What follows belongs to an exercise in optimizing a design on an open flow for small area and a short achievable clock period; a production flow would make more cautious choices. Where RTL was checked, it was by simulation tests only, not by an equivalence proof against the original. Not every run is shown, and edits may drop behaviour that the tests do not exercise. For runs 5 and 8 to 11, only the layout was checked, not whether the RTL still works. No activity file was given, so power comes from the tool's default toggle rates.

==> flow/design.v <==
`default_nettype none
module sin_rom(m, c0, c1);
  input [5:0] m;
  wire [5:0] m;
  output [15:0] c0;
  wire [15:0] c0;
  output [7:0] c1;
  wire [7:0] c1;
  wire _000_;
  wire _001_;
  wire _002_;
  wire _003_;
  wire _004_;
  wire _005_;
  wire _006_;
  wire _007_;
  wire _008_;
  wire _009_;
  wire _010_;
  wire _011_;
  wire _012_;
  wire _013_;
  wire _014_;
  wire _015_;
  wire _016_;
  wire _017_;
  wire _018_;
  wire _019_;
  wire _020_;
  wire _021_;
  wire _022_;
  wire _023_;
  wire _024_;
  wire _025_;
  wire _026_;
  wire _027_;
  wire _028_;
  wire _029_;
  wire _030_;
  wire _031_;
  wire _032_;
  wire _033_;
  wire _034_;
  wire _035_;
  wire _036_;
  wire _037_;
  wire _038_;
  wire _039_;
  wire _040_;
  wire _041_;
  wire _042_;
  wire _043_;
  wire _044_;
  wire _045_;
  wire _046_;
  wire _047_;
  wire _048_;
  wire _049_;
  wire _050_;
  wire _051_;
  wire _052_;
  wire _053_;
  wire _054_;
  wire _055_;
  wire _056_;
  wire _057_;
  wire _058_;
  wire _059_;
  wire _060_;
  wire _061_;
  wire _062_;
  wire _063_;
  wire _064_;
  wire _065_;
  wire _066_;
  wire _067_;
  wire _068_;
  wire _069_;
  wire _070_;
  wire _071_;
  wire _072_;
  wire _073_;
  wire _074_;
  wire _075_;
  wire _076_;
  wire _077_;
  wire _078_;
  wire _079_;
  wire _080_;
  wire _081_;
  wire _082_;
  wire _083_;
  wire _084_;
  wire _085_;
  wire _086_;
  wire _087_;
  wire _088_;
  wire _089_;
  wire _090_;
  wire _091_;
  wire _092_;
  wire _093_;
  wire _094_;
  wire _095_;
  wire _096_;
  wire _097_;
  wire _098_;
  wire _099_;
  wire _100_;
  wire _101_;
  wire _102_;
  wire _103_;
  wire _104_;
  wire _105_;
  wire _106_;
  wire _107_;
  wire _108_;
  wire _109_;
  wire _110_;
  wire _111_;
  wire _112_;
  wire _113_;
  wire _114_;
  wire _115_;
  wire _116_;
  wire _117_;
  wire _118_;
  wire _119_;
  wire _120_;
  wire _121_;
  wire _122_;
  wire _123_;
  wire _124_;
  wire _125_;
  wire _126_;
  wire _127_;
  wire _128_;
  wire _129_;
  wire _130_;
  wire _131_;
  wire _132_;
  wire _133_;
  wire _134_;
  wire _135_;
  wire _136_;
  wire _137_;
  wire _138_;
  wire _139_;
  wire _140_;
  wire _141_;
  wire _142_;
  wire _143_;
  wire _144_;
  wire _145_;
  wire _146_;
  wire _147_;
  wire _148_;
  wire _149_;
  wire _150_;
  wire _151_;
  wire _152_;
  wire _153_;
  wire _154_;
  wire _155_;
  wire _156_;
  wire _157_;
  wire _158_;
  wire _159_;
  wire _160_;
  wire _161_;
  wire _162_;
  wire _163_;
  wire _164_;
  wire _165_;
  wire _166_;
  wire _167_;
  wire _168_;
  wire _169_;
  wire _170_;
  wire _171_;
  wire _172_;
  wire _173_;
  wire _174_;
  wire _175_;
  wire _176_;
  wire _177_;
  wire _178_;
  wire _179_;
  wire _180_;
  wire _181_;
  wire _182_;
  wire _183_;
  wire _184_;
  wire _185_;
  wire _186_;
  wire _187_;
  wire _188_;
  wire _189_;
  wire _190_;
  wire _191_;
  wire _192_;
  wire _193_;
  wire _194_;
  wire _195_;
  wire _196_;
  wire _197_;
  wire _198_;
  wire _199_;
  wire _200_;
  wire _201_;
  wire _202_;
  wire _203_;
  wire _204_;
  wire _205_;
  wire _206_;
  wire _207_;
  wire _208_;
  wire _209_;
  wire _210_;
  wire _211_;
  wire _212_;
  wire _213_;
  wire _214_;
  wire _215_;
  wire _216_;
  wire _217_;
  wire _218_;
  wire _219_;
  wire _220_;
  wire _221_;
  wire _222_;
  wire _223_;
  wire _224_;
  wire _225_;
  wire _226_;
  wire _227_;
  wire _228_;
  wire _229_;
  wire _230_;
  wire _231_;
  wire _232_;
  wire _233_;
  wire _234_;
  wire _235_;
  wire _236_;
  wire _237_;
  wire _238_;
  wire _239_;
  wire _240_;
  wire _241_;
  wire _242_;
  wire _243_;
  wire _244_;
  wire _245_;
  wire _246_;
  wire _247_;
  wire _248_;
  wire _249_;
  wire _250_;
  wire _251_;
  wire _252_;
  wire _253_;
  wire _254_;
  wire _255_;
  wire _256_;
  wire _257_;
  wire _258_;
  wire _259_;
  wire _260_;
  wire _261_;
  wire _262_;
  wire _263_;
  wire _264_;
  wire _265_;
  wire _266_;
  wire _267_;
  wire _268_;
  wire _269_;
  wire _270_;
  wire _271_;
  wire _272_;
  wire _273_;
  wire _274_;
  wire _275_;
  wire _276_;
  wire _277_;
  wire _278_;
  wire _279_;
  wire _280_;
  wire _281_;
  wire _282_;
  wire _283_;
  wire _284_;
  wire _285_;
  wire _286_;
  wire _287_;
  wire _288_;
  wire _289_;
  wire _290_;
  wire _291_;
  wire _292_;
  wire _293_;
  wire _294_;
  wire _295_;
  wire _296_;
  wire _297_;
  wire _298_;
  wire _299_;
  wire _300_;
  wire _301_;
  wire _302_;
  wire _303_;
  wire _304_;
  wire _305_;
  wire _306_;
  wire _307_;
  wire _308_;
  wire _309_;
  wire _310_;
  wire _311_;
  wire _312_;
  wire _313_;
  wire _314_;
  wire _315_;
  wire _316_;
  wire _317_;
  wire _318_;
  wire _319_;
  wire _320_;
  wire _321_;
  wire _322_;
  wire _323_;
  assign _195_ = ~m[5];
  assign _205_ = ~(m[4] | m[3]);
  assign _215_ = ~m[4];
  assign _225_ = ~(m[2] | m[3]);
  assign _236_ = _215_ & ~(_225_);
  assign _246_ = ~_236_;
  assign _256_ = ~(m[0] | m[1]);
  assign _265_ = m[2] & ~(_256_);
  assign _266_ = m[3] & ~(_265_);
  assign _267_ = ~m[3];
  assign _268_ = ~(m[1] & m[2]);
  assign _269_ = _267_ & ~(_268_);
  assign _270_ = ~m[0];
  assign _271_ = m[1] | m[2];
  assign _272_ = _270_ & ~(_271_);
  assign _273_ = _272_ | _269_;
  assign _274_ = _273_ | _266_;
  assign _275_ = m[2] & ~(m[0]);
  assign _276_ = _267_ & ~(_275_);
  assign _277_ = _276_ | _274_;
  assign _278_ = _277_ & ~(_246_);
  assign _279_ = _278_ | _205_;
  assign _280_ = _195_ & ~(_279_);
  assign _281_ = m[0] & m[1];
  assign _282_ = m[4] & ~(m[3]);
  assign _283_ = _282_ & ~(m[2]);
  assign _284_ = _283_ & ~(_281_);
  assign _285_ = _236_ | _195_;
  assign _286_ = _285_ | _284_;
  assign c1[6] = _286_ & ~(_280_);
  assign _287_ = m[3] | ~(m[2]);
  assign _288_ = m[3] & ~(m[2]);
  assign _289_ = _288_ | ~(_287_);
  assign _290_ = _215_ & ~(_289_);
  assign _291_ = m[5] & ~(_290_);
  assign _292_ = ~m[2];
  assign _293_ = _292_ & ~(_281_);
  assign _294_ = _267_ & ~(_293_);
  assign _295_ = m[3] & ~(_271_);
  assign _296_ = _295_ | _215_;
  assign _297_ = ~(_296_ | _294_);
  assign _298_ = _291_ & ~(_297_);
  assign _299_ = ~(m[0] | m[2]);
  assign _300_ = m[3] & ~(_299_);
  assign _301_ = _300_ & _271_;
  assign _302_ = _301_ & ~(_215_);
  assign _303_ = _280_ & ~(_302_);
  assign c1[5] = _303_ | _298_;
  assign _304_ = ~m[1];
  assign _305_ = m[0] | m[1];
  assign _306_ = _292_ ? _304_ : _305_;
  assign _307_ = _306_ & ~(_267_);
  assign _308_ = m[4] & ~(_269_);
  assign _309_ = _308_ & ~(_284_);
  assign _310_ = _309_ & ~(_307_);
  assign _311_ = ~(m[1] & m[3]);
  assign _312_ = ~(_311_ | _275_);
  assign _313_ = _312_ | m[4];
  assign _314_ = m[2] & ~(_313_);
  assign _315_ = _314_ | _310_;
  assign _316_ = m[0] & ~(m[1]);
  assign _317_ = m[0] | ~(m[1]);
  assign _318_ = _317_ & ~(_316_);
  assign _319_ = _288_ & ~(_318_);
  assign _320_ = ~(_319_ | _296_);
  assign _321_ = _265_ ? m[3] : _320_;
  assign c1[4] = m[5] ? _315_ : _321_;
  assign _322_ = m[0] & ~(m[2]);
  assign _323_ = ~_322_;
  assign _000_ = ~(_306_ & _267_);
  assign _001_ = _323_ & ~(_000_);
  assign _002_ = _300_ & ~(_306_);
  assign _003_ = _002_ | _215_;
  assign _004_ = _003_ | _001_;
  assign _005_ = _004_ & ~(_278_);
  assign _006_ = _005_ | m[5];
  assign _007_ = _292_ & ~(_318_);
  assign _008_ = _007_ | _316_;
  assign _009_ = _267_ & ~(_008_);
  assign _010_ = _322_ | _267_;
  assign _011_ = _268_ & ~(_010_);
  assign _012_ = _011_ & ~(_256_);
  assign _013_ = ~(_012_ | _009_);
  assign _014_ = _013_ | _215_;
  assign _015_ = m[1] & ~(m[3]);
  assign _016_ = m[0] & m[2];
  assign _017_ = ~(_311_ | _016_);
  assign _018_ = _017_ | m[4];
  assign _019_ = ~(_018_ | _015_);
  assign _020_ = _019_ | _195_;
  assign _021_ = _014_ & ~(_020_);
  assign c1[3] = _006_ & ~(_021_);
  assign _022_ = _292_ ? _267_ : _256_;
  assign _023_ = ~(_022_ | _312_);
  assign _024_ = _023_ & ~(m[4]);
  assign _025_ = _319_ | _215_;
  assign _026_ = _008_ | _288_;
  assign _027_ = _026_ & ~(_025_);
  assign _028_ = _027_ | _024_;
  assign _029_ = ~(_299_ | _016_);
  assign _030_ = _029_ | m[3];
  assign _031_ = m[3] & ~(_306_);
  assign _032_ = _031_ | _312_;
  assign _033_ = ~(_032_ & m[2]);
  assign _034_ = ~(_033_ & _030_);
  assign _035_ = _256_ & ~(_287_);
  assign _036_ = m[4] & ~(_035_);
  assign _037_ = _319_ | ~(_036_);
  assign _038_ = ~(_037_ | _034_);
  assign _039_ = m[0] & ~(m[3]);
  assign _040_ = _215_ & ~(_039_);
  assign _041_ = _268_ & ~(_270_);
  assign _042_ = _040_ & ~(_041_);
  assign _043_ = _042_ | _038_;
  assign c1[2] = _195_ ? _028_ : _043_;
  assign _044_ = _271_ & ~(_281_);
  assign _045_ = _307_ & ~(_044_);
  assign _046_ = _294_ | m[4];
  assign _047_ = _046_ | _045_;
  assign _048_ = ~(_311_ & m[4]);
  assign _049_ = _000_ & ~(_048_);
  assign _050_ = _047_ & ~(_049_);
  assign _051_ = m[3] & ~(_312_);
  assign _052_ = _270_ & ~(_268_);
  assign _053_ = ~(_052_ | _041_);
  assign _054_ = _267_ & ~(_053_);
  assign _055_ = _054_ | _215_;
  assign _056_ = _055_ | _051_;
  assign _057_ = _289_ & ~(_317_);
  assign _058_ = _215_ & ~(_057_);
  assign _059_ = _058_ & ~(_016_);
  assign _060_ = _056_ & ~(_059_);
  assign c1[1] = m[5] ? _050_ : _060_;
  assign _061_ = _267_ & ~(_318_);
  assign _062_ = _215_ & ~(_061_);
  assign _063_ = _062_ | m[5];
  assign _064_ = m[0] & ~(_311_);
  assign _065_ = _215_ & ~(_064_);
  assign _066_ = ~(_271_ & _268_);
  assign _067_ = m[0] | ~(m[3]);
  assign _068_ = _066_ & ~(_067_);
  assign _069_ = _068_ | _272_;
  assign _070_ = _065_ & ~(_069_);
  assign _071_ = _195_ & ~(_070_);
  assign _072_ = _071_ | ~(_063_);
  assign _073_ = _053_ | _267_;
  assign _074_ = _225_ | ~(_308_);
  assign _075_ = _073_ & ~(_074_);
  assign _076_ = _072_ & ~(_075_);
  assign _077_ = _246_ & ~(_062_);
  assign _078_ = _077_ | _032_;
  assign _079_ = ~(_268_ & _267_);
  assign _080_ = m[2] ? _256_ : _316_;
  assign _081_ = _080_ | _079_;
  assign _082_ = ~(_067_ & m[4]);
  assign _083_ = _081_ & ~(_082_);
  assign _084_ = _083_ | _195_;
  assign _085_ = _078_ & ~(_084_);
  assign c1[0] = _085_ | _076_;
  assign _086_ = _079_ & ~(_215_);
  assign _087_ = _195_ & ~(_086_);
  assign _088_ = _272_ & _205_;
  assign _089_ = ~_088_;
  assign c0[15] = ~(_089_ & _087_);
  assign _090_ = m[5] & ~(_225_);
  assign c1[7] = ~(_090_ | _291_);
  assign _091_ = _301_ | m[4];
  assign _092_ = _089_ & ~(_091_);
  assign _093_ = _092_ | ~(_087_);
  assign c0[14] = ~(_093_ & c1[7]);
  assign _094_ = ~(_090_ & _279_);
  assign _095_ = _091_ | ~(_274_);
  assign _096_ = m[4] & ~(_274_);
  assign _097_ = _096_ | m[5];
  assign _098_ = _095_ & ~(_097_);
  assign c0[13] = _094_ & ~(_098_);
  assign _099_ = ~(_031_ | _025_);
  assign _100_ = ~_318_;
  assign _101_ = m[2] ? m[1] : _100_;
  assign _102_ = _101_ & ~(_267_);
  assign _103_ = _215_ & ~(_102_);
  assign _104_ = _103_ | _099_;
  assign _105_ = _267_ & ~(_101_);
  assign _106_ = _104_ & ~(_105_);
  assign _107_ = _195_ & ~(_106_);
  assign _108_ = _266_ | _246_;
  assign _109_ = _283_ | _195_;
  assign _110_ = _108_ & ~(_109_);
  assign c0[12] = _110_ | _107_;
  assign _111_ = _015_ | m[4];
  assign _112_ = _111_ | _002_;
  assign _113_ = _289_ & ~(_048_);
  assign _114_ = _112_ & ~(_113_);
  assign _115_ = _114_ | _195_;
  assign _116_ = ~(m[4] & m[3]);
  assign _117_ = _116_ | _008_;
  assign _118_ = ~_029_;
  assign _119_ = _118_ & ~(_086_);
  assign _120_ = _119_ | m[5];
  assign _121_ = _117_ & ~(_120_);
  assign c0[11] = _115_ & ~(_121_);
  assign _122_ = ~(m[4] | m[1]);
  assign _123_ = ~_080_;
  assign _124_ = _323_ & ~(_044_);
  assign _125_ = _124_ | m[3];
  assign _126_ = _123_ & ~(_125_);
  assign _127_ = _322_ & ~(_311_);
  assign _128_ = _127_ | _052_;
  assign _129_ = ~(_128_ | _296_);
  assign _130_ = _129_ & ~(_126_);
  assign _131_ = _130_ | _122_;
  assign _132_ = _040_ & ~(_319_);
  assign _133_ = ~(_132_ & _033_);
  assign _134_ = _275_ | ~(_015_);
  assign _135_ = _134_ & ~(_296_);
  assign _136_ = _133_ & ~(_135_);
  assign c0[10] = _195_ ? _131_ : _136_;
  assign _137_ = _127_ | _256_;
  assign _138_ = _030_ & ~(_137_);
  assign _139_ = m[4] & ~(_138_);
  assign _140_ = ~(m[4] | m[0]);
  assign _141_ = _140_ & ~(_088_);
  assign _142_ = _141_ | _139_;
  assign _143_ = _055_ | _307_;
  assign _144_ = _125_ & ~(_018_);
  assign _145_ = _143_ & ~(_144_);
  assign c0[9] = _195_ ? _142_ : _145_;
  assign _146_ = _067_ & ~(m[4]);
  assign _147_ = _124_ | ~(_146_);
  assign _148_ = _300_ & ~(_265_);
  assign _149_ = _308_ & ~(_148_);
  assign _150_ = _149_ | _195_;
  assign _151_ = _147_ & ~(_150_);
  assign _152_ = _035_ | _015_;
  assign _153_ = _073_ & ~(_152_);
  assign _154_ = _153_ | _215_;
  assign _155_ = _016_ | m[3];
  assign _156_ = ~(_155_ | _272_);
  assign _157_ = _156_ & _058_;
  assign _158_ = _157_ | m[5];
  assign _159_ = _154_ & ~(_158_);
  assign c0[8] = _159_ | _151_;
  assign _160_ = _317_ & ~(_010_);
  assign _161_ = m[4] & ~(_160_);
  assign _162_ = _039_ & ~(_066_);
  assign _163_ = _267_ & ~(_162_);
  assign _164_ = ~(_155_ | _080_);
  assign _165_ = _163_ & ~(_164_);
  assign _166_ = _161_ & ~(_165_);
  assign _167_ = _166_ | _063_;
  assign _168_ = _033_ & ~(_156_);
  assign _169_ = _168_ | _215_;
  assign _170_ = _062_ & ~(_068_);
  assign _171_ = _170_ | _195_;
  assign _172_ = _169_ & ~(_171_);
  assign c0[7] = _167_ & ~(_172_);
  assign _173_ = _067_ & ~(_101_);
  assign _174_ = _173_ | _037_;
  assign _175_ = ~(_044_ | _010_);
  assign _176_ = _040_ & ~(_175_);
  assign _177_ = _174_ & ~(_176_);
  assign _178_ = _195_ & ~(_177_);
  assign _179_ = _034_ | _018_;
  assign _180_ = _320_ & ~(_069_);
  assign _181_ = _180_ | _195_;
  assign _182_ = _179_ & ~(_181_);
  assign c0[6] = _182_ | _178_;
  assign _183_ = ~(_032_ | _010_);
  assign _184_ = ~(_294_ | _275_);
  assign _185_ = _184_ & ~(_183_);
  assign _186_ = _185_ | _306_;
  assign _187_ = _011_ | ~(_186_);
  assign _188_ = _187_ | _313_;
  assign _189_ = _317_ & _282_;
  assign _190_ = _189_ | m[5];
  assign _191_ = _188_ & ~(_190_);
  assign _192_ = _292_ & ~(_316_);
  assign _193_ = m[3] & ~(_192_);
  assign _194_ = _193_ | _215_;
  assign _196_ = _194_ | _126_;
  assign _197_ = _271_ ? _300_ : _270_;
  assign _198_ = _062_ & ~(_197_);
  assign _199_ = _198_ | _195_;
  assign _200_ = _196_ & ~(_199_);
  assign c0[5] = _200_ | _191_;
  assign _201_ = ~(_044_ & _267_);
  assign _202_ = ~(_201_ & _161_);
  assign _203_ = _062_ & ~(_300_);
  assign _204_ = _202_ & ~(_203_);
  assign _206_ = ~(_082_ | _192_);
  assign _207_ = ~(_206_ & _000_);
  assign _208_ = _029_ | _267_;
  assign _209_ = _007_ | m[4];
  assign _210_ = _208_ & ~(_209_);
  assign _211_ = _207_ & ~(_210_);
  assign c0[4] = _195_ ? _204_ : _211_;
  assign _212_ = _163_ | ~(_073_);
  assign _213_ = _035_ | _322_;
  assign _214_ = _213_ | _183_;
  assign _216_ = m[4] ? _212_ : _214_;
  assign _217_ = _187_ | _215_;
  assign _218_ = ~(_079_ | _029_);
  assign _219_ = _146_ & ~(_218_);
  assign _220_ = _217_ & ~(_219_);
  assign c0[3] = m[5] ? _216_ : _220_;
  assign _221_ = _195_ & ~(_225_);
  assign _222_ = ~(_221_ & _317_);
  assign _223_ = _222_ | _183_;
  assign _224_ = _087_ & ~(_189_);
  assign _226_ = _223_ & ~(_224_);
  assign _227_ = m[3] & ~(_318_);
  assign _228_ = _227_ | m[4];
  assign _229_ = _186_ & ~(_228_);
  assign _230_ = _229_ | _226_;
  assign _231_ = _300_ & ~(_318_);
  assign _232_ = _231_ | _246_;
  assign _233_ = _232_ | _009_;
  assign _234_ = _300_ & ~(_044_);
  assign _235_ = _036_ & ~(_234_);
  assign _237_ = _235_ | _195_;
  assign _238_ = _233_ & ~(_237_);
  assign c0[2] = _230_ & ~(_238_);
  assign _239_ = _276_ & ~(_316_);
  assign _240_ = _239_ | _215_;
  assign _241_ = _033_ & ~(_240_);
  assign _242_ = _071_ & ~(_241_);
  assign _243_ = _215_ & ~(_164_);
  assign _244_ = _100_ & ~(_023_);
  assign _245_ = _277_ & ~(_244_);
  assign _247_ = _245_ | m[4];
  assign _248_ = _247_ & ~(_243_);
  assign _249_ = _248_ | _288_;
  assign _250_ = _316_ & _225_;
  assign _251_ = _250_ | _002_;
  assign _252_ = _161_ & ~(_251_);
  assign _253_ = _252_ | _195_;
  assign _254_ = _249_ & ~(_253_);
  assign c0[1] = _254_ | _242_;
  assign _255_ = _162_ | _025_;
  assign _257_ = _033_ & ~(_255_);
  assign _258_ = _247_ & ~(_257_);
  assign _259_ = _258_ | _195_;
  assign _260_ = _185_ | _215_;
  assign _261_ = _012_ | _288_;
  assign _262_ = _243_ & ~(_261_);
  assign _263_ = _262_ | m[5];
  assign _264_ = _260_ & ~(_263_);
  assign c0[0] = _259_ & ~(_264_);
endmodule
module sin_qrom(mq, aq, qn);
  input [1:0] mq;
  wire [1:0] mq;
  input [2:0] aq;
  wire [2:0] aq;
  output [2:0] qn;
  wire [2:0] qn;
  wire _00_;
  wire _01_;
  wire _02_;
  wire _03_;
  wire _04_;
  wire _05_;
  wire _06_;
  wire _07_;
  wire _08_;
  wire _09_;
  wire _10_;
  wire _11_;
  wire _12_;
  wire _13_;
  wire _14_;
  wire _15_;
  wire _16_;
  assign _16_ = ~aq[2];
  assign _00_ = ~(mq[0] | mq[1]);
  assign _01_ = _00_ & ~(aq[1]);
  assign _02_ = _01_ | _16_;
  assign _03_ = ~(aq[0] | mq[0]);
  assign _04_ = mq[1] & ~(_03_);
  assign _05_ = aq[1] & ~(_00_);
  assign _06_ = _05_ | _04_;
  assign _07_ = ~aq[0];
  assign _08_ = ~(aq[1] & mq[1]);
  assign _09_ = _08_ | _16_;
  assign qn[2] = _09_ | _07_;
  assign _10_ = ~(qn[2] & _06_);
  assign qn[1] = _10_ | _02_;
  assign _11_ = _06_ | _02_;
  assign _12_ = aq[2] | ~(aq[0]);
  assign _13_ = _05_ & ~(_12_);
  assign _14_ = _07_ & ~(_09_);
  assign _15_ = _14_ | _13_;
  assign qn[0] = _11_ & ~(_15_);
endmodule
module sin_fa
( input  wire a
, input  wire b
, input  wire c
, output wire s
, output wire co
);
assign s = a ^ b ^ c;
assign co = (a & b) | (a & c) | (b & c);
endmodule
module sin_ha
( input  wire a
, input  wire b
, output wire s
, output wire co
);
assign s = a ^ b;
assign co = a & b;
endmodule
`default_nettype none
module saw2sin
( input  wire        i_clk
, input  wire [15:0] i_saw
, output logic [15:0] o_sin
);
wire inv = i_saw[15];
wire rev = i_saw[14];
wire [13:0] v = i_saw[13:0] ^ {14{rev}};
wire [5:0] m = v[13:8];
wire [7:0] tb = {~v[7], v[6:0]};
wire [6:0] a = tb[7] ? ~tb[6:0] : tb[6:0];
wire [15:0] c0;
wire [7:0] c1;
sin_rom rom (.m(m), .c0(c0), .c1(c1));
wire [2:0] qn;
sin_qrom qrom (.mq(m[5:4]), .aq(a[6:4]), .qn(qn));
wire [3:0] bneg, bone, btwo;
assign bneg[0] = tb[1];
assign bone[0] = tb[0] ^ rev;
assign btwo[0] = (tb[1] & ~tb[0] & ~rev) | (~tb[1] & tb[0] & rev);
assign bneg[1] = tb[3];
assign bone[1] = tb[2] ^ tb[1];
assign btwo[1] = (tb[3] & ~tb[2] & ~tb[1]) | (~tb[3] & tb[2] & tb[1]);
assign bneg[2] = tb[5];
assign bone[2] = tb[4] ^ tb[3];
assign btwo[2] = (tb[5] & ~tb[4] & ~tb[3]) | (~tb[5] & tb[4] & tb[3]);
assign bneg[3] = tb[7];
assign bone[3] = tb[6] ^ tb[5];
assign btwo[3] = (tb[7] & ~tb[6] & ~tb[5]) | (~tb[7] & tb[6] & tb[5]);
wire b_pp0_5 = (((bone[0] & c1[5]) | (btwo[0] & c1[4])) ^ bneg[0]);
wire b_pp0_6 = (((bone[0] & c1[6]) | (btwo[0] & c1[5])) ^ bneg[0]);
wire b_pp0_7 = (((bone[0] & c1[7]) | (btwo[0] & c1[6])) ^ bneg[0]);
wire b_pp0_8 = ((btwo[0] & c1[7]) ^ bneg[0]);
wire b_nneg0 = ~bneg[0];
wire b_pp1_3 = (((bone[1] & c1[3]) | (btwo[1] & c1[2])) ^ bneg[1]);
wire b_pp1_4 = (((bone[1] & c1[4]) | (btwo[1] & c1[3])) ^ bneg[1]);
wire b_pp1_5 = (((bone[1] & c1[5]) | (btwo[1] & c1[4])) ^ bneg[1]);
wire b_pp1_6 = (((bone[1] & c1[6]) | (btwo[1] & c1[5])) ^ bneg[1]);
wire b_pp1_7 = (((bone[1] & c1[7]) | (btwo[1] & c1[6])) ^ bneg[1]);
wire b_pp1_8 = ((btwo[1] & c1[7]) ^ bneg[1]);
wire b_nneg1 = ~bneg[1];
wire b_pp2_1 = (((bone[2] & c1[1]) | (btwo[2] & c1[0])) ^ bneg[2]);
wire b_pp2_2 = (((bone[2] & c1[2]) | (btwo[2] & c1[1])) ^ bneg[2]);
wire b_pp2_3 = (((bone[2] & c1[3]) | (btwo[2] & c1[2])) ^ bneg[2]);
wire b_pp2_4 = (((bone[2] & c1[4]) | (btwo[2] & c1[3])) ^ bneg[2]);
wire b_pp2_5 = (((bone[2] & c1[5]) | (btwo[2] & c1[4])) ^ bneg[2]);
wire b_pp2_6 = (((bone[2] & c1[6]) | (btwo[2] & c1[5])) ^ bneg[2]);
wire b_pp2_7 = (((bone[2] & c1[7]) | (btwo[2] & c1[6])) ^ bneg[2]);
wire b_pp2_8 = ((btwo[2] & c1[7]) ^ bneg[2]);
wire b_nneg2 = ~bneg[2];
wire b_pp3_0 = ((bone[3] & c1[0]) ^ bneg[3]);
wire b_pp3_1 = (((bone[3] & c1[1]) | (btwo[3] & c1[0])) ^ bneg[3]);
wire b_pp3_2 = (((bone[3] & c1[2]) | (btwo[3] & c1[1])) ^ bneg[3]);
wire b_pp3_3 = (((bone[3] & c1[3]) | (btwo[3] & c1[2])) ^ bneg[3]);
wire b_pp3_4 = (((bone[3] & c1[4]) | (btwo[3] & c1[3])) ^ bneg[3]);
wire b_pp3_5 = (((bone[3] & c1[5]) | (btwo[3] & c1[4])) ^ bneg[3]);
wire b_pp3_6 = (((bone[3] & c1[6]) | (btwo[3] & c1[5])) ^ bneg[3]);
wire b_pp3_7 = (((bone[3] & c1[7]) | (btwo[3] & c1[6])) ^ bneg[3]);
wire b_pp3_8 = ((btwo[3] & c1[7]) ^ bneg[3]);
wire b_nneg3 = ~bneg[3];
wire b_neg3 = bneg[3];
wire b_q0 = qn[0];
wire b_q1 = qn[1];
wire b_q2 = qn[2];
wire b_ninv = ~inv;
wire fs1, fc2;
sin_fa u_fs1 (.a(b_pp0_6), .b(b_pp1_4), .c(b_pp2_2), .s(fs1), .co(fc2));
wire hs3, hc4;
sin_ha u_hs3 (.a(b_pp0_7), .b(b_pp1_5), .s(hs3), .co(hc4));
wire hs5, hc6;
sin_ha u_hs5 (.a(b_pp0_5), .b(b_pp1_3), .s(hs5), .co(hc6));
wire fs7, fc8;
sin_fa u_fs7 (.a(fs1), .b(b_pp3_0), .c(b_neg3), .s(fs7), .co(fc8));
wire hs9, hc10;
sin_ha u_hs9 (.a(b_q1), .b(b_ninv), .s(hs9), .co(hc10));
wire fs11, fc12;
sin_fa u_fs11 (.a(hs3), .b(b_pp2_3), .c(b_pp3_1), .s(fs11), .co(fc12));
wire fs13, fc14;
sin_fa u_fs13 (.a(b_q2), .b(c0[2]), .c(fc2), .s(fs13), .co(fc14));
wire fs15, fc16;
sin_fa u_fs15 (.a(b_pp0_8), .b(b_pp1_6), .c(b_pp2_4), .s(fs15), .co(fc16));
wire fs17, fc18;
sin_fa u_fs17 (.a(b_pp3_2), .b(c0[3]), .c(hc4), .s(fs17), .co(fc18));
wire fs19, fc20;
sin_fa u_fs19 (.a(b_nneg0), .b(b_pp1_7), .c(b_pp2_5), .s(fs19), .co(fc20));
wire hs21, hc22;
sin_ha u_hs21 (.a(b_pp3_3), .b(c0[4]), .s(hs21), .co(hc22));
wire fs23, fc24;
sin_fa u_fs23 (.a(b_pp1_8), .b(b_pp2_6), .c(b_pp3_4), .s(fs23), .co(fc24));
wire hs25, hc26;
sin_ha u_hs25 (.a(b_nneg1), .b(b_pp2_7), .s(hs25), .co(hc26));
wire hs27, hc28;
sin_ha u_hs27 (.a(hs5), .b(b_pp2_1), .s(hs27), .co(hc28));
wire fs29, fc30;
sin_fa u_fs29 (.a(fs7), .b(hs9), .c(c0[1]), .s(fs29), .co(fc30));
wire fs31, fc32;
sin_fa u_fs31 (.a(fs11), .b(fs13), .c(fc8), .s(fs31), .co(fc32));
wire fs33, fc34;
sin_fa u_fs33 (.a(fs15), .b(fs17), .c(fc12), .s(fs33), .co(fc34));
wire fs35, fc36;
sin_fa u_fs35 (.a(fs19), .b(hs21), .c(fc16), .s(fs35), .co(fc36));
wire fs37, fc38;
sin_fa u_fs37 (.a(fs23), .b(c0[5]), .c(fc20), .s(fs37), .co(fc38));
wire fs39, fc40;
sin_fa u_fs39 (.a(hs25), .b(b_pp3_5), .c(c0[6]), .s(fs39), .co(fc40));
wire fs41, fc42;
sin_fa u_fs41 (.a(b_pp2_8), .b(b_pp3_6), .c(c0[7]), .s(fs41), .co(fc42));
wire hs43, hc44;
sin_ha u_hs43 (.a(b_nneg2), .b(b_pp3_7), .s(hs43), .co(hc44));
wire hs45, hc46;
sin_ha u_hs45 (.a(hs27), .b(b_q0), .s(hs45), .co(hc46));
wire fs47, fc48;
sin_fa u_fs47 (.a(fs29), .b(hc6), .c(hc28), .s(fs47), .co(fc48));
wire fs49, fc50;
sin_fa u_fs49 (.a(fs31), .b(hc10), .c(fc30), .s(fs49), .co(fc50));
wire fs51, fc52;
sin_fa u_fs51 (.a(fs33), .b(fc14), .c(fc32), .s(fs51), .co(fc52));
wire fs53, fc54;
sin_fa u_fs53 (.a(fs35), .b(fc18), .c(fc34), .s(fs53), .co(fc54));
wire fs55, fc56;
sin_fa u_fs55 (.a(fs37), .b(hc22), .c(fc36), .s(fs55), .co(fc56));
wire fs57, fc58;
sin_fa u_fs57 (.a(fs39), .b(fc24), .c(fc38), .s(fs57), .co(fc58));
wire fs59, fc60;
sin_fa u_fs59 (.a(fs41), .b(hc26), .c(fc40), .s(fs59), .co(fc60));
wire fs61, fc62;
sin_fa u_fs61 (.a(hs43), .b(c0[8]), .c(fc42), .s(fs61), .co(fc62));
wire fs63, fc64;
sin_fa u_fs63 (.a(b_pp3_8), .b(c0[9]), .c(hc44), .s(fs63), .co(fc64));
wire hs65, hc66;
sin_ha u_hs65 (.a(b_nneg3), .b(c0[10]), .s(hs65), .co(hc66));
wire [15:0] ra = {c0[15], c0[14], c0[13], c0[12], c0[11], hs65, fs63, fs61, fs59, fs57, fs55, fs53, fs51, fs49, fs47, hs45};
wire [15:0] rb = {1'b0, 1'b0, 1'b0, 1'b0, hc66, fc64, fc62, fc60, fc58, fc56, fc54, fc52, fc50, fc48, hc46, c0[0]};
wire [15:0] z;
wire [15:0] pg_g0 = ra & rb;
wire [15:0] pg_p0 = ra ^ rb;
wire pfx_g1 = pg_g0[1] | (pg_p0[1] & pg_g0[0]);
wire pfx_p1 = pg_p0[1] & pg_p0[0];
wire pfx_g2 = pg_g0[3] | (pg_p0[3] & pg_g0[2]);
wire pfx_p2 = pg_p0[3] & pg_p0[2];
wire pfx_g3 = pg_g0[5] | (pg_p0[5] & pg_g0[4]);
wire pfx_p3 = pg_p0[5] & pg_p0[4];
wire pfx_g4 = pg_g0[7] | (pg_p0[7] & pg_g0[6]);
wire pfx_p4 = pg_p0[7] & pg_p0[6];
wire pfx_g5 = pg_g0[9] | (pg_p0[9] & pg_g0[8]);
wire pfx_p5 = pg_p0[9] & pg_p0[8];
wire pfx_g6 = pg_g0[11] | (pg_p0[11] & pg_g0[10]);
wire pfx_p6 = pg_p0[11] & pg_p0[10];
wire pfx_g7 = pg_g0[13] | (pg_p0[13] & pg_g0[12]);
wire pfx_p7 = pg_p0[13] & pg_p0[12];
wire pfx_g8 = pg_g0[15] | (pg_p0[15] & pg_g0[14]);
wire pfx_p8 = pg_p0[15] & pg_p0[14];
wire pfx_g9 = pfx_g2 | (pfx_p2 & pfx_g1);
wire pfx_p9 = pfx_p2 & pfx_p1;
wire pfx_g10 = pfx_g4 | (pfx_p4 & pfx_g3);
wire pfx_p10 = pfx_p4 & pfx_p3;
wire pfx_g11 = pfx_g6 | (pfx_p6 & pfx_g5);
wire pfx_p11 = pfx_p6 & pfx_p5;
wire pfx_g12 = pfx_g8 | (pfx_p8 & pfx_g7);
wire pfx_p12 = pfx_p8 & pfx_p7;
wire pfx_g13 = pfx_g10 | (pfx_p10 & pfx_g9);
wire pfx_p13 = pfx_p10 & pfx_p9;
wire pfx_g14 = pfx_g12 | (pfx_p12 & pfx_g11);
wire pfx_p14 = pfx_p12 & pfx_p11;
wire pfx_g15 = pfx_g14 | (pfx_p14 & pfx_g13);
wire pfx_p15 = pfx_p14 & pfx_p13;
wire pfx_g16 = pfx_g11 | (pfx_p11 & pfx_g13);
wire pfx_p16 = pfx_p11 & pfx_p13;
wire pfx_g17 = pfx_g3 | (pfx_p3 & pfx_g9);
wire pfx_p17 = pfx_p3 & pfx_p9;
wire pfx_g18 = pfx_g5 | (pfx_p5 & pfx_g13);
wire pfx_p18 = pfx_p5 & pfx_p13;
wire pfx_g19 = pfx_g7 | (pfx_p7 & pfx_g16);
wire pfx_p19 = pfx_p7 & pfx_p16;
wire pfx_g20 = pg_g0[2] | (pg_p0[2] & pfx_g1);
wire pfx_p20 = pg_p0[2] & pfx_p1;
wire pfx_g21 = pg_g0[4] | (pg_p0[4] & pfx_g9);
wire pfx_p21 = pg_p0[4] & pfx_p9;
wire pfx_g22 = pg_g0[6] | (pg_p0[6] & pfx_g17);
wire pfx_p22 = pg_p0[6] & pfx_p17;
wire pfx_g23 = pg_g0[8] | (pg_p0[8] & pfx_g13);
wire pfx_p23 = pg_p0[8] & pfx_p13;
wire pfx_g24 = pg_g0[10] | (pg_p0[10] & pfx_g18);
wire pfx_p24 = pg_p0[10] & pfx_p18;
wire pfx_g25 = pg_g0[12] | (pg_p0[12] & pfx_g16);
wire pfx_p25 = pg_p0[12] & pfx_p16;
wire pfx_g26 = pg_g0[14] | (pg_p0[14] & pfx_g19);
wire pfx_p26 = pg_p0[14] & pfx_p19;
assign z[0] = pg_p0[0];
assign z[1] = pg_p0[1] ^ pg_g0[0];
assign z[2] = pg_p0[2] ^ pfx_g1;
assign z[3] = pg_p0[3] ^ pfx_g20;
assign z[4] = pg_p0[4] ^ pfx_g9;
assign z[5] = pg_p0[5] ^ pfx_g21;
assign z[6] = pg_p0[6] ^ pfx_g17;
assign z[7] = pg_p0[7] ^ pfx_g22;
assign z[8] = pg_p0[8] ^ pfx_g13;
assign z[9] = pg_p0[9] ^ pfx_g23;
assign z[10] = pg_p0[10] ^ pfx_g18;
assign z[11] = pg_p0[11] ^ pfx_g24;
assign z[12] = pg_p0[12] ^ pfx_g16;
assign z[13] = pg_p0[13] ^ pfx_g25;
assign z[14] = pg_p0[14] ^ pfx_g19;
assign z[15] = pg_p0[15] ^ pfx_g26;
wire [14:0] zi = z[15:1];
logic [15:0] sin_q;
always_ff @(posedge i_clk) sin_q <= {~inv, zi ^ {15{inv}}};
always_comb o_sin = sin_q;
endmodule
==> flow/flow/run.sh <==
#!/bin/bash
# Own flow: the standard layout, with one change to synthesis: ABC maps the
# combinational logic with flow/abc_area.script (area-first mapping, then
# sizing) instead of ORFS's abc_area.script.  Everything else, including
# synth_recipe.tcl (-nofsm -noshare, flatten, rename), is the standard flow.
set -euo pipefail
rm -rf scripts_abc
cp -r "$FLOW_HOME/scripts" scripts_abc
cp flow/abc_area.script scripts_abc/abc_area.script
bash standard.sh SCRIPTS_DIR="$PWD/scripts_abc" synth > synth.log 2>&1
bash standard.sh "BUFFER_PORTS_ARGS=-buffer_cell sky130_fd_sc_hd__buf_2" finish > layout.log 2>&1
==> flow/flow/abc_area.script <==
strash
dch
map -a
topo
stime -c
buffer -c
upsize -c
dnsize -c
==> flow/standard.sh <==
#!/bin/bash
# synth_recipe.tcl (not shown) runs the flow's synth.tcl, then flattens the netlist and writes it again
# the make line also repeats each setting of config.mk as NAME=value (left out here)
make -C /OpenROAD-flow-scripts/flow DESIGN_CONFIG=/design/flow/config.mk WORK_HOME=/design/flow/orfs CLKGATE_MAP_FILE= SYNTH_SCRIPT=/design/flow/synth_recipe.tcl "${@:-finish}"
==> flow/config.mk <==
export PLATFORM = sky130hd
export DESIGN_NAME = saw2sin
export DESIGN_NICKNAME = saw2sin
export VERILOG_FILES = /design/flow/design.v
export SDC_FILE = /design/flow/constraint.sdc
export NUM_CORES = 4
export LEC_CHECK = 0
export ABC_AREA = 1
export CAP_MARGIN = 20
export CORE_MARGIN = 2
export CORE_UTILIZATION = 40
export SLEW_MARGIN = 20
export SYNTH_HIERARCHICAL = 1
==> flow/constraint.sdc <==
create_clock -name core_clock -period 70.0 [get_ports {i_clk}]
set_input_delay 14.0000 -clock core_clock [delete_from_list [all_inputs] [get_ports {i_clk}]]
set_output_delay 14.0000 -clock core_clock [all_outputs]
set_load 0.01 [all_outputs]
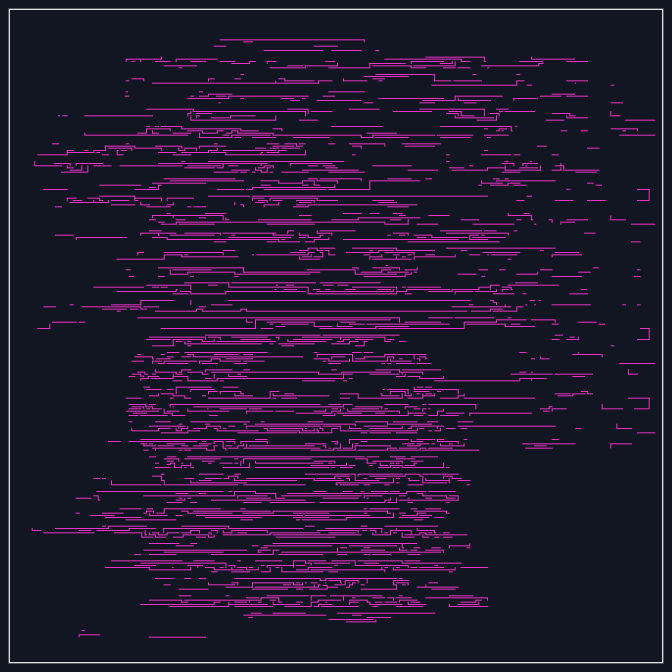
Figure 1: run 1, met1 routing.
share of all routed wire	45%
longest straight run	40.9 µm
met1 GRT Util: 33.7%
Routed WL: 11,400 µm
via count: 3,752

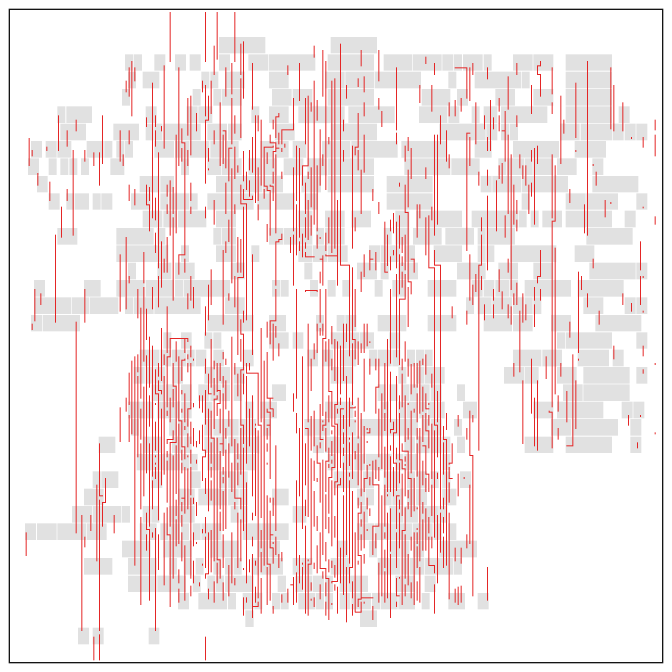
Figure 2: run 1, M2 wires.
main direction	vertical
longest straight run	38.1 µm
M2 GR Usage: 33.8%

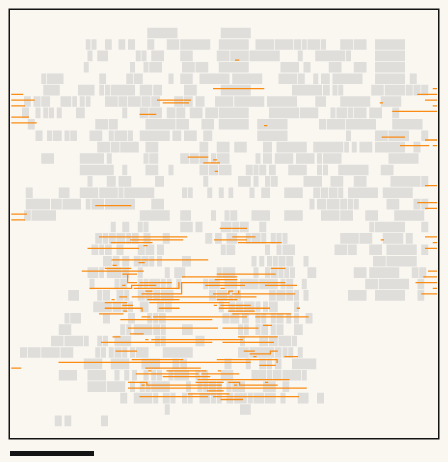
Figure 3: run 1, signal wires on met3.
Scale bar: 20 µm.
main direction	horizontal
longest straight run	45.5 µm
share of all routed wire	9.0%
grt met3 use: 2.53%

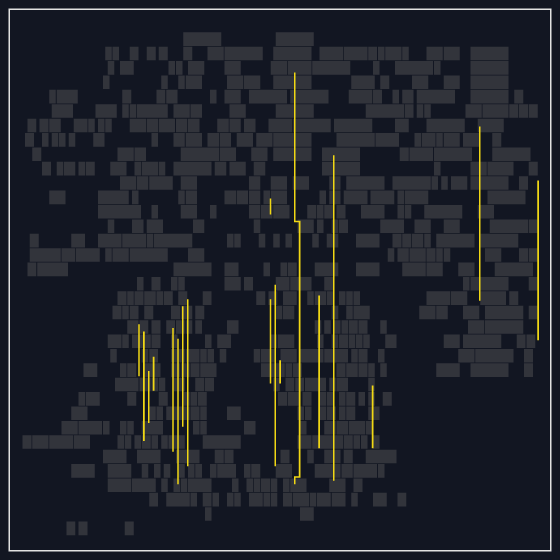
Figure 4: run 1, met4 routing.
share of all routed wire	3.9%
main direction	vertical
nets with wire on the layer	18

==> flow_metrics.env, run 1 <==
export IMPL_grt_use_total_pct=22.6
export IMPL_cts_path_max_buffers=2
export IMPL_ant_nets=0
export IMPL_drv_slew=0
export IMPL_coreArea_mm2=0.00928
export IMPL_holdPathStages=2
export IMPL_cts_tree="done"
export IMPL_fin_crit_sh_pct=30.3
export IMPL_drtIter0Drc=459
export IMPL_cp_end_kind="flip-flop"
export IMPL_wl_per_cell_um=17.2
export IMPL_ys_top_cells_by_count="inv_1 (67), nor2_1 (53), nand2_1 (46)"
export IMPL_status="no timing/DRC/antenna violations"
export IMPL_layout_drive_gt1_share_pct=14.7
export IMPL_crit_slowest_cell="xor2_1"
export IMPL_hold_viol=0
export IMPL_via_per_inst=5.63
export IMPL_setup_slack_ps=48770
export IMPL_grt_pass1_wl_um=18400
export IMPL_cts_sinks=16
export IMPL_maxCapViolCount=0
export IMPL_tightest_slew_ps=746
export IMPL_irDropWorstVdd_v=0.0000383
export IMPL_cp_start_kind="input port"
export IMPL_utilization_pct=45.0
export IMPL_largest_reg_flops=16
export IMPL_slew_headroom_pct=49.9
export IMPL_ys_seq_area_share_pct=8.33
export IMPL_syn_inst=514
export IMPL_finalPower_mw=0.252
export IMPL_ctsHtreeMaxLevel=1
export IMPL_io_pins=33
export IMPL_critPathMaxFanout=14
export IMPL_largestRegisters="sin_q (16)"
export IMPL_ctsHoldBuffers=0
export IMPL_cts_made_buffers=3
export IMPL_slowest_delay_ps=580
export IMPL_synth_cell_types=52
export IMPL_ys_flop_type="dfxtp_1"
export IMPL_die_h_um=102
export IMPL_yosys_area_top_type="fa_1"
export IMPL_start_util_pct=41.4
export IMPL_drc=0
export IMPL_ys_seq_elements=16
export IMPL_place_ws_ps=48540
export IMPL_place_area_mm2=0.00413
export IMPL_grt_remaining_overflow=0
export IMPL_port_buffers=32
export IMPL_netlist_area_mm2=0.00385
export IMPL_crit_required_ps=70120
export IMPL_num_nets_final=623
export IMPL_grt_antenna_before_repair=0
export IMPL_post_cts_setup_buffer_count=0
export IMPL_die_x_um=102
export IMPL_hpwl_um=9300
export IMPL_p_leak_nw=1.93
export IMPL_async_flop_share_pct=0
export IMPL_yosys_warnings=7
export IMPL_synth_area_per_cell_um2=7.48
export IMPL_seq_area_um2=320
export IMPL_fin_tns_setup_ps=0
export IMPL_setup_viol=0
export IMPL_period_needed_ps=21230
export IMPL_die_area_mm2=0.0104
export IMPL_rsz0062_at_grt="false"
export IMPL_grt_pass1_vias=3544
export IMPL_cts_clk_slew_worst_paths_ps=60
export IMPL_syn_nets=599
export IMPL_place_gp_congestion=1.07
export IMPL_p_per_area_mw_per_mm2=60.2
export IMPL_area_growth_pct=8.69
export IMPL_max_freq_mhz=47.1
export IMPL_hold_class="in -> reg"
export IMPL_rows=35
export IMPL_root_buffer="clkbuf_8"
export IMPL_regMostFlops="sin_q"
export IMPL_synth_edf_count=0
export IMPL_multi_input_area_mm2=0.00315
export IMPL_dr_pass1_iters=7
export IMPL_cts_resized=0
export IMPL_critPathKind="in -> reg"
export IMPL_yosysMostFrequentCell="inv_1"
export IMPL_cp_arrival_ps=21350
export IMPL_diodes=0
export IMPL_fillerInstances=980
export IMPL_grt_max_degree=32
export IMPL_synth_top_area_share_pct=15.6
export IMPL_final_area_mm2=0.00418
export IMPL_synthTopCellsByArea="fa_1 (16%), ha_1 (12%), xor2_1 (9.6%)"
[run 1: layer usage]
| layer | track usage, % | vias to the layer above | wire, µm |
|---|---|---|---|
| met5 | 0 | - | 0 |
| met4 | 7.69 | 0 | 449 |
| met3 | 2.53 | 38 | 1030 |
| met2 | 33.8 | 224 | 4820 |
| met1 | 33.7 | 1708 | 5150 |
| li1 | - | 1782 | - |
[run 1: worst max-delay path, delay by kind of cell]
family,cells,cell delay [ps]
AND/OR/NAND/NOR,8,940
XOR/XNOR,3,980
AO/OA/AOI/OAI,7,1360
adder cells (fa/ha/maj),7,3070
buffers and inverters,6,990
[run 1: layout by cell type, fill, tap and decap left out, types with 5 or more instances in the layout]
cell	instances
dfxtp_1	16
o211ai_1	5
inv_1	67
buf_2	32
nor3_1	11
o21ai_0	25
ha_1	38
nand2_1	46
o22ai_1	30
xor2_1	40
nand3_1	10
fa_1	30
nor2_1	53
a21oi_1	30
a31oi_1	7
inv_2	8
xnor2_1	16
buf_4	6
[run 1: modules after synthesis (local to each module, per instance)]
module | cells inside | times used
sin_rom | 257 | 1
sin_fa | 1 | 24
sin_qrom | 12 | 1
saw2sin | 212 | 1
sin_ha | 1 | 9
[run 1: cells by family after synthesis]
family,count (synthesis),share of synthesized area [%]
adders and majority gates,68,28.0
AOI/OAI and AO/OA,133,22.2
and+or+nand+nor,141,16.8
buffers and inverters,95,10.1
DFF,16,8.33
xor gates and xnor gates,60,14.1
muxes,1,0.586
[run 1: where the power goes]
| part | internal [mW] | switching, mW |
|---|---|---|
| registers | 0.0180 | 0.000855 |
| clock network | 0.00498 | 0.00278 |
| logic | 0.105 | 0.120 |
| total | 0.128 | 0.124 |
[run 1: final timing paths]
kind / to / from / slack (ps)
max: sin_q[13]$_DFF_P_ / i_saw[14] / 48770
min: sin_q[7]$_DFF_P_ / i_saw[15] / 14190
[run 1: per-stage QoR]
step           hold slack, ps  instances
2_1_floorplan           14300        514
3_3_place_gp            14390        662
3_5_place_dp            14390        662
4_1_cts                 14190        666
5_1_grt                 14200        666
6_report                14190        666
[run 1: cell type report]
class | instances | share of cell area (%)
Multi-Input combinational cell | 403 | 75.4
Timing Repair Buffer | 38 | 4.91
Tap cell | 129 | 3.86
Inverter | 76 | 6.82
Clock buffer | 4 | 1.32
Sequential cell | 16 | 7.66
==> run 2, diff against run 1 <==
--- a/flow/flow/run.sh
+++ b/flow/flow/run.sh
@@ -8,4 +8,4 @@
 cp -r "$FLOW_HOME/scripts" scripts_abc
 cp flow/abc_area.script scripts_abc/abc_area.script
 bash standard.sh SCRIPTS_DIR="$PWD/scripts_abc" synth > synth.log 2>&1
-bash standard.sh "BUFFER_PORTS_ARGS=-buffer_cell sky130_fd_sc_hd__buf_2" finish > layout.log 2>&1
+bash standard.sh SETUP_SLACK_MARGIN=53 "BUFFER_PORTS_ARGS=-buffer_cell sky130_fd_sc_hd__buf_1" finish > layout.log 2>&1
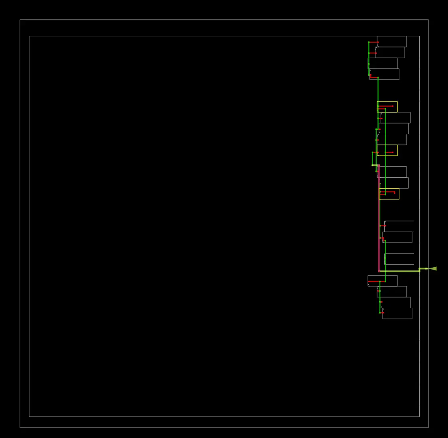
Figure 5: run 2, clock routing.
sequential cells: 16
CTS sink cnt: 16
Num CTS Buffers: 3

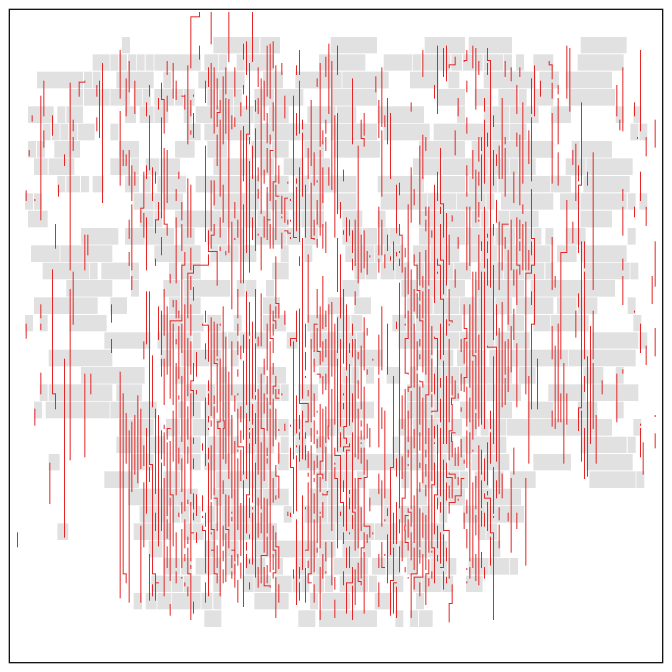
Figure 6: run 2, M2 wires.
Routed WL: 13,900 µm
M2 GR Usage: 41.6%
via count: 4,231

==> flow_metrics.env, run 2 <==
export IMPL_hpwl_um=9750
export IMPL_synth_edf_count=0
export IMPL_yosysMostFrequentCell="inv_1"
export IMPL_num_nets_final=702
export IMPL_area_growth_pct=37.0
export IMPL_layout_drive_gt1_share_pct=30.6
export IMPL_crit_path_frequent_cell="buf_4"
export IMPL_cp_arrival_ps=19980
export IMPL_diodes=0
export IMPL_drv_slew=0
export IMPL_wl_per_cell_um=18.6
export IMPL_fin_tns_setup_ps=0
export IMPL_max_freq_mhz=50.3
export IMPL_cp_end_kind="flip-flop"
export IMPL_p_per_area_mw_per_mm2=60.2
export IMPL_grt_use_total_pct=27.2
export IMPL_ys_seq_area_share_pct=8.33
export IMPL_syn_inst=514
export IMPL_start_util_pct=41.4
export IMPL_layout_commonest_cell="buf_4"
export IMPL_critPathMaxFanout=7
export IMPL_synth_area_per_cell_um2=7.48
export IMPL_synth_cell_types=52
export IMPL_maxCapViolCount=0
export IMPL_crit_slowest_cell="a211oi_2"
export IMPL_slew_headroom_pct=41.7
export IMPL_crit_required_ps=70090
export IMPL_cts_clk_slew_worst_paths_ps=50
export IMPL_root_buffer="clkbuf_8"
export IMPL_synthTopCellsByArea="fa_1 (16%), ha_1 (12%), xor2_1 (9.6%)"
export IMPL_die_area_mm2=0.0104
export IMPL_fillerInstances=880
export IMPL_coreArea_mm2=0.00928
export IMPL_grt_max_degree=32
export IMPL_grt_pass1_vias=4131
export IMPL_hold_viol=0
export IMPL_die_h_um=102
export IMPL_ys_seq_elements=16
export IMPL_grt_remaining_overflow=0
export IMPL_cp_top_family="buffers and inverters"
export IMPL_grt_antenna_before_repair=0
export IMPL_synth_top_area_share_pct=15.6
export IMPL_yosys_area_top_type="fa_1"
export IMPL_rsz0062_at_grt="true"
export IMPL_period_needed_ps=19890
export IMPL_utilization_pct=56.8
export IMPL_fin_crit_sh_pct=28.4
export IMPL_drc=0
export IMPL_yosys_warnings=7
export IMPL_die_x_um=102
export IMPL_hold_class="in -> reg"
export IMPL_irDropWorstVdd_v=0.0000531
export IMPL_critPathKind="in -> reg"
export IMPL_p_leak_nw=2.32
export IMPL_ys_top_cells_by_count="inv_1 (67), nor2_1 (53), nand2_1 (46)"
export IMPL_grt_pass1_wl_um=21700
export IMPL_largest_reg_flops=16
export IMPL_cp_start_kind="input port"
export IMPL_status="no timing/DRC/antenna violations"
export IMPL_largestRegisters="sin_q (16)"
export IMPL_place_area_mm2=0.00420
export IMPL_syn_nets=599
export IMPL_final_area_mm2=0.00527
export IMPL_critical_path_buf_inv_count=35
export IMPL_drtIter0Drc=554
export IMPL_port_buffers=32
export IMPL_regMostFlops="sin_q"
export IMPL_tightest_slew_ps=874
export IMPL_async_flop_share_pct=0
export IMPL_slowest_delay_ps=240
export IMPL_cts_tree="done"
export IMPL_io_pins=33
export IMPL_ant_nets=0
export IMPL_ys_flop_type="dfxtp_1"
export IMPL_place_gp_congestion=1.02
export IMPL_netlist_area_mm2=0.00385
export IMPL_setup_viol=0
export IMPL_cts_path_max_buffers=2
export IMPL_ctsHtreeMaxLevel=1
export IMPL_via_per_inst=5.69
export IMPL_dr_pass1_iters=6
export IMPL_final_cell_mix="buf_4 (72), inv_1 (57), nand2_1 (45)"
export IMPL_rows=35
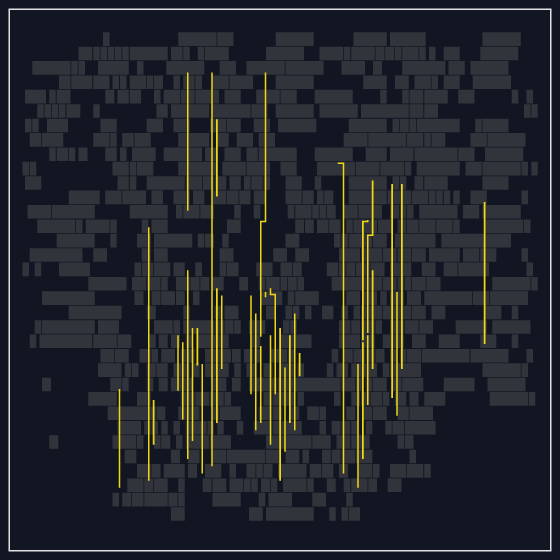
Figure 7: run 2, met4 routing.

run 2: layer usage:
metal / global-route usage [%] / vias up / part of all wire (%)
met5: 0 / - / 0
met4: 13.5 / 0 / 6.4
met3: 3.83 / 77 / 9.4
met2: 41.6 / 271 / 43
met1: 37.6 / 1945 / 41
li1: - / 1938 / -
run 2: through the flow:
| stage | setup slack [ps] | power, mW | hold WS (ps) | std cells |
|---|---|---|---|---|
| floorplan | 50480 | 0.204 | 14300 | 514 |
| global placement | 49220 | 0.247 | 14390 | 662 |
| detailed placement | 49080 | 0.248 | 14390 | 662 |
| CTS | 50270 | 0.296 | 14390 | 734 |
| global route | 49920 | 0.351 | 14450 | 744 |
| finish | 50110 | 0.317 | 14410 | 744 |
run 2: cell type report:
| cell class | instances | area [µm²] | area share, % |
|---|---|---|---|
| Multi-Input combinational cell | 403 | 3550 | 67.4 |
| Tap cell | 129 | 161 | 3.06 |
| Clock buffer | 3 | 41.3 | 0.784 |
| Sequential cell | 16 | 320 | 6.08 |
| Inverter | 76 | 319 | 6.06 |
| Timing Repair Buffer | 117 | 873 | 16.6 |
run 2: cells by family (layout without fill, tap and decap cells):
kind of cell	Yosys count	after routing	share of synthesized area [%]
buf+inv	95	196	10.1
compound gates	133	133	22.2
flops	16	16	8.33
mux	1	1	0.586
simple gates	141	141	16.8
xor+xnor	60	60	14.1
fa+ha+maj	68	68	28.0
run 2: Yosys stat by module, one instance, submodules excluded:
module	flip-flops and latches	cells inside
saw2sin	16	212
sin_rom	0	257
sin_qrom	0	12
sin_fa	0	1
sin_ha	0	1
run 2: worst paths after layout:
check / from / to / cells past startpoint / slack, ps
setup / recovery: i_saw[14] / sin_q[13]$_DFF_P_ / 46 / 50110
hold / removal: i_saw[15] / sin_q[7]$_DFF_P_ / 2 / 14410
run 2: repair_timing:
action / in CTS / in global routing
buffers inserted: 68 / 10
hold buffers: 0 / 0
cloned: 1 / 0
setup endpoints to repair: 15 / 15
gates resized for setup: 59 / 32
pin swaps: 25 / 24
hold endpoints to repair: 0 / 0
run 2: power by group:
group | internal [mW] | total (mW) | switching [mW]
clock network | 0.00379 | 0.00632 | 0.00253
logic | 0.142 | 0.292 | 0.150
registers | 0.0180 | 0.0191 | 0.00101
total | 0.164 | 0.317 | 0.153
==> run 3, diff against run 2 <==
--- a/flow/flow/run.sh
+++ b/flow/flow/run.sh
@@ -8,4 +8,4 @@
 cp -r "$FLOW_HOME/scripts" scripts_abc
 cp flow/abc_area.script scripts_abc/abc_area.script
 bash standard.sh SCRIPTS_DIR="$PWD/scripts_abc" synth > synth.log 2>&1
-bash standard.sh SETUP_SLACK_MARGIN=53 "BUFFER_PORTS_ARGS=-buffer_cell sky130_fd_sc_hd__buf_1" finish > layout.log 2>&1
+bash standard.sh SETUP_SLACK_MARGIN=50 "BUFFER_PORTS_ARGS=-buffer_cell sky130_fd_sc_hd__buf_1" finish > layout.log 2>&1
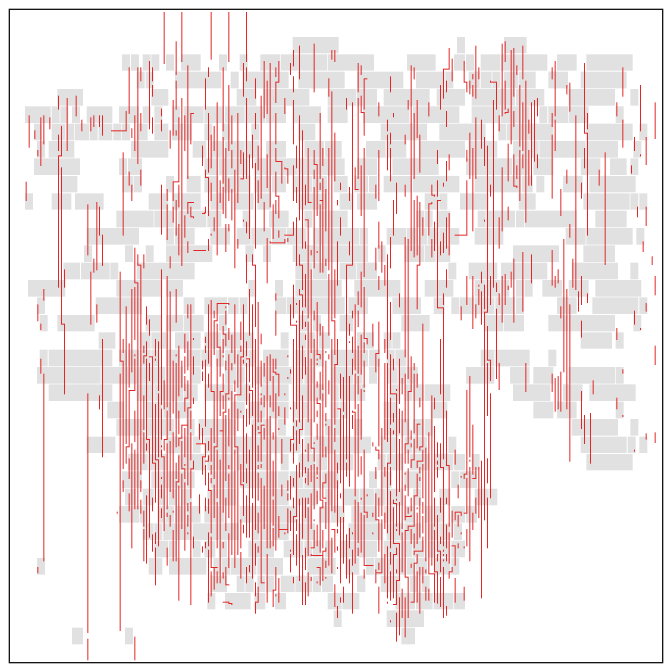
Figure 8: run 3, M2 wires.
via count: 4,042
Routed WL: 12,600 µm
M2 GR Usage: 36.2%

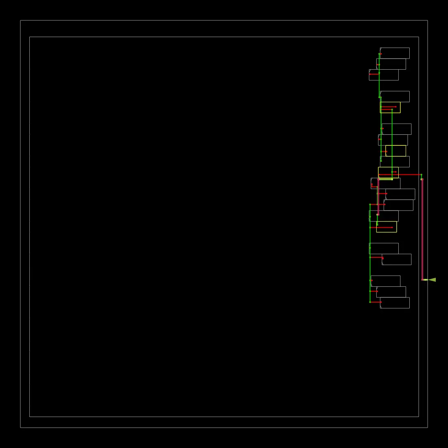
Figure 9: run 3, clock routing.
clkbuf count: 4
clock group power: 0.00769 mW

==> flow_metrics.env, run 3 <==
export IMPL_place_gp_congestion=1.02
export IMPL_ant_nets=0
export IMPL_status="no timing/DRC/antenna violations"
export IMPL_hpwl_um=9670
export IMPL_cts_sinks=16
export IMPL_tightest_slew_ps=606
export IMPL_area_growth_pct=23.8
export IMPL_critPathLaunch="i_saw[14]"
export IMPL_irDropWorstVdd_v=0.0000462
export IMPL_hold_viol=0
export IMPL_dr_pass1_iters=5
export IMPL_fillerInstances=911
export IMPL_yosys_warnings=7
export IMPL_hold_class="in -> reg"
export IMPL_cts_tree="done"
export IMPL_port_buffers=32
export IMPL_p_per_area_mw_per_mm2=58.0
export IMPL_synth_simple_area_share_pct=16.8
export IMPL_yosys_mux_area_fraction_pct=0.586
export IMPL_setup_viol=0
export IMPL_fin_tns_setup_ps=0
export IMPL_synth_area_per_cell_um2=7.48
export IMPL_num_nets_final=658
export IMPL_largest_reg_flops=16
export IMPL_max_freq_mhz=50.6
export IMPL_finalPower_mw=0.276
export IMPL_cts_path_max_buffers=2
export IMPL_crit_required_ps=70130
export IMPL_root_buffer="clkbuf_8"
export IMPL_fin_crit_sh_pct=28.2
export IMPL_wl_per_cell_um=18.0
export IMPL_drc=0
export IMPL_drtIter0Drc=496
export IMPL_diodes=0
export IMPL_synth_fa_ha_area_share_pct=28.0
export IMPL_ys_top_cells_by_count="inv_1 (67), nor2_1 (53), nand2_1 (46)"
export IMPL_grt_antenna_before_repair=0
export IMPL_period_needed_ps=19770
export IMPL_coreArea_mm2=0.00928
export IMPL_synth_cell_types=52
export IMPL_drv_slew=0
export IMPL_layout_commonest_cell="inv_1"
export IMPL_async_flop_share_pct=0
export IMPL_synthTopCellsByArea="fa_1 (16%), ha_1 (12%), xor2_1 (9.6%)"
export IMPL_cp_arrival_ps=19900
export IMPL_grt_max_degree=32
export IMPL_die_area_mm2=0.0104
export IMPL_ys_seq_area_share_pct=8.33
export IMPL_regMostFlops="sin_q"
export IMPL_synth_edf_count=0
export IMPL_syn_inst=514
export IMPL_grt_remaining_overflow=0
export IMPL_yosys_area_top_type="fa_1"
export IMPL_timing_critical_path_to="sin_q[10]$_DFF_P_"
export IMPL_critPathKind="in -> reg"
export IMPL_netlist_area_mm2=0.00385
export IMPL_grt_pass1_wl_um=19200
export IMPL_cts_clk_slew_worst_paths_ps=60
export IMPL_synth_compound_area_share_pct=22.2
export IMPL_rows=35
export IMPL_synth_top_area_share_pct=15.6
export IMPL_grt_use_total_pct=23.8
export IMPL_largestRegisters="sin_q (16)"
export IMPL_layout_drive_gt1_share_pct=22.7
export IMPL_critPathMaxFanout=7
export IMPL_rsz0062_at_grt="false"
export IMPL_syn_nets=599
export IMPL_p_leak_nw=2.07
export IMPL_grt_pass1_vias=3699
export IMPL_start_util_pct=41.4
export IMPL_cp_end_kind="flip-flop"
export IMPL_die_h_um=102
export IMPL_ys_flop_type="dfxtp_1"
export IMPL_ys_seq_elements=16
export IMPL_ctsHoldBuffers=0
export IMPL_synthXorXnorAreaFrac_pct=14.1
export IMPL_final_cell_mix="inv_1 (57), nand2_1 (44), nor2_1 (41)"
export IMPL_ctsHtreeMaxLevel=1
export IMPL_maxCapViolCount=0
export IMPL_cp_start_kind="input port"
export IMPL_synth_top_family_by_area="adder cells"
export IMPL_cts_made_buffers=3
export IMPL_slew_headroom_pct=59.5
export IMPL_die_x_um=102
export IMPL_io_pins=33
export IMPL_via_per_inst=5.77
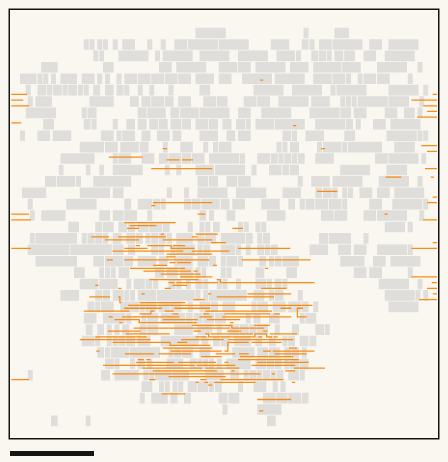
Figure 10: run 3, signal wires on met3.
Scale bar: 20 µm.
grt met3 use: 3.28%

-- run 3: cell counts after synthesis --
Identical to the previous run, type by type.
-- run 3: how the worst min path moves through the flow --
| stage | endpoint | slack [ps] | cells past startpoint |
|---|---|---|---|
| 2_1_floorplan | o_sin[0] | 14300 | 0 |
| 3_3_place_gp | o_sin[11] | 14390 | 1 |
| 3_5_place_dp | o_sin[11] | 14390 | 1 |
| 4_1_cts | sin_q[10]$_DFF_P_ | 14190 | 3 |
| 5_1_grt | sin_q[10]$_DFF_P_ | 14210 | 3 |
| 6_report | sin_q[10]$_DFF_P_ | 14190 | 3 |
-- run 3: worst max-delay path, cell delays in order --
cell and delay (ps):
buf_6 100, buf_12 140, xor2_4 210, clkinv_4 120, buf_4 150, ha_1 200
nor2_1 170, inv_1 150, nor2_2 220, a211oi_1 110, o21ai_0 220, inv_1 110
o22ai_2 130, xor2_1 190, fa_1 470, fa_1 500, fa_1 510, fa_1 490
inv_1 50, fa_2 340, o21a_1 200, inv_2 70, nand3_2 80, o21bai_4 170
a31oi_1 120, fa_1 390, xnor2_1 150, xor2_1 140
-- run 3: logic make-up after synthesis --
kind of cell / after synthesis
buffers and inverters: 95
DFF: 16
AOI/OAI and AO/OA: 133
muxes: 1
adders and majority gates: 68
and+or+nand+nor: 141
xor gates and xnor gates: 60
-- run 3: modules after synthesis (local to each module, per instance) --
| module | copies in the design | flops+latches | area [µm²] | cells inside |
|---|---|---|---|---|
| sin_qrom | 1 | 0 | 62.6 | 12 |
| sin_ha | 9 | 0 | 12.5 | 1 |
| sin_fa | 24 | 0 | 20.0 | 1 |
| saw2sin | 1 | 16 | 1770 | 212 |
| sin_rom | 1 | 0 | 1420 | 257 |
-- run 3: through the flow --
step                      hold WS, ps  area [µm²]  util (%)  instances  worst slack (ps)
after floorplan                 14300        3920         -        514             50010
after global placement          14390        4160      44.8        663             48860
after detailed placement        14390        4160      44.8        663             48920
after CTS                       14190        4410      47.5        676             50000
after global routing            14210        4760      51.3        701             49970
final                           14190        4760      51.3        701             50230
-- run 3: power by group --
part	switching [mW]	internal (mW)	total, mW
logic	0.132	0.118	0.250
registers	0.000923	0.0180	0.0189
clock network	0.00271	0.00498	0.00769
total	0.136	0.141	0.276
-- run 3: layout make-up --
class                      count  area, µm²  share of cell area, %
sequential                    16        320                   6.73
multi-input combinational    403       3420                   71.7
tap                          129        161                   3.39
inverter                      76        319                   6.70
clock buffer                   4       55.1                   1.16
timing repair buffer          73        489                   10.3
-- run 3: repair_timing --
action	in CTS	in global routing
setup endpoints to repair	12	9
pin swaps	6	22
setup buffers	9	24
gates cloned	0	1
gates resized for setup	41	39
-- run 3: routing by layer --
metal / wire (µm) / vias to the layer above
li1: - / 1854
met1: 5310 / 1836
met2: 5400 / 272
met3: 1140 / 80
met4: 782 / 0
met5: 0 / -
==> run 4, diff against run 3 <==
--- a/flow/flow/run.sh
+++ b/flow/flow/run.sh
@@ -8,4 +8,4 @@
 cp -r "$FLOW_HOME/scripts" scripts_abc
 cp flow/abc_area.script scripts_abc/abc_area.script
 bash standard.sh SCRIPTS_DIR="$PWD/scripts_abc" synth > synth.log 2>&1
-bash standard.sh SETUP_SLACK_MARGIN=50 "BUFFER_PORTS_ARGS=-buffer_cell sky130_fd_sc_hd__buf_1" finish > layout.log 2>&1
+bash standard.sh "BUFFER_PORTS_ARGS=-buffer_cell sky130_fd_sc_hd__buf_1" finish > layout.log 2>&1
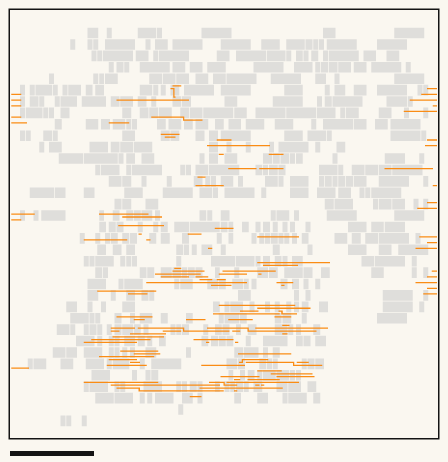
Figure 11: run 4, signal wires on met3.
Scale bar: 20 µm.
Routed WL: 12,000 µm
via count: 3,791

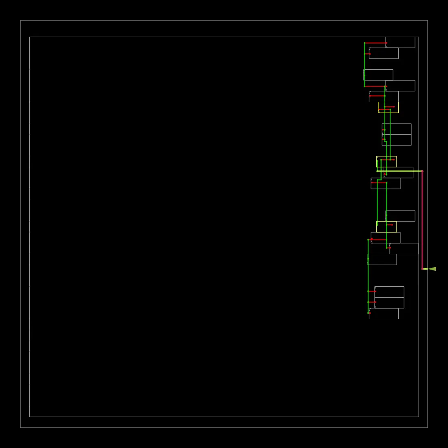
Figure 12: run 4, clock routing.
clock group power: 0.00638 mW
clkbuf count: 3

==> flow_metrics.env, run 4 <==
export IMPL_status="no timing/DRC/antenna violations"
export IMPL_irDropWorstVdd_v=0.0000443
export IMPL_die_area_mm2=0.0104
export IMPL_syn_inst=514
export IMPL_yosys_area_top_type="fa_1"
export IMPL_cp_arrival_ps=21780
export IMPL_drtIter0Drc=358
export IMPL_yosysMostFrequentCell="inv_1"
export IMPL_ys_flop_type="dfxtp_1"
export IMPL_critPathMaxFanout=14
export IMPL_clkPwrFrac_pct=2.5
export IMPL_utilization_pct=44.4
export IMPL_root_buffer="clkbuf_8"
export IMPL_max_freq_mhz=46.1
export IMPL_cp_start_kind="input port"
export IMPL_grt_pass1_wl_um=18700
export IMPL_synth_top_area_share_pct=15.6
export IMPL_ys_seq_elements=16
export IMPL_port_buffers=32
export IMPL_area_growth_pct=7.09
export IMPL_io_pins=33
export IMPL_grt_max_degree=32
export IMPL_netlist_area_mm2=0.00385
export IMPL_p_switching_mw=0.128
export IMPL_cts_path_max_buffers=2
export IMPL_cp_end_kind="flip-flop"
export IMPL_largestRegisters="sin_q (16)"
export IMPL_grt_antenna_before_repair=0
export IMPL_ys_seq_area_share_pct=8.33
export IMPL_p_comb_share_pct=90.0
export IMPL_slowest_delay_ps=670
export IMPL_slew_headroom_pct=35.2
export IMPL_critPathKind="in -> reg"
export IMPL_place_ws_ps=48060
export IMPL_grt_pass1_vias=3536
export IMPL_fin_tns_setup_ps=0
export IMPL_synth_edf_count=0
export IMPL_ctsHtreeMaxLevel=1
export IMPL_num_nets_final=622
export IMPL_fin_crit_sh_pct=31.0
export IMPL_syn_nets=599
export IMPL_cts_made_buffers=3
export IMPL_cts_clk_slew_worst_paths_ps=50
export IMPL_setup_slack_ps=48310
export IMPL_die_h_um=102
export IMPL_via_per_inst=5.71
export IMPL_layout_commonest_cell="inv_1"
export IMPL_regMostFlops="sin_q"
export IMPL_coreArea_mm2=0.00928
export IMPL_rows=35
export IMPL_final_cell_mix="inv_1 (67), nor2_1 (53), nand2_1 (46)"
export IMPL_hold_class="in -> reg"
export IMPL_wl_per_cell_um=18.0
export IMPL_seqPwrFrac_pct=7.5
export IMPL_hold_viol=0
export IMPL_grt_remaining_overflow=0
export IMPL_ys_top_cells_by_count="inv_1 (67), nor2_1 (53), nand2_1 (46)"
export IMPL_setup_viol=0
export IMPL_start_util_pct=41.4
export IMPL_swShare_pct=50.4
export IMPL_final_area_mm2=0.00412
export IMPL_async_flop_share_pct=0
export IMPL_post_cts_setup_buffer_count=0
export IMPL_holdWs_ps=14400
export IMPL_p_per_area_mw_per_mm2=61.6
export IMPL_dp_cells=661
export IMPL_p_leak_nw=1.83
export IMPL_tightest_slew_ps=968
export IMPL_die_x_um=102
export IMPL_place_gp_congestion=1.05
export IMPL_dr_pass1_iters=5
export IMPL_yosys_warnings=7
export IMPL_drc=0
export IMPL_hpwl_um=9800
export IMPL_largest_reg_flops=16
export IMPL_final_cells=664
export IMPL_synthTopCellsByArea="fa_1 (16%), ha_1 (12%), xor2_1 (9.6%)"
export IMPL_ant_nets=0
export IMPL_cts_sinks=16
export IMPL_synth_area_per_cell_um2=7.48
export IMPL_crit_slowest_cell="buf_1"
export IMPL_ctsHoldBuffers=0
export IMPL_cts_resized=0
export IMPL_internal_power_mw=0.126
export IMPL_drv_slew=0
export IMPL_grt_use_total_pct=23.3
export IMPL_diodes=0
export IMPL_crit_required_ps=70090
export IMPL_finalPower_mw=0.254
export IMPL_layout_drive_gt1_share_pct=8.41
export IMPL_cts_tree="done"
export IMPL_period_needed_ps=21690
export IMPL_maxCapViolCount=0
export IMPL_place_area_mm2=0.00408
export IMPL_synth_cell_types=52
export IMPL_rsz0062_at_grt="false"
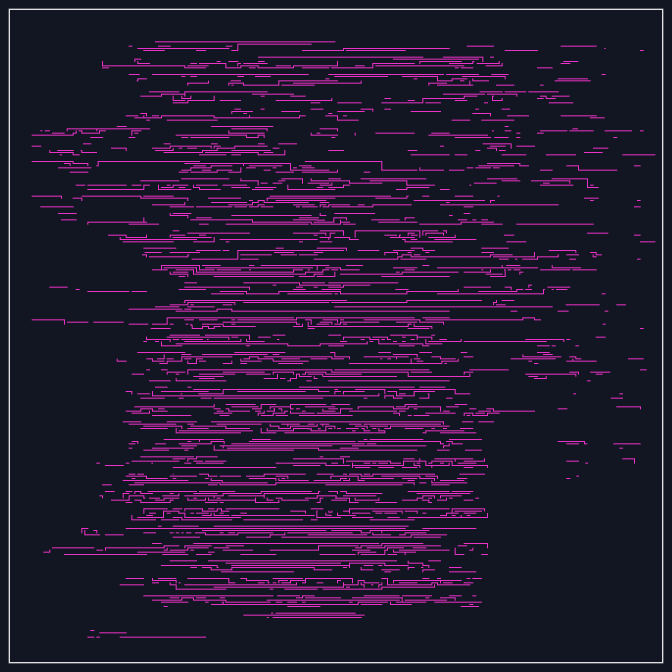
Figure 13: run 4, met1 routing.
wire length on this layer	5,510 µm
main direction	horizontal
longest straight run	43.7 µm
met1 GRT Util: 35.1%

-- run 4: cell families after synthesis --
kind of cell / Yosys count / synth area share [%]
AND/OR/NAND/NOR: 141 / 16.8
AO/OA/AOI/OAI: 133 / 22.2
buffers and inverters: 95 / 10.1
adder cells (fa/ha/maj): 68 / 28.0
XOR/XNOR: 60 / 14.1
flip-flops: 16 / 8.33
multiplexers: 1 / 0.586
-- run 4: path summary, 6_finish.rpt --
kind | startpoint | to | cells past startpoint
max | i_saw[14] | sin_q[13]$_DFF_P_ | 31
min | i_saw[15] | sin_q[9]$_DFF_P_ | 2
-- run 4: layout make-up --
type / count / area, µm²
repair buffers: 37 / 158
clock buffers: 3 / 41.3
inverters: 76 / 285
well taps: 129 / 161
multi-input cells: 403 / 3150
fillers: 1004 / 5160
flip-flops and latches: 16 / 320
-- run 4: power groups by stage --
stage	Sequential, mW	Clock, mW	Combinational, mW
after floorplan	0.0217	0	0.180
after global placement	0.0193	0	0.224
after detailed placement	0.0194	0	0.230
after CTS	0.0193	0.00669	0.230
after global routing	0.0198	0.00701	0.260
final	0.0191	0.00638	0.228
-- run 4: Yosys stat by module, one instance, submodules excluded --
| module | copies in the design | cell area [µm²] | flops+latches | cells inside |
|---|---|---|---|---|
| saw2sin | 1 | 1770 | 16 | 212 |
| sin_rom | 1 | 1420 | 0 | 257 |
| sin_qrom | 1 | 62.6 | 0 | 12 |
| sin_fa | 24 | 20.0 | 0 | 1 |
| sin_ha | 9 | 12.5 | 0 | 1 |
-- run 4: worst max-delay path, delay by kind of cell --
kind,cells,cell delay [ps]
adder cells (fa/ha/maj),7,3120
AND/OR/NAND/NOR,8,950
buffers and inverters,6,1360
XOR/XNOR,3,970
AO/OA/AOI/OAI,7,1360
-- run 4: routing by layer --
metal | global-route usage (%) | wire length [µm]
met1 | 35.1 | 5510
met3 | 1.57 | 835
met5 | 0 | 0
met2 | 36.3 | 5340
met4 | 5.74 | 274
--- run 5 (changed files replaced; the others as in run 4) ---
==> flow/design.v <==
`default_nettype none
module sin_rom(m, c0, c1);
  input [5:0] m;
  wire [5:0] m;
  output [15:0] c0;
  wire [15:0] c0;
  output [7:0] c1;
  wire [7:0] c1;
  wire _000_;
  wire _001_;
  wire _002_;
  wire _003_;
  wire _004_;
  wire _005_;
  wire _006_;
  wire _007_;
  wire _008_;
  wire _009_;
  wire _010_;
  wire _011_;
  wire _012_;
  wire _013_;
  wire _014_;
  wire _015_;
  wire _016_;
  wire _017_;
  wire _018_;
  wire _019_;
  wire _020_;
  wire _021_;
  wire _022_;
  wire _023_;
  wire _024_;
  wire _025_;
  wire _026_;
  wire _027_;
  wire _028_;
  wire _029_;
  wire _030_;
  wire _031_;
  wire _032_;
  wire _033_;
  wire _034_;
  wire _035_;
  wire _036_;
  wire _037_;
  wire _038_;
  wire _039_;
  wire _040_;
  wire _041_;
  wire _042_;
  wire _043_;
  wire _044_;
  wire _045_;
  wire _046_;
  wire _047_;
  wire _048_;
  wire _049_;
  wire _050_;
  wire _051_;
  wire _052_;
  wire _053_;
  wire _054_;
  wire _055_;
  wire _056_;
  wire _057_;
  wire _058_;
  wire _059_;
  wire _060_;
  wire _061_;
  wire _062_;
  wire _063_;
  wire _064_;
  wire _065_;
  wire _066_;
  wire _067_;
  wire _068_;
  wire _069_;
  wire _070_;
  wire _071_;
  wire _072_;
  wire _073_;
  wire _074_;
  wire _075_;
  wire _076_;
  wire _077_;
  wire _078_;
  wire _079_;
  wire _080_;
  wire _081_;
  wire _082_;
  wire _083_;
  wire _084_;
  wire _085_;
  wire _086_;
  wire _087_;
  wire _088_;
  wire _089_;
  wire _090_;
  wire _091_;
  wire _092_;
  wire _093_;
  wire _094_;
  wire _095_;
  wire _096_;
  wire _097_;
  wire _098_;
  wire _099_;
  wire _100_;
  wire _101_;
  wire _102_;
  wire _103_;
  wire _104_;
  wire _105_;
  wire _106_;
  wire _107_;
  wire _108_;
  wire _109_;
  wire _110_;
  wire _111_;
  wire _112_;
  wire _113_;
  wire _114_;
  wire _115_;
  wire _116_;
  wire _117_;
  wire _118_;
  wire _119_;
  wire _120_;
  wire _121_;
  wire _122_;
  wire _123_;
  wire _124_;
  wire _125_;
  wire _126_;
  wire _127_;
  wire _128_;
  wire _129_;
  wire _130_;
  wire _131_;
  wire _132_;
  wire _133_;
  wire _134_;
  wire _135_;
  wire _136_;
  wire _137_;
  wire _138_;
  wire _139_;
  wire _140_;
  wire _141_;
  wire _142_;
  wire _143_;
  wire _144_;
  wire _145_;
  wire _146_;
  wire _147_;
  wire _148_;
  wire _149_;
  wire _150_;
  wire _151_;
  wire _152_;
  wire _153_;
  wire _154_;
  wire _155_;
  wire _156_;
  wire _157_;
  wire _158_;
  wire _159_;
  wire _160_;
  wire _161_;
  wire _162_;
  wire _163_;
  wire _164_;
  wire _165_;
  wire _166_;
  wire _167_;
  wire _168_;
  wire _169_;
  wire _170_;
  wire _171_;
  wire _172_;
  wire _173_;
  wire _174_;
  wire _175_;
  wire _176_;
  wire _177_;
  wire _178_;
  wire _179_;
  wire _180_;
  wire _181_;
  wire _182_;
  wire _183_;
  wire _184_;
  wire _185_;
  wire _186_;
  wire _187_;
  wire _188_;
  wire _189_;
  wire _190_;
  wire _191_;
  wire _192_;
  wire _193_;
  wire _194_;
  wire _195_;
  wire _196_;
  wire _197_;
  wire _198_;
  wire _199_;
  wire _200_;
  wire _201_;
  wire _202_;
  wire _203_;
  wire _204_;
  wire _205_;
  wire _206_;
  wire _207_;
  wire _208_;
  wire _209_;
  wire _210_;
  wire _211_;
  wire _212_;
  wire _213_;
  wire _214_;
  wire _215_;
  wire _216_;
  wire _217_;
  wire _218_;
  wire _219_;
  wire _220_;
  wire _221_;
  wire _222_;
  wire _223_;
  wire _224_;
  wire _225_;
  wire _226_;
  wire _227_;
  wire _228_;
  wire _229_;
  wire _230_;
  wire _231_;
  wire _232_;
  wire _233_;
  wire _234_;
  wire _235_;
  wire _236_;
  wire _237_;
  wire _238_;
  wire _239_;
  wire _240_;
  wire _241_;
  wire _242_;
  wire _243_;
  wire _244_;
  wire _245_;
  wire _246_;
  wire _247_;
  wire _248_;
  wire _249_;
  wire _250_;
  wire _251_;
  wire _252_;
  wire _253_;
  wire _254_;
  wire _255_;
  wire _256_;
  wire _257_;
  wire _258_;
  wire _259_;
  wire _260_;
  wire _261_;
  wire _262_;
  wire _263_;
  wire _264_;
  wire _265_;
  wire _266_;
  wire _267_;
  wire _268_;
  wire _269_;
  wire _270_;
  wire _271_;
  wire _272_;
  wire _273_;
  wire _274_;
  wire _275_;
  wire _276_;
  wire _277_;
  wire _278_;
  wire _279_;
  wire _280_;
  wire _281_;
  wire _282_;
  wire _283_;
  wire _284_;
  wire _285_;
  wire _286_;
  wire _287_;
  wire _288_;
  wire _289_;
  wire _290_;
  wire _291_;
  wire _292_;
  wire _293_;
  wire _294_;
  wire _295_;
  wire _296_;
  wire _297_;
  wire _298_;
  wire _299_;
  wire _300_;
  wire _301_;
  assign _194_ = ~m[5];
  assign _204_ = ~m[4];
  assign _215_ = ~(m[0] | m[1]);
  assign _225_ = ~(m[2] & m[3]);
  assign _235_ = ~(_225_ | _215_);
  assign _241_ = _204_ & ~(_235_);
  assign _242_ = _194_ & ~(_241_);
  assign _243_ = ~(m[2] | m[3]);
  assign _244_ = ~(_243_ & m[4]);
  assign _245_ = m[1] ? m[0] : m[2];
  assign _246_ = _245_ | _244_;
  assign _247_ = _243_ | m[4];
  assign _248_ = ~(_247_ & m[5]);
  assign _249_ = _248_ | ~(_246_);
  assign c1[6] = _249_ & ~(_242_);
  assign _250_ = m[2] & ~(m[3]);
  assign _251_ = m[3] & ~(m[2]);
  assign _252_ = _204_ & ~(_251_);
  assign _253_ = _252_ & ~(_250_);
  assign _254_ = m[5] & ~(_253_);
  assign _255_ = ~(m[0] & m[1]);
  assign _256_ = _255_ | m[3];
  assign _257_ = ~_250_;
  assign _258_ = ~m[2];
  assign _259_ = m[3] & ~(m[1]);
  assign _260_ = ~(_259_ & _258_);
  assign _261_ = ~(_260_ & m[4]);
  assign _262_ = _257_ & ~(_261_);
  assign _263_ = _262_ & _256_;
  assign _264_ = _254_ & ~(_263_);
  assign _265_ = ~(m[1] | m[2]);
  assign _266_ = ~_265_;
  assign _267_ = m[0] & m[3];
  assign _268_ = _267_ | ~(_225_);
  assign _269_ = ~(_268_ & _266_);
  assign _270_ = _269_ | _204_;
  assign _271_ = _270_ & _242_;
  assign c1[5] = _271_ | _264_;
  assign _272_ = ~m[3];
  assign _273_ = m[2] & ~(_215_);
  assign _274_ = _272_ & ~(_273_);
  assign _275_ = _269_ & ~(_274_);
  assign _276_ = _242_ & ~(_275_);
  assign _277_ = _255_ | _272_;
  assign _278_ = m[2] & ~(m[4]);
  assign _279_ = ~(_278_ & _277_);
  assign _280_ = ~(m[0] ^ m[1]);
  assign _281_ = ~(m[0] ^ m[2]);
  assign _282_ = ~(_281_ & m[3]);
  assign _283_ = ~(_282_ | _280_);
  assign _284_ = ~(_283_ | _245_);
  assign _285_ = m[4] & ~(_284_);
  assign _286_ = m[1] & m[2];
  assign _287_ = _286_ | _235_;
  assign _288_ = _285_ & ~(_287_);
  assign _289_ = _279_ & ~(_288_);
  assign _290_ = m[5] & ~(_289_);
  assign c1[4] = _290_ | _276_;
  assign _291_ = _273_ | ~(_268_);
  assign _292_ = _266_ & ~(_291_);
  assign _293_ = _292_ | _204_;
  assign _294_ = _245_ & ~(_281_);
  assign _295_ = _258_ & ~(_280_);
  assign _296_ = ~(_295_ | _294_);
  assign _297_ = _296_ & ~(m[3]);
  assign _298_ = _297_ | _293_;
  assign _299_ = _241_ & ~(_274_);
  assign _300_ = _299_ | m[5];
  assign _301_ = _298_ & ~(_300_);
  assign _000_ = m[2] & ~(m[0]);
  assign _001_ = ~(_000_ | _280_);
  assign _002_ = _272_ & ~(_001_);
  assign _003_ = _283_ | _204_;
  assign _004_ = _003_ | _002_;
  assign _005_ = _280_ & ~(_282_);
  assign _006_ = m[1] & ~(m[4]);
  assign _007_ = _006_ & ~(_005_);
  assign _008_ = _007_ | _194_;
  assign _009_ = _004_ & ~(_008_);
  assign c1[3] = _009_ | _301_;
  assign _010_ = _280_ & ~(_258_);
  assign _011_ = _010_ | _295_;
  assign _012_ = _011_ | _272_;
  assign _013_ = ~_215_;
  assign _014_ = _281_ | m[3];
  assign _015_ = _013_ & ~(_014_);
  assign _016_ = _015_ | _204_;
  assign _017_ = _016_ | ~(_012_);
  assign _018_ = m[0] & ~(_286_);
  assign _019_ = _018_ | _250_;
  assign _020_ = m[4] | ~(m[0]);
  assign _021_ = _019_ & ~(_020_);
  assign _022_ = _017_ & ~(_021_);
  assign _023_ = _022_ | _194_;
  assign _024_ = _286_ | _204_;
  assign _025_ = _272_ ? _280_ : _011_;
  assign _026_ = _025_ | _024_;
  assign _027_ = _274_ | m[4];
  assign _028_ = _265_ | _272_;
  assign _029_ = ~(_028_ | _273_);
  assign _030_ = _277_ & ~(_029_);
  assign _031_ = _030_ & ~(_027_);
  assign _032_ = _031_ | m[5];
  assign _033_ = _026_ & ~(_032_);
  assign c1[2] = _023_ & ~(_033_);
  assign _034_ = m[2] & ~(m[1]);
  assign _035_ = m[3] | ~(m[0]);
  assign _036_ = _034_ & ~(_035_);
  assign _037_ = ~(_036_ | _015_);
  assign _038_ = _259_ | _204_;
  assign _039_ = _268_ & ~(_280_);
  assign _040_ = ~(_039_ | _038_);
  assign _041_ = ~(_040_ & _037_);
  assign _042_ = _286_ & ~(m[3]);
  assign _043_ = m[0] & m[2];
  assign _044_ = _204_ & ~(_043_);
  assign _045_ = _044_ & ~(_042_);
  assign _046_ = _045_ & ~(_283_);
  assign _047_ = _041_ & ~(_046_);
  assign _048_ = _243_ & _215_;
  assign _049_ = _048_ | m[4];
  assign _050_ = _280_ & ~(_294_);
  assign _051_ = _050_ | _028_;
  assign _052_ = _243_ & ~(_280_);
  assign _053_ = _051_ & ~(_052_);
  assign _054_ = _053_ & ~(_049_);
  assign _055_ = ~(_274_ & _266_);
  assign _056_ = _055_ & ~(_038_);
  assign _057_ = _056_ | _054_;
  assign c1[1] = _194_ ? _047_ : _057_;
  assign _058_ = _010_ | ~(_268_);
  assign _059_ = _034_ | m[3];
  assign _060_ = ~(_059_ & _058_);
  assign _061_ = m[3] & ~(_280_);
  assign _062_ = ~m[0];
  assign _063_ = ~(_034_ & _062_);
  assign _064_ = _061_ | ~(_063_);
  assign _065_ = _256_ & ~(_064_);
  assign _066_ = m[4] ? _060_ : _065_;
  assign _067_ = _030_ & ~(_052_);
  assign _068_ = _204_ & ~(_067_);
  assign _069_ = _014_ | m[1];
  assign _070_ = _042_ | _204_;
  assign _071_ = _070_ | _267_;
  assign _072_ = _069_ & ~(_071_);
  assign _073_ = _072_ | _068_;
  assign c1[0] = _194_ ? _066_ : _073_;
  assign _074_ = _272_ & ~(_286_);
  assign _075_ = m[4] & ~(_074_);
  assign _076_ = _194_ & ~(_075_);
  assign _077_ = ~(_048_ & _204_);
  assign c0[15] = ~(_077_ & _076_);
  assign _078_ = m[5] & ~(_243_);
  assign _079_ = _078_ | _254_;
  assign _080_ = _049_ | ~(_269_);
  assign _081_ = _080_ & _076_;
  assign c0[14] = _081_ | _079_;
  assign _082_ = ~(_078_ & _241_);
  assign _083_ = _272_ & ~(_215_);
  assign _084_ = _083_ | _245_;
  assign _085_ = _084_ | m[2];
  assign _086_ = _085_ & ~(_042_);
  assign _087_ = _086_ ^ _293_;
  assign _088_ = _194_ & ~(_087_);
  assign c0[13] = _082_ & ~(_088_);
  assign _089_ = _278_ & ~(_029_);
  assign _090_ = _244_ & ~(_089_);
  assign _091_ = _090_ | _194_;
  assign _092_ = m[1] & ~(m[2]);
  assign _093_ = _268_ & ~(_092_);
  assign _094_ = _093_ | _061_;
  assign _095_ = _270_ & ~(_094_);
  assign _096_ = _278_ | _273_;
  assign _097_ = _096_ & ~(_006_);
  assign _098_ = _097_ | _095_;
  assign _099_ = _074_ & ~(_295_);
  assign _100_ = _099_ | m[5];
  assign _101_ = _098_ & ~(_100_);
  assign c0[12] = _091_ & ~(_101_);
  assign _102_ = _281_ & ~(_075_);
  assign _103_ = m[4] & m[3];
  assign _104_ = _103_ & ~(_001_);
  assign _105_ = _104_ | _102_;
  assign _106_ = m[1] & ~(m[3]);
  assign _107_ = ~(_292_ | _106_);
  assign _108_ = _204_ & ~(_107_);
  assign _109_ = _108_ | _262_;
  assign c0[11] = _194_ ? _105_ : _109_;
  assign _110_ = _106_ & ~(_000_);
  assign _111_ = _110_ | _261_;
  assign _112_ = ~(_010_ | _295_);
  assign _113_ = _112_ | _272_;
  assign _114_ = ~(_035_ & _204_);
  assign _115_ = _113_ & ~(_114_);
  assign _116_ = _111_ & ~(_115_);
  assign _117_ = ~(m[4] | m[1]);
  assign _118_ = _281_ ? m[3] : _245_;
  assign _119_ = _272_ & ~(_112_);
  assign _120_ = _119_ | _118_;
  assign _121_ = _120_ & ~(_092_);
  assign _122_ = _083_ & ~(_121_);
  assign _123_ = ~(_012_ | _034_);
  assign _124_ = ~(_123_ | _261_);
  assign _125_ = _124_ & ~(_122_);
  assign _126_ = _125_ | _117_;
  assign c0[10] = m[5] ? _116_ : _126_;
  assign _127_ = _050_ | _259_;
  assign _128_ = ~(_127_ & _204_);
  assign _129_ = _261_ | _235_;
  assign _130_ = _037_ & ~(_129_);
  assign _131_ = _128_ & ~(_130_);
  assign _132_ = _131_ | _194_;
  assign _133_ = _061_ | _235_;
  assign _134_ = _133_ | _016_;
  assign _135_ = _247_ & ~(_006_);
  assign _136_ = _062_ & ~(_135_);
  assign _137_ = _136_ | m[5];
  assign _138_ = _134_ & ~(_137_);
  assign c0[9] = _132_ & ~(_138_);
  assign _139_ = m[3] & ~(m[0]);
  assign _140_ = _139_ | m[4];
  assign _141_ = _140_ | _050_;
  assign _142_ = _291_ & ~(_070_);
  assign _143_ = _141_ & ~(_142_);
  assign _144_ = _250_ & _215_;
  assign _145_ = _144_ | _106_;
  assign _146_ = _058_ & ~(_145_);
  assign _147_ = _146_ | _204_;
  assign _148_ = _274_ & ~(_049_);
  assign _149_ = _147_ & ~(_148_);
  assign c0[8] = m[5] ? _143_ : _149_;
  assign _150_ = _272_ & ~(_280_);
  assign _151_ = _204_ & ~(_150_);
  assign _152_ = ~(_139_ & _112_);
  assign _153_ = m[5] & ~(_152_);
  assign _154_ = _151_ & ~(_153_);
  assign _155_ = m[1] & ~(m[0]);
  assign _156_ = _272_ ? _155_ : _280_;
  assign _157_ = _296_ & ~(_156_);
  assign _158_ = _157_ | _251_;
  assign _159_ = _194_ ? _121_ : _158_;
  assign _160_ = m[4] & ~(_159_);
  assign c0[7] = _160_ | _154_;
  assign _161_ = _005_ | ~(_035_);
  assign _162_ = ~(_161_ & _204_);
  assign _163_ = _215_ & ~(_272_);
  assign _164_ = _163_ | _024_;
  assign _165_ = ~(_164_ | _052_);
  assign _166_ = _162_ & ~(_165_);
  assign _167_ = ~_084_;
  assign _168_ = _259_ & ~(_000_);
  assign _169_ = _014_ & ~(_168_);
  assign _170_ = m[4] ? _167_ : _169_;
  assign c0[6] = _194_ ? _166_ : _170_;
  assign _171_ = _118_ | m[4];
  assign _172_ = ~(_038_ | _155_);
  assign _173_ = _172_ & ~(_093_);
  assign _174_ = _171_ & ~(_173_);
  assign _175_ = _093_ | _204_;
  assign _176_ = _175_ | _122_;
  assign _177_ = _025_ & ~(_080_);
  assign _178_ = _176_ & ~(_177_);
  assign c0[5] = _194_ ? _174_ : _178_;
  assign _179_ = _268_ | ~(_151_);
  assign _180_ = m[4] & ~(_034_);
  assign _181_ = _180_ & ~(_156_);
  assign _182_ = _179_ & ~(_181_);
  assign _183_ = ~(_144_ | _267_);
  assign _184_ = _183_ | _293_;
  assign _185_ = _282_ & ~(m[4]);
  assign _186_ = _185_ & ~(_295_);
  assign _187_ = _184_ & ~(_186_);
  assign c0[4] = _194_ ? _182_ : _187_;
  assign _188_ = _019_ & ~(_036_);
  assign _189_ = _204_ & ~(_188_);
  assign _190_ = _118_ & ~(_024_);
  assign _191_ = _190_ | m[5];
  assign _192_ = _191_ | _189_;
  assign _193_ = _036_ | m[3];
  assign _195_ = _193_ | ~(_255_);
  assign _196_ = _195_ & ~(_070_);
  assign _197_ = _027_ & ~(_189_);
  assign _198_ = _260_ & ~(_197_);
  assign _199_ = _198_ | _196_;
  assign _200_ = ~(_058_ & m[5]);
  assign _201_ = _199_ & ~(_200_);
  assign c0[3] = _192_ & ~(_201_);
  assign _202_ = _048_ | _017_;
  assign _203_ = _014_ & ~(_094_);
  assign _205_ = _151_ & ~(_203_);
  assign _206_ = _202_ & ~(_205_);
  assign _207_ = _206_ | m[5];
  assign _208_ = _053_ & ~(_161_);
  assign _209_ = ~(_277_ & m[4]);
  assign _210_ = _209_ | _208_;
  assign _211_ = _039_ | m[4];
  assign _212_ = _193_ & ~(_211_);
  assign _213_ = _212_ | _194_;
  assign _214_ = _210_ & ~(_213_);
  assign c0[2] = _207_ & ~(_214_);
  assign _216_ = _158_ & ~(_215_);
  assign _217_ = _055_ & ~(_216_);
  assign _218_ = _217_ | _204_;
  assign _219_ = _112_ & ~(_059_);
  assign _220_ = _252_ & ~(_219_);
  assign _221_ = _220_ | _194_;
  assign _222_ = _218_ & ~(_221_);
  assign _223_ = _135_ | _123_;
  assign _224_ = _048_ | _204_;
  assign _226_ = _224_ | _110_;
  assign _227_ = ~(_226_ | _029_);
  assign _228_ = _227_ | m[5];
  assign _229_ = _223_ & ~(_228_);
  assign c0[1] = _229_ | _222_;
  assign _230_ = _011_ & ~(_127_);
  assign _231_ = _241_ & ~(_230_);
  assign _232_ = _119_ | _204_;
  assign _233_ = _152_ & ~(_232_);
  assign _234_ = _233_ | _231_;
  assign _236_ = m[2] | ~(m[0]);
  assign _237_ = _156_ | ~(_252_);
  assign _238_ = _237_ & ~(_117_);
  assign _239_ = _236_ & ~(_238_);
  assign _240_ = _239_ | _285_;
  assign c0[0] = m[5] ? _234_ : _240_;
  assign c1[7] = ~_079_;
endmodule
module sin_qrom(mq, aq, qn);
  input [0:0] mq;
  wire [0:0] mq;
  input [2:0] aq;
  wire [2:0] aq;
  output [2:0] qn;
  wire [2:0] qn;
  wire _00_;
  wire _01_;
  wire _02_;
  wire _03_;
  wire _04_;
  wire _05_;
  assign _04_ = ~(aq[1] | mq);
  assign _05_ = aq[0] & ~(_04_);
  assign _00_ = ~(aq[1] & mq);
  assign _01_ = _00_ | ~(aq[0]);
  assign qn[0] = aq[2] ? _05_ : _01_;
  assign qn[2] = _01_ | ~(aq[2]);
  assign _02_ = _00_ & ~(_05_);
  assign _03_ = ~(_01_ & aq[2]);
  assign qn[1] = _03_ | _02_;
endmodule
module sin_fa
( input  wire a
, input  wire b
, input  wire c
, output wire s
, output wire co
);
assign s = a ^ b ^ c;
assign co = (a & b) | (a & c) | (b & c);
endmodule
module sin_ha
( input  wire a
, input  wire b
, output wire s
, output wire co
);
assign s = a ^ b;
assign co = a & b;
endmodule
`default_nettype none
module saw2sin
( input  wire        i_clk
, input  wire [15:0] i_saw
, output logic [15:0] o_sin
);
wire inv = i_saw[15];
wire rev = i_saw[14];
wire [13:0] v = i_saw[13:0] ^ {14{rev}};
wire [5:0] m = v[13:8];
wire [7:0] x = {~i_saw[7], i_saw[6:0]};
wire [6:0] a = x[7] ? ~x[6:0] : x[6:0];
wire [15:0] c0;
wire [7:0] c1;
sin_rom rom (.m(m), .c0(c0), .c1(c1));
wire [2:0] qn;
sin_qrom qrom (.mq(m[5:5]), .aq(a[6:4]), .qn(qn));
wire [3:0] bneg, bone, btwo;
assign bneg[0] = x[1] ^ rev;
assign bone[0] = x[0] ^ 1'b0;
assign btwo[0] = (x[1] & ~x[0] & ~1'b0) | (~x[1] & x[0] & 1'b0);
assign bneg[1] = x[3] ^ rev;
assign bone[1] = x[2] ^ x[1];
assign btwo[1] = (x[3] & ~x[2] & ~x[1]) | (~x[3] & x[2] & x[1]);
assign bneg[2] = x[5] ^ rev;
assign bone[2] = x[4] ^ x[3];
assign btwo[2] = (x[5] & ~x[4] & ~x[3]) | (~x[5] & x[4] & x[3]);
assign bneg[3] = x[7] ^ rev;
assign bone[3] = x[6] ^ x[5];
assign btwo[3] = (x[7] & ~x[6] & ~x[5]) | (~x[7] & x[6] & x[5]);
wire b_pp0_5 = (((bone[0] & c1[5]) | (btwo[0] & c1[4])) ^ bneg[0]);
wire b_pp0_6 = (((bone[0] & c1[6]) | (btwo[0] & c1[5])) ^ bneg[0]);
wire b_pp0_7 = (((bone[0] & c1[7]) | (btwo[0] & c1[6])) ^ bneg[0]);
wire b_pp0_8 = ((btwo[0] & c1[7]) ^ bneg[0]);
wire b_nneg0 = ~bneg[0];
wire b_pp1_3 = (((bone[1] & c1[3]) | (btwo[1] & c1[2])) ^ bneg[1]);
wire b_pp1_4 = (((bone[1] & c1[4]) | (btwo[1] & c1[3])) ^ bneg[1]);
wire b_pp1_5 = (((bone[1] & c1[5]) | (btwo[1] & c1[4])) ^ bneg[1]);
wire b_pp1_6 = (((bone[1] & c1[6]) | (btwo[1] & c1[5])) ^ bneg[1]);
wire b_pp1_7 = (((bone[1] & c1[7]) | (btwo[1] & c1[6])) ^ bneg[1]);
wire b_pp1_8 = ((btwo[1] & c1[7]) ^ bneg[1]);
wire b_nneg1 = ~bneg[1];
wire b_pp2_1 = (((bone[2] & c1[1]) | (btwo[2] & c1[0])) ^ bneg[2]);
wire b_pp2_2 = (((bone[2] & c1[2]) | (btwo[2] & c1[1])) ^ bneg[2]);
wire b_pp2_3 = (((bone[2] & c1[3]) | (btwo[2] & c1[2])) ^ bneg[2]);
wire b_pp2_4 = (((bone[2] & c1[4]) | (btwo[2] & c1[3])) ^ bneg[2]);
wire b_pp2_5 = (((bone[2] & c1[5]) | (btwo[2] & c1[4])) ^ bneg[2]);
wire b_pp2_6 = (((bone[2] & c1[6]) | (btwo[2] & c1[5])) ^ bneg[2]);
wire b_pp2_7 = (((bone[2] & c1[7]) | (btwo[2] & c1[6])) ^ bneg[2]);
wire b_pp2_8 = ((btwo[2] & c1[7]) ^ bneg[2]);
wire b_nneg2 = ~bneg[2];
wire b_pp3_0 = ((bone[3] & c1[0]) ^ bneg[3]);
wire b_pp3_1 = (((bone[3] & c1[1]) | (btwo[3] & c1[0])) ^ bneg[3]);
wire b_pp3_2 = (((bone[3] & c1[2]) | (btwo[3] & c1[1])) ^ bneg[3]);
wire b_pp3_3 = (((bone[3] & c1[3]) | (btwo[3] & c1[2])) ^ bneg[3]);
wire b_pp3_4 = (((bone[3] & c1[4]) | (btwo[3] & c1[3])) ^ bneg[3]);
wire b_pp3_5 = (((bone[3] & c1[5]) | (btwo[3] & c1[4])) ^ bneg[3]);
wire b_pp3_6 = (((bone[3] & c1[6]) | (btwo[3] & c1[5])) ^ bneg[3]);
wire b_pp3_7 = (((bone[3] & c1[7]) | (btwo[3] & c1[6])) ^ bneg[3]);
wire b_pp3_8 = ((btwo[3] & c1[7]) ^ bneg[3]);
wire b_nneg3 = ~bneg[3];
wire b_neg3 = bneg[3];
wire b_q0 = qn[0];
wire b_q1 = qn[1];
wire b_q2 = qn[2];
wire b_ninv = ~inv;
wire fs1, fc2;
sin_fa u_fs1 (.a(b_pp0_6), .b(b_pp1_4), .c(b_pp2_2), .s(fs1), .co(fc2));
wire hs3, hc4;
sin_ha u_hs3 (.a(b_pp0_7), .b(b_pp1_5), .s(hs3), .co(hc4));
wire hs5, hc6;
sin_ha u_hs5 (.a(b_pp0_5), .b(b_pp1_3), .s(hs5), .co(hc6));
wire fs7, fc8;
sin_fa u_fs7 (.a(fs1), .b(b_pp3_0), .c(b_neg3), .s(fs7), .co(fc8));
wire hs9, hc10;
sin_ha u_hs9 (.a(b_q1), .b(b_ninv), .s(hs9), .co(hc10));
wire fs11, fc12;
sin_fa u_fs11 (.a(hs3), .b(b_pp2_3), .c(b_pp3_1), .s(fs11), .co(fc12));
wire fs13, fc14;
sin_fa u_fs13 (.a(b_q2), .b(c0[2]), .c(fc2), .s(fs13), .co(fc14));
wire fs15, fc16;
sin_fa u_fs15 (.a(b_pp0_8), .b(b_pp1_6), .c(b_pp2_4), .s(fs15), .co(fc16));
wire fs17, fc18;
sin_fa u_fs17 (.a(b_pp3_2), .b(c0[3]), .c(hc4), .s(fs17), .co(fc18));
wire fs19, fc20;
sin_fa u_fs19 (.a(b_nneg0), .b(b_pp1_7), .c(b_pp2_5), .s(fs19), .co(fc20));
wire hs21, hc22;
sin_ha u_hs21 (.a(b_pp3_3), .b(c0[4]), .s(hs21), .co(hc22));
wire fs23, fc24;
sin_fa u_fs23 (.a(b_pp1_8), .b(b_pp2_6), .c(b_pp3_4), .s(fs23), .co(fc24));
wire hs25, hc26;
sin_ha u_hs25 (.a(b_nneg1), .b(b_pp2_7), .s(hs25), .co(hc26));
wire hs27, hc28;
sin_ha u_hs27 (.a(hs5), .b(b_pp2_1), .s(hs27), .co(hc28));
wire fs29, fc30;
sin_fa u_fs29 (.a(fs7), .b(hs9), .c(c0[1]), .s(fs29), .co(fc30));
wire fs31, fc32;
sin_fa u_fs31 (.a(fs11), .b(fs13), .c(fc8), .s(fs31), .co(fc32));
wire fs33, fc34;
sin_fa u_fs33 (.a(fs15), .b(fs17), .c(fc12), .s(fs33), .co(fc34));
wire fs35, fc36;
sin_fa u_fs35 (.a(fs19), .b(hs21), .c(fc16), .s(fs35), .co(fc36));
wire fs37, fc38;
sin_fa u_fs37 (.a(fs23), .b(c0[5]), .c(fc20), .s(fs37), .co(fc38));
wire fs39, fc40;
sin_fa u_fs39 (.a(hs25), .b(b_pp3_5), .c(c0[6]), .s(fs39), .co(fc40));
wire fs41, fc42;
sin_fa u_fs41 (.a(b_pp2_8), .b(b_pp3_6), .c(c0[7]), .s(fs41), .co(fc42));
wire hs43, hc44;
sin_ha u_hs43 (.a(b_nneg2), .b(b_pp3_7), .s(hs43), .co(hc44));
wire hs45, hc46;
sin_ha u_hs45 (.a(hs27), .b(b_q0), .s(hs45), .co(hc46));
wire fs47, fc48;
sin_fa u_fs47 (.a(fs29), .b(hc6), .c(hc28), .s(fs47), .co(fc48));
wire fs49, fc50;
sin_fa u_fs49 (.a(fs31), .b(hc10), .c(fc30), .s(fs49), .co(fc50));
wire fs51, fc52;
sin_fa u_fs51 (.a(fs33), .b(fc14), .c(fc32), .s(fs51), .co(fc52));
wire fs53, fc54;
sin_fa u_fs53 (.a(fs35), .b(fc18), .c(fc34), .s(fs53), .co(fc54));
wire fs55, fc56;
sin_fa u_fs55 (.a(fs37), .b(hc22), .c(fc36), .s(fs55), .co(fc56));
wire fs57, fc58;
sin_fa u_fs57 (.a(fs39), .b(fc24), .c(fc38), .s(fs57), .co(fc58));
wire fs59, fc60;
sin_fa u_fs59 (.a(fs41), .b(hc26), .c(fc40), .s(fs59), .co(fc60));
wire fs61, fc62;
sin_fa u_fs61 (.a(hs43), .b(c0[8]), .c(fc42), .s(fs61), .co(fc62));
wire fs63, fc64;
sin_fa u_fs63 (.a(b_pp3_8), .b(c0[9]), .c(hc44), .s(fs63), .co(fc64));
wire hs65, hc66;
sin_ha u_hs65 (.a(b_nneg3), .b(c0[10]), .s(hs65), .co(hc66));
wire [15:0] ra = {c0[15], c0[14], c0[13], c0[12], c0[11], hs65, fs63, fs61, fs59, fs57, fs55, fs53, fs51, fs49, fs47, hs45};
wire [15:0] rb = {1'b0, 1'b0, 1'b0, 1'b0, hc66, fc64, fc62, fc60, fc58, fc56, fc54, fc52, fc50, fc48, hc46, c0[0]};
wire [15:0] z;
wire [15:0] pg_g0 = ra & rb;
wire [15:0] pg_p0 = ra ^ rb;
wire pfx_g1 = pg_g0[1] | (pg_p0[1] & pg_g0[0]);
wire pfx_p1 = pg_p0[1] & pg_p0[0];
wire pfx_g2 = pg_g0[3] | (pg_p0[3] & pg_g0[2]);
wire pfx_p2 = pg_p0[3] & pg_p0[2];
wire pfx_g3 = pg_g0[5] | (pg_p0[5] & pg_g0[4]);
wire pfx_p3 = pg_p0[5] & pg_p0[4];
wire pfx_g4 = pg_g0[7] | (pg_p0[7] & pg_g0[6]);
wire pfx_p4 = pg_p0[7] & pg_p0[6];
wire pfx_g5 = pg_g0[9] | (pg_p0[9] & pg_g0[8]);
wire pfx_p5 = pg_p0[9] & pg_p0[8];
wire pfx_g6 = pg_g0[11] | (pg_p0[11] & pg_g0[10]);
wire pfx_p6 = pg_p0[11] & pg_p0[10];
wire pfx_g7 = pg_g0[13] | (pg_p0[13] & pg_g0[12]);
wire pfx_p7 = pg_p0[13] & pg_p0[12];
wire pfx_g8 = pg_g0[15] | (pg_p0[15] & pg_g0[14]);
wire pfx_p8 = pg_p0[15] & pg_p0[14];
wire pfx_g9 = pfx_g2 | (pfx_p2 & pfx_g1);
wire pfx_p9 = pfx_p2 & pfx_p1;
wire pfx_g10 = pfx_g4 | (pfx_p4 & pfx_g3);
wire pfx_p10 = pfx_p4 & pfx_p3;
wire pfx_g11 = pfx_g6 | (pfx_p6 & pfx_g5);
wire pfx_p11 = pfx_p6 & pfx_p5;
wire pfx_g12 = pfx_g8 | (pfx_p8 & pfx_g7);
wire pfx_p12 = pfx_p8 & pfx_p7;
wire pfx_g13 = pfx_g10 | (pfx_p10 & pfx_g9);
wire pfx_p13 = pfx_p10 & pfx_p9;
wire pfx_g14 = pfx_g12 | (pfx_p12 & pfx_g11);
wire pfx_p14 = pfx_p12 & pfx_p11;
wire pfx_g15 = pfx_g14 | (pfx_p14 & pfx_g13);
wire pfx_p15 = pfx_p14 & pfx_p13;
wire pfx_g16 = pfx_g11 | (pfx_p11 & pfx_g13);
wire pfx_p16 = pfx_p11 & pfx_p13;
wire pfx_g17 = pfx_g3 | (pfx_p3 & pfx_g9);
wire pfx_p17 = pfx_p3 & pfx_p9;
wire pfx_g18 = pfx_g5 | (pfx_p5 & pfx_g13);
wire pfx_p18 = pfx_p5 & pfx_p13;
wire pfx_g19 = pfx_g7 | (pfx_p7 & pfx_g16);
wire pfx_p19 = pfx_p7 & pfx_p16;
wire pfx_g20 = pg_g0[2] | (pg_p0[2] & pfx_g1);
wire pfx_p20 = pg_p0[2] & pfx_p1;
wire pfx_g21 = pg_g0[4] | (pg_p0[4] & pfx_g9);
wire pfx_p21 = pg_p0[4] & pfx_p9;
wire pfx_g22 = pg_g0[6] | (pg_p0[6] & pfx_g17);
wire pfx_p22 = pg_p0[6] & pfx_p17;
wire pfx_g23 = pg_g0[8] | (pg_p0[8] & pfx_g13);
wire pfx_p23 = pg_p0[8] & pfx_p13;
wire pfx_g24 = pg_g0[10] | (pg_p0[10] & pfx_g18);
wire pfx_p24 = pg_p0[10] & pfx_p18;
wire pfx_g25 = pg_g0[12] | (pg_p0[12] & pfx_g16);
wire pfx_p25 = pg_p0[12] & pfx_p16;
wire pfx_g26 = pg_g0[14] | (pg_p0[14] & pfx_g19);
wire pfx_p26 = pg_p0[14] & pfx_p19;
wire [15:0] pg_pi = pg_p0 ^ {16{inv}};
assign z[0] = pg_pi[0];
assign z[1] = pg_pi[1] ^ pg_g0[0];
assign z[2] = pg_pi[2] ^ pfx_g1;
assign z[3] = pg_pi[3] ^ pfx_g20;
assign z[4] = pg_pi[4] ^ pfx_g9;
assign z[5] = pg_pi[5] ^ pfx_g21;
assign z[6] = pg_pi[6] ^ pfx_g17;
assign z[7] = pg_pi[7] ^ pfx_g22;
assign z[8] = pg_pi[8] ^ pfx_g13;
assign z[9] = pg_pi[9] ^ pfx_g23;
assign z[10] = pg_pi[10] ^ pfx_g18;
assign z[11] = pg_pi[11] ^ pfx_g24;
assign z[12] = pg_pi[12] ^ pfx_g16;
assign z[13] = pg_pi[13] ^ pfx_g25;
assign z[14] = pg_pi[14] ^ pfx_g19;
assign z[15] = pg_pi[15] ^ pfx_g26;
wire [14:0] zi = z[15:1];
logic [15:0] sin_q;
always_ff @(posedge i_clk) sin_q <= {~inv, zi};
always_comb o_sin = sin_q;
endmodule
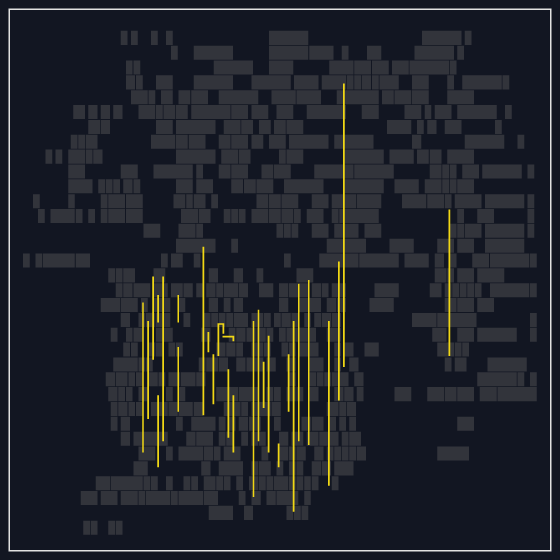
Figure 14: run 5, met4 routing.
main direction	vertical
nets with wire on the layer	28
Routed WL: 10,500 µm
via count: 3,752

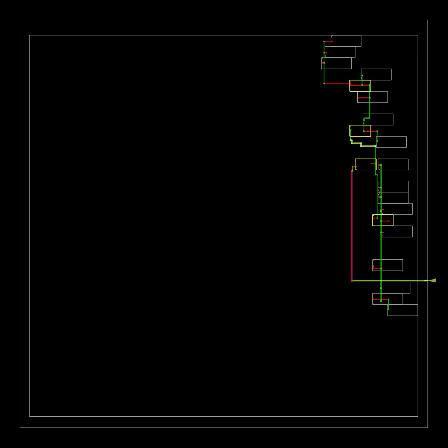
Figure 15: run 5, clock routing.
clock group power: 0.00766 mW
clkbuf count: 4

==> flow_metrics.env, run 5 <==
export IMPL_period_needed_ps=21150
export IMPL_critical_path_buf_inv_count=6
export IMPL_ctsHtreeMaxLevel=1
export IMPL_syn_inst=503
export IMPL_cp_top_family="adder cells"
export IMPL_die_x_um=98.9
export IMPL_root_buffer="clkbuf_8"
export IMPL_via_per_inst=5.93
export IMPL_cts_path_max_buffers=2
export IMPL_slowest_delay_ps=760
export IMPL_tightest_slew_ps=1030
export IMPL_syn_nets=574
export IMPL_ys_top_cells_by_count="nor2_1 (60), inv_1 (52), nand2_1 (49)"
export IMPL_ys_flop_type="dfxtp_1"
export IMPL_min_to="sin_q[15]$_DFF_P_"
export IMPL_p_per_area_mw_per_mm2=60.9
export IMPL_cts_resized=0
export IMPL_crit_required_ps=70120
export IMPL_crit_path_frequent_cell="fa_1"
export IMPL_synth_edf_count=0
export IMPL_async_flop_share_pct=0
export IMPL_setup_viol=0
export IMPL_grt_remaining_overflow=0
export IMPL_synth_cell_types=39
export IMPL_start_util_pct=41.3
export IMPL_rsz0062_at_grt="false"
export IMPL_regMostFlops="sin_q"
export IMPL_grt_antenna_before_repair=0
export IMPL_ctsHoldBuffers=0
export IMPL_num_nets_final=597
export IMPL_yosys_warnings=7
export IMPL_post_cts_setup_buffer_count=0
export IMPL_die_area_mm2=0.00979
export IMPL_crit_slowest_cell="xor2_1"
export IMPL_grt_pass1_wl_um=16800
export IMPL_cts_sinks=16
export IMPL_ys_seq_elements=16
export IMPL_slew_headroom_pct=31.0
export IMPL_drc=0
export IMPL_port_buffers=32
export IMPL_drtIter0Drc=611
export IMPL_synthTopCellsByArea="fa_1 (13%), xor2_1 (11%), ha_1 (10%)"
export IMPL_final_area_mm2=0.00387
export IMPL_largestRegisters="sin_q (16)"
export IMPL_hpwl_um=8550
export IMPL_critPathMaxFanout=10
export IMPL_critPathKind="in -> reg"
export IMPL_grt_max_degree=35
export IMPL_grt_pass1_vias=3435
export IMPL_hold_start="i_saw[15]"
export IMPL_fin_crit_sh_pct=30.2
export IMPL_hold_class="in -> reg"
export IMPL_cts_tree="done"
export IMPL_yosysMostFrequentCell="nor2_1"
export IMPL_area_growth_pct=7.36
export IMPL_synth_top_area_share_pct=13.3
export IMPL_coreArea_mm2=0.00872
export IMPL_ant_nets=0
export IMPL_holdPathStages=2
export IMPL_synth_area_per_cell_um2=7.17
export IMPL_yosys_area_top_type="fa_1"
export IMPL_ys_seq_area_share_pct=8.88
export IMPL_die_h_um=98.9
export IMPL_p_leak_nw=1.66
export IMPL_grt_use_total_pct=21.1
export IMPL_holdWs_ps=14480
export IMPL_max_freq_mhz=47.3
export IMPL_cp_end_kind="flip-flop"
export IMPL_place_gp_congestion=1.06
export IMPL_io_pins=33
export IMPL_hold_viol=0
export IMPL_rows=34
export IMPL_drv_slew=0
export IMPL_status="no timing/DRC/antenna violations"
export IMPL_netlist_area_mm2=0.00361
export IMPL_layout_drive_gt1_share_pct=8.57
export IMPL_irDropWorstVdd_v=0.0000303
export IMPL_cp_arrival_ps=21270
export IMPL_cts_made_buffers=3
export IMPL_diodes=0
export IMPL_final_cell_mix="nor2_1 (60), inv_1 (52), nand2_1 (49)"
export IMPL_layout_commonest_cell="nor2_1"
export IMPL_largest_reg_flops=16
export IMPL_place_area_mm2=0.00382
export IMPL_fin_tns_setup_ps=0
export IMPL_cts_clk_slew_worst_paths_ps=60
export IMPL_cp_start_kind="input port"
export IMPL_dr_pass1_iters=6
export IMPL_maxCapViolCount=0
export IMPL_wl_per_cell_um=16.6
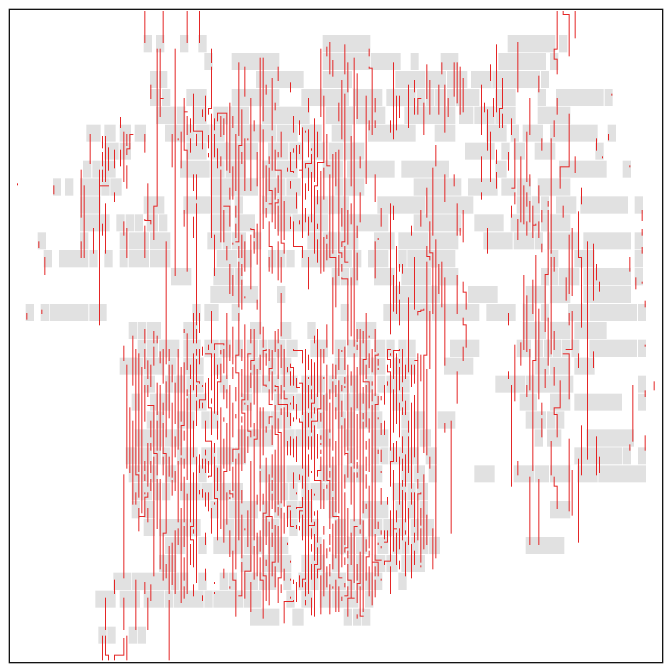
Figure 16: run 5, M2 wires.
share of all routed wire	43%
longest straight run	48.3 µm
nets with wire on the layer	495
M2 GR Usage: 32.4%

-- run 5: cell types whose count changed after synthesis, moves of 4 or more --
cell | previous run | this run
nor2_2 | 3 | 7
nor2_1 | 53 | 60
inv_1 | 67 | 52
fa_1 | 30 | 24
xnor2_1 | 16 | 25
ha_1 | 38 | 30
inv_2 | 8 | 12
-- run 5: worst max path at each step --
stage	cells past startpoint	endpoint	start	slack [ps]
6_report	31	sin_q[14]$_DFF_P_	i_saw[14]	48850
5_1_grt	31	sin_q[14]$_DFF_P_	i_saw[14]	48420
4_1_cts	31	sin_q[14]$_DFF_P_	i_saw[14]	48920
3_5_place_dp	31	sin_q[14]$_DFF_P_	i_saw[14]	48670
3_3_place_gp	31	sin_q[14]$_DFF_P_	i_saw[14]	48760
2_1_floorplan	31	sin_q[14]$_DFF_P_	i_saw[14]	49860
-- run 5: cells by family after synthesis --
logic type | synth area share [%]
AND/OR/NAND/NOR | 18.2
AO/OA/AOI/OAI | 22.6
buffers and inverters | 9.16
XOR/XNOR | 17.5
adder cells (fa/ha/maj) | 23.7
flip-flops | 8.88
-- run 5: final cells by class --
type | instances | area [µm²]
fill | 880 | 4850
multi-input combinational | 404 | 2970
clock buffer | 4 | 55.1
timing repair buffer | 35 | 143
tap | 108 | 135
sequential | 16 | 320
inverter | 66 | 248
-- run 5: power breakdown --
group | internal, mW | switching [mW]
clock network | 0.00497 | 0.00269
logic | 0.0881 | 0.121
registers | 0.0178 | 0.000863
total | 0.111 | 0.125
-- run 5: layer usage --
metal	GRT usage [%]	up-vias	part of all wire, %
met5	0	-	0
met4	9.59	0	5.0
met3	3.69	58	10
met2	32.4	259	43
met1	29.0	1703	41
li1	-	1732	-
-- run 5: Yosys stat by module, one instance, submodules excluded --
module / cell area, µm² / times used / cells
sin_qrom: 51.3 / 1 / 10
sin_fa: 20.0 / 24 / 1
saw2sin: 1650 / 1 / 205
sin_rom: 1320 / 1 / 255
sin_ha: 12.5 / 9 / 1
-- run 5: per-stage QoR --
step / setup WS [ps] / utilization [%] / instances / total power [mW]
after floorplan: 49860 / - / 503 / 0.188
final: 48850 / 44.4 / 633 / 0.236
after CTS: 48920 / 44.4 / 633 / 0.237
after global routing: 48420 / 44.4 / 633 / 0.266
after global placement: 48760 / 43.8 / 629 / 0.223
after detailed placement: 48670 / 43.8 / 629 / 0.227
==> run 6, diff against run 5 <==
--- a/flow/design.v
+++ b/flow/design.v
@@ -635,28 +635,45 @@
   assign c0[0] = m[5] ? _234_ : _240_;
   assign c1[7] = ~_079_;
 endmodule
-module sin_qrom(mq, aq, qn);
+module sin_qrom(mq, aq, ex, qn);
   input [0:0] mq;
   wire [0:0] mq;
   input [2:0] aq;
   wire [2:0] aq;
-  output [2:0] qn;
-  wire [2:0] qn;
+  input [1:0] ex;
+  wire [1:0] ex;
+  output [3:0] qn;
+  wire [3:0] qn;
   wire _00_;
   wire _01_;
   wire _02_;
   wire _03_;
   wire _04_;
   wire _05_;
-  assign _04_ = ~(aq[1] | mq);
-  assign _05_ = aq[0] & ~(_04_);
-  assign _00_ = ~(aq[1] & mq);
-  assign _01_ = _00_ | ~(aq[0]);
-  assign qn[0] = aq[2] ? _05_ : _01_;
-  assign qn[2] = _01_ | ~(aq[2]);
-  assign _02_ = _00_ & ~(_05_);
-  assign _03_ = ~(_01_ & aq[2]);
-  assign qn[1] = _03_ | _02_;
+  wire _06_;
+  wire _07_;
+  wire _08_;
+  wire _09_;
+  wire _10_;
+  wire _11_;
+  wire _12_;
+  assign _00_ = ex[1] & ~(ex[0]);
+  assign _01_ = ~(mq | aq[1]);
+  assign _02_ = ~(aq[0] & aq[2]);
+  assign _03_ = ~(_02_ | _01_);
+  assign _04_ = ~(mq & aq[1]);
+  assign _05_ = aq[2] & ~(_04_);
+  assign _06_ = _05_ | _03_;
+  assign _07_ = aq[0] & ~(_04_);
+  assign _08_ = _07_ | ~(_06_);
+  assign _09_ = ~(ex[0] ^ ex[1]);
+  assign _10_ = ~(_09_ | _08_);
+  assign _11_ = _06_ & ~(_10_);
+  assign qn[2] = _11_ ^ _00_;
+  assign qn[1] = _09_ ^ _08_;
+  assign _12_ = _07_ | aq[2];
+  assign qn[0] = _03_ | ~(_12_);
+  assign qn[3] = ~(_11_ | _00_);
 endmodule
 module sin_fa
 ( input  wire a
@@ -692,8 +709,8 @@
 wire [15:0] c0;
 wire [7:0] c1;
 sin_rom rom (.m(m), .c0(c0), .c1(c1));
-wire [2:0] qn;
-sin_qrom qrom (.mq(m[5:5]), .aq(a[6:4]), .qn(qn));
+wire [3:0] qn;
+sin_qrom qrom (.mq(m[5:5]), .aq(a[6:4]), .ex({inv, bneg[3]}), .qn(qn));
 wire [3:0] bneg, bone, btwo;
 assign bneg[0] = x[1] ^ rev;
 assign bone[0] = x[0] ^ 1'b0;
@@ -738,79 +755,74 @@
 wire b_pp3_7 = (((bone[3] & c1[7]) | (btwo[3] & c1[6])) ^ bneg[3]);
 wire b_pp3_8 = ((btwo[3] & c1[7]) ^ bneg[3]);
 wire b_nneg3 = ~bneg[3];
-wire b_neg3 = bneg[3];
 wire b_q0 = qn[0];
 wire b_q1 = qn[1];
 wire b_q2 = qn[2];
-wire b_ninv = ~inv;
-wire fs1, fc2;
-sin_fa u_fs1 (.a(b_pp0_6), .b(b_pp1_4), .c(b_pp2_2), .s(fs1), .co(fc2));
-wire hs3, hc4;
-sin_ha u_hs3 (.a(b_pp0_7), .b(b_pp1_5), .s(hs3), .co(hc4));
+wire b_q3 = qn[3];
+wire hs1, hc2;
+sin_ha u_hs1 (.a(b_pp0_5), .b(b_pp1_3), .s(hs1), .co(hc2));
+wire fs3, fc4;
+sin_fa u_fs3 (.a(b_pp0_6), .b(b_pp1_4), .c(b_pp2_2), .s(fs3), .co(fc4));
 wire hs5, hc6;
-sin_ha u_hs5 (.a(b_pp0_5), .b(b_pp1_3), .s(hs5), .co(hc6));
+sin_ha u_hs5 (.a(b_pp3_0), .b(b_q1), .s(hs5), .co(hc6));
 wire fs7, fc8;
-sin_fa u_fs7 (.a(fs1), .b(b_pp3_0), .c(b_neg3), .s(fs7), .co(fc8));
-wire hs9, hc10;
-sin_ha u_hs9 (.a(b_q1), .b(b_ninv), .s(hs9), .co(hc10));
+sin_fa u_fs7 (.a(b_pp0_7), .b(b_pp1_5), .c(b_pp2_3), .s(fs7), .co(fc8));
+wire fs9, fc10;
+sin_fa u_fs9 (.a(b_pp3_1), .b(b_q2), .c(c0[2]), .s(fs9), .co(fc10));
 wire fs11, fc12;
-sin_fa u_fs11 (.a(hs3), .b(b_pp2_3), .c(b_pp3_1), .s(fs11), .co(fc12));
+sin_fa u_fs11 (.a(b_pp0_8), .b(b_pp1_6), .c(b_pp2_4), .s(fs11), .co(fc12));
 wire fs13, fc14;
-sin_fa u_fs13 (.a(b_q2), .b(c0[2]), .c(fc2), .s(fs13), .co(fc14));
+sin_fa u_fs13 (.a(b_pp3_2), .b(b_q3), .c(c0[3]), .s(fs13), .co(fc14));
 wire fs15, fc16;
-sin_fa u_fs15 (.a(b_pp0_8), .b(b_pp1_6), .c(b_pp2_4), .s(fs15), .co(fc16));
-wire fs17, fc18;
-sin_fa u_fs17 (.a(b_pp3_2), .b(c0[3]), .c(hc4), .s(fs17), .co(fc18));
+sin_fa u_fs15 (.a(b_nneg0), .b(b_pp1_7), .c(b_pp2_5), .s(fs15), .co(fc16));
+wire hs17, hc18;
+sin_ha u_hs17 (.a(b_pp3_3), .b(c0[4]), .s(hs17), .co(hc18));
 wire fs19, fc20;
-sin_fa u_fs19 (.a(b_nneg0), .b(b_pp1_7), .c(b_pp2_5), .s(fs19), .co(fc20));
+sin_fa u_fs19 (.a(b_pp1_8), .b(b_pp2_6), .c(b_pp3_4), .s(fs19), .co(fc20));
 wire hs21, hc22;
-sin_ha u_hs21 (.a(b_pp3_3), .b(c0[4]), .s(hs21), .co(hc22));
-wire fs23, fc24;
-sin_fa u_fs23 (.a(b_pp1_8), .b(b_pp2_6), .c(b_pp3_4), .s(fs23), .co(fc24));
-wire hs25, hc26;
-sin_ha u_hs25 (.a(b_nneg1), .b(b_pp2_7), .s(hs25), .co(hc26));
-wire hs27, hc28;
-sin_ha u_hs27 (.a(hs5), .b(b_pp2_1), .s(hs27), .co(hc28));
+sin_ha u_hs21 (.a(b_nneg1), .b(b_pp2_7), .s(hs21), .co(hc22));
+wire hs23, hc24;
+sin_ha u_hs23 (.a(hs1), .b(b_pp2_1), .s(hs23), .co(hc24));
+wire fs25, fc26;
+sin_fa u_fs25 (.a(fs3), .b(hs5), .c(c0[1]), .s(fs25), .co(fc26));
+wire fs27, fc28;
+sin_fa u_fs27 (.a(fs7), .b(fs9), .c(fc4), .s(fs27), .co(fc28));
 wire fs29, fc30;
-sin_fa u_fs29 (.a(fs7), .b(hs9), .c(c0[1]), .s(fs29), .co(fc30));
+sin_fa u_fs29 (.a(fs11), .b(fs13), .c(fc8), .s(fs29), .co(fc30));
 wire fs31, fc32;
-sin_fa u_fs31 (.a(fs11), .b(fs13), .c(fc8), .s(fs31), .co(fc32));
+sin_fa u_fs31 (.a(fs15), .b(hs17), .c(fc12), .s(fs31), .co(fc32));
 wire fs33, fc34;
-sin_fa u_fs33 (.a(fs15), .b(fs17), .c(fc12), .s(fs33), .co(fc34));
+sin_fa u_fs33 (.a(fs19), .b(c0[5]), .c(fc16), .s(fs33), .co(fc34));
 wire fs35, fc36;
-sin_fa u_fs35 (.a(fs19), .b(hs21), .c(fc16), .s(fs35), .co(fc36));
+sin_fa u_fs35 (.a(hs21), .b(b_pp3_5), .c(c0[6]), .s(fs35), .co(fc36));
 wire fs37, fc38;
-sin_fa u_fs37 (.a(fs23), .b(c0[5]), .c(fc20), .s(fs37), .co(fc38));
-wire fs39, fc40;
-sin_fa u_fs39 (.a(hs25), .b(b_pp3_5), .c(c0[6]), .s(fs39), .co(fc40));
-wire fs41, fc42;
-sin_fa u_fs41 (.a(b_pp2_8), .b(b_pp3_6), .c(c0[7]), .s(fs41), .co(fc42));
-wire hs43, hc44;
-sin_ha u_hs43 (.a(b_nneg2), .b(b_pp3_7), .s(hs43), .co(hc44));
-wire hs45, hc46;
-sin_ha u_hs45 (.a(hs27), .b(b_q0), .s(hs45), .co(hc46));
+sin_fa u_fs37 (.a(b_pp2_8), .b(b_pp3_6), .c(c0[7]), .s(fs37), .co(fc38));
+wire hs39, hc40;
+sin_ha u_hs39 (.a(b_nneg2), .b(b_pp3_7), .s(hs39), .co(hc40));
+wire hs41, hc42;
+sin_ha u_hs41 (.a(hs23), .b(b_q0), .s(hs41), .co(hc42));
+wire fs43, fc44;
+sin_fa u_fs43 (.a(fs25), .b(hc2), .c(hc24), .s(fs43), .co(fc44));
+wire fs45, fc46;
+sin_fa u_fs45 (.a(fs27), .b(hc6), .c(fc26), .s(fs45), .co(fc46));
 wire fs47, fc48;
-sin_fa u_fs47 (.a(fs29), .b(hc6), .c(hc28), .s(fs47), .co(fc48));
+sin_fa u_fs47 (.a(fs29), .b(fc10), .c(fc28), .s(fs47), .co(fc48));
 wire fs49, fc50;
-sin_fa u_fs49 (.a(fs31), .b(hc10), .c(fc30), .s(fs49), .co(fc50));
+sin_fa u_fs49 (.a(fs31), .b(fc14), .c(fc30), .s(fs49), .co(fc50));
 wire fs51, fc52;
-sin_fa u_fs51 (.a(fs33), .b(fc14), .c(fc32), .s(fs51), .co(fc52));
+sin_fa u_fs51 (.a(fs33), .b(hc18), .c(fc32), .s(fs51), .co(fc52));
 wire fs53, fc54;
-sin_fa u_fs53 (.a(fs35), .b(fc18), .c(fc34), .s(fs53), .co(fc54));
+sin_fa u_fs53 (.a(fs35), .b(fc20), .c(fc34), .s(fs53), .co(fc54));
 wire fs55, fc56;
 sin_fa u_fs55 (.a(fs37), .b(hc22), .c(fc36), .s(fs55), .co(fc56));
 wire fs57, fc58;
-sin_fa u_fs57 (.a(fs39), .b(fc24), .c(fc38), .s(fs57), .co(fc58));
+sin_fa u_fs57 (.a(hs39), .b(c0[8]), .c(fc38), .s(fs57), .co(fc58));
 wire fs59, fc60;
-sin_fa u_fs59 (.a(fs41), .b(hc26), .c(fc40), .s(fs59), .co(fc60));
-wire fs61, fc62;
-sin_fa u_fs61 (.a(hs43), .b(c0[8]), .c(fc42), .s(fs61), .co(fc62));
-wire fs63, fc64;
-sin_fa u_fs63 (.a(b_pp3_8), .b(c0[9]), .c(hc44), .s(fs63), .co(fc64));
-wire hs65, hc66;
-sin_ha u_hs65 (.a(b_nneg3), .b(c0[10]), .s(hs65), .co(hc66));
-wire [15:0] ra = {c0[15], c0[14], c0[13], c0[12], c0[11], hs65, fs63, fs61, fs59, fs57, fs55, fs53, fs51, fs49, fs47, hs45};
-wire [15:0] rb = {1'b0, 1'b0, 1'b0, 1'b0, hc66, fc64, fc62, fc60, fc58, fc56, fc54, fc52, fc50, fc48, hc46, c0[0]};
+sin_fa u_fs59 (.a(b_pp3_8), .b(c0[9]), .c(hc40), .s(fs59), .co(fc60));
+wire hs61, hc62;
+sin_ha u_hs61 (.a(b_nneg3), .b(c0[10]), .s(hs61), .co(hc62));
+wire [15:0] ra = {c0[15], c0[14], c0[13], c0[12], c0[11], hs61, fs59, fs57, fs55, fs53, fs51, fs49, fs47, fs45, fs43, hs41};
+wire [15:0] rb = {1'b0, 1'b0, 1'b0, 1'b0, hc62, fc60, fc58, fc56, fc54, fc52, fc50, fc48, fc46, fc44, hc42, c0[0]};
 wire [15:0] z;
 wire [15:0] pg_g0 = ra & rb;
 wire [15:0] pg_p0 = ra ^ rb;
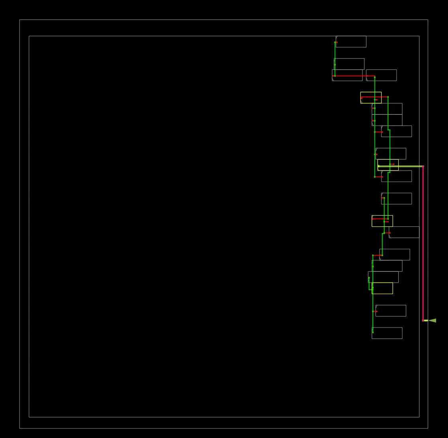
Figure 17: run 6, clock routing.
clock group power: 0.00770 mW

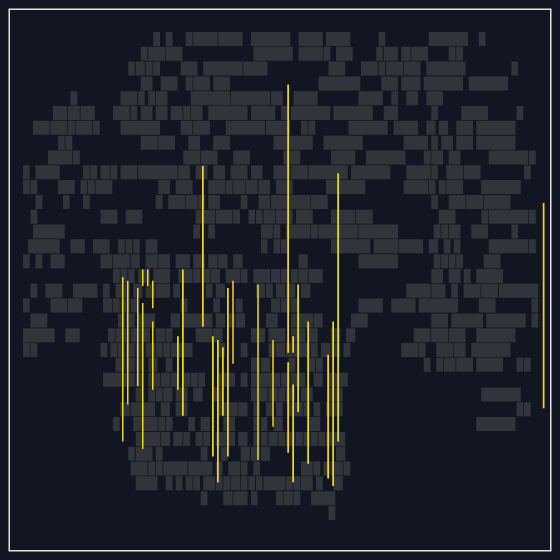
Figure 18: run 6, met4 routing.
wire length on this layer	611 µm
share of all routed wire	5.7%
main direction	vertical
longest straight run	49.0 µm
nets with wire on the layer	27
Routed WL: 10,800 µm
via count: 3,763

==> flow_metrics.env, run 6 <==
export IMPL_ys_seq_area_share_pct=8.84
export IMPL_grt_use_total_pct=21.9
export IMPL_cts_clk_slew_worst_paths_ps=60
export IMPL_die_area_mm2=0.00983
export IMPL_cts_resized=0
export IMPL_cp_arrival_ps=20730
export IMPL_post_cts_setup_buffer_count=0
export IMPL_cts_path_max_buffers=2
export IMPL_yosysMostFrequentCell="nor2_1"
export IMPL_tightest_slew_ps=915
export IMPL_rows=34
export IMPL_netlist_area_mm2=0.00362
export IMPL_num_nets_final=603
export IMPL_grt_max_degree=36
export IMPL_ctsHtreeMaxLevel=1
export IMPL_ctsHoldBuffers=0
export IMPL_timing_critical_path_to="sin_q[14]$_DFF_P_"
export IMPL_slowest_delay_ps=660
export IMPL_ys_top_cells_by_count="nor2_1 (61), inv_1 (55), nand2_1 (50)"
export IMPL_synthTopCellsByArea="fa_1 (13%), ha_1 (11%), xor2_1 (11%)"
export IMPL_synth_cell_types=41
export IMPL_max_freq_mhz=48.5
export IMPL_cp_end_kind="flip-flop"
export IMPL_via_per_inst=5.90
export IMPL_synth_area_per_cell_um2=7.16
export IMPL_coreArea_mm2=0.00876
export IMPL_p_per_area_mw_per_mm2=57.8
export IMPL_port_buffers=32
export IMPL_critPathMaxFanout=10
export IMPL_wl_per_cell_um=16.9
export IMPL_cp_top_family="adder cells"
export IMPL_drc=0
export IMPL_area_growth_pct=7.94
export IMPL_grt_pass1_wl_um=17300
export IMPL_irDropWorstVdd_v=0.0000298
export IMPL_synth_top_area_share_pct=12.7
export IMPL_critPathLaunch="i_saw[14]"
export IMPL_cts_made_buffers=3
export IMPL_grt_pass1_vias=3441
export IMPL_period_needed_ps=20600
export IMPL_yosys_warnings=7
export IMPL_largestRegisters="sin_q (16)"
export IMPL_status="no timing/DRC/antenna violations"
export IMPL_hold_viol=0
export IMPL_syn_inst=506
export IMPL_final_cell_mix="nor2_1 (61), inv_1 (55), nand2_1 (50)"
export IMPL_slew_headroom_pct=38.8
export IMPL_drtIter0Drc=654
export IMPL_fin_tns_setup_ps=0
export IMPL_holdWs_ps=14140
export IMPL_place_gp_congestion=1.10
export IMPL_start_util_pct=41.3
export IMPL_cp_num_cells=30
export IMPL_layout_commonest_cell="nor2_1"
export IMPL_cts_tree="done"
export IMPL_dr_pass1_iters=8
export IMPL_synth_edf_count=0
export IMPL_layout_drive_gt1_share_pct=8.87
export IMPL_io_pins=33
export IMPL_maxCapViolCount=0
export IMPL_grt_antenna_before_repair=0
export IMPL_critical_path_buf_inv_count=6
export IMPL_crit_required_ps=70120
export IMPL_diodes=0
export IMPL_cp_start_kind="input port"
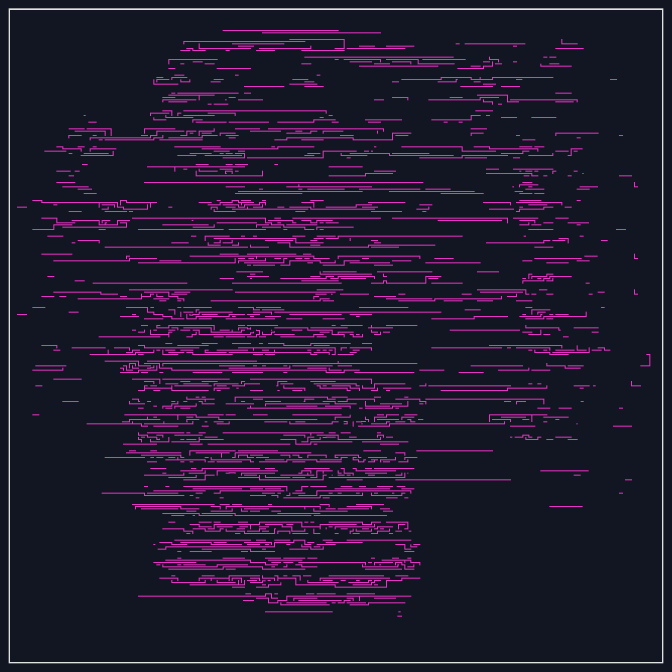
Figure 19: run 6, met1 routing.
main direction	horizontal
share of all routed wire	42%
nets with wire on the layer	538
met1 GRT Util: 30.2%

==> run 6: layout make-up <==
class | instances | area, µm²
repair buffers | 37 | 158
inverters | 69 | 259
well taps | 108 | 135
flip-flops and latches | 16 | 320
clock buffers | 4 | 55.1
fillers | 893 | 4850
multi-input cells | 404 | 2980
==> run 6: power breakdown <==
part           switching [mW]  internal [mW]
combinational           0.116         0.0837
clock                 0.00272        0.00498
sequential           0.000941         0.0175
==> run 6: tightest hold or removal path, delay by kind of cell <==
| family | cells | cell delay [ps] |
|---|---|---|
| buffers and inverters | 3 | 350 |
==> run 6: kinds of logic (layout without fill, tap and decap cells) <==
logic type	after synthesis	count (layout)	share of synthesized area, %
AO/OA/AOI/OAI	129	129	22.7
XOR/XNOR	71	71	17.4
adder cells (fa/ha/maj)	55	55	23.8
buffers and inverters	86	110	9.43
flip-flops	16	16	8.84
AND/OR/NAND/NOR	149	149	17.9
==> run 6: per-layer routing <==
layer  GRT usage, %  part of all wire [%]  vias up
met2           32.7                    41      287
li1               -                     -     1744
met5              0                     0        -
met4           11.5                   5.6        0
met1           30.2                    42     1672
met3           4.15                    11       60
==> run 6: per-module statistics from Yosys, one instance, submodules excluded <==
module,flops+latches,cell area (µm²)
sin_ha,0,12.5
sin_qrom,0,100
sin_rom,0,1320
saw2sin,16,1650
sin_fa,0,20.0
==> run 6: metrics by stage <==
stage | area (µm²) | setup WS [ps] | cells | total power [mW] | utilization, %
4_1_cts | 3910 | 49450 | 638 | 0.227 | 44.6
5_1_grt | 3910 | 48960 | 638 | 0.251 | 44.6
6_report | 3910 | 49400 | 638 | 0.226 | 44.6
3_5_place_dp | 3850 | 49200 | 634 | 0.218 | 44.0
2_1_floorplan | 3620 | 50380 | 506 | 0.179 | -
3_3_place_gp | 3850 | 49250 | 634 | 0.213 | 44.0
==> run 6: how the worst min path moves through the flow <==
stage	from	to	slack (ps)	cells after the start
final	i_saw[15]	sin_q[15]$_DFF_P_	14140	3
after global routing	i_saw[15]	sin_q[15]$_DFF_P_	14160	3
after CTS	i_saw[15]	sin_q[15]$_DFF_P_	14130	3
after detailed placement	sin_q[15]$_DFF_P_	o_sin[15]	14380	1
after global placement	i_saw[15]	sin_q[15]$_DFF_P_	14390	3
after floorplan	sin_q[0]$_DFF_P_	o_sin[0]	14300	0
==> run 7, diff against run 6 <==
==> flow/flow/run.sh (replaced) <==
#!/bin/bash
# Own flow: the standard layout (standard.sh) with two changes.
#  1. Synthesis: ABC maps the combinational logic with flow/abc_area.script
#     (area-first mapping, then buffering and sizing) instead of ORFS's
#     abc_area.script.  It runs from a private copy of the ORFS scripts in
#     which only that file differs; synth_recipe.tcl (-nofsm -noshare,
#     flatten, rename) and everything else is the standard synthesis.
#  2. Layout: the port buffers that global placement inserts on every input
#     and output are sky130_fd_sc_hd__buf_1 cells.
# Each tool's full output goes to synth.log / layout.log here (and ORFS's own
# per-step logs under orfs/logs/).
set -euo pipefail
rm -rf scripts_abc
cp -r "$FLOW_HOME/scripts" scripts_abc
cp flow/abc_area.script scripts_abc/abc_area.script
bash standard.sh SCRIPTS_DIR="$PWD/scripts_abc" synth > synth.log 2>&1
bash standard.sh "BUFFER_PORTS_ARGS=-buffer_cell sky130_fd_sc_hd__buf_1" finish > layout.log 2>&1
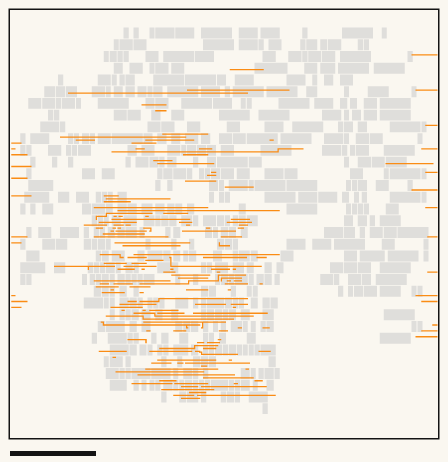
Figure 20: run 7, signal wires on met3.
Scale bar: 20 µm.
share of all routed wire	11%
longest straight run	41.4 µm
grt met3 use: 4.15%

==> flow_metrics.env, run 7 <==
export IMPL_status="no timing/DRC/antenna violations"
export IMPL_grt_pass1_wl_um=17300
export IMPL_synthXorXnorAreaFrac_pct=17.4
export IMPL_hold_viol=0
export IMPL_seq_area_um2=320
export IMPL_slowest_delay_ps=660
export IMPL_min_to="sin_q[15]$_DFF_P_"
export IMPL_critPathMaxFanout=10
export IMPL_tightest_slew_ps=915
export IMPL_fin_tns_setup_ps=0
export IMPL_synthTopCellsByArea="fa_1 (13%), ha_1 (11%), xor2_1 (11%)"
export IMPL_yosysMostFrequentCell="nor2_1"
export IMPL_cts_resized=0
export IMPL_cp_arrival_ps=20730
export IMPL_num_nets_final=603
export IMPL_async_flop_share_pct=0
export IMPL_syn_inst=506
export IMPL_fillerInstances=893
export IMPL_drc=0
export IMPL_p_leak_nw=1.70
export IMPL_crit_required_ps=70120
export IMPL_synth_top_family_by_area="adder cells"
export IMPL_ctsHtreeMaxLevel=1
export IMPL_post_cts_setup_buffer_count=0
export IMPL_ys_top_cells_by_count="nor2_1 (61), inv_1 (55), nand2_1 (50)"
export IMPL_synth_cell_types=41
export IMPL_max_freq_mhz=48.5
export IMPL_final_cell_mix="nor2_1 (61), inv_1 (55), nand2_1 (50)"
export IMPL_hpwl_um=8950
export IMPL_area_growth_pct=7.94
export IMPL_hold_start="i_saw[15]"
export IMPL_ys_seq_elements=16
export IMPL_met1_usage_pct=30.2
export IMPL_ant_nets=0
export IMPL_grt_antenna_before_repair=0
export IMPL_cts_clk_slew_worst_paths_ps=60
export IMPL_diodes=0
export IMPL_yosys_area_top_type="fa_1"
export IMPL_grt_pass1_vias=3441
export IMPL_synth_area_per_cell_um2=7.16
export IMPL_die_h_um=99.2
export IMPL_ys_flop_type="dfxtp_1"
export IMPL_drv_slew=0
export IMPL_synth_simple_area_share_pct=17.9
export IMPL_syn_nets=578
export IMPL_rows=34
export IMPL_largest_reg_flops=16
export IMPL_grt_use_total_pct=21.9
export IMPL_synth_fa_ha_area_share_pct=23.8
export IMPL_io_pins=33
export IMPL_synth_edf_count=0
export IMPL_irDropWorstVdd_v=0.0000298
export IMPL_largestRegisters="sin_q (16)"
export IMPL_via_per_inst=5.90
export IMPL_layout_commonest_cell="nor2_1"
export IMPL_holdPathStages=3
export IMPL_place_gp_congestion=1.10
export IMPL_die_x_um=99.2
export IMPL_maxCapViolCount=0
export IMPL_period_needed_ps=20600
export IMPL_ctsHoldBuffers=0
export IMPL_die_area_mm2=0.00983
export IMPL_port_buffers=32
export IMPL_cp_start_kind="input port"
export IMPL_wl_per_cell_um=16.9
export IMPL_yosys_mux_area_fraction_pct=0
export IMPL_dr_pass1_iters=8
export IMPL_rsz0062_at_grt="false"
export IMPL_ys_seq_area_share_pct=8.84
export IMPL_layout_drive_gt1_share_pct=8.87
export IMPL_yosys_warnings=7
export IMPL_cts_tree="done"
export IMPL_wl_um=10800
export IMPL_slew_headroom_pct=38.8
export IMPL_cts_path_max_buffers=2
export IMPL_grt_remaining_overflow=0
export IMPL_regMostFlops="sin_q"
export IMPL_utilization_pct=44.6
export IMPL_cp_end_kind="flip-flop"
export IMPL_setup_viol=0
export IMPL_p_per_area_mw_per_mm2=57.8
export IMPL_top_usage_layer="met2"
export IMPL_place_area_mm2=0.00385
export IMPL_cts_sinks=16
export IMPL_grt_max_degree=36
export IMPL_hold_class="in -> reg"
export IMPL_drtIter0Drc=654
export IMPL_netlist_area_mm2=0.00362
export IMPL_fin_crit_sh_pct=29.4
export IMPL_crit_slowest_cell="xor2_1"
export IMPL_root_buffer="clkbuf_8"
export IMPL_synth_top_area_share_pct=12.7
export IMPL_critPathKind="in -> reg"
export IMPL_multi_input_area_mm2=0.00298
export IMPL_vias=3763
export IMPL_start_util_pct=41.3
export IMPL_cts_made_buffers=3
export IMPL_final_area_mm2=0.00391
export IMPL_synth_compound_area_share_pct=22.7
export IMPL_coreArea_mm2=0.00876
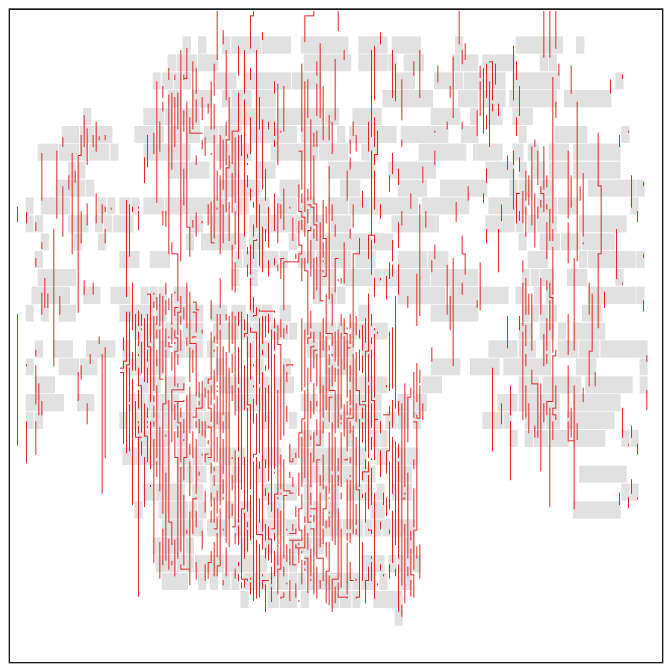
Figure 21: run 7, M2 wires.
M2 GR Usage: 32.7%

## run 7: cell counts after synthesis
No cell type changed its count.
## run 7: metrics by stage
step,power [mW],setup slack [ps],hold WS [ps],std cells
2_1_floorplan,0.179,50380,14300,506
3_3_place_gp,0.213,49250,14390,634
3_5_place_dp,0.218,49200,14380,634
4_1_cts,0.227,49450,14130,638
5_1_grt,0.251,48960,14160,638
6_report,0.226,49400,14140,638
## run 7: where the power goes
group	internal, mW	switching (mW)	total (mW)
registers	0.0175	0.000941	0.0185
clock network	0.00498	0.00272	0.00770
logic	0.0837	0.116	0.200
total	0.106	0.120	0.226
## run 7: logic make-up (layout without fill, tap and decap cells)
logic type                 count (synthesis)  in the layout
AOI/OAI and AO/OA                        129            129
xor gates and xnor gates                  71             71
adders and majority gates                 55             55
buffers and inverters                     86            110
DFF                                       16             16
and+or+nand+nor                          149            149
## run 7: per-layer routing
metal	up-vias	share of wire [%]
met1	1672	42
met5	-	0
met4	0	5.6
li1	1744	-
met2	287	41
met3	60	11
## run 7: worst max-delay path, delay by kind of cell
kind	cells	cell delay [ps]
buffers and inverters	6	1230
XOR/XNOR	3	1020
AO/OA/AOI/OAI	6	690
adder cells (fa/ha/maj)	6	2800
AND/OR/NAND/NOR	9	990
## run 7: modules after synthesis (local to each module, per instance)
module | times used | flops+latches | cell area, µm² | cells inside
saw2sin | 1 | 16 | 1650 | 205
sin_ha | 8 | 0 | 12.5 | 1
sin_qrom | 1 | 0 | 100 | 15
sin_fa | 23 | 0 | 20.0 | 1
sin_rom | 1 | 0 | 1320 | 255
## run 7: worst max path at each step
stage	start	to	slack [ps]
6_report	i_saw[14]	sin_q[14]$_DFF_P_	49400
2_1_floorplan	i_saw[14]	sin_q[14]$_DFF_P_	50380
5_1_grt	i_saw[14]	sin_q[14]$_DFF_P_	48960
4_1_cts	i_saw[14]	sin_q[14]$_DFF_P_	49450
3_3_place_gp	i_saw[14]	sin_q[14]$_DFF_P_	49250
3_5_place_dp	i_saw[14]	sin_q[14]$_DFF_P_	49200
## run 7: area by class of cell
class	instances	area share, %
Sequential cell	16	8.19
Tap cell	108	3.46
Multi-Input combinational cell	404	76.3
Clock buffer	4	1.41
Timing Repair Buffer	37	4.03
Inverter	69	6.62
==> run 8, diff against run 7 <==
--- a/flow/design.v
+++ b/flow/design.v
@@ -842,59 +842,71 @@
 wire pfx_p7 = pg_p0[13] & pg_p0[12];
 wire pfx_g8 = pg_g0[15] | (pg_p0[15] & pg_g0[14]);
 wire pfx_p8 = pg_p0[15] & pg_p0[14];
-wire pfx_g9 = pfx_g2 | (pfx_p2 & pfx_g1);
-wire pfx_p9 = pfx_p2 & pfx_p1;
-wire pfx_g10 = pfx_g4 | (pfx_p4 & pfx_g3);
-wire pfx_p10 = pfx_p4 & pfx_p3;
-wire pfx_g11 = pfx_g6 | (pfx_p6 & pfx_g5);
-wire pfx_p11 = pfx_p6 & pfx_p5;
-wire pfx_g12 = pfx_g8 | (pfx_p8 & pfx_g7);
-wire pfx_p12 = pfx_p8 & pfx_p7;
-wire pfx_g13 = pfx_g10 | (pfx_p10 & pfx_g9);
-wire pfx_p13 = pfx_p10 & pfx_p9;
-wire pfx_g14 = pfx_g12 | (pfx_p12 & pfx_g11);
-wire pfx_p14 = pfx_p12 & pfx_p11;
-wire pfx_g15 = pfx_g14 | (pfx_p14 & pfx_g13);
-wire pfx_p15 = pfx_p14 & pfx_p13;
-wire pfx_g16 = pfx_g11 | (pfx_p11 & pfx_g13);
-wire pfx_p16 = pfx_p11 & pfx_p13;
-wire pfx_g17 = pfx_g3 | (pfx_p3 & pfx_g9);
-wire pfx_p17 = pfx_p3 & pfx_p9;
-wire pfx_g18 = pfx_g5 | (pfx_p5 & pfx_g13);
-wire pfx_p18 = pfx_p5 & pfx_p13;
-wire pfx_g19 = pfx_g7 | (pfx_p7 & pfx_g16);
-wire pfx_p19 = pfx_p7 & pfx_p16;
-wire pfx_g20 = pg_g0[2] | (pg_p0[2] & pfx_g1);
-wire pfx_p20 = pg_p0[2] & pfx_p1;
-wire pfx_g21 = pg_g0[4] | (pg_p0[4] & pfx_g9);
-wire pfx_p21 = pg_p0[4] & pfx_p9;
-wire pfx_g22 = pg_g0[6] | (pg_p0[6] & pfx_g17);
-wire pfx_p22 = pg_p0[6] & pfx_p17;
-wire pfx_g23 = pg_g0[8] | (pg_p0[8] & pfx_g13);
-wire pfx_p23 = pg_p0[8] & pfx_p13;
-wire pfx_g24 = pg_g0[10] | (pg_p0[10] & pfx_g18);
-wire pfx_p24 = pg_p0[10] & pfx_p18;
-wire pfx_g25 = pg_g0[12] | (pg_p0[12] & pfx_g16);
-wire pfx_p25 = pg_p0[12] & pfx_p16;
-wire pfx_g26 = pg_g0[14] | (pg_p0[14] & pfx_g19);
-wire pfx_p26 = pg_p0[14] & pfx_p19;
+wire pfx_g9 = pg_g0[2] | (pg_p0[2] & pfx_g1);
+wire pfx_p9 = pg_p0[2] & pfx_p1;
+wire pfx_g10 = pfx_g2 | (pfx_p2 & pfx_g1);
+wire pfx_p10 = pfx_p2 & pfx_p1;
+wire pfx_g11 = pg_g0[6] | (pg_p0[6] & pfx_g3);
+wire pfx_p11 = pg_p0[6] & pfx_p3;
+wire pfx_g12 = pfx_g4 | (pfx_p4 & pfx_g3);
+wire pfx_p12 = pfx_p4 & pfx_p3;
+wire pfx_g13 = pg_g0[10] | (pg_p0[10] & pfx_g5);
+wire pfx_p13 = pg_p0[10] & pfx_p5;
+wire pfx_g14 = pfx_g6 | (pfx_p6 & pfx_g5);
+wire pfx_p14 = pfx_p6 & pfx_p5;
+wire pfx_g15 = pg_g0[14] | (pg_p0[14] & pfx_g7);
+wire pfx_p15 = pg_p0[14] & pfx_p7;
+wire pfx_g16 = pfx_g8 | (pfx_p8 & pfx_g7);
+wire pfx_p16 = pfx_p8 & pfx_p7;
+wire pfx_g17 = pg_g0[4] | (pg_p0[4] & pfx_g10);
+wire pfx_p17 = pg_p0[4] & pfx_p10;
+wire pfx_g18 = pfx_g3 | (pfx_p3 & pfx_g10);
+wire pfx_p18 = pfx_p3 & pfx_p10;
+wire pfx_g19 = pfx_g11 | (pfx_p11 & pfx_g10);
+wire pfx_p19 = pfx_p11 & pfx_p10;
+wire pfx_g20 = pfx_g12 | (pfx_p12 & pfx_g10);
+wire pfx_p20 = pfx_p12 & pfx_p10;
+wire pfx_g21 = pg_g0[12] | (pg_p0[12] & pfx_g14);
+wire pfx_p21 = pg_p0[12] & pfx_p14;
+wire pfx_g22 = pfx_g7 | (pfx_p7 & pfx_g14);
+wire pfx_p22 = pfx_p7 & pfx_p14;
+wire pfx_g23 = pfx_g15 | (pfx_p15 & pfx_g14);
+wire pfx_p23 = pfx_p15 & pfx_p14;
+wire pfx_g24 = pfx_g16 | (pfx_p16 & pfx_g14);
+wire pfx_p24 = pfx_p16 & pfx_p14;
+wire pfx_g25 = pg_g0[8] | (pg_p0[8] & pfx_g20);
+wire pfx_p25 = pg_p0[8] & pfx_p20;
+wire pfx_g26 = pfx_g5 | (pfx_p5 & pfx_g20);
+wire pfx_p26 = pfx_p5 & pfx_p20;
+wire pfx_g27 = pfx_g13 | (pfx_p13 & pfx_g20);
+wire pfx_p27 = pfx_p13 & pfx_p20;
+wire pfx_g28 = pfx_g14 | (pfx_p14 & pfx_g20);
+wire pfx_p28 = pfx_p14 & pfx_p20;
+wire pfx_g29 = pfx_g21 | (pfx_p21 & pfx_g20);
+wire pfx_p29 = pfx_p21 & pfx_p20;
+wire pfx_g30 = pfx_g22 | (pfx_p22 & pfx_g20);
+wire pfx_p30 = pfx_p22 & pfx_p20;
+wire pfx_g31 = pfx_g23 | (pfx_p23 & pfx_g20);
+wire pfx_p31 = pfx_p23 & pfx_p20;
+wire pfx_g32 = pfx_g24 | (pfx_p24 & pfx_g20);
+wire pfx_p32 = pfx_p24 & pfx_p20;
 wire [15:0] pg_pi = pg_p0 ^ {16{inv}};
 assign z[0] = pg_pi[0];
 assign z[1] = pg_pi[1] ^ pg_g0[0];
 assign z[2] = pg_pi[2] ^ pfx_g1;
-assign z[3] = pg_pi[3] ^ pfx_g20;
-assign z[4] = pg_pi[4] ^ pfx_g9;
-assign z[5] = pg_pi[5] ^ pfx_g21;
-assign z[6] = pg_pi[6] ^ pfx_g17;
-assign z[7] = pg_pi[7] ^ pfx_g22;
-assign z[8] = pg_pi[8] ^ pfx_g13;
-assign z[9] = pg_pi[9] ^ pfx_g23;
-assign z[10] = pg_pi[10] ^ pfx_g18;
-assign z[11] = pg_pi[11] ^ pfx_g24;
-assign z[12] = pg_pi[12] ^ pfx_g16;
-assign z[13] = pg_pi[13] ^ pfx_g25;
-assign z[14] = pg_pi[14] ^ pfx_g19;
-assign z[15] = pg_pi[15] ^ pfx_g26;
+assign z[3] = pg_pi[3] ^ pfx_g9;
+assign z[4] = pg_pi[4] ^ pfx_g10;
+assign z[5] = pg_pi[5] ^ pfx_g17;
+assign z[6] = pg_pi[6] ^ pfx_g18;
+assign z[7] = pg_pi[7] ^ pfx_g19;
+assign z[8] = pg_pi[8] ^ pfx_g20;
+assign z[9] = pg_pi[9] ^ pfx_g25;
+assign z[10] = pg_pi[10] ^ pfx_g26;
+assign z[11] = pg_pi[11] ^ pfx_g27;
+assign z[12] = pg_pi[12] ^ pfx_g28;
+assign z[13] = pg_pi[13] ^ pfx_g29;
+assign z[14] = pg_pi[14] ^ pfx_g30;
+assign z[15] = pg_pi[15] ^ pfx_g31;
 wire [14:0] zi = z[15:1];
 logic [15:0] sin_q;
 always_ff @(posedge i_clk) sin_q <= {~inv, zi};
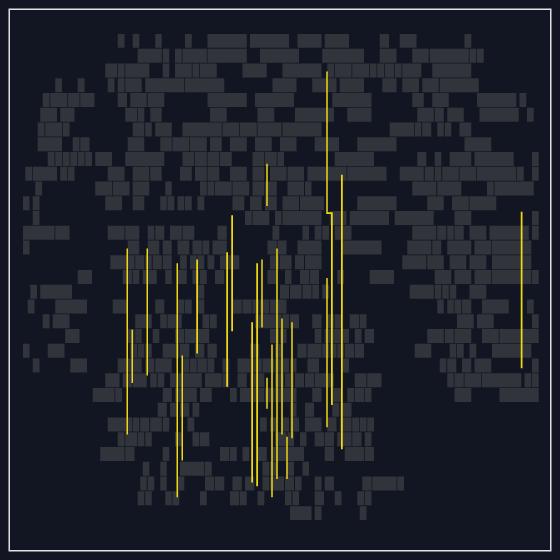
Figure 22: run 8, met4 routing.
Routed WL: 11,100 µm
via count: 3,707

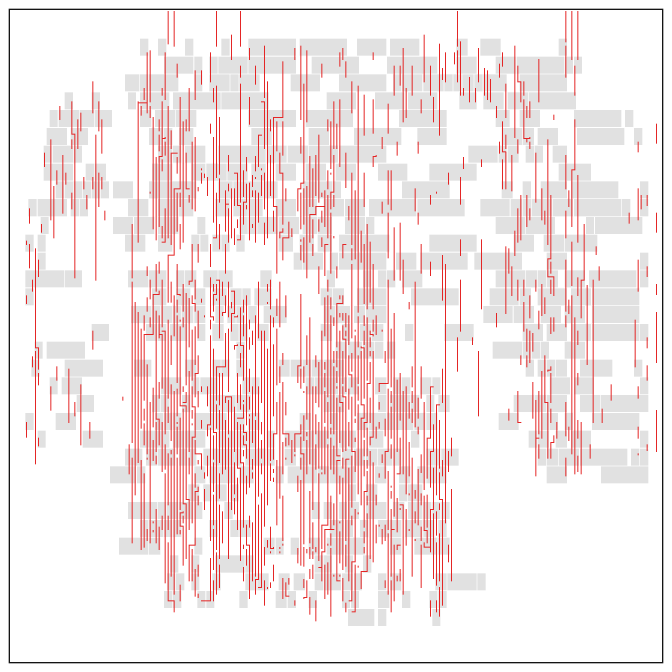
Figure 23: run 8, M2 wires.
share of all routed wire	43%
main direction	vertical
longest straight run	39.4 µm
M2 GR Usage: 34.6%

==> flow_metrics.env, run 8 <==
export IMPL_via_per_inst=5.79
export IMPL_cp_end_kind="flip-flop"
export IMPL_seqPwrFrac_pct=8.1
export IMPL_ctsHoldBuffers=0
export IMPL_setup_slack_ps=49620
export IMPL_final_cell_mix="nor2_1 (57), nand2_1 (54), inv_1 (50)"
export IMPL_tightest_slew_ps=916
export IMPL_syn_nets=581
export IMPL_io_pins=33
export IMPL_synth_edf_count=0
export IMPL_post_cts_setup_buffer_count=0
export IMPL_rows=34
export IMPL_p_comb_share_pct=89.1
export IMPL_grt_pass1_wl_um=17900
export IMPL_p_leak_nw=1.70
export IMPL_slew_headroom_pct=38.7
export IMPL_ctsHtreeMaxLevel=1
export IMPL_status="no timing/DRC/antenna violations"
export IMPL_irDropWorstVdd_v=0.0000290
export IMPL_place_ws_ps=49430
export IMPL_slowest_delay_ps=790
export IMPL_ys_top_cells_by_count="nor2_1 (57), nand2_1 (54), inv_1 (50), xor2_1 (50)"
export IMPL_largest_reg_flops=16
export IMPL_cp_arrival_ps=20510
export IMPL_critPathMaxFanout=10
export IMPL_hold_class="in -> reg"
export IMPL_ys_seq_area_share_pct=8.77
export IMPL_cts_sinks=16
export IMPL_internal_power_mw=0.106
export IMPL_coreArea_mm2=0.00881
export IMPL_yosys_area_top_type="fa_1"
export IMPL_dr_pass1_iters=6
export IMPL_grt_remaining_overflow=0
export IMPL_netlist_area_mm2=0.00365
export IMPL_root_buffer="clkbuf_8"
export IMPL_grt_antenna_before_repair=0
export IMPL_async_flop_share_pct=0
export IMPL_synth_cell_types=42
export IMPL_layout_commonest_cell="nor2_1"
export IMPL_ant_nets=0
export IMPL_largestRegisters="sin_q (16)"
export IMPL_period_needed_ps=20380
export IMPL_cts_path_max_buffers=2
export IMPL_start_util_pct=41.5
export IMPL_regMostFlops="sin_q"
export IMPL_hpwl_um=9170
export IMPL_clkPwrFrac_pct=2.8
export IMPL_diodes=0
export IMPL_fin_crit_sh_pct=29.1
export IMPL_cts_clk_slew_worst_paths_ps=50
export IMPL_drc=0
export IMPL_area_growth_pct=7.23
export IMPL_layout_drive_gt1_share_pct=9.40
export IMPL_syn_inst=509
export IMPL_setup_viol=0
export IMPL_cts_resized=0
export IMPL_p_switching_mw=0.122
export IMPL_synth_area_per_cell_um2=7.17
export IMPL_synthTopCellsByArea="fa_1 (13%), xor2_1 (12%), ha_1 (11%)"
export IMPL_maxCapViolCount=0
export IMPL_p_per_area_mw_per_mm2=58.2
export IMPL_crit_slowest_cell="xor2_1"
export IMPL_crit_required_ps=70120
export IMPL_num_nets_final=606
export IMPL_drtIter0Drc=407
export IMPL_critPathKind="in -> reg"
export IMPL_top_usage_layer="met2"
export IMPL_yosys_warnings=7
export IMPL_grt_use_total_pct=22.5
export IMPL_max_freq_mhz=49.1
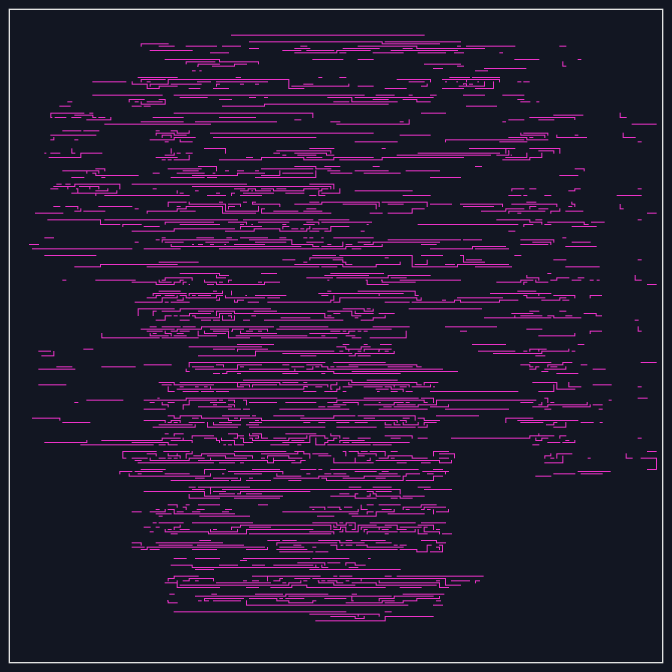
Figure 24: run 8, met1 routing.
wire length on this layer	4,790 µm
nets with wire on the layer	544
met1 GRT Util: 31.1%

-- run 8: cell types whose count changed after synthesis, moves of 2 or more --
| cell | before | now |
|---|---|---|
| clkbuf_1 | 8 | 6 |
| nand3_1 | 10 | 14 |
| nor2_1 | 61 | 57 |
| nand2_1 | 50 | 54 |
| inv_2 | 12 | 14 |
| nand4_1 | 4 | 2 |
| a21oi_1 | 29 | 32 |
| xnor2_1 | 25 | 22 |
| inv_1 | 55 | 50 |
| o21ai_2 | 3 | 5 |
| a31oi_1 | 11 | 9 |
| xor2_1 | 45 | 50 |
| nor2_2 | 5 | 3 |
-- run 8: power groups by stage --
stage | Combinational [mW] | Clock [mW] | Sequential, mW
6_report | 0.203 | 0.00627 | 0.0185
4_1_cts | 0.204 | 0.00650 | 0.0186
5_1_grt | 0.228 | 0.00690 | 0.0191
2_1_floorplan | 0.161 | 0 | 0.0214
3_5_place_dp | 0.203 | 0 | 0.0188
3_3_place_gp | 0.200 | 0 | 0.0188
-- run 8: metrics by stage --
step / util [%] / hold WS (ps) / cell area [µm²] / std cells / total power, mW
finish: 44.5 / 14250 / 3920 / 640 / 0.228
global route: 44.5 / 14310 / 3920 / 640 / 0.254
CTS: 44.4 / 14400 / 3910 / 640 / 0.229
detailed placement: 44.0 / 14390 / 3870 / 637 / 0.222
global placement: 44.0 / 14390 / 3870 / 637 / 0.218
floorplan: - / 14300 / 3650 / 509 / 0.183
-- run 8: modules after synthesis, one instance, submodules excluded --
| module | cells | area (µm²) | copies in the design | flip-flops and latches |
|---|---|---|---|---|
| saw2sin | 208 | 1680 | 1 | 16 |
| sin_rom | 255 | 1320 | 1 | 0 |
| sin_qrom | 15 | 100 | 1 | 0 |
| sin_fa | 1 | 20.0 | 23 | 0 |
| sin_ha | 1 | 12.5 | 8 | 0 |
-- run 8: cells by family after synthesis --
family                     count (synthesis)  share of synthesized area (%)
buffers and inverters                     83                           9.36
xor gates and xnor gates                  72                           17.3
and+or+nand+nor                          149                           17.8
AOI/OAI and AO/OA                        134                           23.2
DFF                                       16                           8.77
adders and majority gates                 55                           23.6
-- run 8: worst max-delay path, delay by kind of cell --
kind,cells,cell delay [ps]
adders and majority gates,6,2690
AOI/OAI and AO/OA,7,1080
xor gates and xnor gates,3,1160
buffers and inverters,4,1030
and+or+nand+nor,4,520
-- run 8: cell type report --
cell class                 count  area, µm²
fill                         921       4890
multi-input combinational    410       3010
sequential                    16        320
inverter                      66        248
timing repair buffer          37        159
tap                          108        135
clock buffer                   3       41.3
-- run 8: worst paths after layout --
path | start | to | depth (start not counted)
worst max-delay path | i_saw[14] | sin_q[6]$_DFF_P_ | 24
worst min-delay path | i_saw[15] | sin_q[15]$_DFF_P_ | 2
-- run 8: routing by layer --
metal	part of all wire, %	vias up	wire, µm
met3	8.7	44	963
met5	0	-	0
met2	43	245	4720
li1	-	1758	-
met1	43	1660	4790
met4	5.2	0	574
==> run 9, diff against run 8 <==
--- a/flow/design.v
+++ b/flow/design.v
@@ -759,70 +759,66 @@
 wire b_q1 = qn[1];
 wire b_q2 = qn[2];
 wire b_q3 = qn[3];
-wire hs1, hc2;
-sin_ha u_hs1 (.a(b_pp0_5), .b(b_pp1_3), .s(hs1), .co(hc2));
-wire fs3, fc4;
-sin_fa u_fs3 (.a(b_pp0_6), .b(b_pp1_4), .c(b_pp2_2), .s(fs3), .co(fc4));
-wire hs5, hc6;
-sin_ha u_hs5 (.a(b_pp3_0), .b(b_q1), .s(hs5), .co(hc6));
-wire fs7, fc8;
-sin_fa u_fs7 (.a(b_pp0_7), .b(b_pp1_5), .c(b_pp2_3), .s(fs7), .co(fc8));
-wire fs9, fc10;
-sin_fa u_fs9 (.a(b_pp3_1), .b(b_q2), .c(c0[2]), .s(fs9), .co(fc10));
-wire fs11, fc12;
-sin_fa u_fs11 (.a(b_pp0_8), .b(b_pp1_6), .c(b_pp2_4), .s(fs11), .co(fc12));
-wire fs13, fc14;
-sin_fa u_fs13 (.a(b_pp3_2), .b(b_q3), .c(c0[3]), .s(fs13), .co(fc14));
-wire fs15, fc16;
-sin_fa u_fs15 (.a(b_nneg0), .b(b_pp1_7), .c(b_pp2_5), .s(fs15), .co(fc16));
-wire hs17, hc18;
-sin_ha u_hs17 (.a(b_pp3_3), .b(c0[4]), .s(hs17), .co(hc18));
-wire fs19, fc20;
-sin_fa u_fs19 (.a(b_pp1_8), .b(b_pp2_6), .c(b_pp3_4), .s(fs19), .co(fc20));
-wire hs21, hc22;
-sin_ha u_hs21 (.a(b_nneg1), .b(b_pp2_7), .s(hs21), .co(hc22));
-wire hs23, hc24;
-sin_ha u_hs23 (.a(hs1), .b(b_pp2_1), .s(hs23), .co(hc24));
-wire fs25, fc26;
-sin_fa u_fs25 (.a(fs3), .b(hs5), .c(c0[1]), .s(fs25), .co(fc26));
-wire fs27, fc28;
-sin_fa u_fs27 (.a(fs7), .b(fs9), .c(fc4), .s(fs27), .co(fc28));
-wire fs29, fc30;
-sin_fa u_fs29 (.a(fs11), .b(fs13), .c(fc8), .s(fs29), .co(fc30));
-wire fs31, fc32;
-sin_fa u_fs31 (.a(fs15), .b(hs17), .c(fc12), .s(fs31), .co(fc32));
-wire fs33, fc34;
-sin_fa u_fs33 (.a(fs19), .b(c0[5]), .c(fc16), .s(fs33), .co(fc34));
-wire fs35, fc36;
-sin_fa u_fs35 (.a(hs21), .b(b_pp3_5), .c(c0[6]), .s(fs35), .co(fc36));
-wire fs37, fc38;
-sin_fa u_fs37 (.a(b_pp2_8), .b(b_pp3_6), .c(c0[7]), .s(fs37), .co(fc38));
-wire hs39, hc40;
-sin_ha u_hs39 (.a(b_nneg2), .b(b_pp3_7), .s(hs39), .co(hc40));
-wire hs41, hc42;
-sin_ha u_hs41 (.a(hs23), .b(b_q0), .s(hs41), .co(hc42));
-wire fs43, fc44;
-sin_fa u_fs43 (.a(fs25), .b(hc2), .c(hc24), .s(fs43), .co(fc44));
-wire fs45, fc46;
-sin_fa u_fs45 (.a(fs27), .b(hc6), .c(fc26), .s(fs45), .co(fc46));
-wire fs47, fc48;
-sin_fa u_fs47 (.a(fs29), .b(fc10), .c(fc28), .s(fs47), .co(fc48));
-wire fs49, fc50;
-sin_fa u_fs49 (.a(fs31), .b(fc14), .c(fc30), .s(fs49), .co(fc50));
-wire fs51, fc52;
-sin_fa u_fs51 (.a(fs33), .b(hc18), .c(fc32), .s(fs51), .co(fc52));
-wire fs53, fc54;
-sin_fa u_fs53 (.a(fs35), .b(fc20), .c(fc34), .s(fs53), .co(fc54));
-wire fs55, fc56;
-sin_fa u_fs55 (.a(fs37), .b(hc22), .c(fc36), .s(fs55), .co(fc56));
-wire fs57, fc58;
-sin_fa u_fs57 (.a(hs39), .b(c0[8]), .c(fc38), .s(fs57), .co(fc58));
-wire fs59, fc60;
-sin_fa u_fs59 (.a(b_pp3_8), .b(c0[9]), .c(hc40), .s(fs59), .co(fc60));
-wire hs61, hc62;
-sin_ha u_hs61 (.a(b_nneg3), .b(c0[10]), .s(hs61), .co(hc62));
-wire [15:0] ra = {c0[15], c0[14], c0[13], c0[12], c0[11], hs61, fs59, fs57, fs55, fs53, fs51, fs49, fs47, fs45, fs43, hs41};
-wire [15:0] rb = {1'b0, 1'b0, 1'b0, 1'b0, hc62, fc60, fc58, fc56, fc54, fc52, fc50, fc48, fc46, fc44, hc42, c0[0]};
+wire ws1, wc1;
+sin_fa u_ws1 (.a(b_pp0_5), .b(b_pp1_3), .c(b_pp2_1), .s(ws1), .co(wc1));
+wire ws2, wc2;
+sin_ha u_ws2 (.a(b_q0), .b(c0[0]), .s(ws2), .co(wc2));
+wire ws3, wc3;
+sin_fa u_ws3 (.a(b_pp0_6), .b(b_pp1_4), .c(b_pp2_2), .s(ws3), .co(wc3));
+wire ws4, wc4;
+sin_fa u_ws4 (.a(b_pp3_0), .b(b_q1), .c(c0[1]), .s(ws4), .co(wc4));
+wire ws5, wc5;
+sin_fa u_ws5 (.a(b_pp0_7), .b(b_pp1_5), .c(b_pp2_3), .s(ws5), .co(wc5));
+wire ws6, wc6;
+sin_fa u_ws6 (.a(b_pp3_1), .b(b_q2), .c(c0[2]), .s(ws6), .co(wc6));
+wire ws7, wc7;
+sin_fa u_ws7 (.a(b_pp0_8), .b(b_pp1_6), .c(b_pp2_4), .s(ws7), .co(wc7));
+wire ws8, wc8;
+sin_fa u_ws8 (.a(b_pp3_2), .b(b_q3), .c(c0[3]), .s(ws8), .co(wc8));
+wire ws9, wc9;
+sin_fa u_ws9 (.a(b_nneg0), .b(b_pp1_7), .c(b_pp2_5), .s(ws9), .co(wc9));
+wire ws10, wc10;
+sin_ha u_ws10 (.a(b_pp3_3), .b(c0[4]), .s(ws10), .co(wc10));
+wire ws11, wc11;
+sin_fa u_ws11 (.a(b_pp1_8), .b(b_pp2_6), .c(b_pp3_4), .s(ws11), .co(wc11));
+wire ws12, wc12;
+sin_fa u_ws12 (.a(b_nneg1), .b(b_pp2_7), .c(b_pp3_5), .s(ws12), .co(wc12));
+wire ws13, wc13;
+sin_fa u_ws13 (.a(b_pp2_8), .b(b_pp3_6), .c(c0[7]), .s(ws13), .co(wc13));
+wire ws14, wc14;
+sin_fa u_ws14 (.a(b_nneg2), .b(b_pp3_7), .c(c0[8]), .s(ws14), .co(wc14));
+wire ws15, wc15;
+sin_fa u_ws15 (.a(wc1), .b(wc2), .c(ws3), .s(ws15), .co(wc15));
+wire ws16, wc16;
+sin_fa u_ws16 (.a(wc3), .b(wc4), .c(ws5), .s(ws16), .co(wc16));
+wire ws17, wc17;
+sin_fa u_ws17 (.a(wc5), .b(wc6), .c(ws7), .s(ws17), .co(wc17));
+wire ws18, wc18;
+sin_fa u_ws18 (.a(wc7), .b(wc8), .c(ws9), .s(ws18), .co(wc18));
+wire ws19, wc19;
+sin_fa u_ws19 (.a(wc9), .b(wc10), .c(ws11), .s(ws19), .co(wc19));
+wire ws20, wc20;
+sin_fa u_ws20 (.a(wc11), .b(ws12), .c(c0[6]), .s(ws20), .co(wc20));
+wire ws21, wc21;
+sin_fa u_ws21 (.a(wc14), .b(b_pp3_8), .c(c0[9]), .s(ws21), .co(wc21));
+wire ws22, wc22;
+sin_fa u_ws22 (.a(wc15), .b(ws16), .c(ws6), .s(ws22), .co(wc22));
+wire ws23, wc23;
+sin_fa u_ws23 (.a(wc16), .b(ws17), .c(ws8), .s(ws23), .co(wc23));
+wire ws24, wc24;
+sin_fa u_ws24 (.a(wc17), .b(ws18), .c(ws10), .s(ws24), .co(wc24));
+wire ws25, wc25;
+sin_fa u_ws25 (.a(wc18), .b(ws19), .c(c0[5]), .s(ws25), .co(wc25));
+wire ws26, wc26;
+sin_fa u_ws26 (.a(wc20), .b(wc12), .c(ws13), .s(ws26), .co(wc26));
+wire ws27, wc27;
+sin_fa u_ws27 (.a(wc21), .b(b_nneg3), .c(c0[10]), .s(ws27), .co(wc27));
+wire ws28, wc28;
+sin_fa u_ws28 (.a(wc25), .b(wc19), .c(ws20), .s(ws28), .co(wc28));
+wire ws29, wc29;
+sin_fa u_ws29 (.a(wc26), .b(wc13), .c(ws14), .s(ws29), .co(wc29));
+wire [15:0] ra = {c0[15], c0[14], c0[13], c0[12], wc27, ws27, wc29, ws29, wc28, ws28, wc24, wc23, wc22, ws22, ws15, ws1};
+wire [15:0] rb = {1'b0, 1'b0, 1'b0, 1'b0, c0[11], 1'b0, ws21, 1'b0, ws26, 1'b0, ws25, ws24, ws23, 1'b0, ws4, ws2};
 wire [15:0] z;
 wire [15:0] pg_g0 = ra & rb;
 wire [15:0] pg_p0 = ra ^ rb;
@@ -842,71 +838,59 @@
 wire pfx_p7 = pg_p0[13] & pg_p0[12];
 wire pfx_g8 = pg_g0[15] | (pg_p0[15] & pg_g0[14]);
 wire pfx_p8 = pg_p0[15] & pg_p0[14];
-wire pfx_g9 = pg_g0[2] | (pg_p0[2] & pfx_g1);
-wire pfx_p9 = pg_p0[2] & pfx_p1;
-wire pfx_g10 = pfx_g2 | (pfx_p2 & pfx_g1);
-wire pfx_p10 = pfx_p2 & pfx_p1;
-wire pfx_g11 = pg_g0[6] | (pg_p0[6] & pfx_g3);
-wire pfx_p11 = pg_p0[6] & pfx_p3;
-wire pfx_g12 = pfx_g4 | (pfx_p4 & pfx_g3);
-wire pfx_p12 = pfx_p4 & pfx_p3;
-wire pfx_g13 = pg_g0[10] | (pg_p0[10] & pfx_g5);
-wire pfx_p13 = pg_p0[10] & pfx_p5;
-wire pfx_g14 = pfx_g6 | (pfx_p6 & pfx_g5);
-wire pfx_p14 = pfx_p6 & pfx_p5;
-wire pfx_g15 = pg_g0[14] | (pg_p0[14] & pfx_g7);
-wire pfx_p15 = pg_p0[14] & pfx_p7;
-wire pfx_g16 = pfx_g8 | (pfx_p8 & pfx_g7);
-wire pfx_p16 = pfx_p8 & pfx_p7;
-wire pfx_g17 = pg_g0[4] | (pg_p0[4] & pfx_g10);
-wire pfx_p17 = pg_p0[4] & pfx_p10;
-wire pfx_g18 = pfx_g3 | (pfx_p3 & pfx_g10);
-wire pfx_p18 = pfx_p3 & pfx_p10;
-wire pfx_g19 = pfx_g11 | (pfx_p11 & pfx_g10);
-wire pfx_p19 = pfx_p11 & pfx_p10;
-wire pfx_g20 = pfx_g12 | (pfx_p12 & pfx_g10);
-wire pfx_p20 = pfx_p12 & pfx_p10;
-wire pfx_g21 = pg_g0[12] | (pg_p0[12] & pfx_g14);
-wire pfx_p21 = pg_p0[12] & pfx_p14;
-wire pfx_g22 = pfx_g7 | (pfx_p7 & pfx_g14);
-wire pfx_p22 = pfx_p7 & pfx_p14;
-wire pfx_g23 = pfx_g15 | (pfx_p15 & pfx_g14);
-wire pfx_p23 = pfx_p15 & pfx_p14;
-wire pfx_g24 = pfx_g16 | (pfx_p16 & pfx_g14);
-wire pfx_p24 = pfx_p16 & pfx_p14;
-wire pfx_g25 = pg_g0[8] | (pg_p0[8] & pfx_g20);
-wire pfx_p25 = pg_p0[8] & pfx_p20;
-wire pfx_g26 = pfx_g5 | (pfx_p5 & pfx_g20);
-wire pfx_p26 = pfx_p5 & pfx_p20;
-wire pfx_g27 = pfx_g13 | (pfx_p13 & pfx_g20);
-wire pfx_p27 = pfx_p13 & pfx_p20;
-wire pfx_g28 = pfx_g14 | (pfx_p14 & pfx_g20);
-wire pfx_p28 = pfx_p14 & pfx_p20;
-wire pfx_g29 = pfx_g21 | (pfx_p21 & pfx_g20);
-wire pfx_p29 = pfx_p21 & pfx_p20;
-wire pfx_g30 = pfx_g22 | (pfx_p22 & pfx_g20);
-wire pfx_p30 = pfx_p22 & pfx_p20;
-wire pfx_g31 = pfx_g23 | (pfx_p23 & pfx_g20);
-wire pfx_p31 = pfx_p23 & pfx_p20;
-wire pfx_g32 = pfx_g24 | (pfx_p24 & pfx_g20);
-wire pfx_p32 = pfx_p24 & pfx_p20;
+wire pfx_g9 = pfx_g2 | (pfx_p2 & pfx_g1);
+wire pfx_p9 = pfx_p2 & pfx_p1;
+wire pfx_g10 = pfx_g4 | (pfx_p4 & pfx_g3);
+wire pfx_p10 = pfx_p4 & pfx_p3;
+wire pfx_g11 = pfx_g6 | (pfx_p6 & pfx_g5);
+wire pfx_p11 = pfx_p6 & pfx_p5;
+wire pfx_g12 = pfx_g8 | (pfx_p8 & pfx_g7);
+wire pfx_p12 = pfx_p8 & pfx_p7;
+wire pfx_g13 = pfx_g10 | (pfx_p10 & pfx_g9);
+wire pfx_p13 = pfx_p10 & pfx_p9;
+wire pfx_g14 = pfx_g12 | (pfx_p12 & pfx_g11);
+wire pfx_p14 = pfx_p12 & pfx_p11;
+wire pfx_g15 = pfx_g14 | (pfx_p14 & pfx_g13);
+wire pfx_p15 = pfx_p14 & pfx_p13;
+wire pfx_g16 = pfx_g11 | (pfx_p11 & pfx_g13);
+wire pfx_p16 = pfx_p11 & pfx_p13;
+wire pfx_g17 = pfx_g3 | (pfx_p3 & pfx_g9);
+wire pfx_p17 = pfx_p3 & pfx_p9;
+wire pfx_g18 = pfx_g5 | (pfx_p5 & pfx_g13);
+wire pfx_p18 = pfx_p5 & pfx_p13;
+wire pfx_g19 = pfx_g7 | (pfx_p7 & pfx_g16);
+wire pfx_p19 = pfx_p7 & pfx_p16;
+wire pfx_g20 = pg_g0[2] | (pg_p0[2] & pfx_g1);
+wire pfx_p20 = pg_p0[2] & pfx_p1;
+wire pfx_g21 = pg_g0[4] | (pg_p0[4] & pfx_g9);
+wire pfx_p21 = pg_p0[4] & pfx_p9;
+wire pfx_g22 = pg_g0[6] | (pg_p0[6] & pfx_g17);
+wire pfx_p22 = pg_p0[6] & pfx_p17;
+wire pfx_g23 = pg_g0[8] | (pg_p0[8] & pfx_g13);
+wire pfx_p23 = pg_p0[8] & pfx_p13;
+wire pfx_g24 = pg_g0[10] | (pg_p0[10] & pfx_g18);
+wire pfx_p24 = pg_p0[10] & pfx_p18;
+wire pfx_g25 = pg_g0[12] | (pg_p0[12] & pfx_g16);
+wire pfx_p25 = pg_p0[12] & pfx_p16;
+wire pfx_g26 = pg_g0[14] | (pg_p0[14] & pfx_g19);
+wire pfx_p26 = pg_p0[14] & pfx_p19;
 wire [15:0] pg_pi = pg_p0 ^ {16{inv}};
 assign z[0] = pg_pi[0];
 assign z[1] = pg_pi[1] ^ pg_g0[0];
 assign z[2] = pg_pi[2] ^ pfx_g1;
-assign z[3] = pg_pi[3] ^ pfx_g9;
-assign z[4] = pg_pi[4] ^ pfx_g10;
-assign z[5] = pg_pi[5] ^ pfx_g17;
-assign z[6] = pg_pi[6] ^ pfx_g18;
-assign z[7] = pg_pi[7] ^ pfx_g19;
-assign z[8] = pg_pi[8] ^ pfx_g20;
-assign z[9] = pg_pi[9] ^ pfx_g25;
-assign z[10] = pg_pi[10] ^ pfx_g26;
-assign z[11] = pg_pi[11] ^ pfx_g27;
-assign z[12] = pg_pi[12] ^ pfx_g28;
-assign z[13] = pg_pi[13] ^ pfx_g29;
-assign z[14] = pg_pi[14] ^ pfx_g30;
-assign z[15] = pg_pi[15] ^ pfx_g31;
+assign z[3] = pg_pi[3] ^ pfx_g20;
+assign z[4] = pg_pi[4] ^ pfx_g9;
+assign z[5] = pg_pi[5] ^ pfx_g21;
+assign z[6] = pg_pi[6] ^ pfx_g17;
+assign z[7] = pg_pi[7] ^ pfx_g22;
+assign z[8] = pg_pi[8] ^ pfx_g13;
+assign z[9] = pg_pi[9] ^ pfx_g23;
+assign z[10] = pg_pi[10] ^ pfx_g18;
+assign z[11] = pg_pi[11] ^ pfx_g24;
+assign z[12] = pg_pi[12] ^ pfx_g16;
+assign z[13] = pg_pi[13] ^ pfx_g25;
+assign z[14] = pg_pi[14] ^ pfx_g19;
+assign z[15] = pg_pi[15] ^ pfx_g26;
 wire [14:0] zi = z[15:1];
 logic [15:0] sin_q;
 always_ff @(posedge i_clk) sin_q <= {~inv, zi};
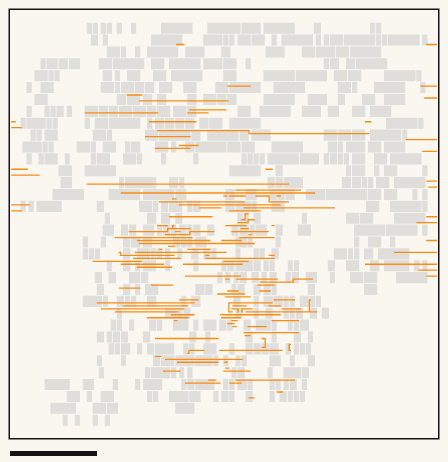
Figure 25: run 9, signal wires on met3.
Scale bar: 20 µm.
nets with wire on the layer	93
wire length on this layer	1,020 µm
grt met3 use: 1.79%
Routed WL: 11,100 µm

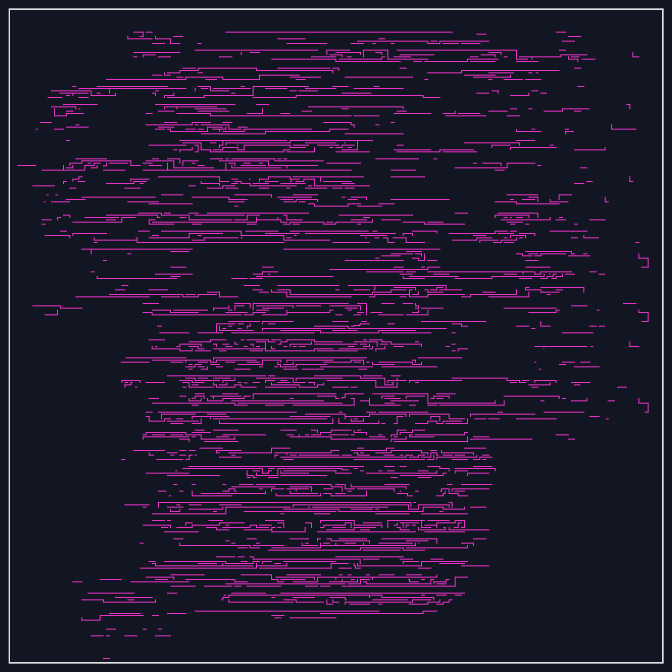
Figure 26: run 9, met1 routing.
wire length on this layer	4,800 µm
main direction	horizontal
share of all routed wire	43%
longest straight run	38.0 µm
via count: 3,578
met1 GRT Util: 33.6%

==> flow_metrics.env, run 9 <==
export IMPL_status="no timing/DRC/antenna violations"
export IMPL_final_cell_mix="nor2_1 (56), nand2_1 (53), inv_1 (50)"
export IMPL_max_freq_mhz=48.3
export IMPL_grt_pass1_wl_um=17900
export IMPL_synth_compound_area_share_pct=22.9
export IMPL_io_pins=33
export IMPL_cts_tree="done"
export IMPL_ctsHtreeMaxLevel=1
export IMPL_cts_path_max_buffers=2
export IMPL_largest_reg_flops=16
export IMPL_dp_cells=615
export IMPL_cts_clk_slew_worst_paths_ps=50
export IMPL_post_cts_setup_buffer_count=0
export IMPL_drv_slew=0
export IMPL_yosys_warnings=7
export IMPL_critPathKind="in -> reg"
export IMPL_top_usage_layer="met2"
export IMPL_diodes=0
export IMPL_ys_top_cells_by_count="nor2_1 (56), nand2_1 (53), inv_1 (50)"
export IMPL_ant_nets=0
export IMPL_grt_use_total_pct=23.1
export IMPL_coreArea_mm2=0.00864
export IMPL_grt_pass1_vias=3395
export IMPL_syn_inst=488
export IMPL_period_needed_ps=20700
export IMPL_grt_remaining_overflow=0
export IMPL_synth_edf_count=0
export IMPL_grt_max_degree=36
export IMPL_final_area_mm2=0.00380
export IMPL_ys_flop_type="dfxtp_1"
export IMPL_swShare_pct=52.6
export IMPL_grt_antenna_before_repair=0
export IMPL_utilization_pct=44.0
export IMPL_setup_viol=0
export IMPL_grt_use_met2_pct=35.8
export IMPL_hpwl_um=9250
export IMPL_cts_resized=0
export IMPL_p_comb_share_pct=88.4
export IMPL_fin_crit_sh_pct=29.6
export IMPL_wl_per_cell_um=18.0
export IMPL_cp_arrival_ps=20820
export IMPL_root_buffer="clkbuf_8"
export IMPL_yosys_mux_area_fraction_pct=0
export IMPL_synth_fa_ha_area_share_pct=23.1
export IMPL_fin_tns_setup_ps=0
export IMPL_place_ws_ps=49040
export IMPL_synthXorXnorAreaFrac_pct=18.1
export IMPL_drc=0
export IMPL_drtIter0Drc=430
export IMPL_synth_top_area_share_pct=15.3
export IMPL_hold_viol=0
export IMPL_setup_slack_ps=49300
export IMPL_clkPwrFrac_pct=2.9
export IMPL_ys_seq_elements=16
export IMPL_tightest_slew_ps=934
export IMPL_internal_power_mw=0.101
export IMPL_p_per_area_mw_per_mm2=55.8
export IMPL_final_cells=618
export IMPL_die_area_mm2=0.00960
export IMPL_hold_class="in -> reg"
export IMPL_num_nets_final=578
export IMPL_layout_drive_gt1_share_pct=8.82
export IMPL_start_util_pct=40.9
export IMPL_cts_sinks=16
export IMPL_largestRegisters="sin_q (16)"
export IMPL_place_gp_congestion=1.02
export IMPL_synth_cell_types=41
export IMPL_ys_seq_area_share_pct=9.06
export IMPL_critPathMaxFanout=10
export IMPL_irDropWorstVdd_v=0.0000312
export IMPL_synth_top_family_by_area="adder cells"
export IMPL_p_leak_nw=1.62
export IMPL_fillerInstances=899
export IMPL_cts_made_buffers=3
export IMPL_maxCapViolCount=0
export IMPL_dr_pass1_iters=5
export IMPL_cp_end_kind="flip-flop"
export IMPL_regMostFlops="sin_q"
export IMPL_layout_commonest_cell="nor2_1"
export IMPL_rsz0062_at_grt="false"
export IMPL_netlist_area_mm2=0.00353
export IMPL_synthTopCellsByArea="fa_1 (15%), xor2_1 (11%), dfxtp_1 (9.1%)"
export IMPL_synth_area_per_cell_um2=7.24
export IMPL_die_h_um=98.0
export IMPL_crit_required_ps=70120
export IMPL_area_growth_pct=7.58
export IMPL_place_area_mm2=0.00376
export IMPL_rows=34
export IMPL_critPathLaunch="i_saw[14]"
export IMPL_slew_headroom_pct=37.7
export IMPL_holdWs_ps=14230
export IMPL_yosys_area_top_type="fa_1"
export IMPL_synth_simple_area_share_pct=17.9
export IMPL_finalPower_mw=0.212
export IMPL_p_switching_mw=0.112
export IMPL_ctsHoldBuffers=0
export IMPL_cp_start_kind="input port"
export IMPL_port_buffers=32
export IMPL_seqPwrFrac_pct=8.7
export IMPL_die_x_um=98.0
export IMPL_timing_critical_path_to="sin_q[14]$_DFF_P_"
export IMPL_via_per_inst=5.79
export IMPL_async_flop_share_pct=0
export IMPL_yosysMostFrequentCell="nor2_1"
export IMPL_syn_nets=554
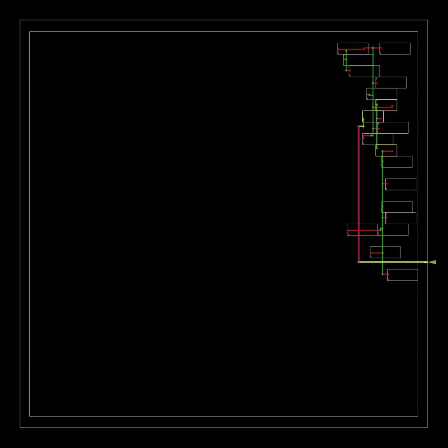
Figure 27: run 9, clock routing.
clock group power: 0.00617 mW
clkbuf count: 3

-- run 9: cell types whose count changed after synthesis, sizes merged, moves of 3 or more --
cell / before / now
xor2: 50 / 47
xnor2: 22 / 25
fa: 23 / 27
a21oi: 37 / 33
ha: 32 / 22
inv: 64 / 61
nand3: 14 / 10
o21ai: 37 / 32
-- run 9: logic make-up after synthesis --
logic type               after synthesis
AO/OA/AOI/OAI                        126
XOR/XNOR                              72
adder cells (fa/ha/maj)               49
buffers and inverters                 80
flip-flops                            16
AND/OR/NAND/NOR                      145
-- run 9: power by group through the flow --
| stage | Clock (mW) | Combinational, mW | Sequential (mW) |
|---|---|---|---|
| CTS | 0.00644 | 0.189 | 0.0184 |
| global placement | 0 | 0.185 | 0.0186 |
| finish | 0.00617 | 0.188 | 0.0184 |
| global route | 0.00674 | 0.212 | 0.0188 |
| floorplan | 0 | 0.147 | 0.0212 |
| detailed placement | 0 | 0.188 | 0.0186 |
-- run 9: cell type report --
cell class | count | area (µm²) | share of cell area (%)
repair buffers | 36 | 151 | 3.98
clock buffers | 3 | 41.3 | 1.09
inverters | 63 | 236 | 6.22
well taps | 108 | 135 | 3.55
flip-flops and latches | 16 | 320 | 8.42
multi-input cells | 392 | 2920 | 76.7
-- run 9: layer usage --
layer,routed length (µm),vias to the layer above
li1,-,1678
met1,4800,1637
met2,4840,228
met3,1020,35
met4,466,0
met5,0,-
-- run 9: worst min-delay path by stage --
stage | startpoint | endpoint | slack [ps] | cells past startpoint
floorplan | sin_q[0]$_DFF_P_ | o_sin[0] | 14300 | 0
global placement | sin_q[3]$_DFF_P_ | o_sin[3] | 14390 | 1
detailed placement | sin_q[15]$_DFF_P_ | o_sin[15] | 14380 | 1
CTS | i_saw[15] | sin_q[15]$_DFF_P_ | 14390 | 2
global route | i_saw[15] | sin_q[15]$_DFF_P_ | 14280 | 2
finish | i_saw[15] | sin_q[15]$_DFF_P_ | 14230 | 2
-- run 9: Yosys stat by module (local to each module, per instance) --
module | cells inside | cell area [µm²] | flops+latches
saw2sin | 189 | 1550 | 16
sin_qrom | 15 | 100 | 0
sin_fa | 1 | 20.0 | 0
sin_ha | 1 | 12.5 | 0
sin_rom | 255 | 1320 | 0
-- run 9: worst max-delay path: stages --
cell and delay [ps]:
buf_1 620, xor2_1 650, inv_1 310, ha_1 500, ha_1 390, inv_1 90, nand2_1 80, o21ai_0 160
nor3_1 240, a31oi_1 70, o22ai_1 140, inv_1 130, o22ai_1 230, xor2_1 130, fa_1 450, fa_1 440
fa_1 460, fa_1 440, ha_1 320, inv_1 50, nor2_1 160, nand4_2 140, a21oi_2 190, a311oi_4 60
nor2_2 150, nand2_2 80, xor2_2 140
==> run 10, diff against run 9 <==
--- a/flow/flow/run.sh
+++ b/flow/flow/run.sh
@@ -14,4 +14,4 @@
 cp -r "$FLOW_HOME/scripts" scripts_abc
 cp flow/abc_area.script scripts_abc/abc_area.script
 bash standard.sh SCRIPTS_DIR="$PWD/scripts_abc" synth > synth.log 2>&1
-bash standard.sh "BUFFER_PORTS_ARGS=-buffer_cell sky130_fd_sc_hd__buf_1" finish > layout.log 2>&1
+bash standard.sh SETUP_SLACK_MARGIN=50.2 "BUFFER_PORTS_ARGS=-buffer_cell sky130_fd_sc_hd__buf_1" finish > layout.log 2>&1
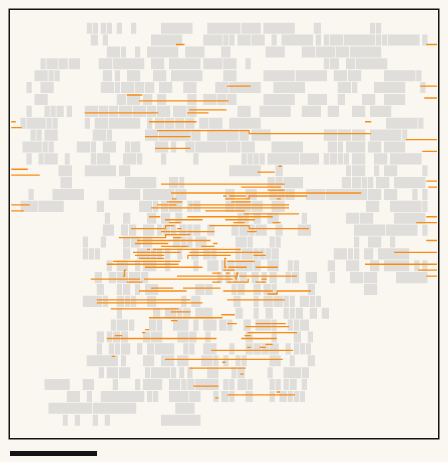
Figure 28: run 10, signal wires on met3.
Scale bar: 20 µm.
longest straight run	43.2 µm
share of all routed wire	9.4%
wire length on this layer	1,060 µm
main direction	horizontal
via count: 3,651
grt met3 use: 2.65%

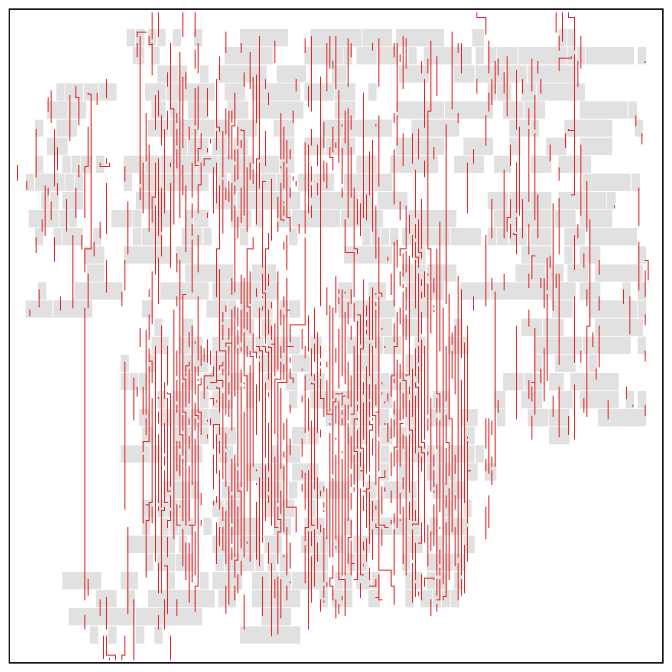
Figure 29: run 10, M2 wires.
Routed WL: 11,300 µm
M2 GR Usage: 35.7%

==> flow_metrics.env, run 10 <==
export IMPL_cp_arrival_ps=19610
export IMPL_ys_top_cells_by_count="nor2_1 (56), nand2_1 (53), inv_1 (50)"
export IMPL_p_comb_share_pct=88.6
export IMPL_die_x_um=98.0
export IMPL_hpwl_um=9250
export IMPL_setup_viol=0
export IMPL_diodes=0
export IMPL_synth_area_per_cell_um2=7.24
export IMPL_start_util_pct=40.9
export IMPL_crit_path_frequent_cell="fa_1"
export IMPL_synth_top_area_share_pct=15.3
export IMPL_num_nets_final=594
export IMPL_coreArea_mm2=0.00864
export IMPL_fin_crit_sh_pct=27.8
export IMPL_cts_path_max_buffers=2
export IMPL_netlist_area_mm2=0.00353
export IMPL_tightest_slew_ps=807
export IMPL_p_switching_mw=0.112
export IMPL_critPathMaxFanout=10
export IMPL_die_h_um=98.0
export IMPL_critPathLaunch="i_saw[14]"
export IMPL_rsz0062_at_grt="false"
export IMPL_status="no timing/DRC/antenna violations"
export IMPL_grt_pass1_vias=3422
export IMPL_largest_reg_flops=16
export IMPL_internal_power_mw=0.102
export IMPL_slew_headroom_pct=45.8
export IMPL_layout_drive_gt1_share_pct=13.3
export IMPL_crit_slowest_cell="fa_1"
export IMPL_synthTopCellsByArea="fa_1 (15%), xor2_1 (11%), dfxtp_1 (9.1%)"
export IMPL_regMostFlops="sin_q"
export IMPL_rows=34
export IMPL_dr_pass1_iters=5
export IMPL_syn_inst=488
export IMPL_utilization_pct=46.5
export IMPL_cp_start_kind="input port"
export IMPL_ys_seq_area_share_pct=9.06
export IMPL_drv_slew=0
export IMPL_ys_seq_elements=16
export IMPL_area_growth_pct=13.6
export IMPL_ant_nets=0
export IMPL_p_leak_nw=1.70
export IMPL_slowest_delay_ps=460
export IMPL_hold_start="i_saw[15]"
export IMPL_syn_nets=554
export IMPL_grt_remaining_overflow=0
export IMPL_cp_end_kind="flip-flop"
export IMPL_drc=0
export IMPL_swShare_pct=52.3
export IMPL_p_per_area_mw_per_mm2=53.5
export IMPL_final_cell_mix="nor2_1 (56), nand2_1 (53), inv_1 (48)"
export IMPL_async_flop_share_pct=0
export IMPL_drtIter0Drc=465
export IMPL_crit_required_ps=70120
export IMPL_ys_flop_type="dfxtp_1"
export IMPL_grt_use_total_pct=23.2
export IMPL_fin_tns_setup_ps=0
export IMPL_largestRegisters="sin_q (16)"
export IMPL_ctsHtreeMaxLevel=1
export IMPL_seqPwrFrac_pct=8.5
export IMPL_die_area_mm2=0.00960
export IMPL_irDropWorstVdd_v=0.0000313
export IMPL_place_gp_congestion=1.02
export IMPL_hold_viol=0
export IMPL_port_buffers=32
export IMPL_cts_tree="done"
export IMPL_yosysMostFrequentCell="nor2_1"
export IMPL_io_pins=33
export IMPL_grt_antenna_before_repair=0
export IMPL_hold_class="in -> reg"
export IMPL_grt_pass1_wl_um=17900
export IMPL_synth_edf_count=0
export IMPL_max_freq_mhz=51.3
export IMPL_clkPwrFrac_pct=2.9
export IMPL_wl_per_cell_um=17.9
export IMPL_synth_cell_types=41
export IMPL_yosys_warnings=7
export IMPL_period_needed_ps=19490
export IMPL_grt_max_degree=36
export IMPL_maxCapViolCount=0
export IMPL_cp_top_family="adder cells"
export IMPL_critPathKind="in -> reg"
export IMPL_cts_made_buffers=3
export IMPL_root_buffer="clkbuf_8"
export IMPL_critical_path_buf_inv_count=5
export IMPL_yosys_area_top_type="fa_1"
export IMPL_cts_sinks=16
export IMPL_via_per_inst=5.76
export IMPL_cts_clk_slew_worst_paths_ps=50
export IMPL_layout_commonest_cell="nor2_1"
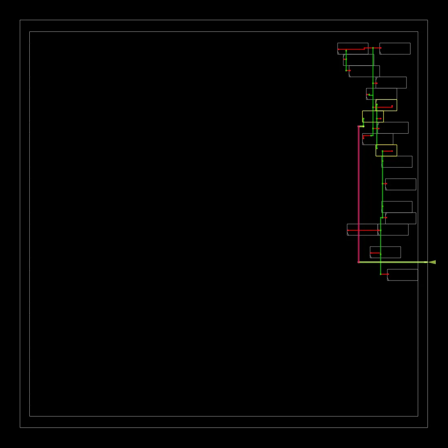
Figure 30: run 10, clock routing.

[run 10: area by class of cell]
type	count	area, µm²
multi-input combinational	392	2980
timing repair buffer	52	292
inverter	63	244
fill	883	4620
clock buffer	3	41.3
sequential	16	320
tap	108	135
[run 10: what timing repair did]
item,in CTS,in global routing
hold buffers,0,0
gates resized for setup,10,9
endpoints found under the setup margin,11,8
setup buffers,0,16
pin swaps,1,3
[run 10: through the flow]
step	area, µm²	std cells	setup slack [ps]	total power, mW	hold WS, ps
2_1_floorplan	3530	488	50320	0.169	14300
6_report	4010	634	50510	0.215	14230
4_1_cts	3840	618	50210	0.214	14390
3_5_place_dp	3760	615	49040	0.206	14380
3_3_place_gp	3760	615	49110	0.203	14390
5_1_grt	4010	634	50170	0.240	14280
[run 10: final timing paths]
path,cells after the start,endpoint,slack (ps)
min,2,sin_q[15]$_DFF_P_,14230
max,27,sin_q[14]$_DFF_P_,50510
[run 10: logic make-up (layout without fill, tap and decap cells)]
| family | Yosys count | after routing | synth area share [%] |
|---|---|---|---|
| AOI/OAI and AO/OA | 126 | 126 | 22.9 |
| xor gates and xnor gates | 72 | 72 | 18.1 |
| adders and majority gates | 49 | 49 | 23.1 |
| buffers and inverters | 80 | 118 | 9.03 |
| DFF | 16 | 16 | 9.06 |
| and+or+nand+nor | 145 | 145 | 17.9 |
[run 10: per-module statistics from Yosys, one instance, submodules excluded]
| module | copies in the design | cell area, µm² |
|---|---|---|
| saw2sin | 1 | 1550 |
| sin_qrom | 1 | 100 |
| sin_fa | 27 | 20.0 |
| sin_rom | 1 | 1320 |
| sin_ha | 2 | 12.5 |
[run 10: per-layer routing]
metal / share of wire, % / global-route usage, % / vias up
li1: - / - / 1705
met5: 0 / 0 / -
met1: 43 / 33.2 / 1682
met4: 3.9 / 9.62 / 0
met3: 9.4 / 2.65 / 38
met2: 44 / 35.7 / 226
[run 10: power groups by stage]
stage | combinational, mW | sequential (mW) | clock (mW)
global placement | 0.185 | 0.0186 | 0
finish | 0.190 | 0.0184 | 0.00617
floorplan | 0.147 | 0.0212 | 0
detailed placement | 0.188 | 0.0186 | 0
global route | 0.215 | 0.0188 | 0.00674
CTS | 0.189 | 0.0184 | 0.00644
==> run 11, diff against run 10 <==
--- a/flow/flow/run.sh
+++ b/flow/flow/run.sh
@@ -14,4 +14,4 @@
 cp -r "$FLOW_HOME/scripts" scripts_abc
 cp flow/abc_area.script scripts_abc/abc_area.script
 bash standard.sh SCRIPTS_DIR="$PWD/scripts_abc" synth > synth.log 2>&1
-bash standard.sh SETUP_SLACK_MARGIN=50.2 "BUFFER_PORTS_ARGS=-buffer_cell sky130_fd_sc_hd__buf_1" finish > layout.log 2>&1
+bash standard.sh SETUP_SLACK_MARGIN=49.7 "BUFFER_PORTS_ARGS=-buffer_cell sky130_fd_sc_hd__buf_1" finish > layout.log 2>&1
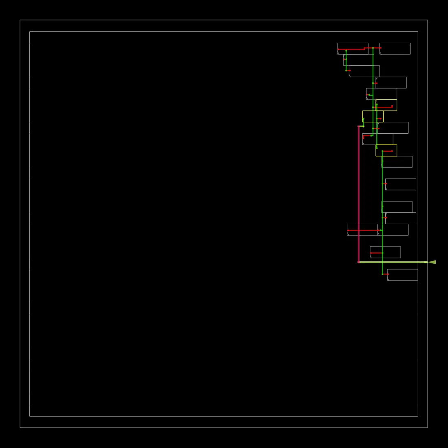
Figure 31: run 11, clock routing.

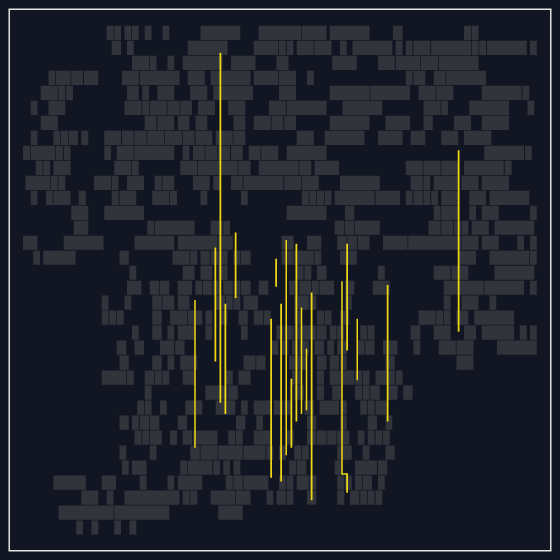
Figure 32: run 11, met4 routing.
share of all routed wire	4.3%
wire length on this layer	483 µm
main direction	vertical
via count: 3,601
Routed WL: 11,100 µm

==> flow_metrics.env, run 11 <==
export IMPL_status="no timing/DRC/antenna violations"
export IMPL_start_util_pct=40.9
export IMPL_io_pins=33
export IMPL_drtIter0Drc=451
export IMPL_slew_headroom_pct=45.9
export IMPL_p_per_area_mw_per_mm2=55.1
export IMPL_fin_crit_sh_pct=28.5
export IMPL_synthTopCellsByArea="fa_1 (15%), xor2_1 (11%), dfxtp_1 (9.1%)"
export IMPL_grt_use_met2_pct=35.9
export IMPL_root_buffer="clkbuf_8"
export IMPL_ys_top_cells_by_count="nor2_1 (56), nand2_1 (53), inv_1 (50)"
export IMPL_cts_resized=6
export IMPL_largest_reg_flops=16
export IMPL_min_to="sin_q[15]$_DFF_P_"
export IMPL_period_needed_ps=19940
export IMPL_cts_clk_slew_worst_paths_ps=50
export IMPL_diodes=0
export IMPL_p_leak_nw=1.63
export IMPL_holdPathStages=2
export IMPL_grt_use_total_pct=23.2
export IMPL_die_h_um=98.0
export IMPL_irDropWorstVdd_v=0.0000313
export IMPL_via_per_inst=5.83
export IMPL_port_buffers=32
export IMPL_yosys_warnings=7
export IMPL_area_growth_pct=9.06
export IMPL_syn_inst=488
export IMPL_ys_seq_elements=16
export IMPL_setup_viol=0
export IMPL_layout_commonest_cell="nor2_1"
export IMPL_final_cell_mix="nor2_1 (56), nand2_1 (53), inv_1 (50)"
export IMPL_p_comb_share_pct=88.4
export IMPL_utilization_pct=44.6
export IMPL_rsz0062_at_grt="false"
export IMPL_cts_sinks=16
export IMPL_ctsHtreeMaxLevel=1
export IMPL_ys_flop_type="dfxtp_1"
export IMPL_dr_pass1_iters=6
export IMPL_swShare_pct=52.6
export IMPL_largestRegisters="sin_q (16)"
export IMPL_fillerInstances=895
export IMPL_critPathMaxFanout=10
export IMPL_synth_cell_types=41
export IMPL_cp_arrival_ps=20060
export IMPL_die_x_um=98.0
export IMPL_ctsHoldBuffers=0
export IMPL_grt_antenna_before_repair=0
export IMPL_tightest_slew_ps=806
export IMPL_yosys_area_top_type="fa_1"
export IMPL_met1_usage_pct=33.5
export IMPL_die_area_mm2=0.00960
export IMPL_fin_tns_setup_ps=0
export IMPL_ys_seq_area_share_pct=9.06
export IMPL_hpwl_um=9250
export IMPL_cts_path_max_buffers=2
export IMPL_syn_nets=554
export IMPL_synth_top_area_share_pct=15.3
export IMPL_yosysMostFrequentCell="nor2_1"
export IMPL_coreArea_mm2=0.00864
export IMPL_internal_power_mw=0.101
export IMPL_synth_edf_count=0
export IMPL_seqPwrFrac_pct=8.6
export IMPL_critPathKind="in -> reg"
export IMPL_regMostFlops="sin_q"
export IMPL_grt_max_degree=36
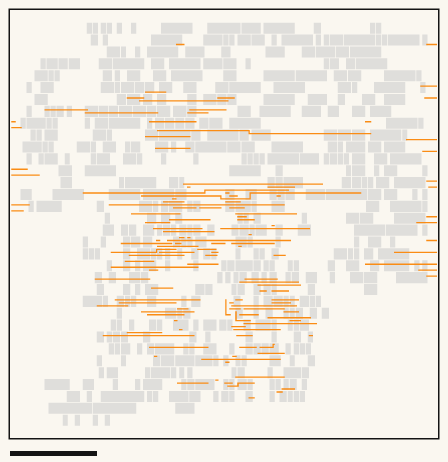
Figure 33: run 11, signal wires on met3.
Scale bar: 20 µm.
longest straight run	40.0 µm
share of all routed wire	8.9%
wire length on this layer	993 µm
nets with wire on the layer	97
grt met3 use: 1.79%

## run 11: routing by layer
layer	share of wire (%)	vias to the layer above
met5	0	-
met4	4.3	0
met3	8.9	38
met2	44	218
met1	43	1667
li1	-	1678
## run 11: power by group through the flow
stage,sequential (mW),combinational (mW),clock (mW)
floorplan,0.0212,0.147,0
global placement,0.0186,0.185,0
detailed placement,0.0186,0.188,0
CTS,0.0184,0.189,0.00644
global route,0.0188,0.213,0.00674
finish,0.0184,0.188,0.00617
## run 11: how the worst max path moves through the flow
stage	startpoint	to	slack, ps
floorplan	i_saw[14]	sin_q[14]$_DFF_P_	50320
global placement	i_saw[14]	sin_q[14]$_DFF_P_	49110
detailed placement	i_saw[14]	sin_q[14]$_DFF_P_	49040
CTS	i_saw[14]	sin_q[14]$_DFF_P_	49820
global route	i_saw[14]	sin_q[14]$_DFF_P_	49710
finish	i_saw[14]	sin_q[14]$_DFF_P_	50060
## run 11: layout make-up
type / count / area (µm²) / share of cell area, %
clock buffer: 3 / 41.3 / 1.07
inverter: 63 / 236 / 6.13
multi-input combinational: 392 / 2970 / 77.0
sequential: 16 / 320 / 8.31
tap: 108 / 135 / 3.51
timing repair buffer: 36 / 155 / 4.02
## run 11: cell families (layout without fill, tap and decap cells)
kind of cell	after synthesis	in the layout	share of synthesized area (%)
flip-flops	16	16	9.06
AND/OR/NAND/NOR	145	145	17.9
AO/OA/AOI/OAI	126	126	22.9
adder cells (fa/ha/maj)	49	49	23.1
buffers and inverters	80	102	9.03
XOR/XNOR	72	72	18.1
## run 11: worst max-delay path, cell delays in order
cell	delay, ps
clkbuf_4	310
xor2_4	310
inv_1	210
ha_1	460
ha_1	390
inv_1	90
nand2_1	80
o21ai_0	150
nor3_1	240
a31oi_1	80
o22ai_1	150
inv_1	130
o22ai_1	230
xor2_1	130
fa_1	450
fa_1	440
fa_1	460
fa_1	440
ha_1	320
inv_1	50
nor2_1	160
nand4_2	140
a21oi_2	190
a311oi_4	60
nor2_2	150
nand2_2	80
xor2_2	140
## run 11: modules after synthesis, one instance, submodules excluded
module | times used | cells inside | flip-flops and latches | area (µm²)
saw2sin | 1 | 189 | 16 | 1550
sin_rom | 1 | 255 | 0 | 1320
sin_qrom | 1 | 15 | 0 | 100
sin_fa | 27 | 1 | 0 | 20.0
sin_ha | 2 | 1 | 0 | 12.5
## run 11: through the flow
step	cells	hold WS [ps]	instance area [µm²]	setup slack [ps]	power (mW)
floorplan	488	14300	3530	50320	0.169
global placement	615	14390	3760	49110	0.203
detailed placement	615	14380	3760	49040	0.206
CTS	618	14390	3850	49820	0.214
global route	618	14280	3850	49710	0.238
finish	618	14230	3850	50060	0.212
--- run 12: outline of the changes from run 11 ---
flow/design.v: 898 -> 902 lines; modules unchanged: 3
  sin_rom: edited, 636 -> 634 lines
  sin_qrom: edited, 40 -> 46 lines
==> module sin_qrom as of run 12 <==
module sin_qrom(mq, aq, ex, qn);
  input [0:0] mq;
  wire [0:0] mq;
  input [2:0] aq;
  wire [2:0] aq;
  input [1:0] ex;
  wire [1:0] ex;
  output [3:0] qn;
  wire [3:0] qn;
  wire _00_;
  wire _01_;
  wire _02_;
  wire _03_;
  wire _04_;
  wire _05_;
  wire _06_;
  wire _07_;
  wire _08_;
  wire _09_;
  wire _10_;
  wire _11_;
  wire _12_;
  wire _13_;
  wire _14_;
  wire _15_;
  assign _00_ = ex[1] & ~(ex[0]);
  assign _01_ = ~(mq | aq[1]);
  assign _02_ = ~(aq[0] & aq[2]);
  assign _03_ = _02_ | _01_;
  assign _04_ = ~(mq & aq[1]);
  assign _05_ = aq[2] & ~(_04_);
  assign _06_ = _03_ & ~(_05_);
  assign _07_ = aq[0] & ~(_04_);
  assign _08_ = _07_ | _06_;
  assign _09_ = ex[0] & ~(ex[1]);
  assign _10_ = ~(_09_ | _00_);
  assign _11_ = ~(_10_ | _08_);
  assign _12_ = ~(_11_ | _06_);
  assign qn[3] = ~(_12_ | _00_);
  assign _13_ = ~(_12_ & _00_);
  assign qn[2] = _13_ & ~(qn[3]);
  assign _14_ = _10_ & _08_;
  assign qn[1] = ~(_14_ | _11_);
  assign _15_ = _07_ | aq[2];
  assign qn[0] = ~(_15_ & _03_);
endmodule
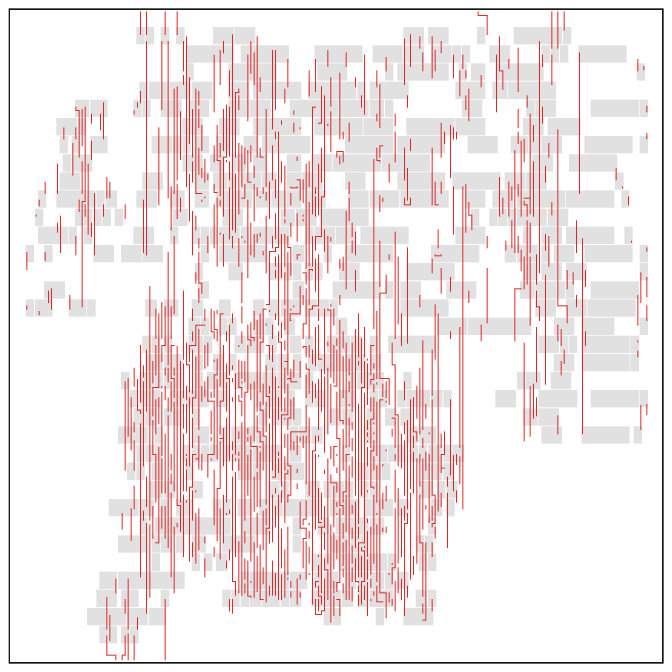
Figure 34: run 12, M2 wires.
Routed WL: 10,500 µm
M2 GR Usage: 32.9%
via count: 3,587

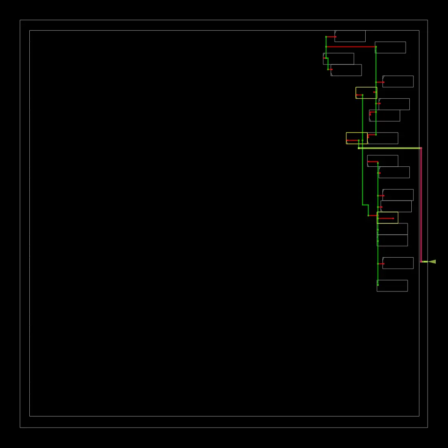
Figure 35: run 12, clock routing.
clock group power: 0.00628 mW

==> flow_metrics.env, run 12 <==
export IMPL_synth_top_area_share_pct=15.4
export IMPL_start_util_pct=40.7
export IMPL_slew_headroom_pct=28.8
export IMPL_synth_area_per_cell_um2=7.18
export IMPL_cts_clk_slew_worst_paths_ps=50
export IMPL_irDropWorstVdd_v=0.0000263
export IMPL_finalPower_mw=0.209
export IMPL_cts_sinks=16
export IMPL_period_needed_ps=19900
export IMPL_critPathKind="in -> reg"
export IMPL_die_h_um=97.7
export IMPL_ant_nets=0
export IMPL_synth_cell_types=40
export IMPL_syn_nets=555
export IMPL_dr_pass1_iters=5
export IMPL_via_per_inst=5.80
export IMPL_hpwl_um=8470
export IMPL_p_leak_nw=1.62
export IMPL_ys_seq_elements=16
export IMPL_status="no timing/DRC/antenna violations"
export IMPL_place_gp_congestion=1.09
export IMPL_async_flop_share_pct=0
export IMPL_critPathMaxFanout=10
export IMPL_regMostFlops="sin_q"
export IMPL_drtIter0Drc=491
export IMPL_crit_required_ps=70120
export IMPL_cts_tree="done"
export IMPL_ys_top_cells_by_count="nor2_1 (60), inv_1 (55), nand2_1 (49)"
export IMPL_rsz0062_at_grt="false"
export IMPL_port_buffers=32
export IMPL_grt_pass1_vias=3496
export IMPL_final_cell_mix="nor2_1 (60), inv_1 (55), nand2_1 (49)"
export IMPL_die_x_um=97.7
export IMPL_yosys_area_top_type="fa_1"
export IMPL_final_area_mm2=0.00381
export IMPL_netlist_area_mm2=0.00351
export IMPL_cp_arrival_ps=20020
export IMPL_synthTopCellsByArea="fa_1 (15%), xor2_1 (11%), dfxtp_1 (9.1%)"
export IMPL_die_area_mm2=0.00955
export IMPL_setup_viol=0
export IMPL_fin_crit_sh_pct=28.4
export IMPL_layout_drive_gt1_share_pct=7.45
export IMPL_maxCapViolCount=0
export IMPL_grt_remaining_overflow=0
export IMPL_grt_antenna_before_repair=0
export IMPL_grt_pass1_wl_um=17400
export IMPL_ys_seq_area_share_pct=9.12
export IMPL_cp_end_kind="flip-flop"
export IMPL_root_buffer="clkbuf_8"
export IMPL_fin_tns_setup_ps=0
export IMPL_ys_flop_type="dfxtp_1"
export IMPL_hold_class="in -> reg"
export IMPL_cp_start_kind="input port"
export IMPL_drv_slew=0
export IMPL_wl_per_cell_um=17.0
export IMPL_layout_commonest_cell="nor2_1"
export IMPL_utilization_pct=44.1
export IMPL_yosysMostFrequentCell="nor2_1"
export IMPL_largest_reg_flops=16
export IMPL_grt_use_total_pct=22.4
export IMPL_hold_viol=0
export IMPL_rows=34
export IMPL_area_growth_pct=8.37
export IMPL_drc=0
export IMPL_p_per_area_mw_per_mm2=55.0
export IMPL_grt_max_degree=36
export IMPL_io_pins=33
export IMPL_place_area_mm2=0.00372
export IMPL_cts_path_max_buffers=2
export IMPL_synth_edf_count=0
export IMPL_yosys_warnings=7
export IMPL_num_nets_final=578
export IMPL_cts_made_buffers=3
export IMPL_largestRegisters="sin_q (16)"
export IMPL_diodes=0
export IMPL_tightest_slew_ps=1070
export IMPL_max_freq_mhz=50.3
export IMPL_syn_inst=489
export IMPL_coreArea_mm2=0.00864
export IMPL_ctsHtreeMaxLevel=1
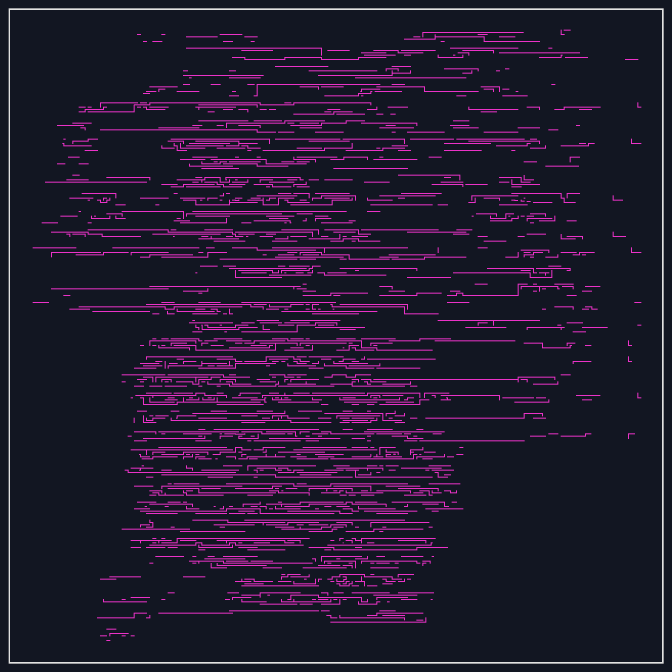
Figure 36: run 12, met1 routing.
wire length on this layer	4,470 µm
main direction	horizontal
met1 GRT Util: 31.3%

run 12: cell count changes after synthesis, moves of 3 or more:
cell     delta
inv_2       -3
o21ai_2     -3
inv_1       +5
nor2_1      +4
buf_4       -3
nand2_1     -4
run 12: metal layers:
metal | up-vias | global-route usage (%) | wire [µm]
met5 | - | 0 | 0
met4 | 0 | 12.2 | 587
met3 | 51 | 3.60 | 1050
met2 | 251 | 32.9 | 4390
met1 | 1608 | 31.3 | 4470
li1 | 1677 | - | -
run 12: worst paths after layout:
check / from / endpoint / slack, ps / cells after the start
setup / recovery: i_saw[14] / sin_q[14]$_DFF_P_ / 50100 / 27
hold / removal: i_saw[15] / sin_q[15]$_DFF_P_ / 14370 / 2
run 12: what timing repair did:
| action | in CTS | in global routing |
|---|---|---|
| gates resized for setup | 6 | 4 |
| pin swaps | 0 | 2 |
| hold buffers | 0 | 0 |
| endpoints found under the setup margin | 7 | 6 |
| setup buffers | 0 | 0 |
run 12: kinds of logic (layout without fill, tap and decap cells):
logic type / after synthesis / in the layout / synth area share [%]
buffers and inverters: 82 / 103 / 9.23
DFF: 16 / 16 / 9.12
AOI/OAI and AO/OA: 126 / 126 / 22.6
and+or+nand+nor: 143 / 143 / 17.4
adders and majority gates: 49 / 49 / 23.2
xor gates and xnor gates: 73 / 73 / 18.4
run 12: final cells by class:
cell class / count / area [µm²]
multi-input combinational: 391 / 2920
fill: 880 / 4830
timing repair buffer: 36 / 154
inverter: 64 / 240
clock buffer: 3 / 41.3
tap: 108 / 135
sequential: 16 / 320
run 12: critical path, cell delays in order:
cell and delay (ps):
clkbuf_4 280, xor2_4 300, inv_1 220, ha_2 400, ha_1 420, inv_1 130
nand2_1 90, o21ai_0 180, nor3_1 190, a31oi_1 70, o22ai_1 140, inv_1 120
o22ai_1 240, xor2_1 130, fa_1 450, fa_1 440, fa_1 470, fa_1 430
ha_1 320, inv_1 40, nor2_1 160, nand4_2 140, a21oi_2 190, a311oi_4 60
nor2_2 150, nand2_2 80, xor2_2 140
run 12: through the flow:
stage	setup slack, ps	std cells	hold slack (ps)
2_1_floorplan	50330	489	14300
3_3_place_gp	48960	615	14390
3_5_place_dp	49070	615	14380
4_1_cts	49850	618	14380
5_1_grt	49800	618	14420
6_report	50100	618	14370
run 12: report_power, final:
| group | internal, mW | switching (mW) | leakage (nW) |
|---|---|---|---|
| Combinational | 0.0788 | 0.106 | 1.46 |
| Clock | 0.00379 | 0.00249 | 0.0216 |
| Sequential | 0.0174 | 0.000861 | 0.135 |
| Total | 0.100 | 0.109 | 1.62 |
run 12: modules after synthesis (local to each module, per instance):
module,cells inside,cell area (µm²),copies in the design,flops+latches
saw2sin,189,1550,1,16
sin_fa,1,20.0,27,0
sin_qrom,15,100,1,0
sin_rom,256,1290,1,0
sin_ha,1,12.5,2,0
==> run 13, diff against run 12 <==
--- a/flow/flow/run.sh
+++ b/flow/flow/run.sh
@@ -14,4 +14,4 @@
 cp -r "$FLOW_HOME/scripts" scripts_abc
 cp flow/abc_area.script scripts_abc/abc_area.script
 bash standard.sh SCRIPTS_DIR="$PWD/scripts_abc" synth > synth.log 2>&1
-bash standard.sh SETUP_SLACK_MARGIN=49.7 "BUFFER_PORTS_ARGS=-buffer_cell sky130_fd_sc_hd__buf_1" finish > layout.log 2>&1
+bash standard.sh SETUP_SLACK_MARGIN=49.95 "BUFFER_PORTS_ARGS=-buffer_cell sky130_fd_sc_hd__buf_1" finish > layout.log 2>&1
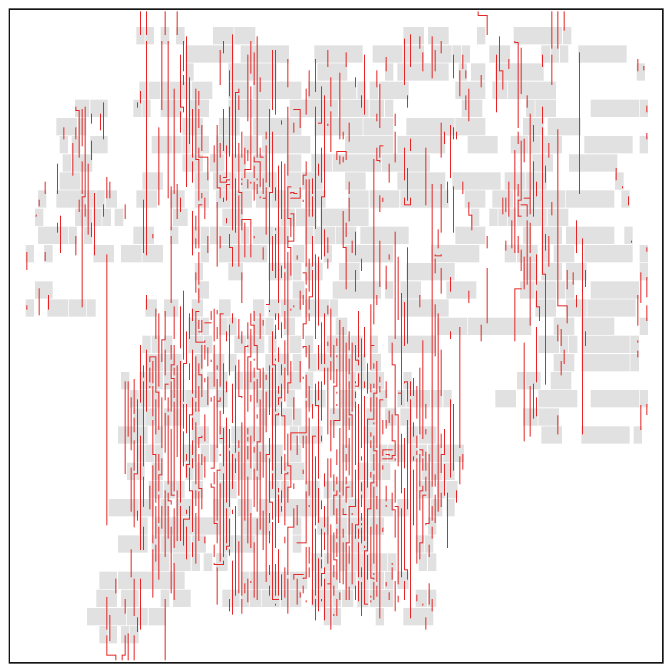
Figure 37: run 13, M2 wires.
M2 GR Usage: 32.5%
Routed WL: 10,500 µm

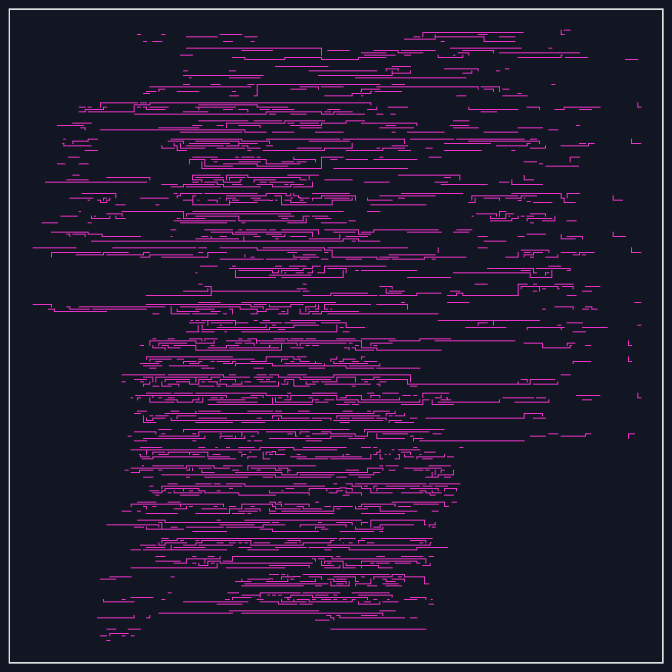
Figure 38: run 13, met1 routing.
wire length on this layer	4,580 µm
main direction	horizontal
nets with wire on the layer	528
share of all routed wire	44%
longest straight run	37.7 µm
met1 GRT Util: 31.0%
via count: 3,593

==> flow_metrics.env, run 13 <==
export IMPL_synth_top_area_share_pct=15.4
export IMPL_syn_nets=555
export IMPL_grt_pass1_wl_um=17300
export IMPL_cp_arrival_ps=19840
export IMPL_critPathKind="in -> reg"
export IMPL_min_to="sin_q[15]$_DFF_P_"
export IMPL_ant_nets=0
export IMPL_yosys_area_top_type="fa_1"
export IMPL_final_cell_mix="nor2_1 (59), inv_1 (53), nand2_1 (49)"
export IMPL_rsz0062_at_grt="false"
export IMPL_ctsHoldBuffers=0
export IMPL_diodes=0
export IMPL_place_gp_congestion=1.09
export IMPL_slew_headroom_pct=29.0
export IMPL_setup_slack_ps=50280
export IMPL_cp_start_kind="input port"
export IMPL_drv_slew=0
export IMPL_synth_edf_count=0
export IMPL_drc=0
export IMPL_drtIter0Drc=414
export IMPL_die_area_mm2=0.00955
export IMPL_tightest_slew_ps=1070
export IMPL_io_pins=33
export IMPL_ys_top_cells_by_count="nor2_1 (60), inv_1 (55), nand2_1 (49)"
export IMPL_multi_input_area_mm2=0.00292
export IMPL_hold_class="in -> reg"
export IMPL_cts_clk_slew_worst_paths_ps=50
export IMPL_hold_viol=0
export IMPL_yosys_warnings=7
export IMPL_async_flop_share_pct=0
export IMPL_largest_reg_flops=16
export IMPL_cts_tree="done"
export IMPL_grt_use_total_pct=22.2
export IMPL_die_x_um=97.7
export IMPL_synth_area_per_cell_um2=7.18
export IMPL_ctsHtreeMaxLevel=1
export IMPL_largestRegisters="sin_q (16)"
export IMPL_layout_drive_gt1_share_pct=9.13
export IMPL_wl_per_cell_um=16.9
export IMPL_fillerInstances=876
export IMPL_hpwl_um=8470
export IMPL_rows=34
export IMPL_synth_cell_types=40
export IMPL_ys_flop_type="dfxtp_1"
export IMPL_syn_inst=489
export IMPL_p_leak_nw=1.64
export IMPL_area_growth_pct=9.62
export IMPL_layout_commonest_cell="nor2_1"
export IMPL_port_buffers=32
export IMPL_grt_pass1_vias=3488
export IMPL_fin_tns_setup_ps=0
export IMPL_grt_antenna_before_repair=0
export IMPL_hold_start="i_saw[15]"
export IMPL_fin_crit_sh_pct=28.2
export IMPL_ys_seq_area_share_pct=9.12
export IMPL_holdPathStages=2
export IMPL_grt_remaining_overflow=0
export IMPL_grt_max_degree=36
export IMPL_yosysMostFrequentCell="nor2_1"
export IMPL_dr_pass1_iters=5
export IMPL_cp_end_kind="flip-flop"
export IMPL_crit_required_ps=70120
export IMPL_status="no timing/DRC/antenna violations"
export IMPL_maxCapViolCount=0
export IMPL_num_nets_final=583
export IMPL_place_ws_ps=49070
export IMPL_die_h_um=97.7
export IMPL_netlist_area_mm2=0.00351
export IMPL_ys_seq_elements=16
export IMPL_cts_path_max_buffers=2
export IMPL_period_needed_ps=19720
export IMPL_regMostFlops="sin_q"
export IMPL_p_per_area_mw_per_mm2=54.4
export IMPL_coreArea_mm2=0.00864
export IMPL_critPathMaxFanout=10
export IMPL_via_per_inst=5.77
export IMPL_synthTopCellsByArea="fa_1 (15%), xor2_1 (11%), dfxtp_1 (9.1%)"
export IMPL_root_buffer="clkbuf_8"
export IMPL_cts_made_buffers=3
export IMPL_start_util_pct=40.7
export IMPL_max_freq_mhz=50.7
export IMPL_cts_sinks=16
export IMPL_setup_viol=0
export IMPL_seq_area_um2=320
export IMPL_irDropWorstVdd_v=0.0000262
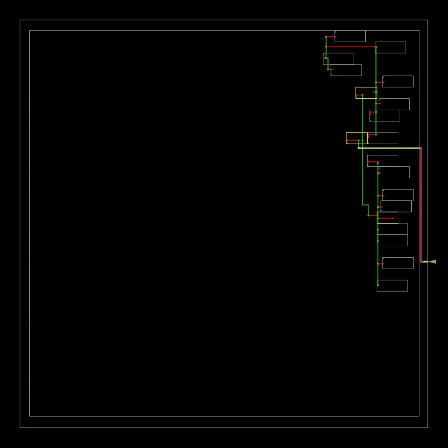
Figure 39: run 13, clock routing.

[run 13: cell count changes in the layout (fill, tap and decap cells not counted), sizes merged]
| cell | before | now |
|---|---|---|
| clkinvlp | 0 | 1 |
| buf | 35 | 40 |
| clkinv | 1 | 0 |
[run 13: final cells by class]
type / count / share of cell area, %
repair buffers: 41 / 4.97
inverters: 64 / 6.34
multi-input cells: 391 / 75.8
well taps: 108 / 3.51
clock buffers: 3 / 1.07
flip-flops and latches: 16 / 8.32
[run 13: Yosys stat by module (local to each module, per instance)]
| module | cells | flops+latches |
|---|---|---|
| sin_fa | 1 | 0 |
| sin_qrom | 15 | 0 |
| sin_ha | 1 | 0 |
| sin_rom | 256 | 0 |
| saw2sin | 189 | 16 |
[run 13: how the worst max path moves through the flow]
stage,from,to,slack [ps],depth (start not counted)
global route,i_saw[14],sin_q[14]$_DFF_P_,49950,29
finish,i_saw[14],sin_q[14]$_DFF_P_,50280,27
CTS,i_saw[14],sin_q[14]$_DFF_P_,50010,27
global placement,i_saw[14],sin_q[14]$_DFF_P_,48960,27
floorplan,i_saw[14],sin_q[14]$_DFF_P_,50330,27
detailed placement,i_saw[14],sin_q[14]$_DFF_P_,49070,27
[run 13: through the flow]
step	hold WS (ps)	power, mW	util (%)	area (µm²)	std cells
4_1_cts	14380	0.210	44.0	3800	618
5_1_grt	14420	0.237	44.6	3850	623
3_3_place_gp	14390	0.201	43.1	3720	615
2_1_floorplan	14300	0.168	-	3510	489
6_report	14370	0.210	44.6	3850	623
3_5_place_dp	14380	0.202	43.1	3720	615
[run 13: metal layers]
metal	vias up	GRT usage, %	part of all wire [%]
met2	240	32.5	41
met5	-	0	0
met4	0	12.4	5.7
li1	1690	-	-
met3	54	4.03	9.8
met1	1609	31.0	44
[run 13: kinds of logic after synthesis]
family,Yosys count,synth area share [%]
AND/OR/NAND/NOR,143,17.4
AO/OA/AOI/OAI,126,22.6
buffers and inverters,82,9.23
XOR/XNOR,73,18.4
adder cells (fa/ha/maj),49,23.2
flip-flops,16,9.12
[run 13: timing repair]
item | in CTS | in global routing
hold endpoints to repair | 0 | 0
gates resized for setup | 8 | 6
setup endpoints to repair | 9 | 8
pin swaps | 2 | 2
setup buffers | 0 | 5
[run 13: where the power goes]
part	internal, mW	total, mW	switching (mW)	leakage (nW)
Sequential	0.0174	0.0183	0.000859	0.135
Clock	0.00379	0.00628	0.00249	0.0216
Combinational	0.0791	0.185	0.106	1.48
[run 13: worst max-delay path, stage by stage]
cell and delay (ps):
clkbuf_4 280, xor2_4 260, inv_2 130, ha_2 370
ha_1 420, inv_1 120, nand2_1 90, o21ai_0 190
nor3_1 200, a31oi_1 70, o22ai_1 130, inv_1 120
o22ai_1 250, xor2_1 130, fa_1 450, fa_1 440
fa_1 470, fa_1 430, ha_1 310, inv_1 40
nor2_1 160, nand4_2 140, a21oi_2 190, a311oi_4 60
nor2_2 150, nand2_2 80, xor2_2 140
==> run 14, diff against run 13 <==
--- a/flow/flow/run.sh
+++ b/flow/flow/run.sh
@@ -6,7 +6,10 @@
 #     which only that file differs; synth_recipe.tcl (-nofsm -noshare,
 #     flatten, rename) and everything else is the standard synthesis.
 #  2. Layout: the port buffers that global placement inserts on every input
-#     and output are sky130_fd_sc_hd__buf_1 cells.
+#     and output are sky130_fd_sc_hd__buf_1 cells, and ORFS's repair_timing
+#     steps aim for 49.7 ns of setup slack (SETUP_SLACK_MARGIN) instead of 0,
+#     so they size up the few gates on the slowest paths.  The clock period
+#     and the SDC constraints are the design's, unchanged.
 # Each tool's full output goes to synth.log / layout.log here (and ORFS's own
 # per-step logs under orfs/logs/).
 set -euo pipefail
@@ -14,4 +17,4 @@
 cp -r "$FLOW_HOME/scripts" scripts_abc
 cp flow/abc_area.script scripts_abc/abc_area.script
 bash standard.sh SCRIPTS_DIR="$PWD/scripts_abc" synth > synth.log 2>&1
-bash standard.sh SETUP_SLACK_MARGIN=49.95 "BUFFER_PORTS_ARGS=-buffer_cell sky130_fd_sc_hd__buf_1" finish > layout.log 2>&1
+bash standard.sh SETUP_SLACK_MARGIN=49.7 "BUFFER_PORTS_ARGS=-buffer_cell sky130_fd_sc_hd__buf_1" finish > layout.log 2>&1
--- a/flow/config.mk
+++ b/flow/config.mk
@@ -8,6 +8,6 @@
 export ABC_AREA = 1
 export CAP_MARGIN = 20
 export CORE_MARGIN = 2
-export CORE_UTILIZATION = 40
+export CORE_UTILIZATION = 60
 export SLEW_MARGIN = 20
 export SYNTH_HIERARCHICAL = 1
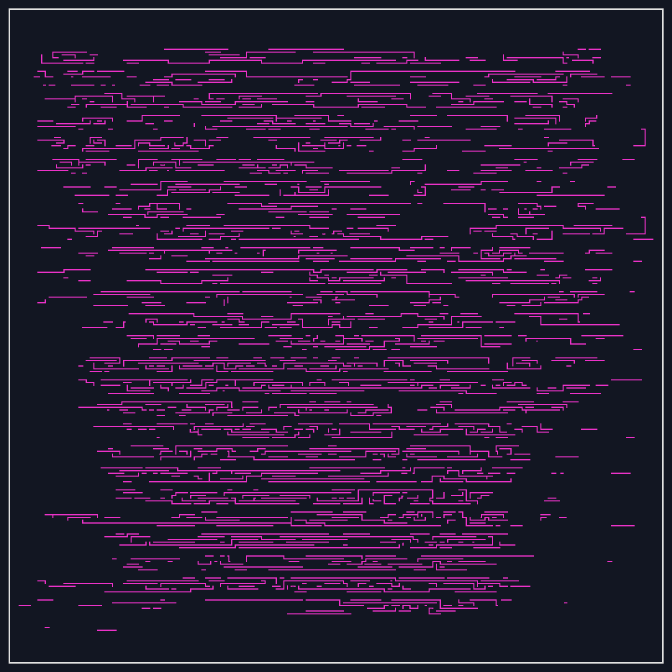
Figure 40: run 14, met1 routing.
wire length on this layer	4,130 µm
main direction	horizontal
share of all routed wire	37%
longest straight run	25.8 µm
nets with wire on the layer	519
Routed WL: 11,300 µm
via count: 3,784

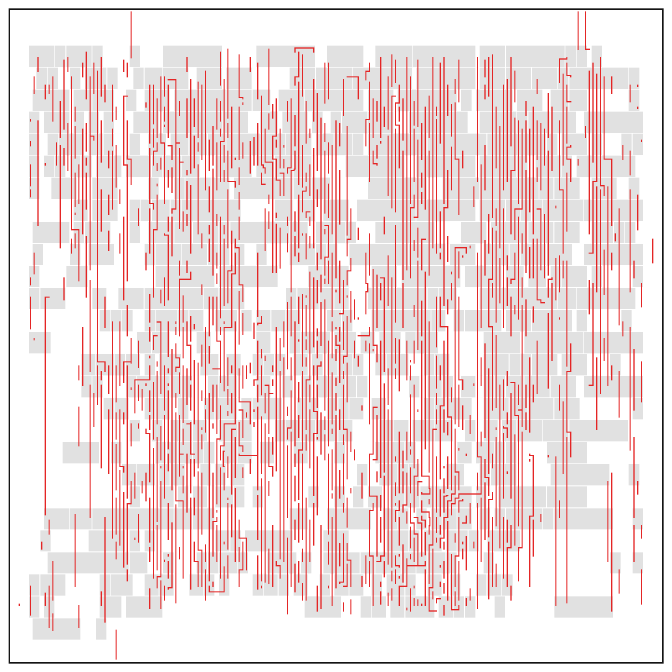
Figure 41: run 14, M2 wires.
wire length on this layer	4,980 µm
longest straight run	35.9 µm
M2 GR Usage: 58.3%

==> flow_metrics.env, run 14 <==
export IMPL_critPathMaxFanout=10
export IMPL_ant_nets=0
export IMPL_rows=27
export IMPL_cp_end_kind="flip-flop"
export IMPL_p_switching_mw=0.123
export IMPL_grt_pass1_wl_um=17800
export IMPL_cts_made_buffers=3
export IMPL_num_nets_final=579
export IMPL_via_per_inst=6.48
export IMPL_cts_path_max_buffers=2
export IMPL_p_leak_nw=1.63
export IMPL_clkPwrFrac_pct=3.6
export IMPL_fillerInstances=482
export IMPL_final_cells=584
export IMPL_cts_tree="done"
export IMPL_hpwl_um=9070
export IMPL_netlist_area_mm2=0.00351
export IMPL_fin_crit_sh_pct=28.6
export IMPL_syn_nets=555
export IMPL_place_gp_congestion=1.02
export IMPL_p_comb_share_pct=88.2
export IMPL_coreArea_mm2=0.00557
export IMPL_p_per_area_mw_per_mm2=59.8
export IMPL_yosys_warnings=7
export IMPL_diodes=0
export IMPL_swShare_pct=54.3
export IMPL_async_flop_share_pct=0
export IMPL_cp_arrival_ps=20140
export IMPL_period_needed_ps=20010
export IMPL_synth_top_area_share_pct=15.4
export IMPL_die_x_um=80.5
export IMPL_wl_met3_um=1530
export IMPL_yosys_area_top_type="fa_1"
export IMPL_maxCapViolCount=0
export IMPL_finalPower_mw=0.226
export IMPL_status="no timing/DRC/antenna violations"
export IMPL_syn_inst=489
export IMPL_hold_viol=0
export IMPL_grt_pass1_vias=3637
export IMPL_tightest_slew_ps=753
export IMPL_grt_antenna_before_repair=0
export IMPL_layout_drive_gt1_share_pct=7.81
export IMPL_grt_max_degree=35
export IMPL_synth_cell_types=40
export IMPL_post_cts_setup_buffer_count=0
export IMPL_yosysMostFrequentCell="nor2_1"
export IMPL_grt_use_total_pct=36.0
export IMPL_grt_remaining_overflow=0
export IMPL_drv_slew=0
export IMPL_rsz0062_at_grt="false"
export IMPL_wl_met1_um=4130
export IMPL_internal_power_mw=0.103
export IMPL_hold_start="i_saw[15]"
export IMPL_io_pins=33
export IMPL_drtIter0Drc=540
export IMPL_ys_seq_area_share_pct=9.12
export IMPL_largest_reg_flops=16
export IMPL_synth_edf_count=0
export IMPL_critPathLaunch="i_saw[14]"
export IMPL_crit_required_ps=70130
export IMPL_start_util_pct=63.0
export IMPL_ctsHtreeMaxLevel=1
export IMPL_die_area_mm2=0.00648
export IMPL_dp_cells=580
export IMPL_ys_top_cells_by_count="nor2_1 (60), inv_1 (55), nand2_1 (49)"
export IMPL_synthTopCellsByArea="fa_1 (15%), xor2_1 (11%), dfxtp_1 (9.1%)"
export IMPL_hold_class="in -> reg"
export IMPL_area_growth_pct=7.70
export IMPL_wl_per_cell_um=19.3
export IMPL_cts_clk_slew_worst_paths_ps=70
export IMPL_port_buffers=32
export IMPL_irDropWorstVdd_v=0.0000645
export IMPL_regMostFlops="sin_q"
export IMPL_multi_input_area_mm2=0.00292
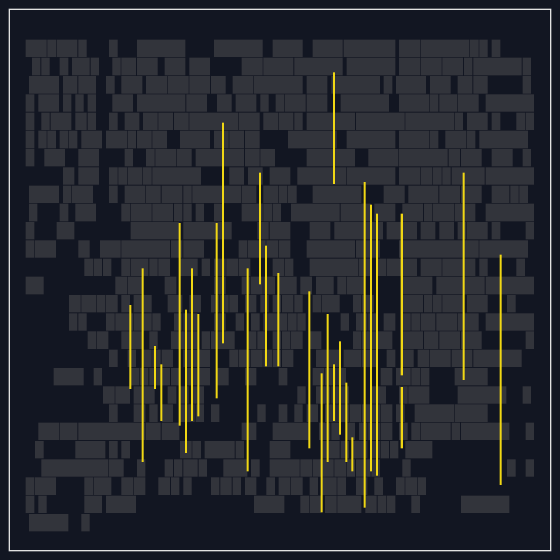
Figure 42: run 14, met4 routing.
wire length on this layer	623 µm
longest straight run	48.3 µm
main direction	vertical
nets with wire on the layer	25

==> run 14: cell types whose count changed in the layout (fill, tap and decap cells not counted), sizes merged <==
| cell | delta |
|---|---|
| clkinv | +1 |
| clkbuf | +1 |
| buf | -4 |
| clkinvlp | -1 |
==> run 14: Yosys stat by module, one instance, submodules excluded <==
module / times used / cells inside / area (µm²) / flops+latches
saw2sin: 1 / 189 / 1550 / 16
sin_rom: 1 / 256 / 1290 / 0
sin_qrom: 1 / 15 / 100 / 0
sin_fa: 27 / 1 / 20.0 / 0
sin_ha: 2 / 1 / 12.5 / 0
==> run 14: logic make-up after synthesis <==
family,Yosys count,share of synthesized area [%]
adders and majority gates,49,23.2
DFF,16,9.12
AOI/OAI and AO/OA,126,22.6
buffers and inverters,82,9.23
and+or+nand+nor,143,17.4
xor gates and xnor gates,73,18.4
==> run 14: path summary, 6_finish.rpt <==
kind | endpoint | slack [ps] | depth (start not counted)
max | sin_q[14]$_DFF_P_ | 49990 | 27
min | sin_q[15]$_DFF_P_ | 14150 | 3
==> run 14: timing repair <==
action                                 CTS  global route
gates resized for setup                  3             4
gates cloned                             0             0
setup endpoints to repair                7             6
endpoints found under the hold margin    0             0
pin swaps                                0             1
==> run 14: critical path: stages <==
cell and delay [ps]:
clkbuf_4 270, xor2_4 310, inv_1 220, ha_2 410, ha_1 420, inv_1 110
nand2_1 90, o21ai_0 180, nor3_1 180, a31oi_1 60, o22ai_1 160, inv_1 130
o22ai_1 240, xor2_1 130, fa_1 470, fa_1 450, fa_1 480, fa_1 450
ha_1 340, inv_1 50, nor2_1 180, nand4_2 140, a21oi_2 210, a311oi_4 70
nor2_2 160, nand2_2 80, xor2_2 150
==> run 14: layout make-up <==
cell class | instances | area share (%)
clock buffers | 4 | 1.46
inverters | 64 | 6.35
multi-input cells | 391 | 77.1
flip-flops and latches | 16 | 8.47
well taps | 72 | 2.38
repair buffers | 37 | 4.27
==> run 14: per-stage QoR <==
step	cell area [µm²]	setup slack (ps)
global route	3780	49740
global placement	3680	49220
floorplan	3510	50330
finish	3780	49990
detailed placement	3680	49070
CTS	3750	49870
==> run 14: power groups by stage <==
stage	combinational [mW]	sequential [mW]	clock [mW]
final	0.199	0.0187	0.00811
after CTS	0.196	0.0188	0.00812
after detailed placement	0.195	0.0190	0
after global placement	0.178	0.0189	0
after global routing	0.218	0.0193	0.00854
after floorplan	0.147	0.0213	0
==> run 14: routing by layer <==
layer / GRT usage, % / vias to the layer above
li1: - / 1680
met5: 3.64 / -
met4: 18.6 / 0
met1: 44.0 / 1723
met3: 8.65 / 60
met2: 58.3 / 321
==> run 15, diff against run 14 <==
--- a/flow/config.mk
+++ b/flow/config.mk
@@ -8,6 +8,6 @@
 export ABC_AREA = 1
 export CAP_MARGIN = 20
 export CORE_MARGIN = 2
-export CORE_UTILIZATION = 60
+export CORE_UTILIZATION = 40
 export SLEW_MARGIN = 20
 export SYNTH_HIERARCHICAL = 1
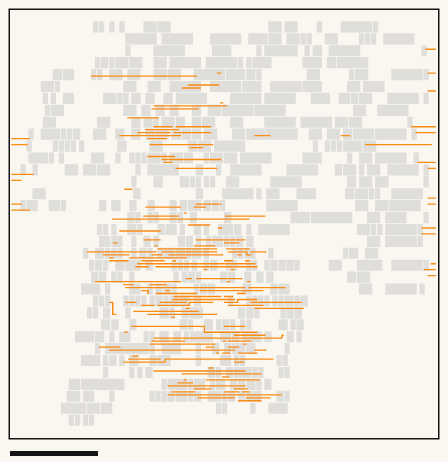
Figure 43: run 15, signal wires on met3.
Scale bar: 20 µm.
main direction	horizontal
share of all routed wire	10%
nets with wire on the layer	110
longest straight run	31.0 µm
via count: 3,587
Routed WL: 10,500 µm

==> flow_metrics.env, run 15 <==
export IMPL_crit_slowest_cell="fa_1"
export IMPL_largest_reg_flops=16
export IMPL_drtIter0Drc=491
export IMPL_cp_end_kind="flip-flop"
export IMPL_critPathMaxFanout=10
export IMPL_async_flop_share_pct=0
export IMPL_critical_path_buf_inv_count=5
export IMPL_hold_class="in -> reg"
export IMPL_cts_path_max_buffers=2
export IMPL_hpwl_um=8470
export IMPL_cp_top_family="adder cells"
export IMPL_syn_nets=555
export IMPL_diodes=0
export IMPL_ctsHtreeMaxLevel=1
export IMPL_setup_slack_ps=50100
export IMPL_syn_inst=489
export IMPL_grt_use_total_pct=22.4
export IMPL_port_buffers=32
export IMPL_rows=34
export IMPL_coreArea_mm2=0.00864
export IMPL_synth_cell_types=40
export IMPL_place_gp_congestion=1.09
export IMPL_grt_pass1_vias=3496
export IMPL_cts_clk_slew_worst_paths_ps=50
export IMPL_drv_slew=0
export IMPL_crit_required_ps=70120
export IMPL_yosys_warnings=7
export IMPL_wl_per_cell_um=17.0
export IMPL_synth_top_area_share_pct=15.4
export IMPL_fin_crit_sh_pct=28.4
export IMPL_via_per_inst=5.80
export IMPL_grt_pass1_wl_um=17400
export IMPL_final_cell_mix="nor2_1 (60), inv_1 (55), nand2_1 (49)"
export IMPL_cts_tree="done"
export IMPL_ys_seq_area_share_pct=9.12
export IMPL_regMostFlops="sin_q"
export IMPL_status="no timing/DRC/antenna violations"
export IMPL_ys_top_cells_by_count="nor2_1 (60), inv_1 (55), nand2_1 (49)"
export IMPL_finalPower_mw=0.209
export IMPL_setup_viol=0
export IMPL_place_ws_ps=49070
export IMPL_num_nets_final=578
export IMPL_irDropWorstVdd_v=0.0000263
export IMPL_io_pins=33
export IMPL_start_util_pct=40.7
export IMPL_netlist_area_mm2=0.00351
export IMPL_yosysMostFrequentCell="nor2_1"
export IMPL_synth_edf_count=0
export IMPL_yosys_area_top_type="fa_1"
export IMPL_synthTopCellsByArea="fa_1 (15%), xor2_1 (11%), dfxtp_1 (9.1%)"
export IMPL_die_area_mm2=0.00955
export IMPL_tightest_slew_ps=1070
export IMPL_die_x_um=97.7
export IMPL_root_buffer="clkbuf_8"
export IMPL_slowest_delay_ps=470
export IMPL_grt_remaining_overflow=0
export IMPL_period_needed_ps=19900
export IMPL_hold_viol=0
export IMPL_cp_arrival_ps=20020
export IMPL_ant_nets=0
export IMPL_cts_made_buffers=3
export IMPL_layout_drive_gt1_share_pct=7.45
export IMPL_area_growth_pct=8.37
export IMPL_p_per_area_mw_per_mm2=55.0
export IMPL_grt_antenna_before_repair=0
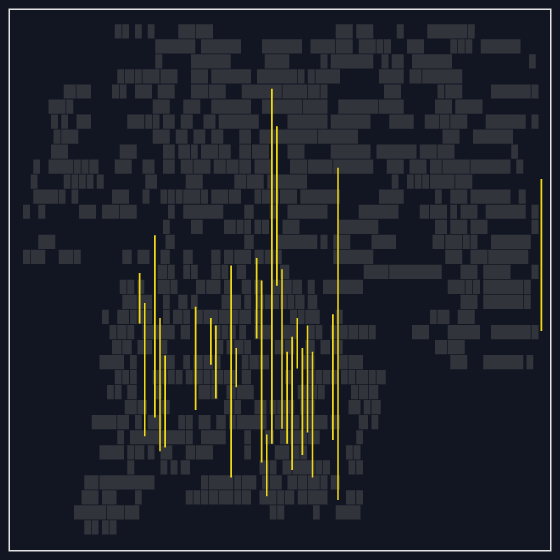
Figure 44: run 15, met4 routing.
longest straight run	63.9 µm
nets with wire on the layer	25
wire length on this layer	588 µm
share of all routed wire	5.6%

## run 15: changes by cell type in the layout (fill, tap and decap cells not counted)
cell / delta
buf_4: -1
clkbuf_8: -1
## run 15: Yosys stat by module, one instance, submodules excluded
module	cells	area, µm²
sin_ha	1	12.5
sin_rom	256	1290
sin_fa	1	20.0
saw2sin	189	1550
sin_qrom	15	100
## run 15: final timing paths
path / depth (start not counted) / to / slack [ps] / startpoint
max: 27 / sin_q[14]$_DFF_P_ / 50100 / i_saw[14]
min: 2 / sin_q[15]$_DFF_P_ / 14370 / i_saw[15]
## run 15: metrics by stage
stage	area (µm²)	cells
3_5_place_dp	3720	615
3_3_place_gp	3720	615
2_1_floorplan	3510	489
6_report	3810	618
4_1_cts	3810	618
5_1_grt	3810	618
## run 15: where the power goes
group,total [mW],internal [mW],switching [mW]
Clock,0.00628,0.00379,0.00249
Combinational,0.185,0.0788,0.106
Sequential,0.0183,0.0174,0.000861
Total,0.209,0.100,0.109
## run 15: metal layers
layer  share of wire (%)  GRT usage [%]
met4                 5.6           12.2
met3                  10           3.60
met2                  42           32.9
met5                   0              0
met1                  43           31.3
## run 15: layout make-up
type | instances | area [µm²]
Fill cell | 880 | 4830
Multi-Input combinational cell | 391 | 2920
Sequential cell | 16 | 320
Inverter | 64 | 240
Timing Repair Buffer | 36 | 154
Tap cell | 108 | 135
Clock buffer | 3 | 41.3
## run 15: cell families after synthesis
group | count (synthesis) | share of synthesized area, %
AO/OA/AOI/OAI | 126 | 22.6
XOR/XNOR | 73 | 18.4
adder cells (fa/ha/maj) | 49 | 23.2
buffers and inverters | 82 | 9.23
flip-flops | 16 | 9.12
AND/OR/NAND/NOR | 143 | 17.4
## run 15: timing repair
item,CTS,global route
gates resized for setup,6,4
setup buffers,0,0
endpoints found under the setup margin,7,6
pin swaps,0,2
cloned,0,0
==> run 16, diff against run 15 <==
--- a/flow/config.mk
+++ b/flow/config.mk
@@ -9,5 +9,9 @@
 export CAP_MARGIN = 20
 export CORE_MARGIN = 2
 export CORE_UTILIZATION = 40
+export CTS_BUF_LIST = sky130_fd_sc_hd__clkbuf_4
+export CTS_CLUSTER_DIAMETER = 300
+export CTS_CLUSTER_SIZE = 50
+export PLACE_DENSITY = 0.75
 export SLEW_MARGIN = 20
 export SYNTH_HIERARCHICAL = 1
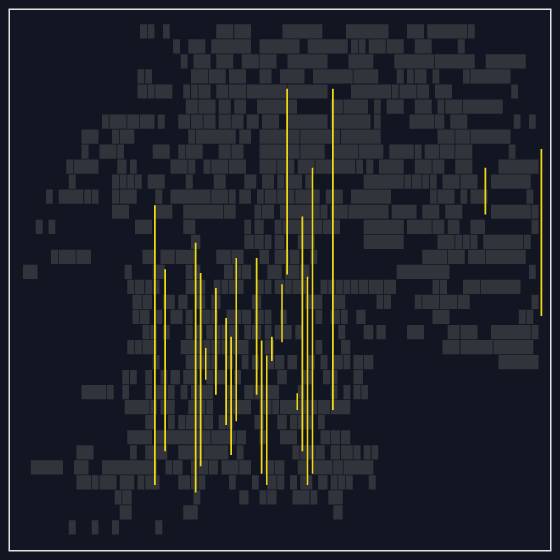
Figure 45: run 16, met4 routing.
main direction	vertical
nets with wire on the layer	21
wire length on this layer	609 µm
share of all routed wire	5.6%
longest straight run	57.8 µm
Routed WL: 10,900 µm
via count: 3,645

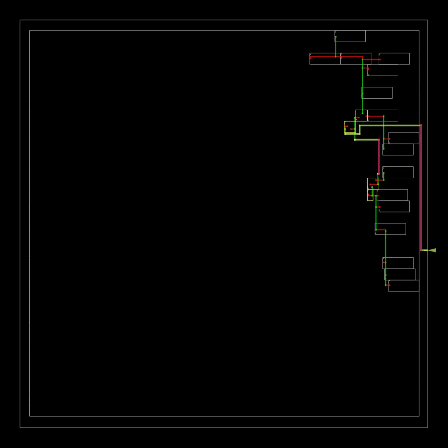
Figure 46: run 16, clock routing.
clock group power: 0.00449 mW

==> flow_metrics.env, run 16 <==
export IMPL_grt_max_degree=35
export IMPL_setup_viol=0
export IMPL_synth_area_per_cell_um2=7.18
export IMPL_yosysMostFrequentCell="nor2_1"
export IMPL_synth_edf_count=0
export IMPL_status="no timing/DRC/antenna violations"
export IMPL_critPathKind="in -> reg"
export IMPL_grt_pass1_vias=3477
export IMPL_regMostFlops="sin_q"
export IMPL_area_growth_pct=8.80
export IMPL_netlist_area_mm2=0.00351
export IMPL_fillerInstances=909
export IMPL_finalPower_mw=0.213
export IMPL_setup_slack_ps=49970
export IMPL_critPathMaxFanout=10
export IMPL_cts_path_max_buffers=2
export IMPL_die_area_mm2=0.00955
export IMPL_p_leak_nw=1.63
export IMPL_hold_class="in -> reg"
export IMPL_cts_sinks=16
export IMPL_ys_flop_type="dfxtp_1"
export IMPL_ys_seq_elements=16
export IMPL_synth_top_area_share_pct=15.4
export IMPL_slowest_delay_ps=480
export IMPL_grt_use_total_pct=22.4
export IMPL_coreArea_mm2=0.00864
export IMPL_hpwl_um=8930
export IMPL_max_freq_mhz=49.9
export IMPL_crit_required_ps=70160
export IMPL_slew_headroom_pct=28.4
export IMPL_die_x_um=97.7
export IMPL_synthTopCellsByArea="fa_1 (15%), xor2_1 (11%), dfxtp_1 (9.1%)"
export IMPL_final_cell_mix="nor2_1 (60), inv_1 (55), nand2_1 (49)"
export IMPL_wl_per_cell_um=17.5
export IMPL_multi_input_area_mm2=0.00292
export IMPL_rsz0062_at_grt="false"
export IMPL_tightest_slew_ps=1070
export IMPL_die_h_um=97.7
export IMPL_utilization_pct=44.2
export IMPL_yosys_warnings=7
export IMPL_ys_seq_area_share_pct=9.12
export IMPL_seq_area_um2=320
export IMPL_place_ws_ps=48950
export IMPL_critical_path_buf_inv_count=5
export IMPL_ctsHtreeMaxLevel=1
export IMPL_syn_nets=555
export IMPL_maxCapViolCount=0
export IMPL_io_pins=33
export IMPL_ant_nets=0
export IMPL_num_nets_final=582
export IMPL_cp_top_family="adder cells"
export IMPL_rows=34
export IMPL_start_util_pct=40.7
export IMPL_hold_viol=0
export IMPL_largestRegisters="sin_q (16)"
export IMPL_cts_made_buffers=3
export IMPL_layout_drive_gt1_share_pct=8.16
export IMPL_drtIter0Drc=618
export IMPL_diodes=0
export IMPL_p_per_area_mw_per_mm2=55.7
export IMPL_dr_pass1_iters=5
export IMPL_drc=0
export IMPL_drv_slew=0
export IMPL_ys_top_cells_by_count="nor2_1 (60), inv_1 (55), nand2_1 (49)"
export IMPL_yosys_area_top_type="fa_1"
export IMPL_cp_start_kind="input port"
export IMPL_period_needed_ps=20030
export IMPL_cp_arrival_ps=20190
export IMPL_via_per_inst=5.85
export IMPL_cp_end_kind="flip-flop"
export IMPL_async_flop_share_pct=0
export IMPL_crit_slowest_cell="fa_1"
export IMPL_syn_inst=489
export IMPL_largest_reg_flops=16
export IMPL_cts_clk_slew_worst_paths_ps=80
export IMPL_layout_commonest_cell="nor2_1"
export IMPL_grt_remaining_overflow=0
export IMPL_root_buffer="clkbuf_4"
export IMPL_cts_tree="done"
export IMPL_fin_crit_sh_pct=28.6
export IMPL_irDropWorstVdd_v=0.0000339
export IMPL_place_gp_congestion=1.11
export IMPL_synth_cell_types=40
export IMPL_grt_antenna_before_repair=0
export IMPL_fin_tns_setup_ps=0
export IMPL_port_buffers=32
export IMPL_grt_pass1_wl_um=17500
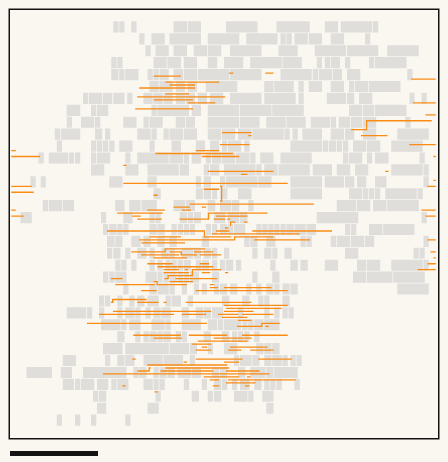
Figure 47: run 16, signal wires on met3.
Scale bar: 20 µm.
grt met3 use: 2.45%

## run 16: cell counts after synthesis
No cell type changed its count.
## run 16: kinds of logic (layout without fill, tap and decap cells)
family,Yosys count,in the layout,share of synthesized area [%]
and+or+nand+nor,143,143,17.4
adders and majority gates,49,49,23.2
xor gates and xnor gates,73,73,18.4
DFF,16,16,9.12
buffers and inverters,82,108,9.23
AOI/OAI and AO/OA,126,126,22.6
## run 16: cell type report
class,instances,area share (%)
Clock buffer,3,0.589
Tap cell,108,3.54
Inverter,64,6.29
Timing Repair Buffer,40,4.81
Clock inverter,1,0.0982
Sequential cell,16,8.38
Multi-Input combinational cell,391,76.3
## run 16: stage by stage
stage | area, µm² | cells | hold slack (ps)
2_1_floorplan | 3510 | 489 | 14300
3_3_place_gp | 3730 | 616 | 14390
3_5_place_dp | 3730 | 616 | 14390
4_1_cts | 3770 | 620 | 14320
5_1_grt | 3820 | 623 | 14360
6_report | 3820 | 623 | 14330
## run 16: Yosys stat by module (local to each module, per instance)
module / cells inside / area, µm²
sin_qrom: 15 / 100
sin_rom: 256 / 1290
saw2sin: 189 / 1550
sin_ha: 1 / 12.5
sin_fa: 1 / 20.0
## run 16: power by group
| group | internal, mW | total, mW | switching [mW] |
|---|---|---|---|
| Combinational | 0.0802 | 0.190 | 0.110 |
| Sequential | 0.0174 | 0.0184 | 0.000967 |
| Clock | 0.00206 | 0.00449 | 0.00243 |
## run 16: final timing paths
check | start | endpoint | slack (ps) | depth (start not counted)
max | i_saw[14] | sin_q[14]$_DFF_P_ | 49970 | 27
min | i_saw[15] | sin_q[15]$_DFF_P_ | 14330 | 2
## run 16: what timing repair did
action	in CTS	in global routing
buffers inserted	0	3
gates resized for setup	3	4
hold buffers	0	0
setup endpoints to repair	8	6
pin swaps	0	2
## run 16: per-layer routing
metal  GRT usage, %  vias to the layer above  wire, µm
li1               -                     1691         -
met1           30.3                     1662      4380
met5              0                        -         0
met4           10.0                        0       608
met3           2.45                       44      1040
met2           36.0                      248      4860
==> run 17, diff against run 16 <==
--- a/flow/config.mk
+++ b/flow/config.mk
@@ -12,6 +12,5 @@
 export CTS_BUF_LIST = sky130_fd_sc_hd__clkbuf_4
 export CTS_CLUSTER_DIAMETER = 300
 export CTS_CLUSTER_SIZE = 50
-export PLACE_DENSITY = 0.75
 export SLEW_MARGIN = 20
 export SYNTH_HIERARCHICAL = 1
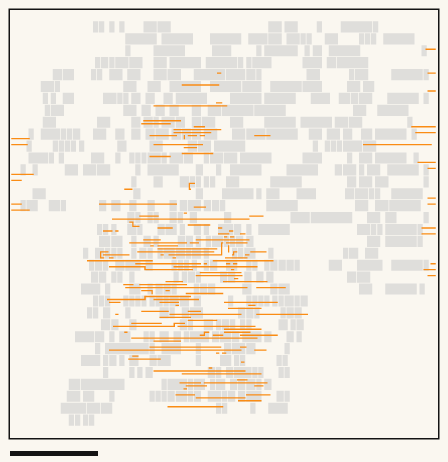
Figure 48: run 17, signal wires on met3.
Scale bar: 20 µm.
longest straight run	31.0 µm
main direction	horizontal
wire length on this layer	909 µm
via count: 3,546
Routed WL: 10,500 µm
grt met3 use: 3.60%

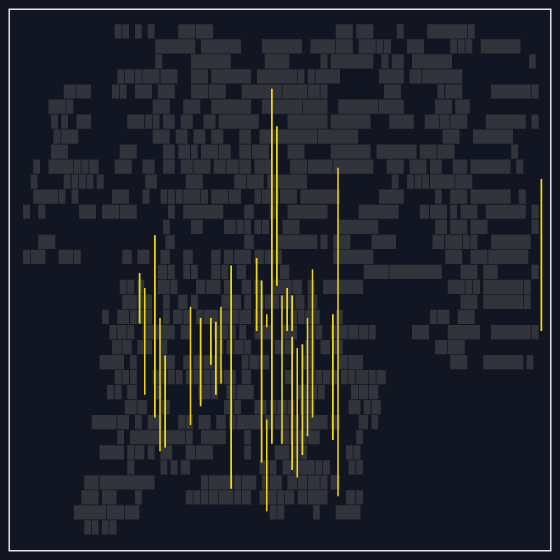
Figure 49: run 17, met4 routing.
wire length on this layer	632 µm
main direction	vertical

==> flow_metrics.env, run 17 <==
export IMPL_drtIter0Drc=511
export IMPL_cp_start_kind="input port"
export IMPL_ys_top_cells_by_count="nor2_1 (60), inv_1 (55), nand2_1 (49)"
export IMPL_place_area_mm2=0.00372
export IMPL_fin_crit_sh_pct=28.5
export IMPL_maxCapViolCount=0
export IMPL_via_per_inst=5.74
export IMPL_yosys_warnings=7
export IMPL_grt_pass1_vias=3495
export IMPL_io_pins=33
export IMPL_holdWs_ps=14340
export IMPL_grt_pass1_wl_um=17400
export IMPL_layout_drive_gt1_share_pct=7.25
export IMPL_fin_tns_setup_ps=0
export IMPL_root_buffer="clkbuf_4"
export IMPL_post_cts_setup_buffer_count=0
export IMPL_slew_headroom_pct=27.9
export IMPL_synth_area_per_cell_um2=7.18
export IMPL_seqPwrFrac_pct=8.8
export IMPL_yosys_area_top_type="fa_1"
export IMPL_hold_viol=0
export IMPL_coreArea_mm2=0.00864
export IMPL_cts_sinks=16
export IMPL_yosysMostFrequentCell="nor2_1"
export IMPL_die_h_um=97.7
export IMPL_critPathMaxFanout=10
export IMPL_status="no timing/DRC/antenna violations"
export IMPL_wl_per_cell_um=17.0
export IMPL_cts_clk_slew_worst_paths_ps=80
export IMPL_p_leak_nw=1.61
export IMPL_p_switching_mw=0.109
export IMPL_grt_use_total_pct=22.4
export IMPL_tightest_slew_ps=1080
export IMPL_final_cell_mix="nor2_1 (60), inv_1 (55), nand2_1 (49)"
export IMPL_internal_power_mw=0.0981
export IMPL_place_gp_congestion=1.09
export IMPL_drv_slew=0
export IMPL_irDropWorstVdd_v=0.0000255
export IMPL_seq_area_um2=320
export IMPL_hold_class="in -> reg"
export IMPL_ys_seq_area_share_pct=9.12
export IMPL_cts_tree="done"
export IMPL_grt_max_degree=36
export IMPL_num_nets_final=578
export IMPL_fillerInstances=884
export IMPL_ys_seq_elements=16
export IMPL_critPathKind="in -> reg"
export IMPL_diodes=0
export IMPL_netlist_area_mm2=0.00351
export IMPL_layout_commonest_cell="nor2_1"
export IMPL_rows=34
export IMPL_cts_path_max_buffers=2
export IMPL_p_comb_share_pct=89.1
export IMPL_cp_end_kind="flip-flop"
export IMPL_port_buffers=32
export IMPL_die_x_um=97.7
export IMPL_cts_made_buffers=3
export IMPL_ctsHoldBuffers=0
export IMPL_crit_required_ps=70160
export IMPL_area_growth_pct=7.77
export IMPL_swShare_pct=52.6
export IMPL_p_per_area_mw_per_mm2=54.7
export IMPL_cp_arrival_ps=20110
export IMPL_multi_input_area_mm2=0.00291
export IMPL_syn_nets=555
export IMPL_ys_flop_type="dfxtp_1"
export IMPL_setup_viol=0
export IMPL_period_needed_ps=19950
export IMPL_dr_pass1_iters=5
export IMPL_grt_antenna_before_repair=0
export IMPL_synth_top_area_share_pct=15.4
export IMPL_synth_cell_types=40
export IMPL_async_flop_share_pct=0
export IMPL_rsz0062_at_grt="false"
export IMPL_final_area_mm2=0.00378
export IMPL_max_freq_mhz=50.1
export IMPL_ctsHtreeMaxLevel=1
export IMPL_hpwl_um=8470
export IMPL_synth_edf_count=0
export IMPL_largestRegisters="sin_q (16)"
export IMPL_regMostFlops="sin_q"
export IMPL_largest_reg_flops=16
export IMPL_syn_inst=489
export IMPL_ant_nets=0
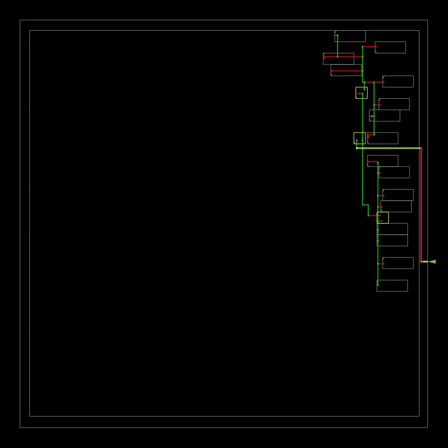
Figure 50: run 17, clock routing.
clock group power: 0.00433 mW

run 17: path summary, 6_finish.rpt:
| check | startpoint | to | slack [ps] | cells after the start |
|---|---|---|---|---|
| max | i_saw[14] | sin_q[14]$_DFF_P_ | 50050 | 27 |
| min | i_saw[15] | sin_q[15]$_DFF_P_ | 14340 | 2 |
run 17: modules after synthesis, one instance, submodules excluded:
module,flops+latches,cell area (µm²),cells inside
sin_rom,0,1290,256
saw2sin,16,1550,189
sin_ha,0,12.5,1
sin_fa,0,20.0,1
sin_qrom,0,100,15
run 17: cells by family after synthesis:
group | synth area share, %
AOI/OAI and AO/OA | 22.6
DFF | 9.12
xor gates and xnor gates | 18.4
adders and majority gates | 23.2
and+or+nand+nor | 17.4
buffers and inverters | 9.23
run 17: metal layers:
layer	global-route usage, %	vias to the layer above	wire, µm
met3	3.60	59	908
li1	-	1676	-
met1	31.4	1576	4610
met5	0	-	0
met4	12.2	0	631
met2	32.9	235	4350
run 17: what timing repair did:
action	in CTS	in global routing
resized for setup	6	3
pin swaps	0	2
setup endpoints to repair	7	6
run 17: cell type report:
class                   count  share of cell area, %
clock buffers               3                  0.595
inverters                  64                   6.35
multi-input cells         391                   77.0
flip-flops and latches     16                   8.46
well taps                 108                   3.57
repair buffers             36                   4.07
run 17: critical path: stages:
cell and delay, ps:
clkbuf_4 270, xor2_4 340, inv_1 210, ha_1 440, ha_1 450, inv_1 130
nand2_1 90, o21ai_0 180, nor3_1 190, a31oi_1 70, o22ai_1 130, inv_1 120
o22ai_1 250, xor2_1 130, fa_1 450, fa_1 440, fa_1 470, fa_1 430
ha_1 310, inv_1 40, nor2_1 160, nand4_2 140, a21oi_2 190, a311oi_4 60
nor2_2 150, nand2_2 80, xor2_2 150
run 17: per-stage QoR:
step           setup slack (ps)  utilization [%]  power, mW  cells
2_1_floorplan             50330                -      0.168    489
3_3_place_gp              48960             43.1      0.201    615
3_5_place_dp              49070             43.1      0.202    615
4_1_cts                   49900             43.9      0.208    618
5_1_grt                   49740             43.8      0.235    618
6_report                  50050             43.8      0.207    618
run 17: power by group through the flow:
stage          sequential (mW)  clock (mW)  combinational, mW
2_1_floorplan           0.0213           0              0.147
3_3_place_gp            0.0185           0              0.182
5_1_grt                 0.0188     0.00504              0.211
4_1_cts                 0.0183     0.00466              0.185
3_5_place_dp            0.0185           0              0.184
6_report                0.0183     0.00433              0.185

separate check: timing with driven ports:
No port has a modelled driver above. Below, the same layouts with a new extraction and two added sets of constraints.
Step 1: set_driving_cell puts a clkbuf_16 on i_clk and a buf_2 on each other input, an assumption about the parent block.
Step 2, shift: input delay + t, output delay - t, t = (earliest + latest rising clock arrival at the registers) / 2. This alone moves slack from input paths to output paths.
Slacks: ideal / step 1 / step 2; pairs: ideal / step 1.
run | shift t [ns] | setup WS [ns] | hold WS [ns] | worst data-port slew with drivers (ns) | pins driven straight from the clock port
run 1 | 0.266 | 48.767 / 48.769 / 48.503 | 14.189 / 14.188 / 14.413 | 0.03 | 1
run 2 | 0.261 | 50.111 / 50.106 / 49.845 | 14.406 / 14.408 / 14.405 | 0.04 | 1
run 3 | 0.263 | 50.232 / 50.217 / 49.954 | 14.191 / 14.192 / 14.403 | 0.04 | 1
run 4 | 0.261 | 48.310 / 48.307 / 48.046 | 14.400 / 14.400 / 14.405 | 0.04 | 1
run 5 | 0.265 | 48.848 / 48.849 / 48.584 | 14.483 / 14.480 / 14.403 | 0.03 | 1
run 6 | 0.263 | 49.397 / 49.394 / 49.132 | 14.137 / 14.134 / 14.397 | 0.04 | 1
run 7 | 0.263 | 49.397 / 49.394 / 49.132 | 14.137 / 14.134 / 14.397 | 0.04 | 1
run 8 | 0.260 | 49.619 / 49.618 / 49.358 | 14.249 / 14.247 / 14.402 | 0.03 | 1
run 9 | 0.257 | 49.297 / 49.299 / 49.042 | 14.229 / 14.225 / 14.403 | 0.03 | 1
run 10 | 0.257 | 50.505 / 50.494 / 50.237 | 14.230 / 14.226 / 14.403 | 0.04 | 1
run 11 | 0.257 | 50.061 / 50.062 / 49.805 | 14.230 / 14.226 / 14.403 | 0.03 | 1
run 12 | 0.260 | 50.102 / 50.102 / 49.843 | 14.370 / 14.367 / 14.402 | 0.03 | 1
run 13 | 0.260 | 50.276 / 50.274 / 50.015 | 14.368 / 14.366 / 14.402 | 0.03 | 1
run 14 | 0.274 | 49.986 / 49.990 / 49.717 | 14.147 / 14.142 / 14.408 | 0.03 | 1
run 15 | 0.260 | 50.102 / 50.102 / 49.843 | 14.370 / 14.367 / 14.402 | 0.03 | 1
run 16 | 0.292 | 49.970 / 49.971 / 49.679 | 14.329 / 14.327 / 14.411 | 0.03 | 1
run 17 | 0.290 | 50.046 / 50.044 / 49.754 | 14.337 / 14.337 / 14.407 | 0.03 | 1
After both steps setup and hold are still met in every run listed. For run 17, which loses most, drivers alone change the setup slack by -0.002 ns; drivers and shift together by -0.292 ns.
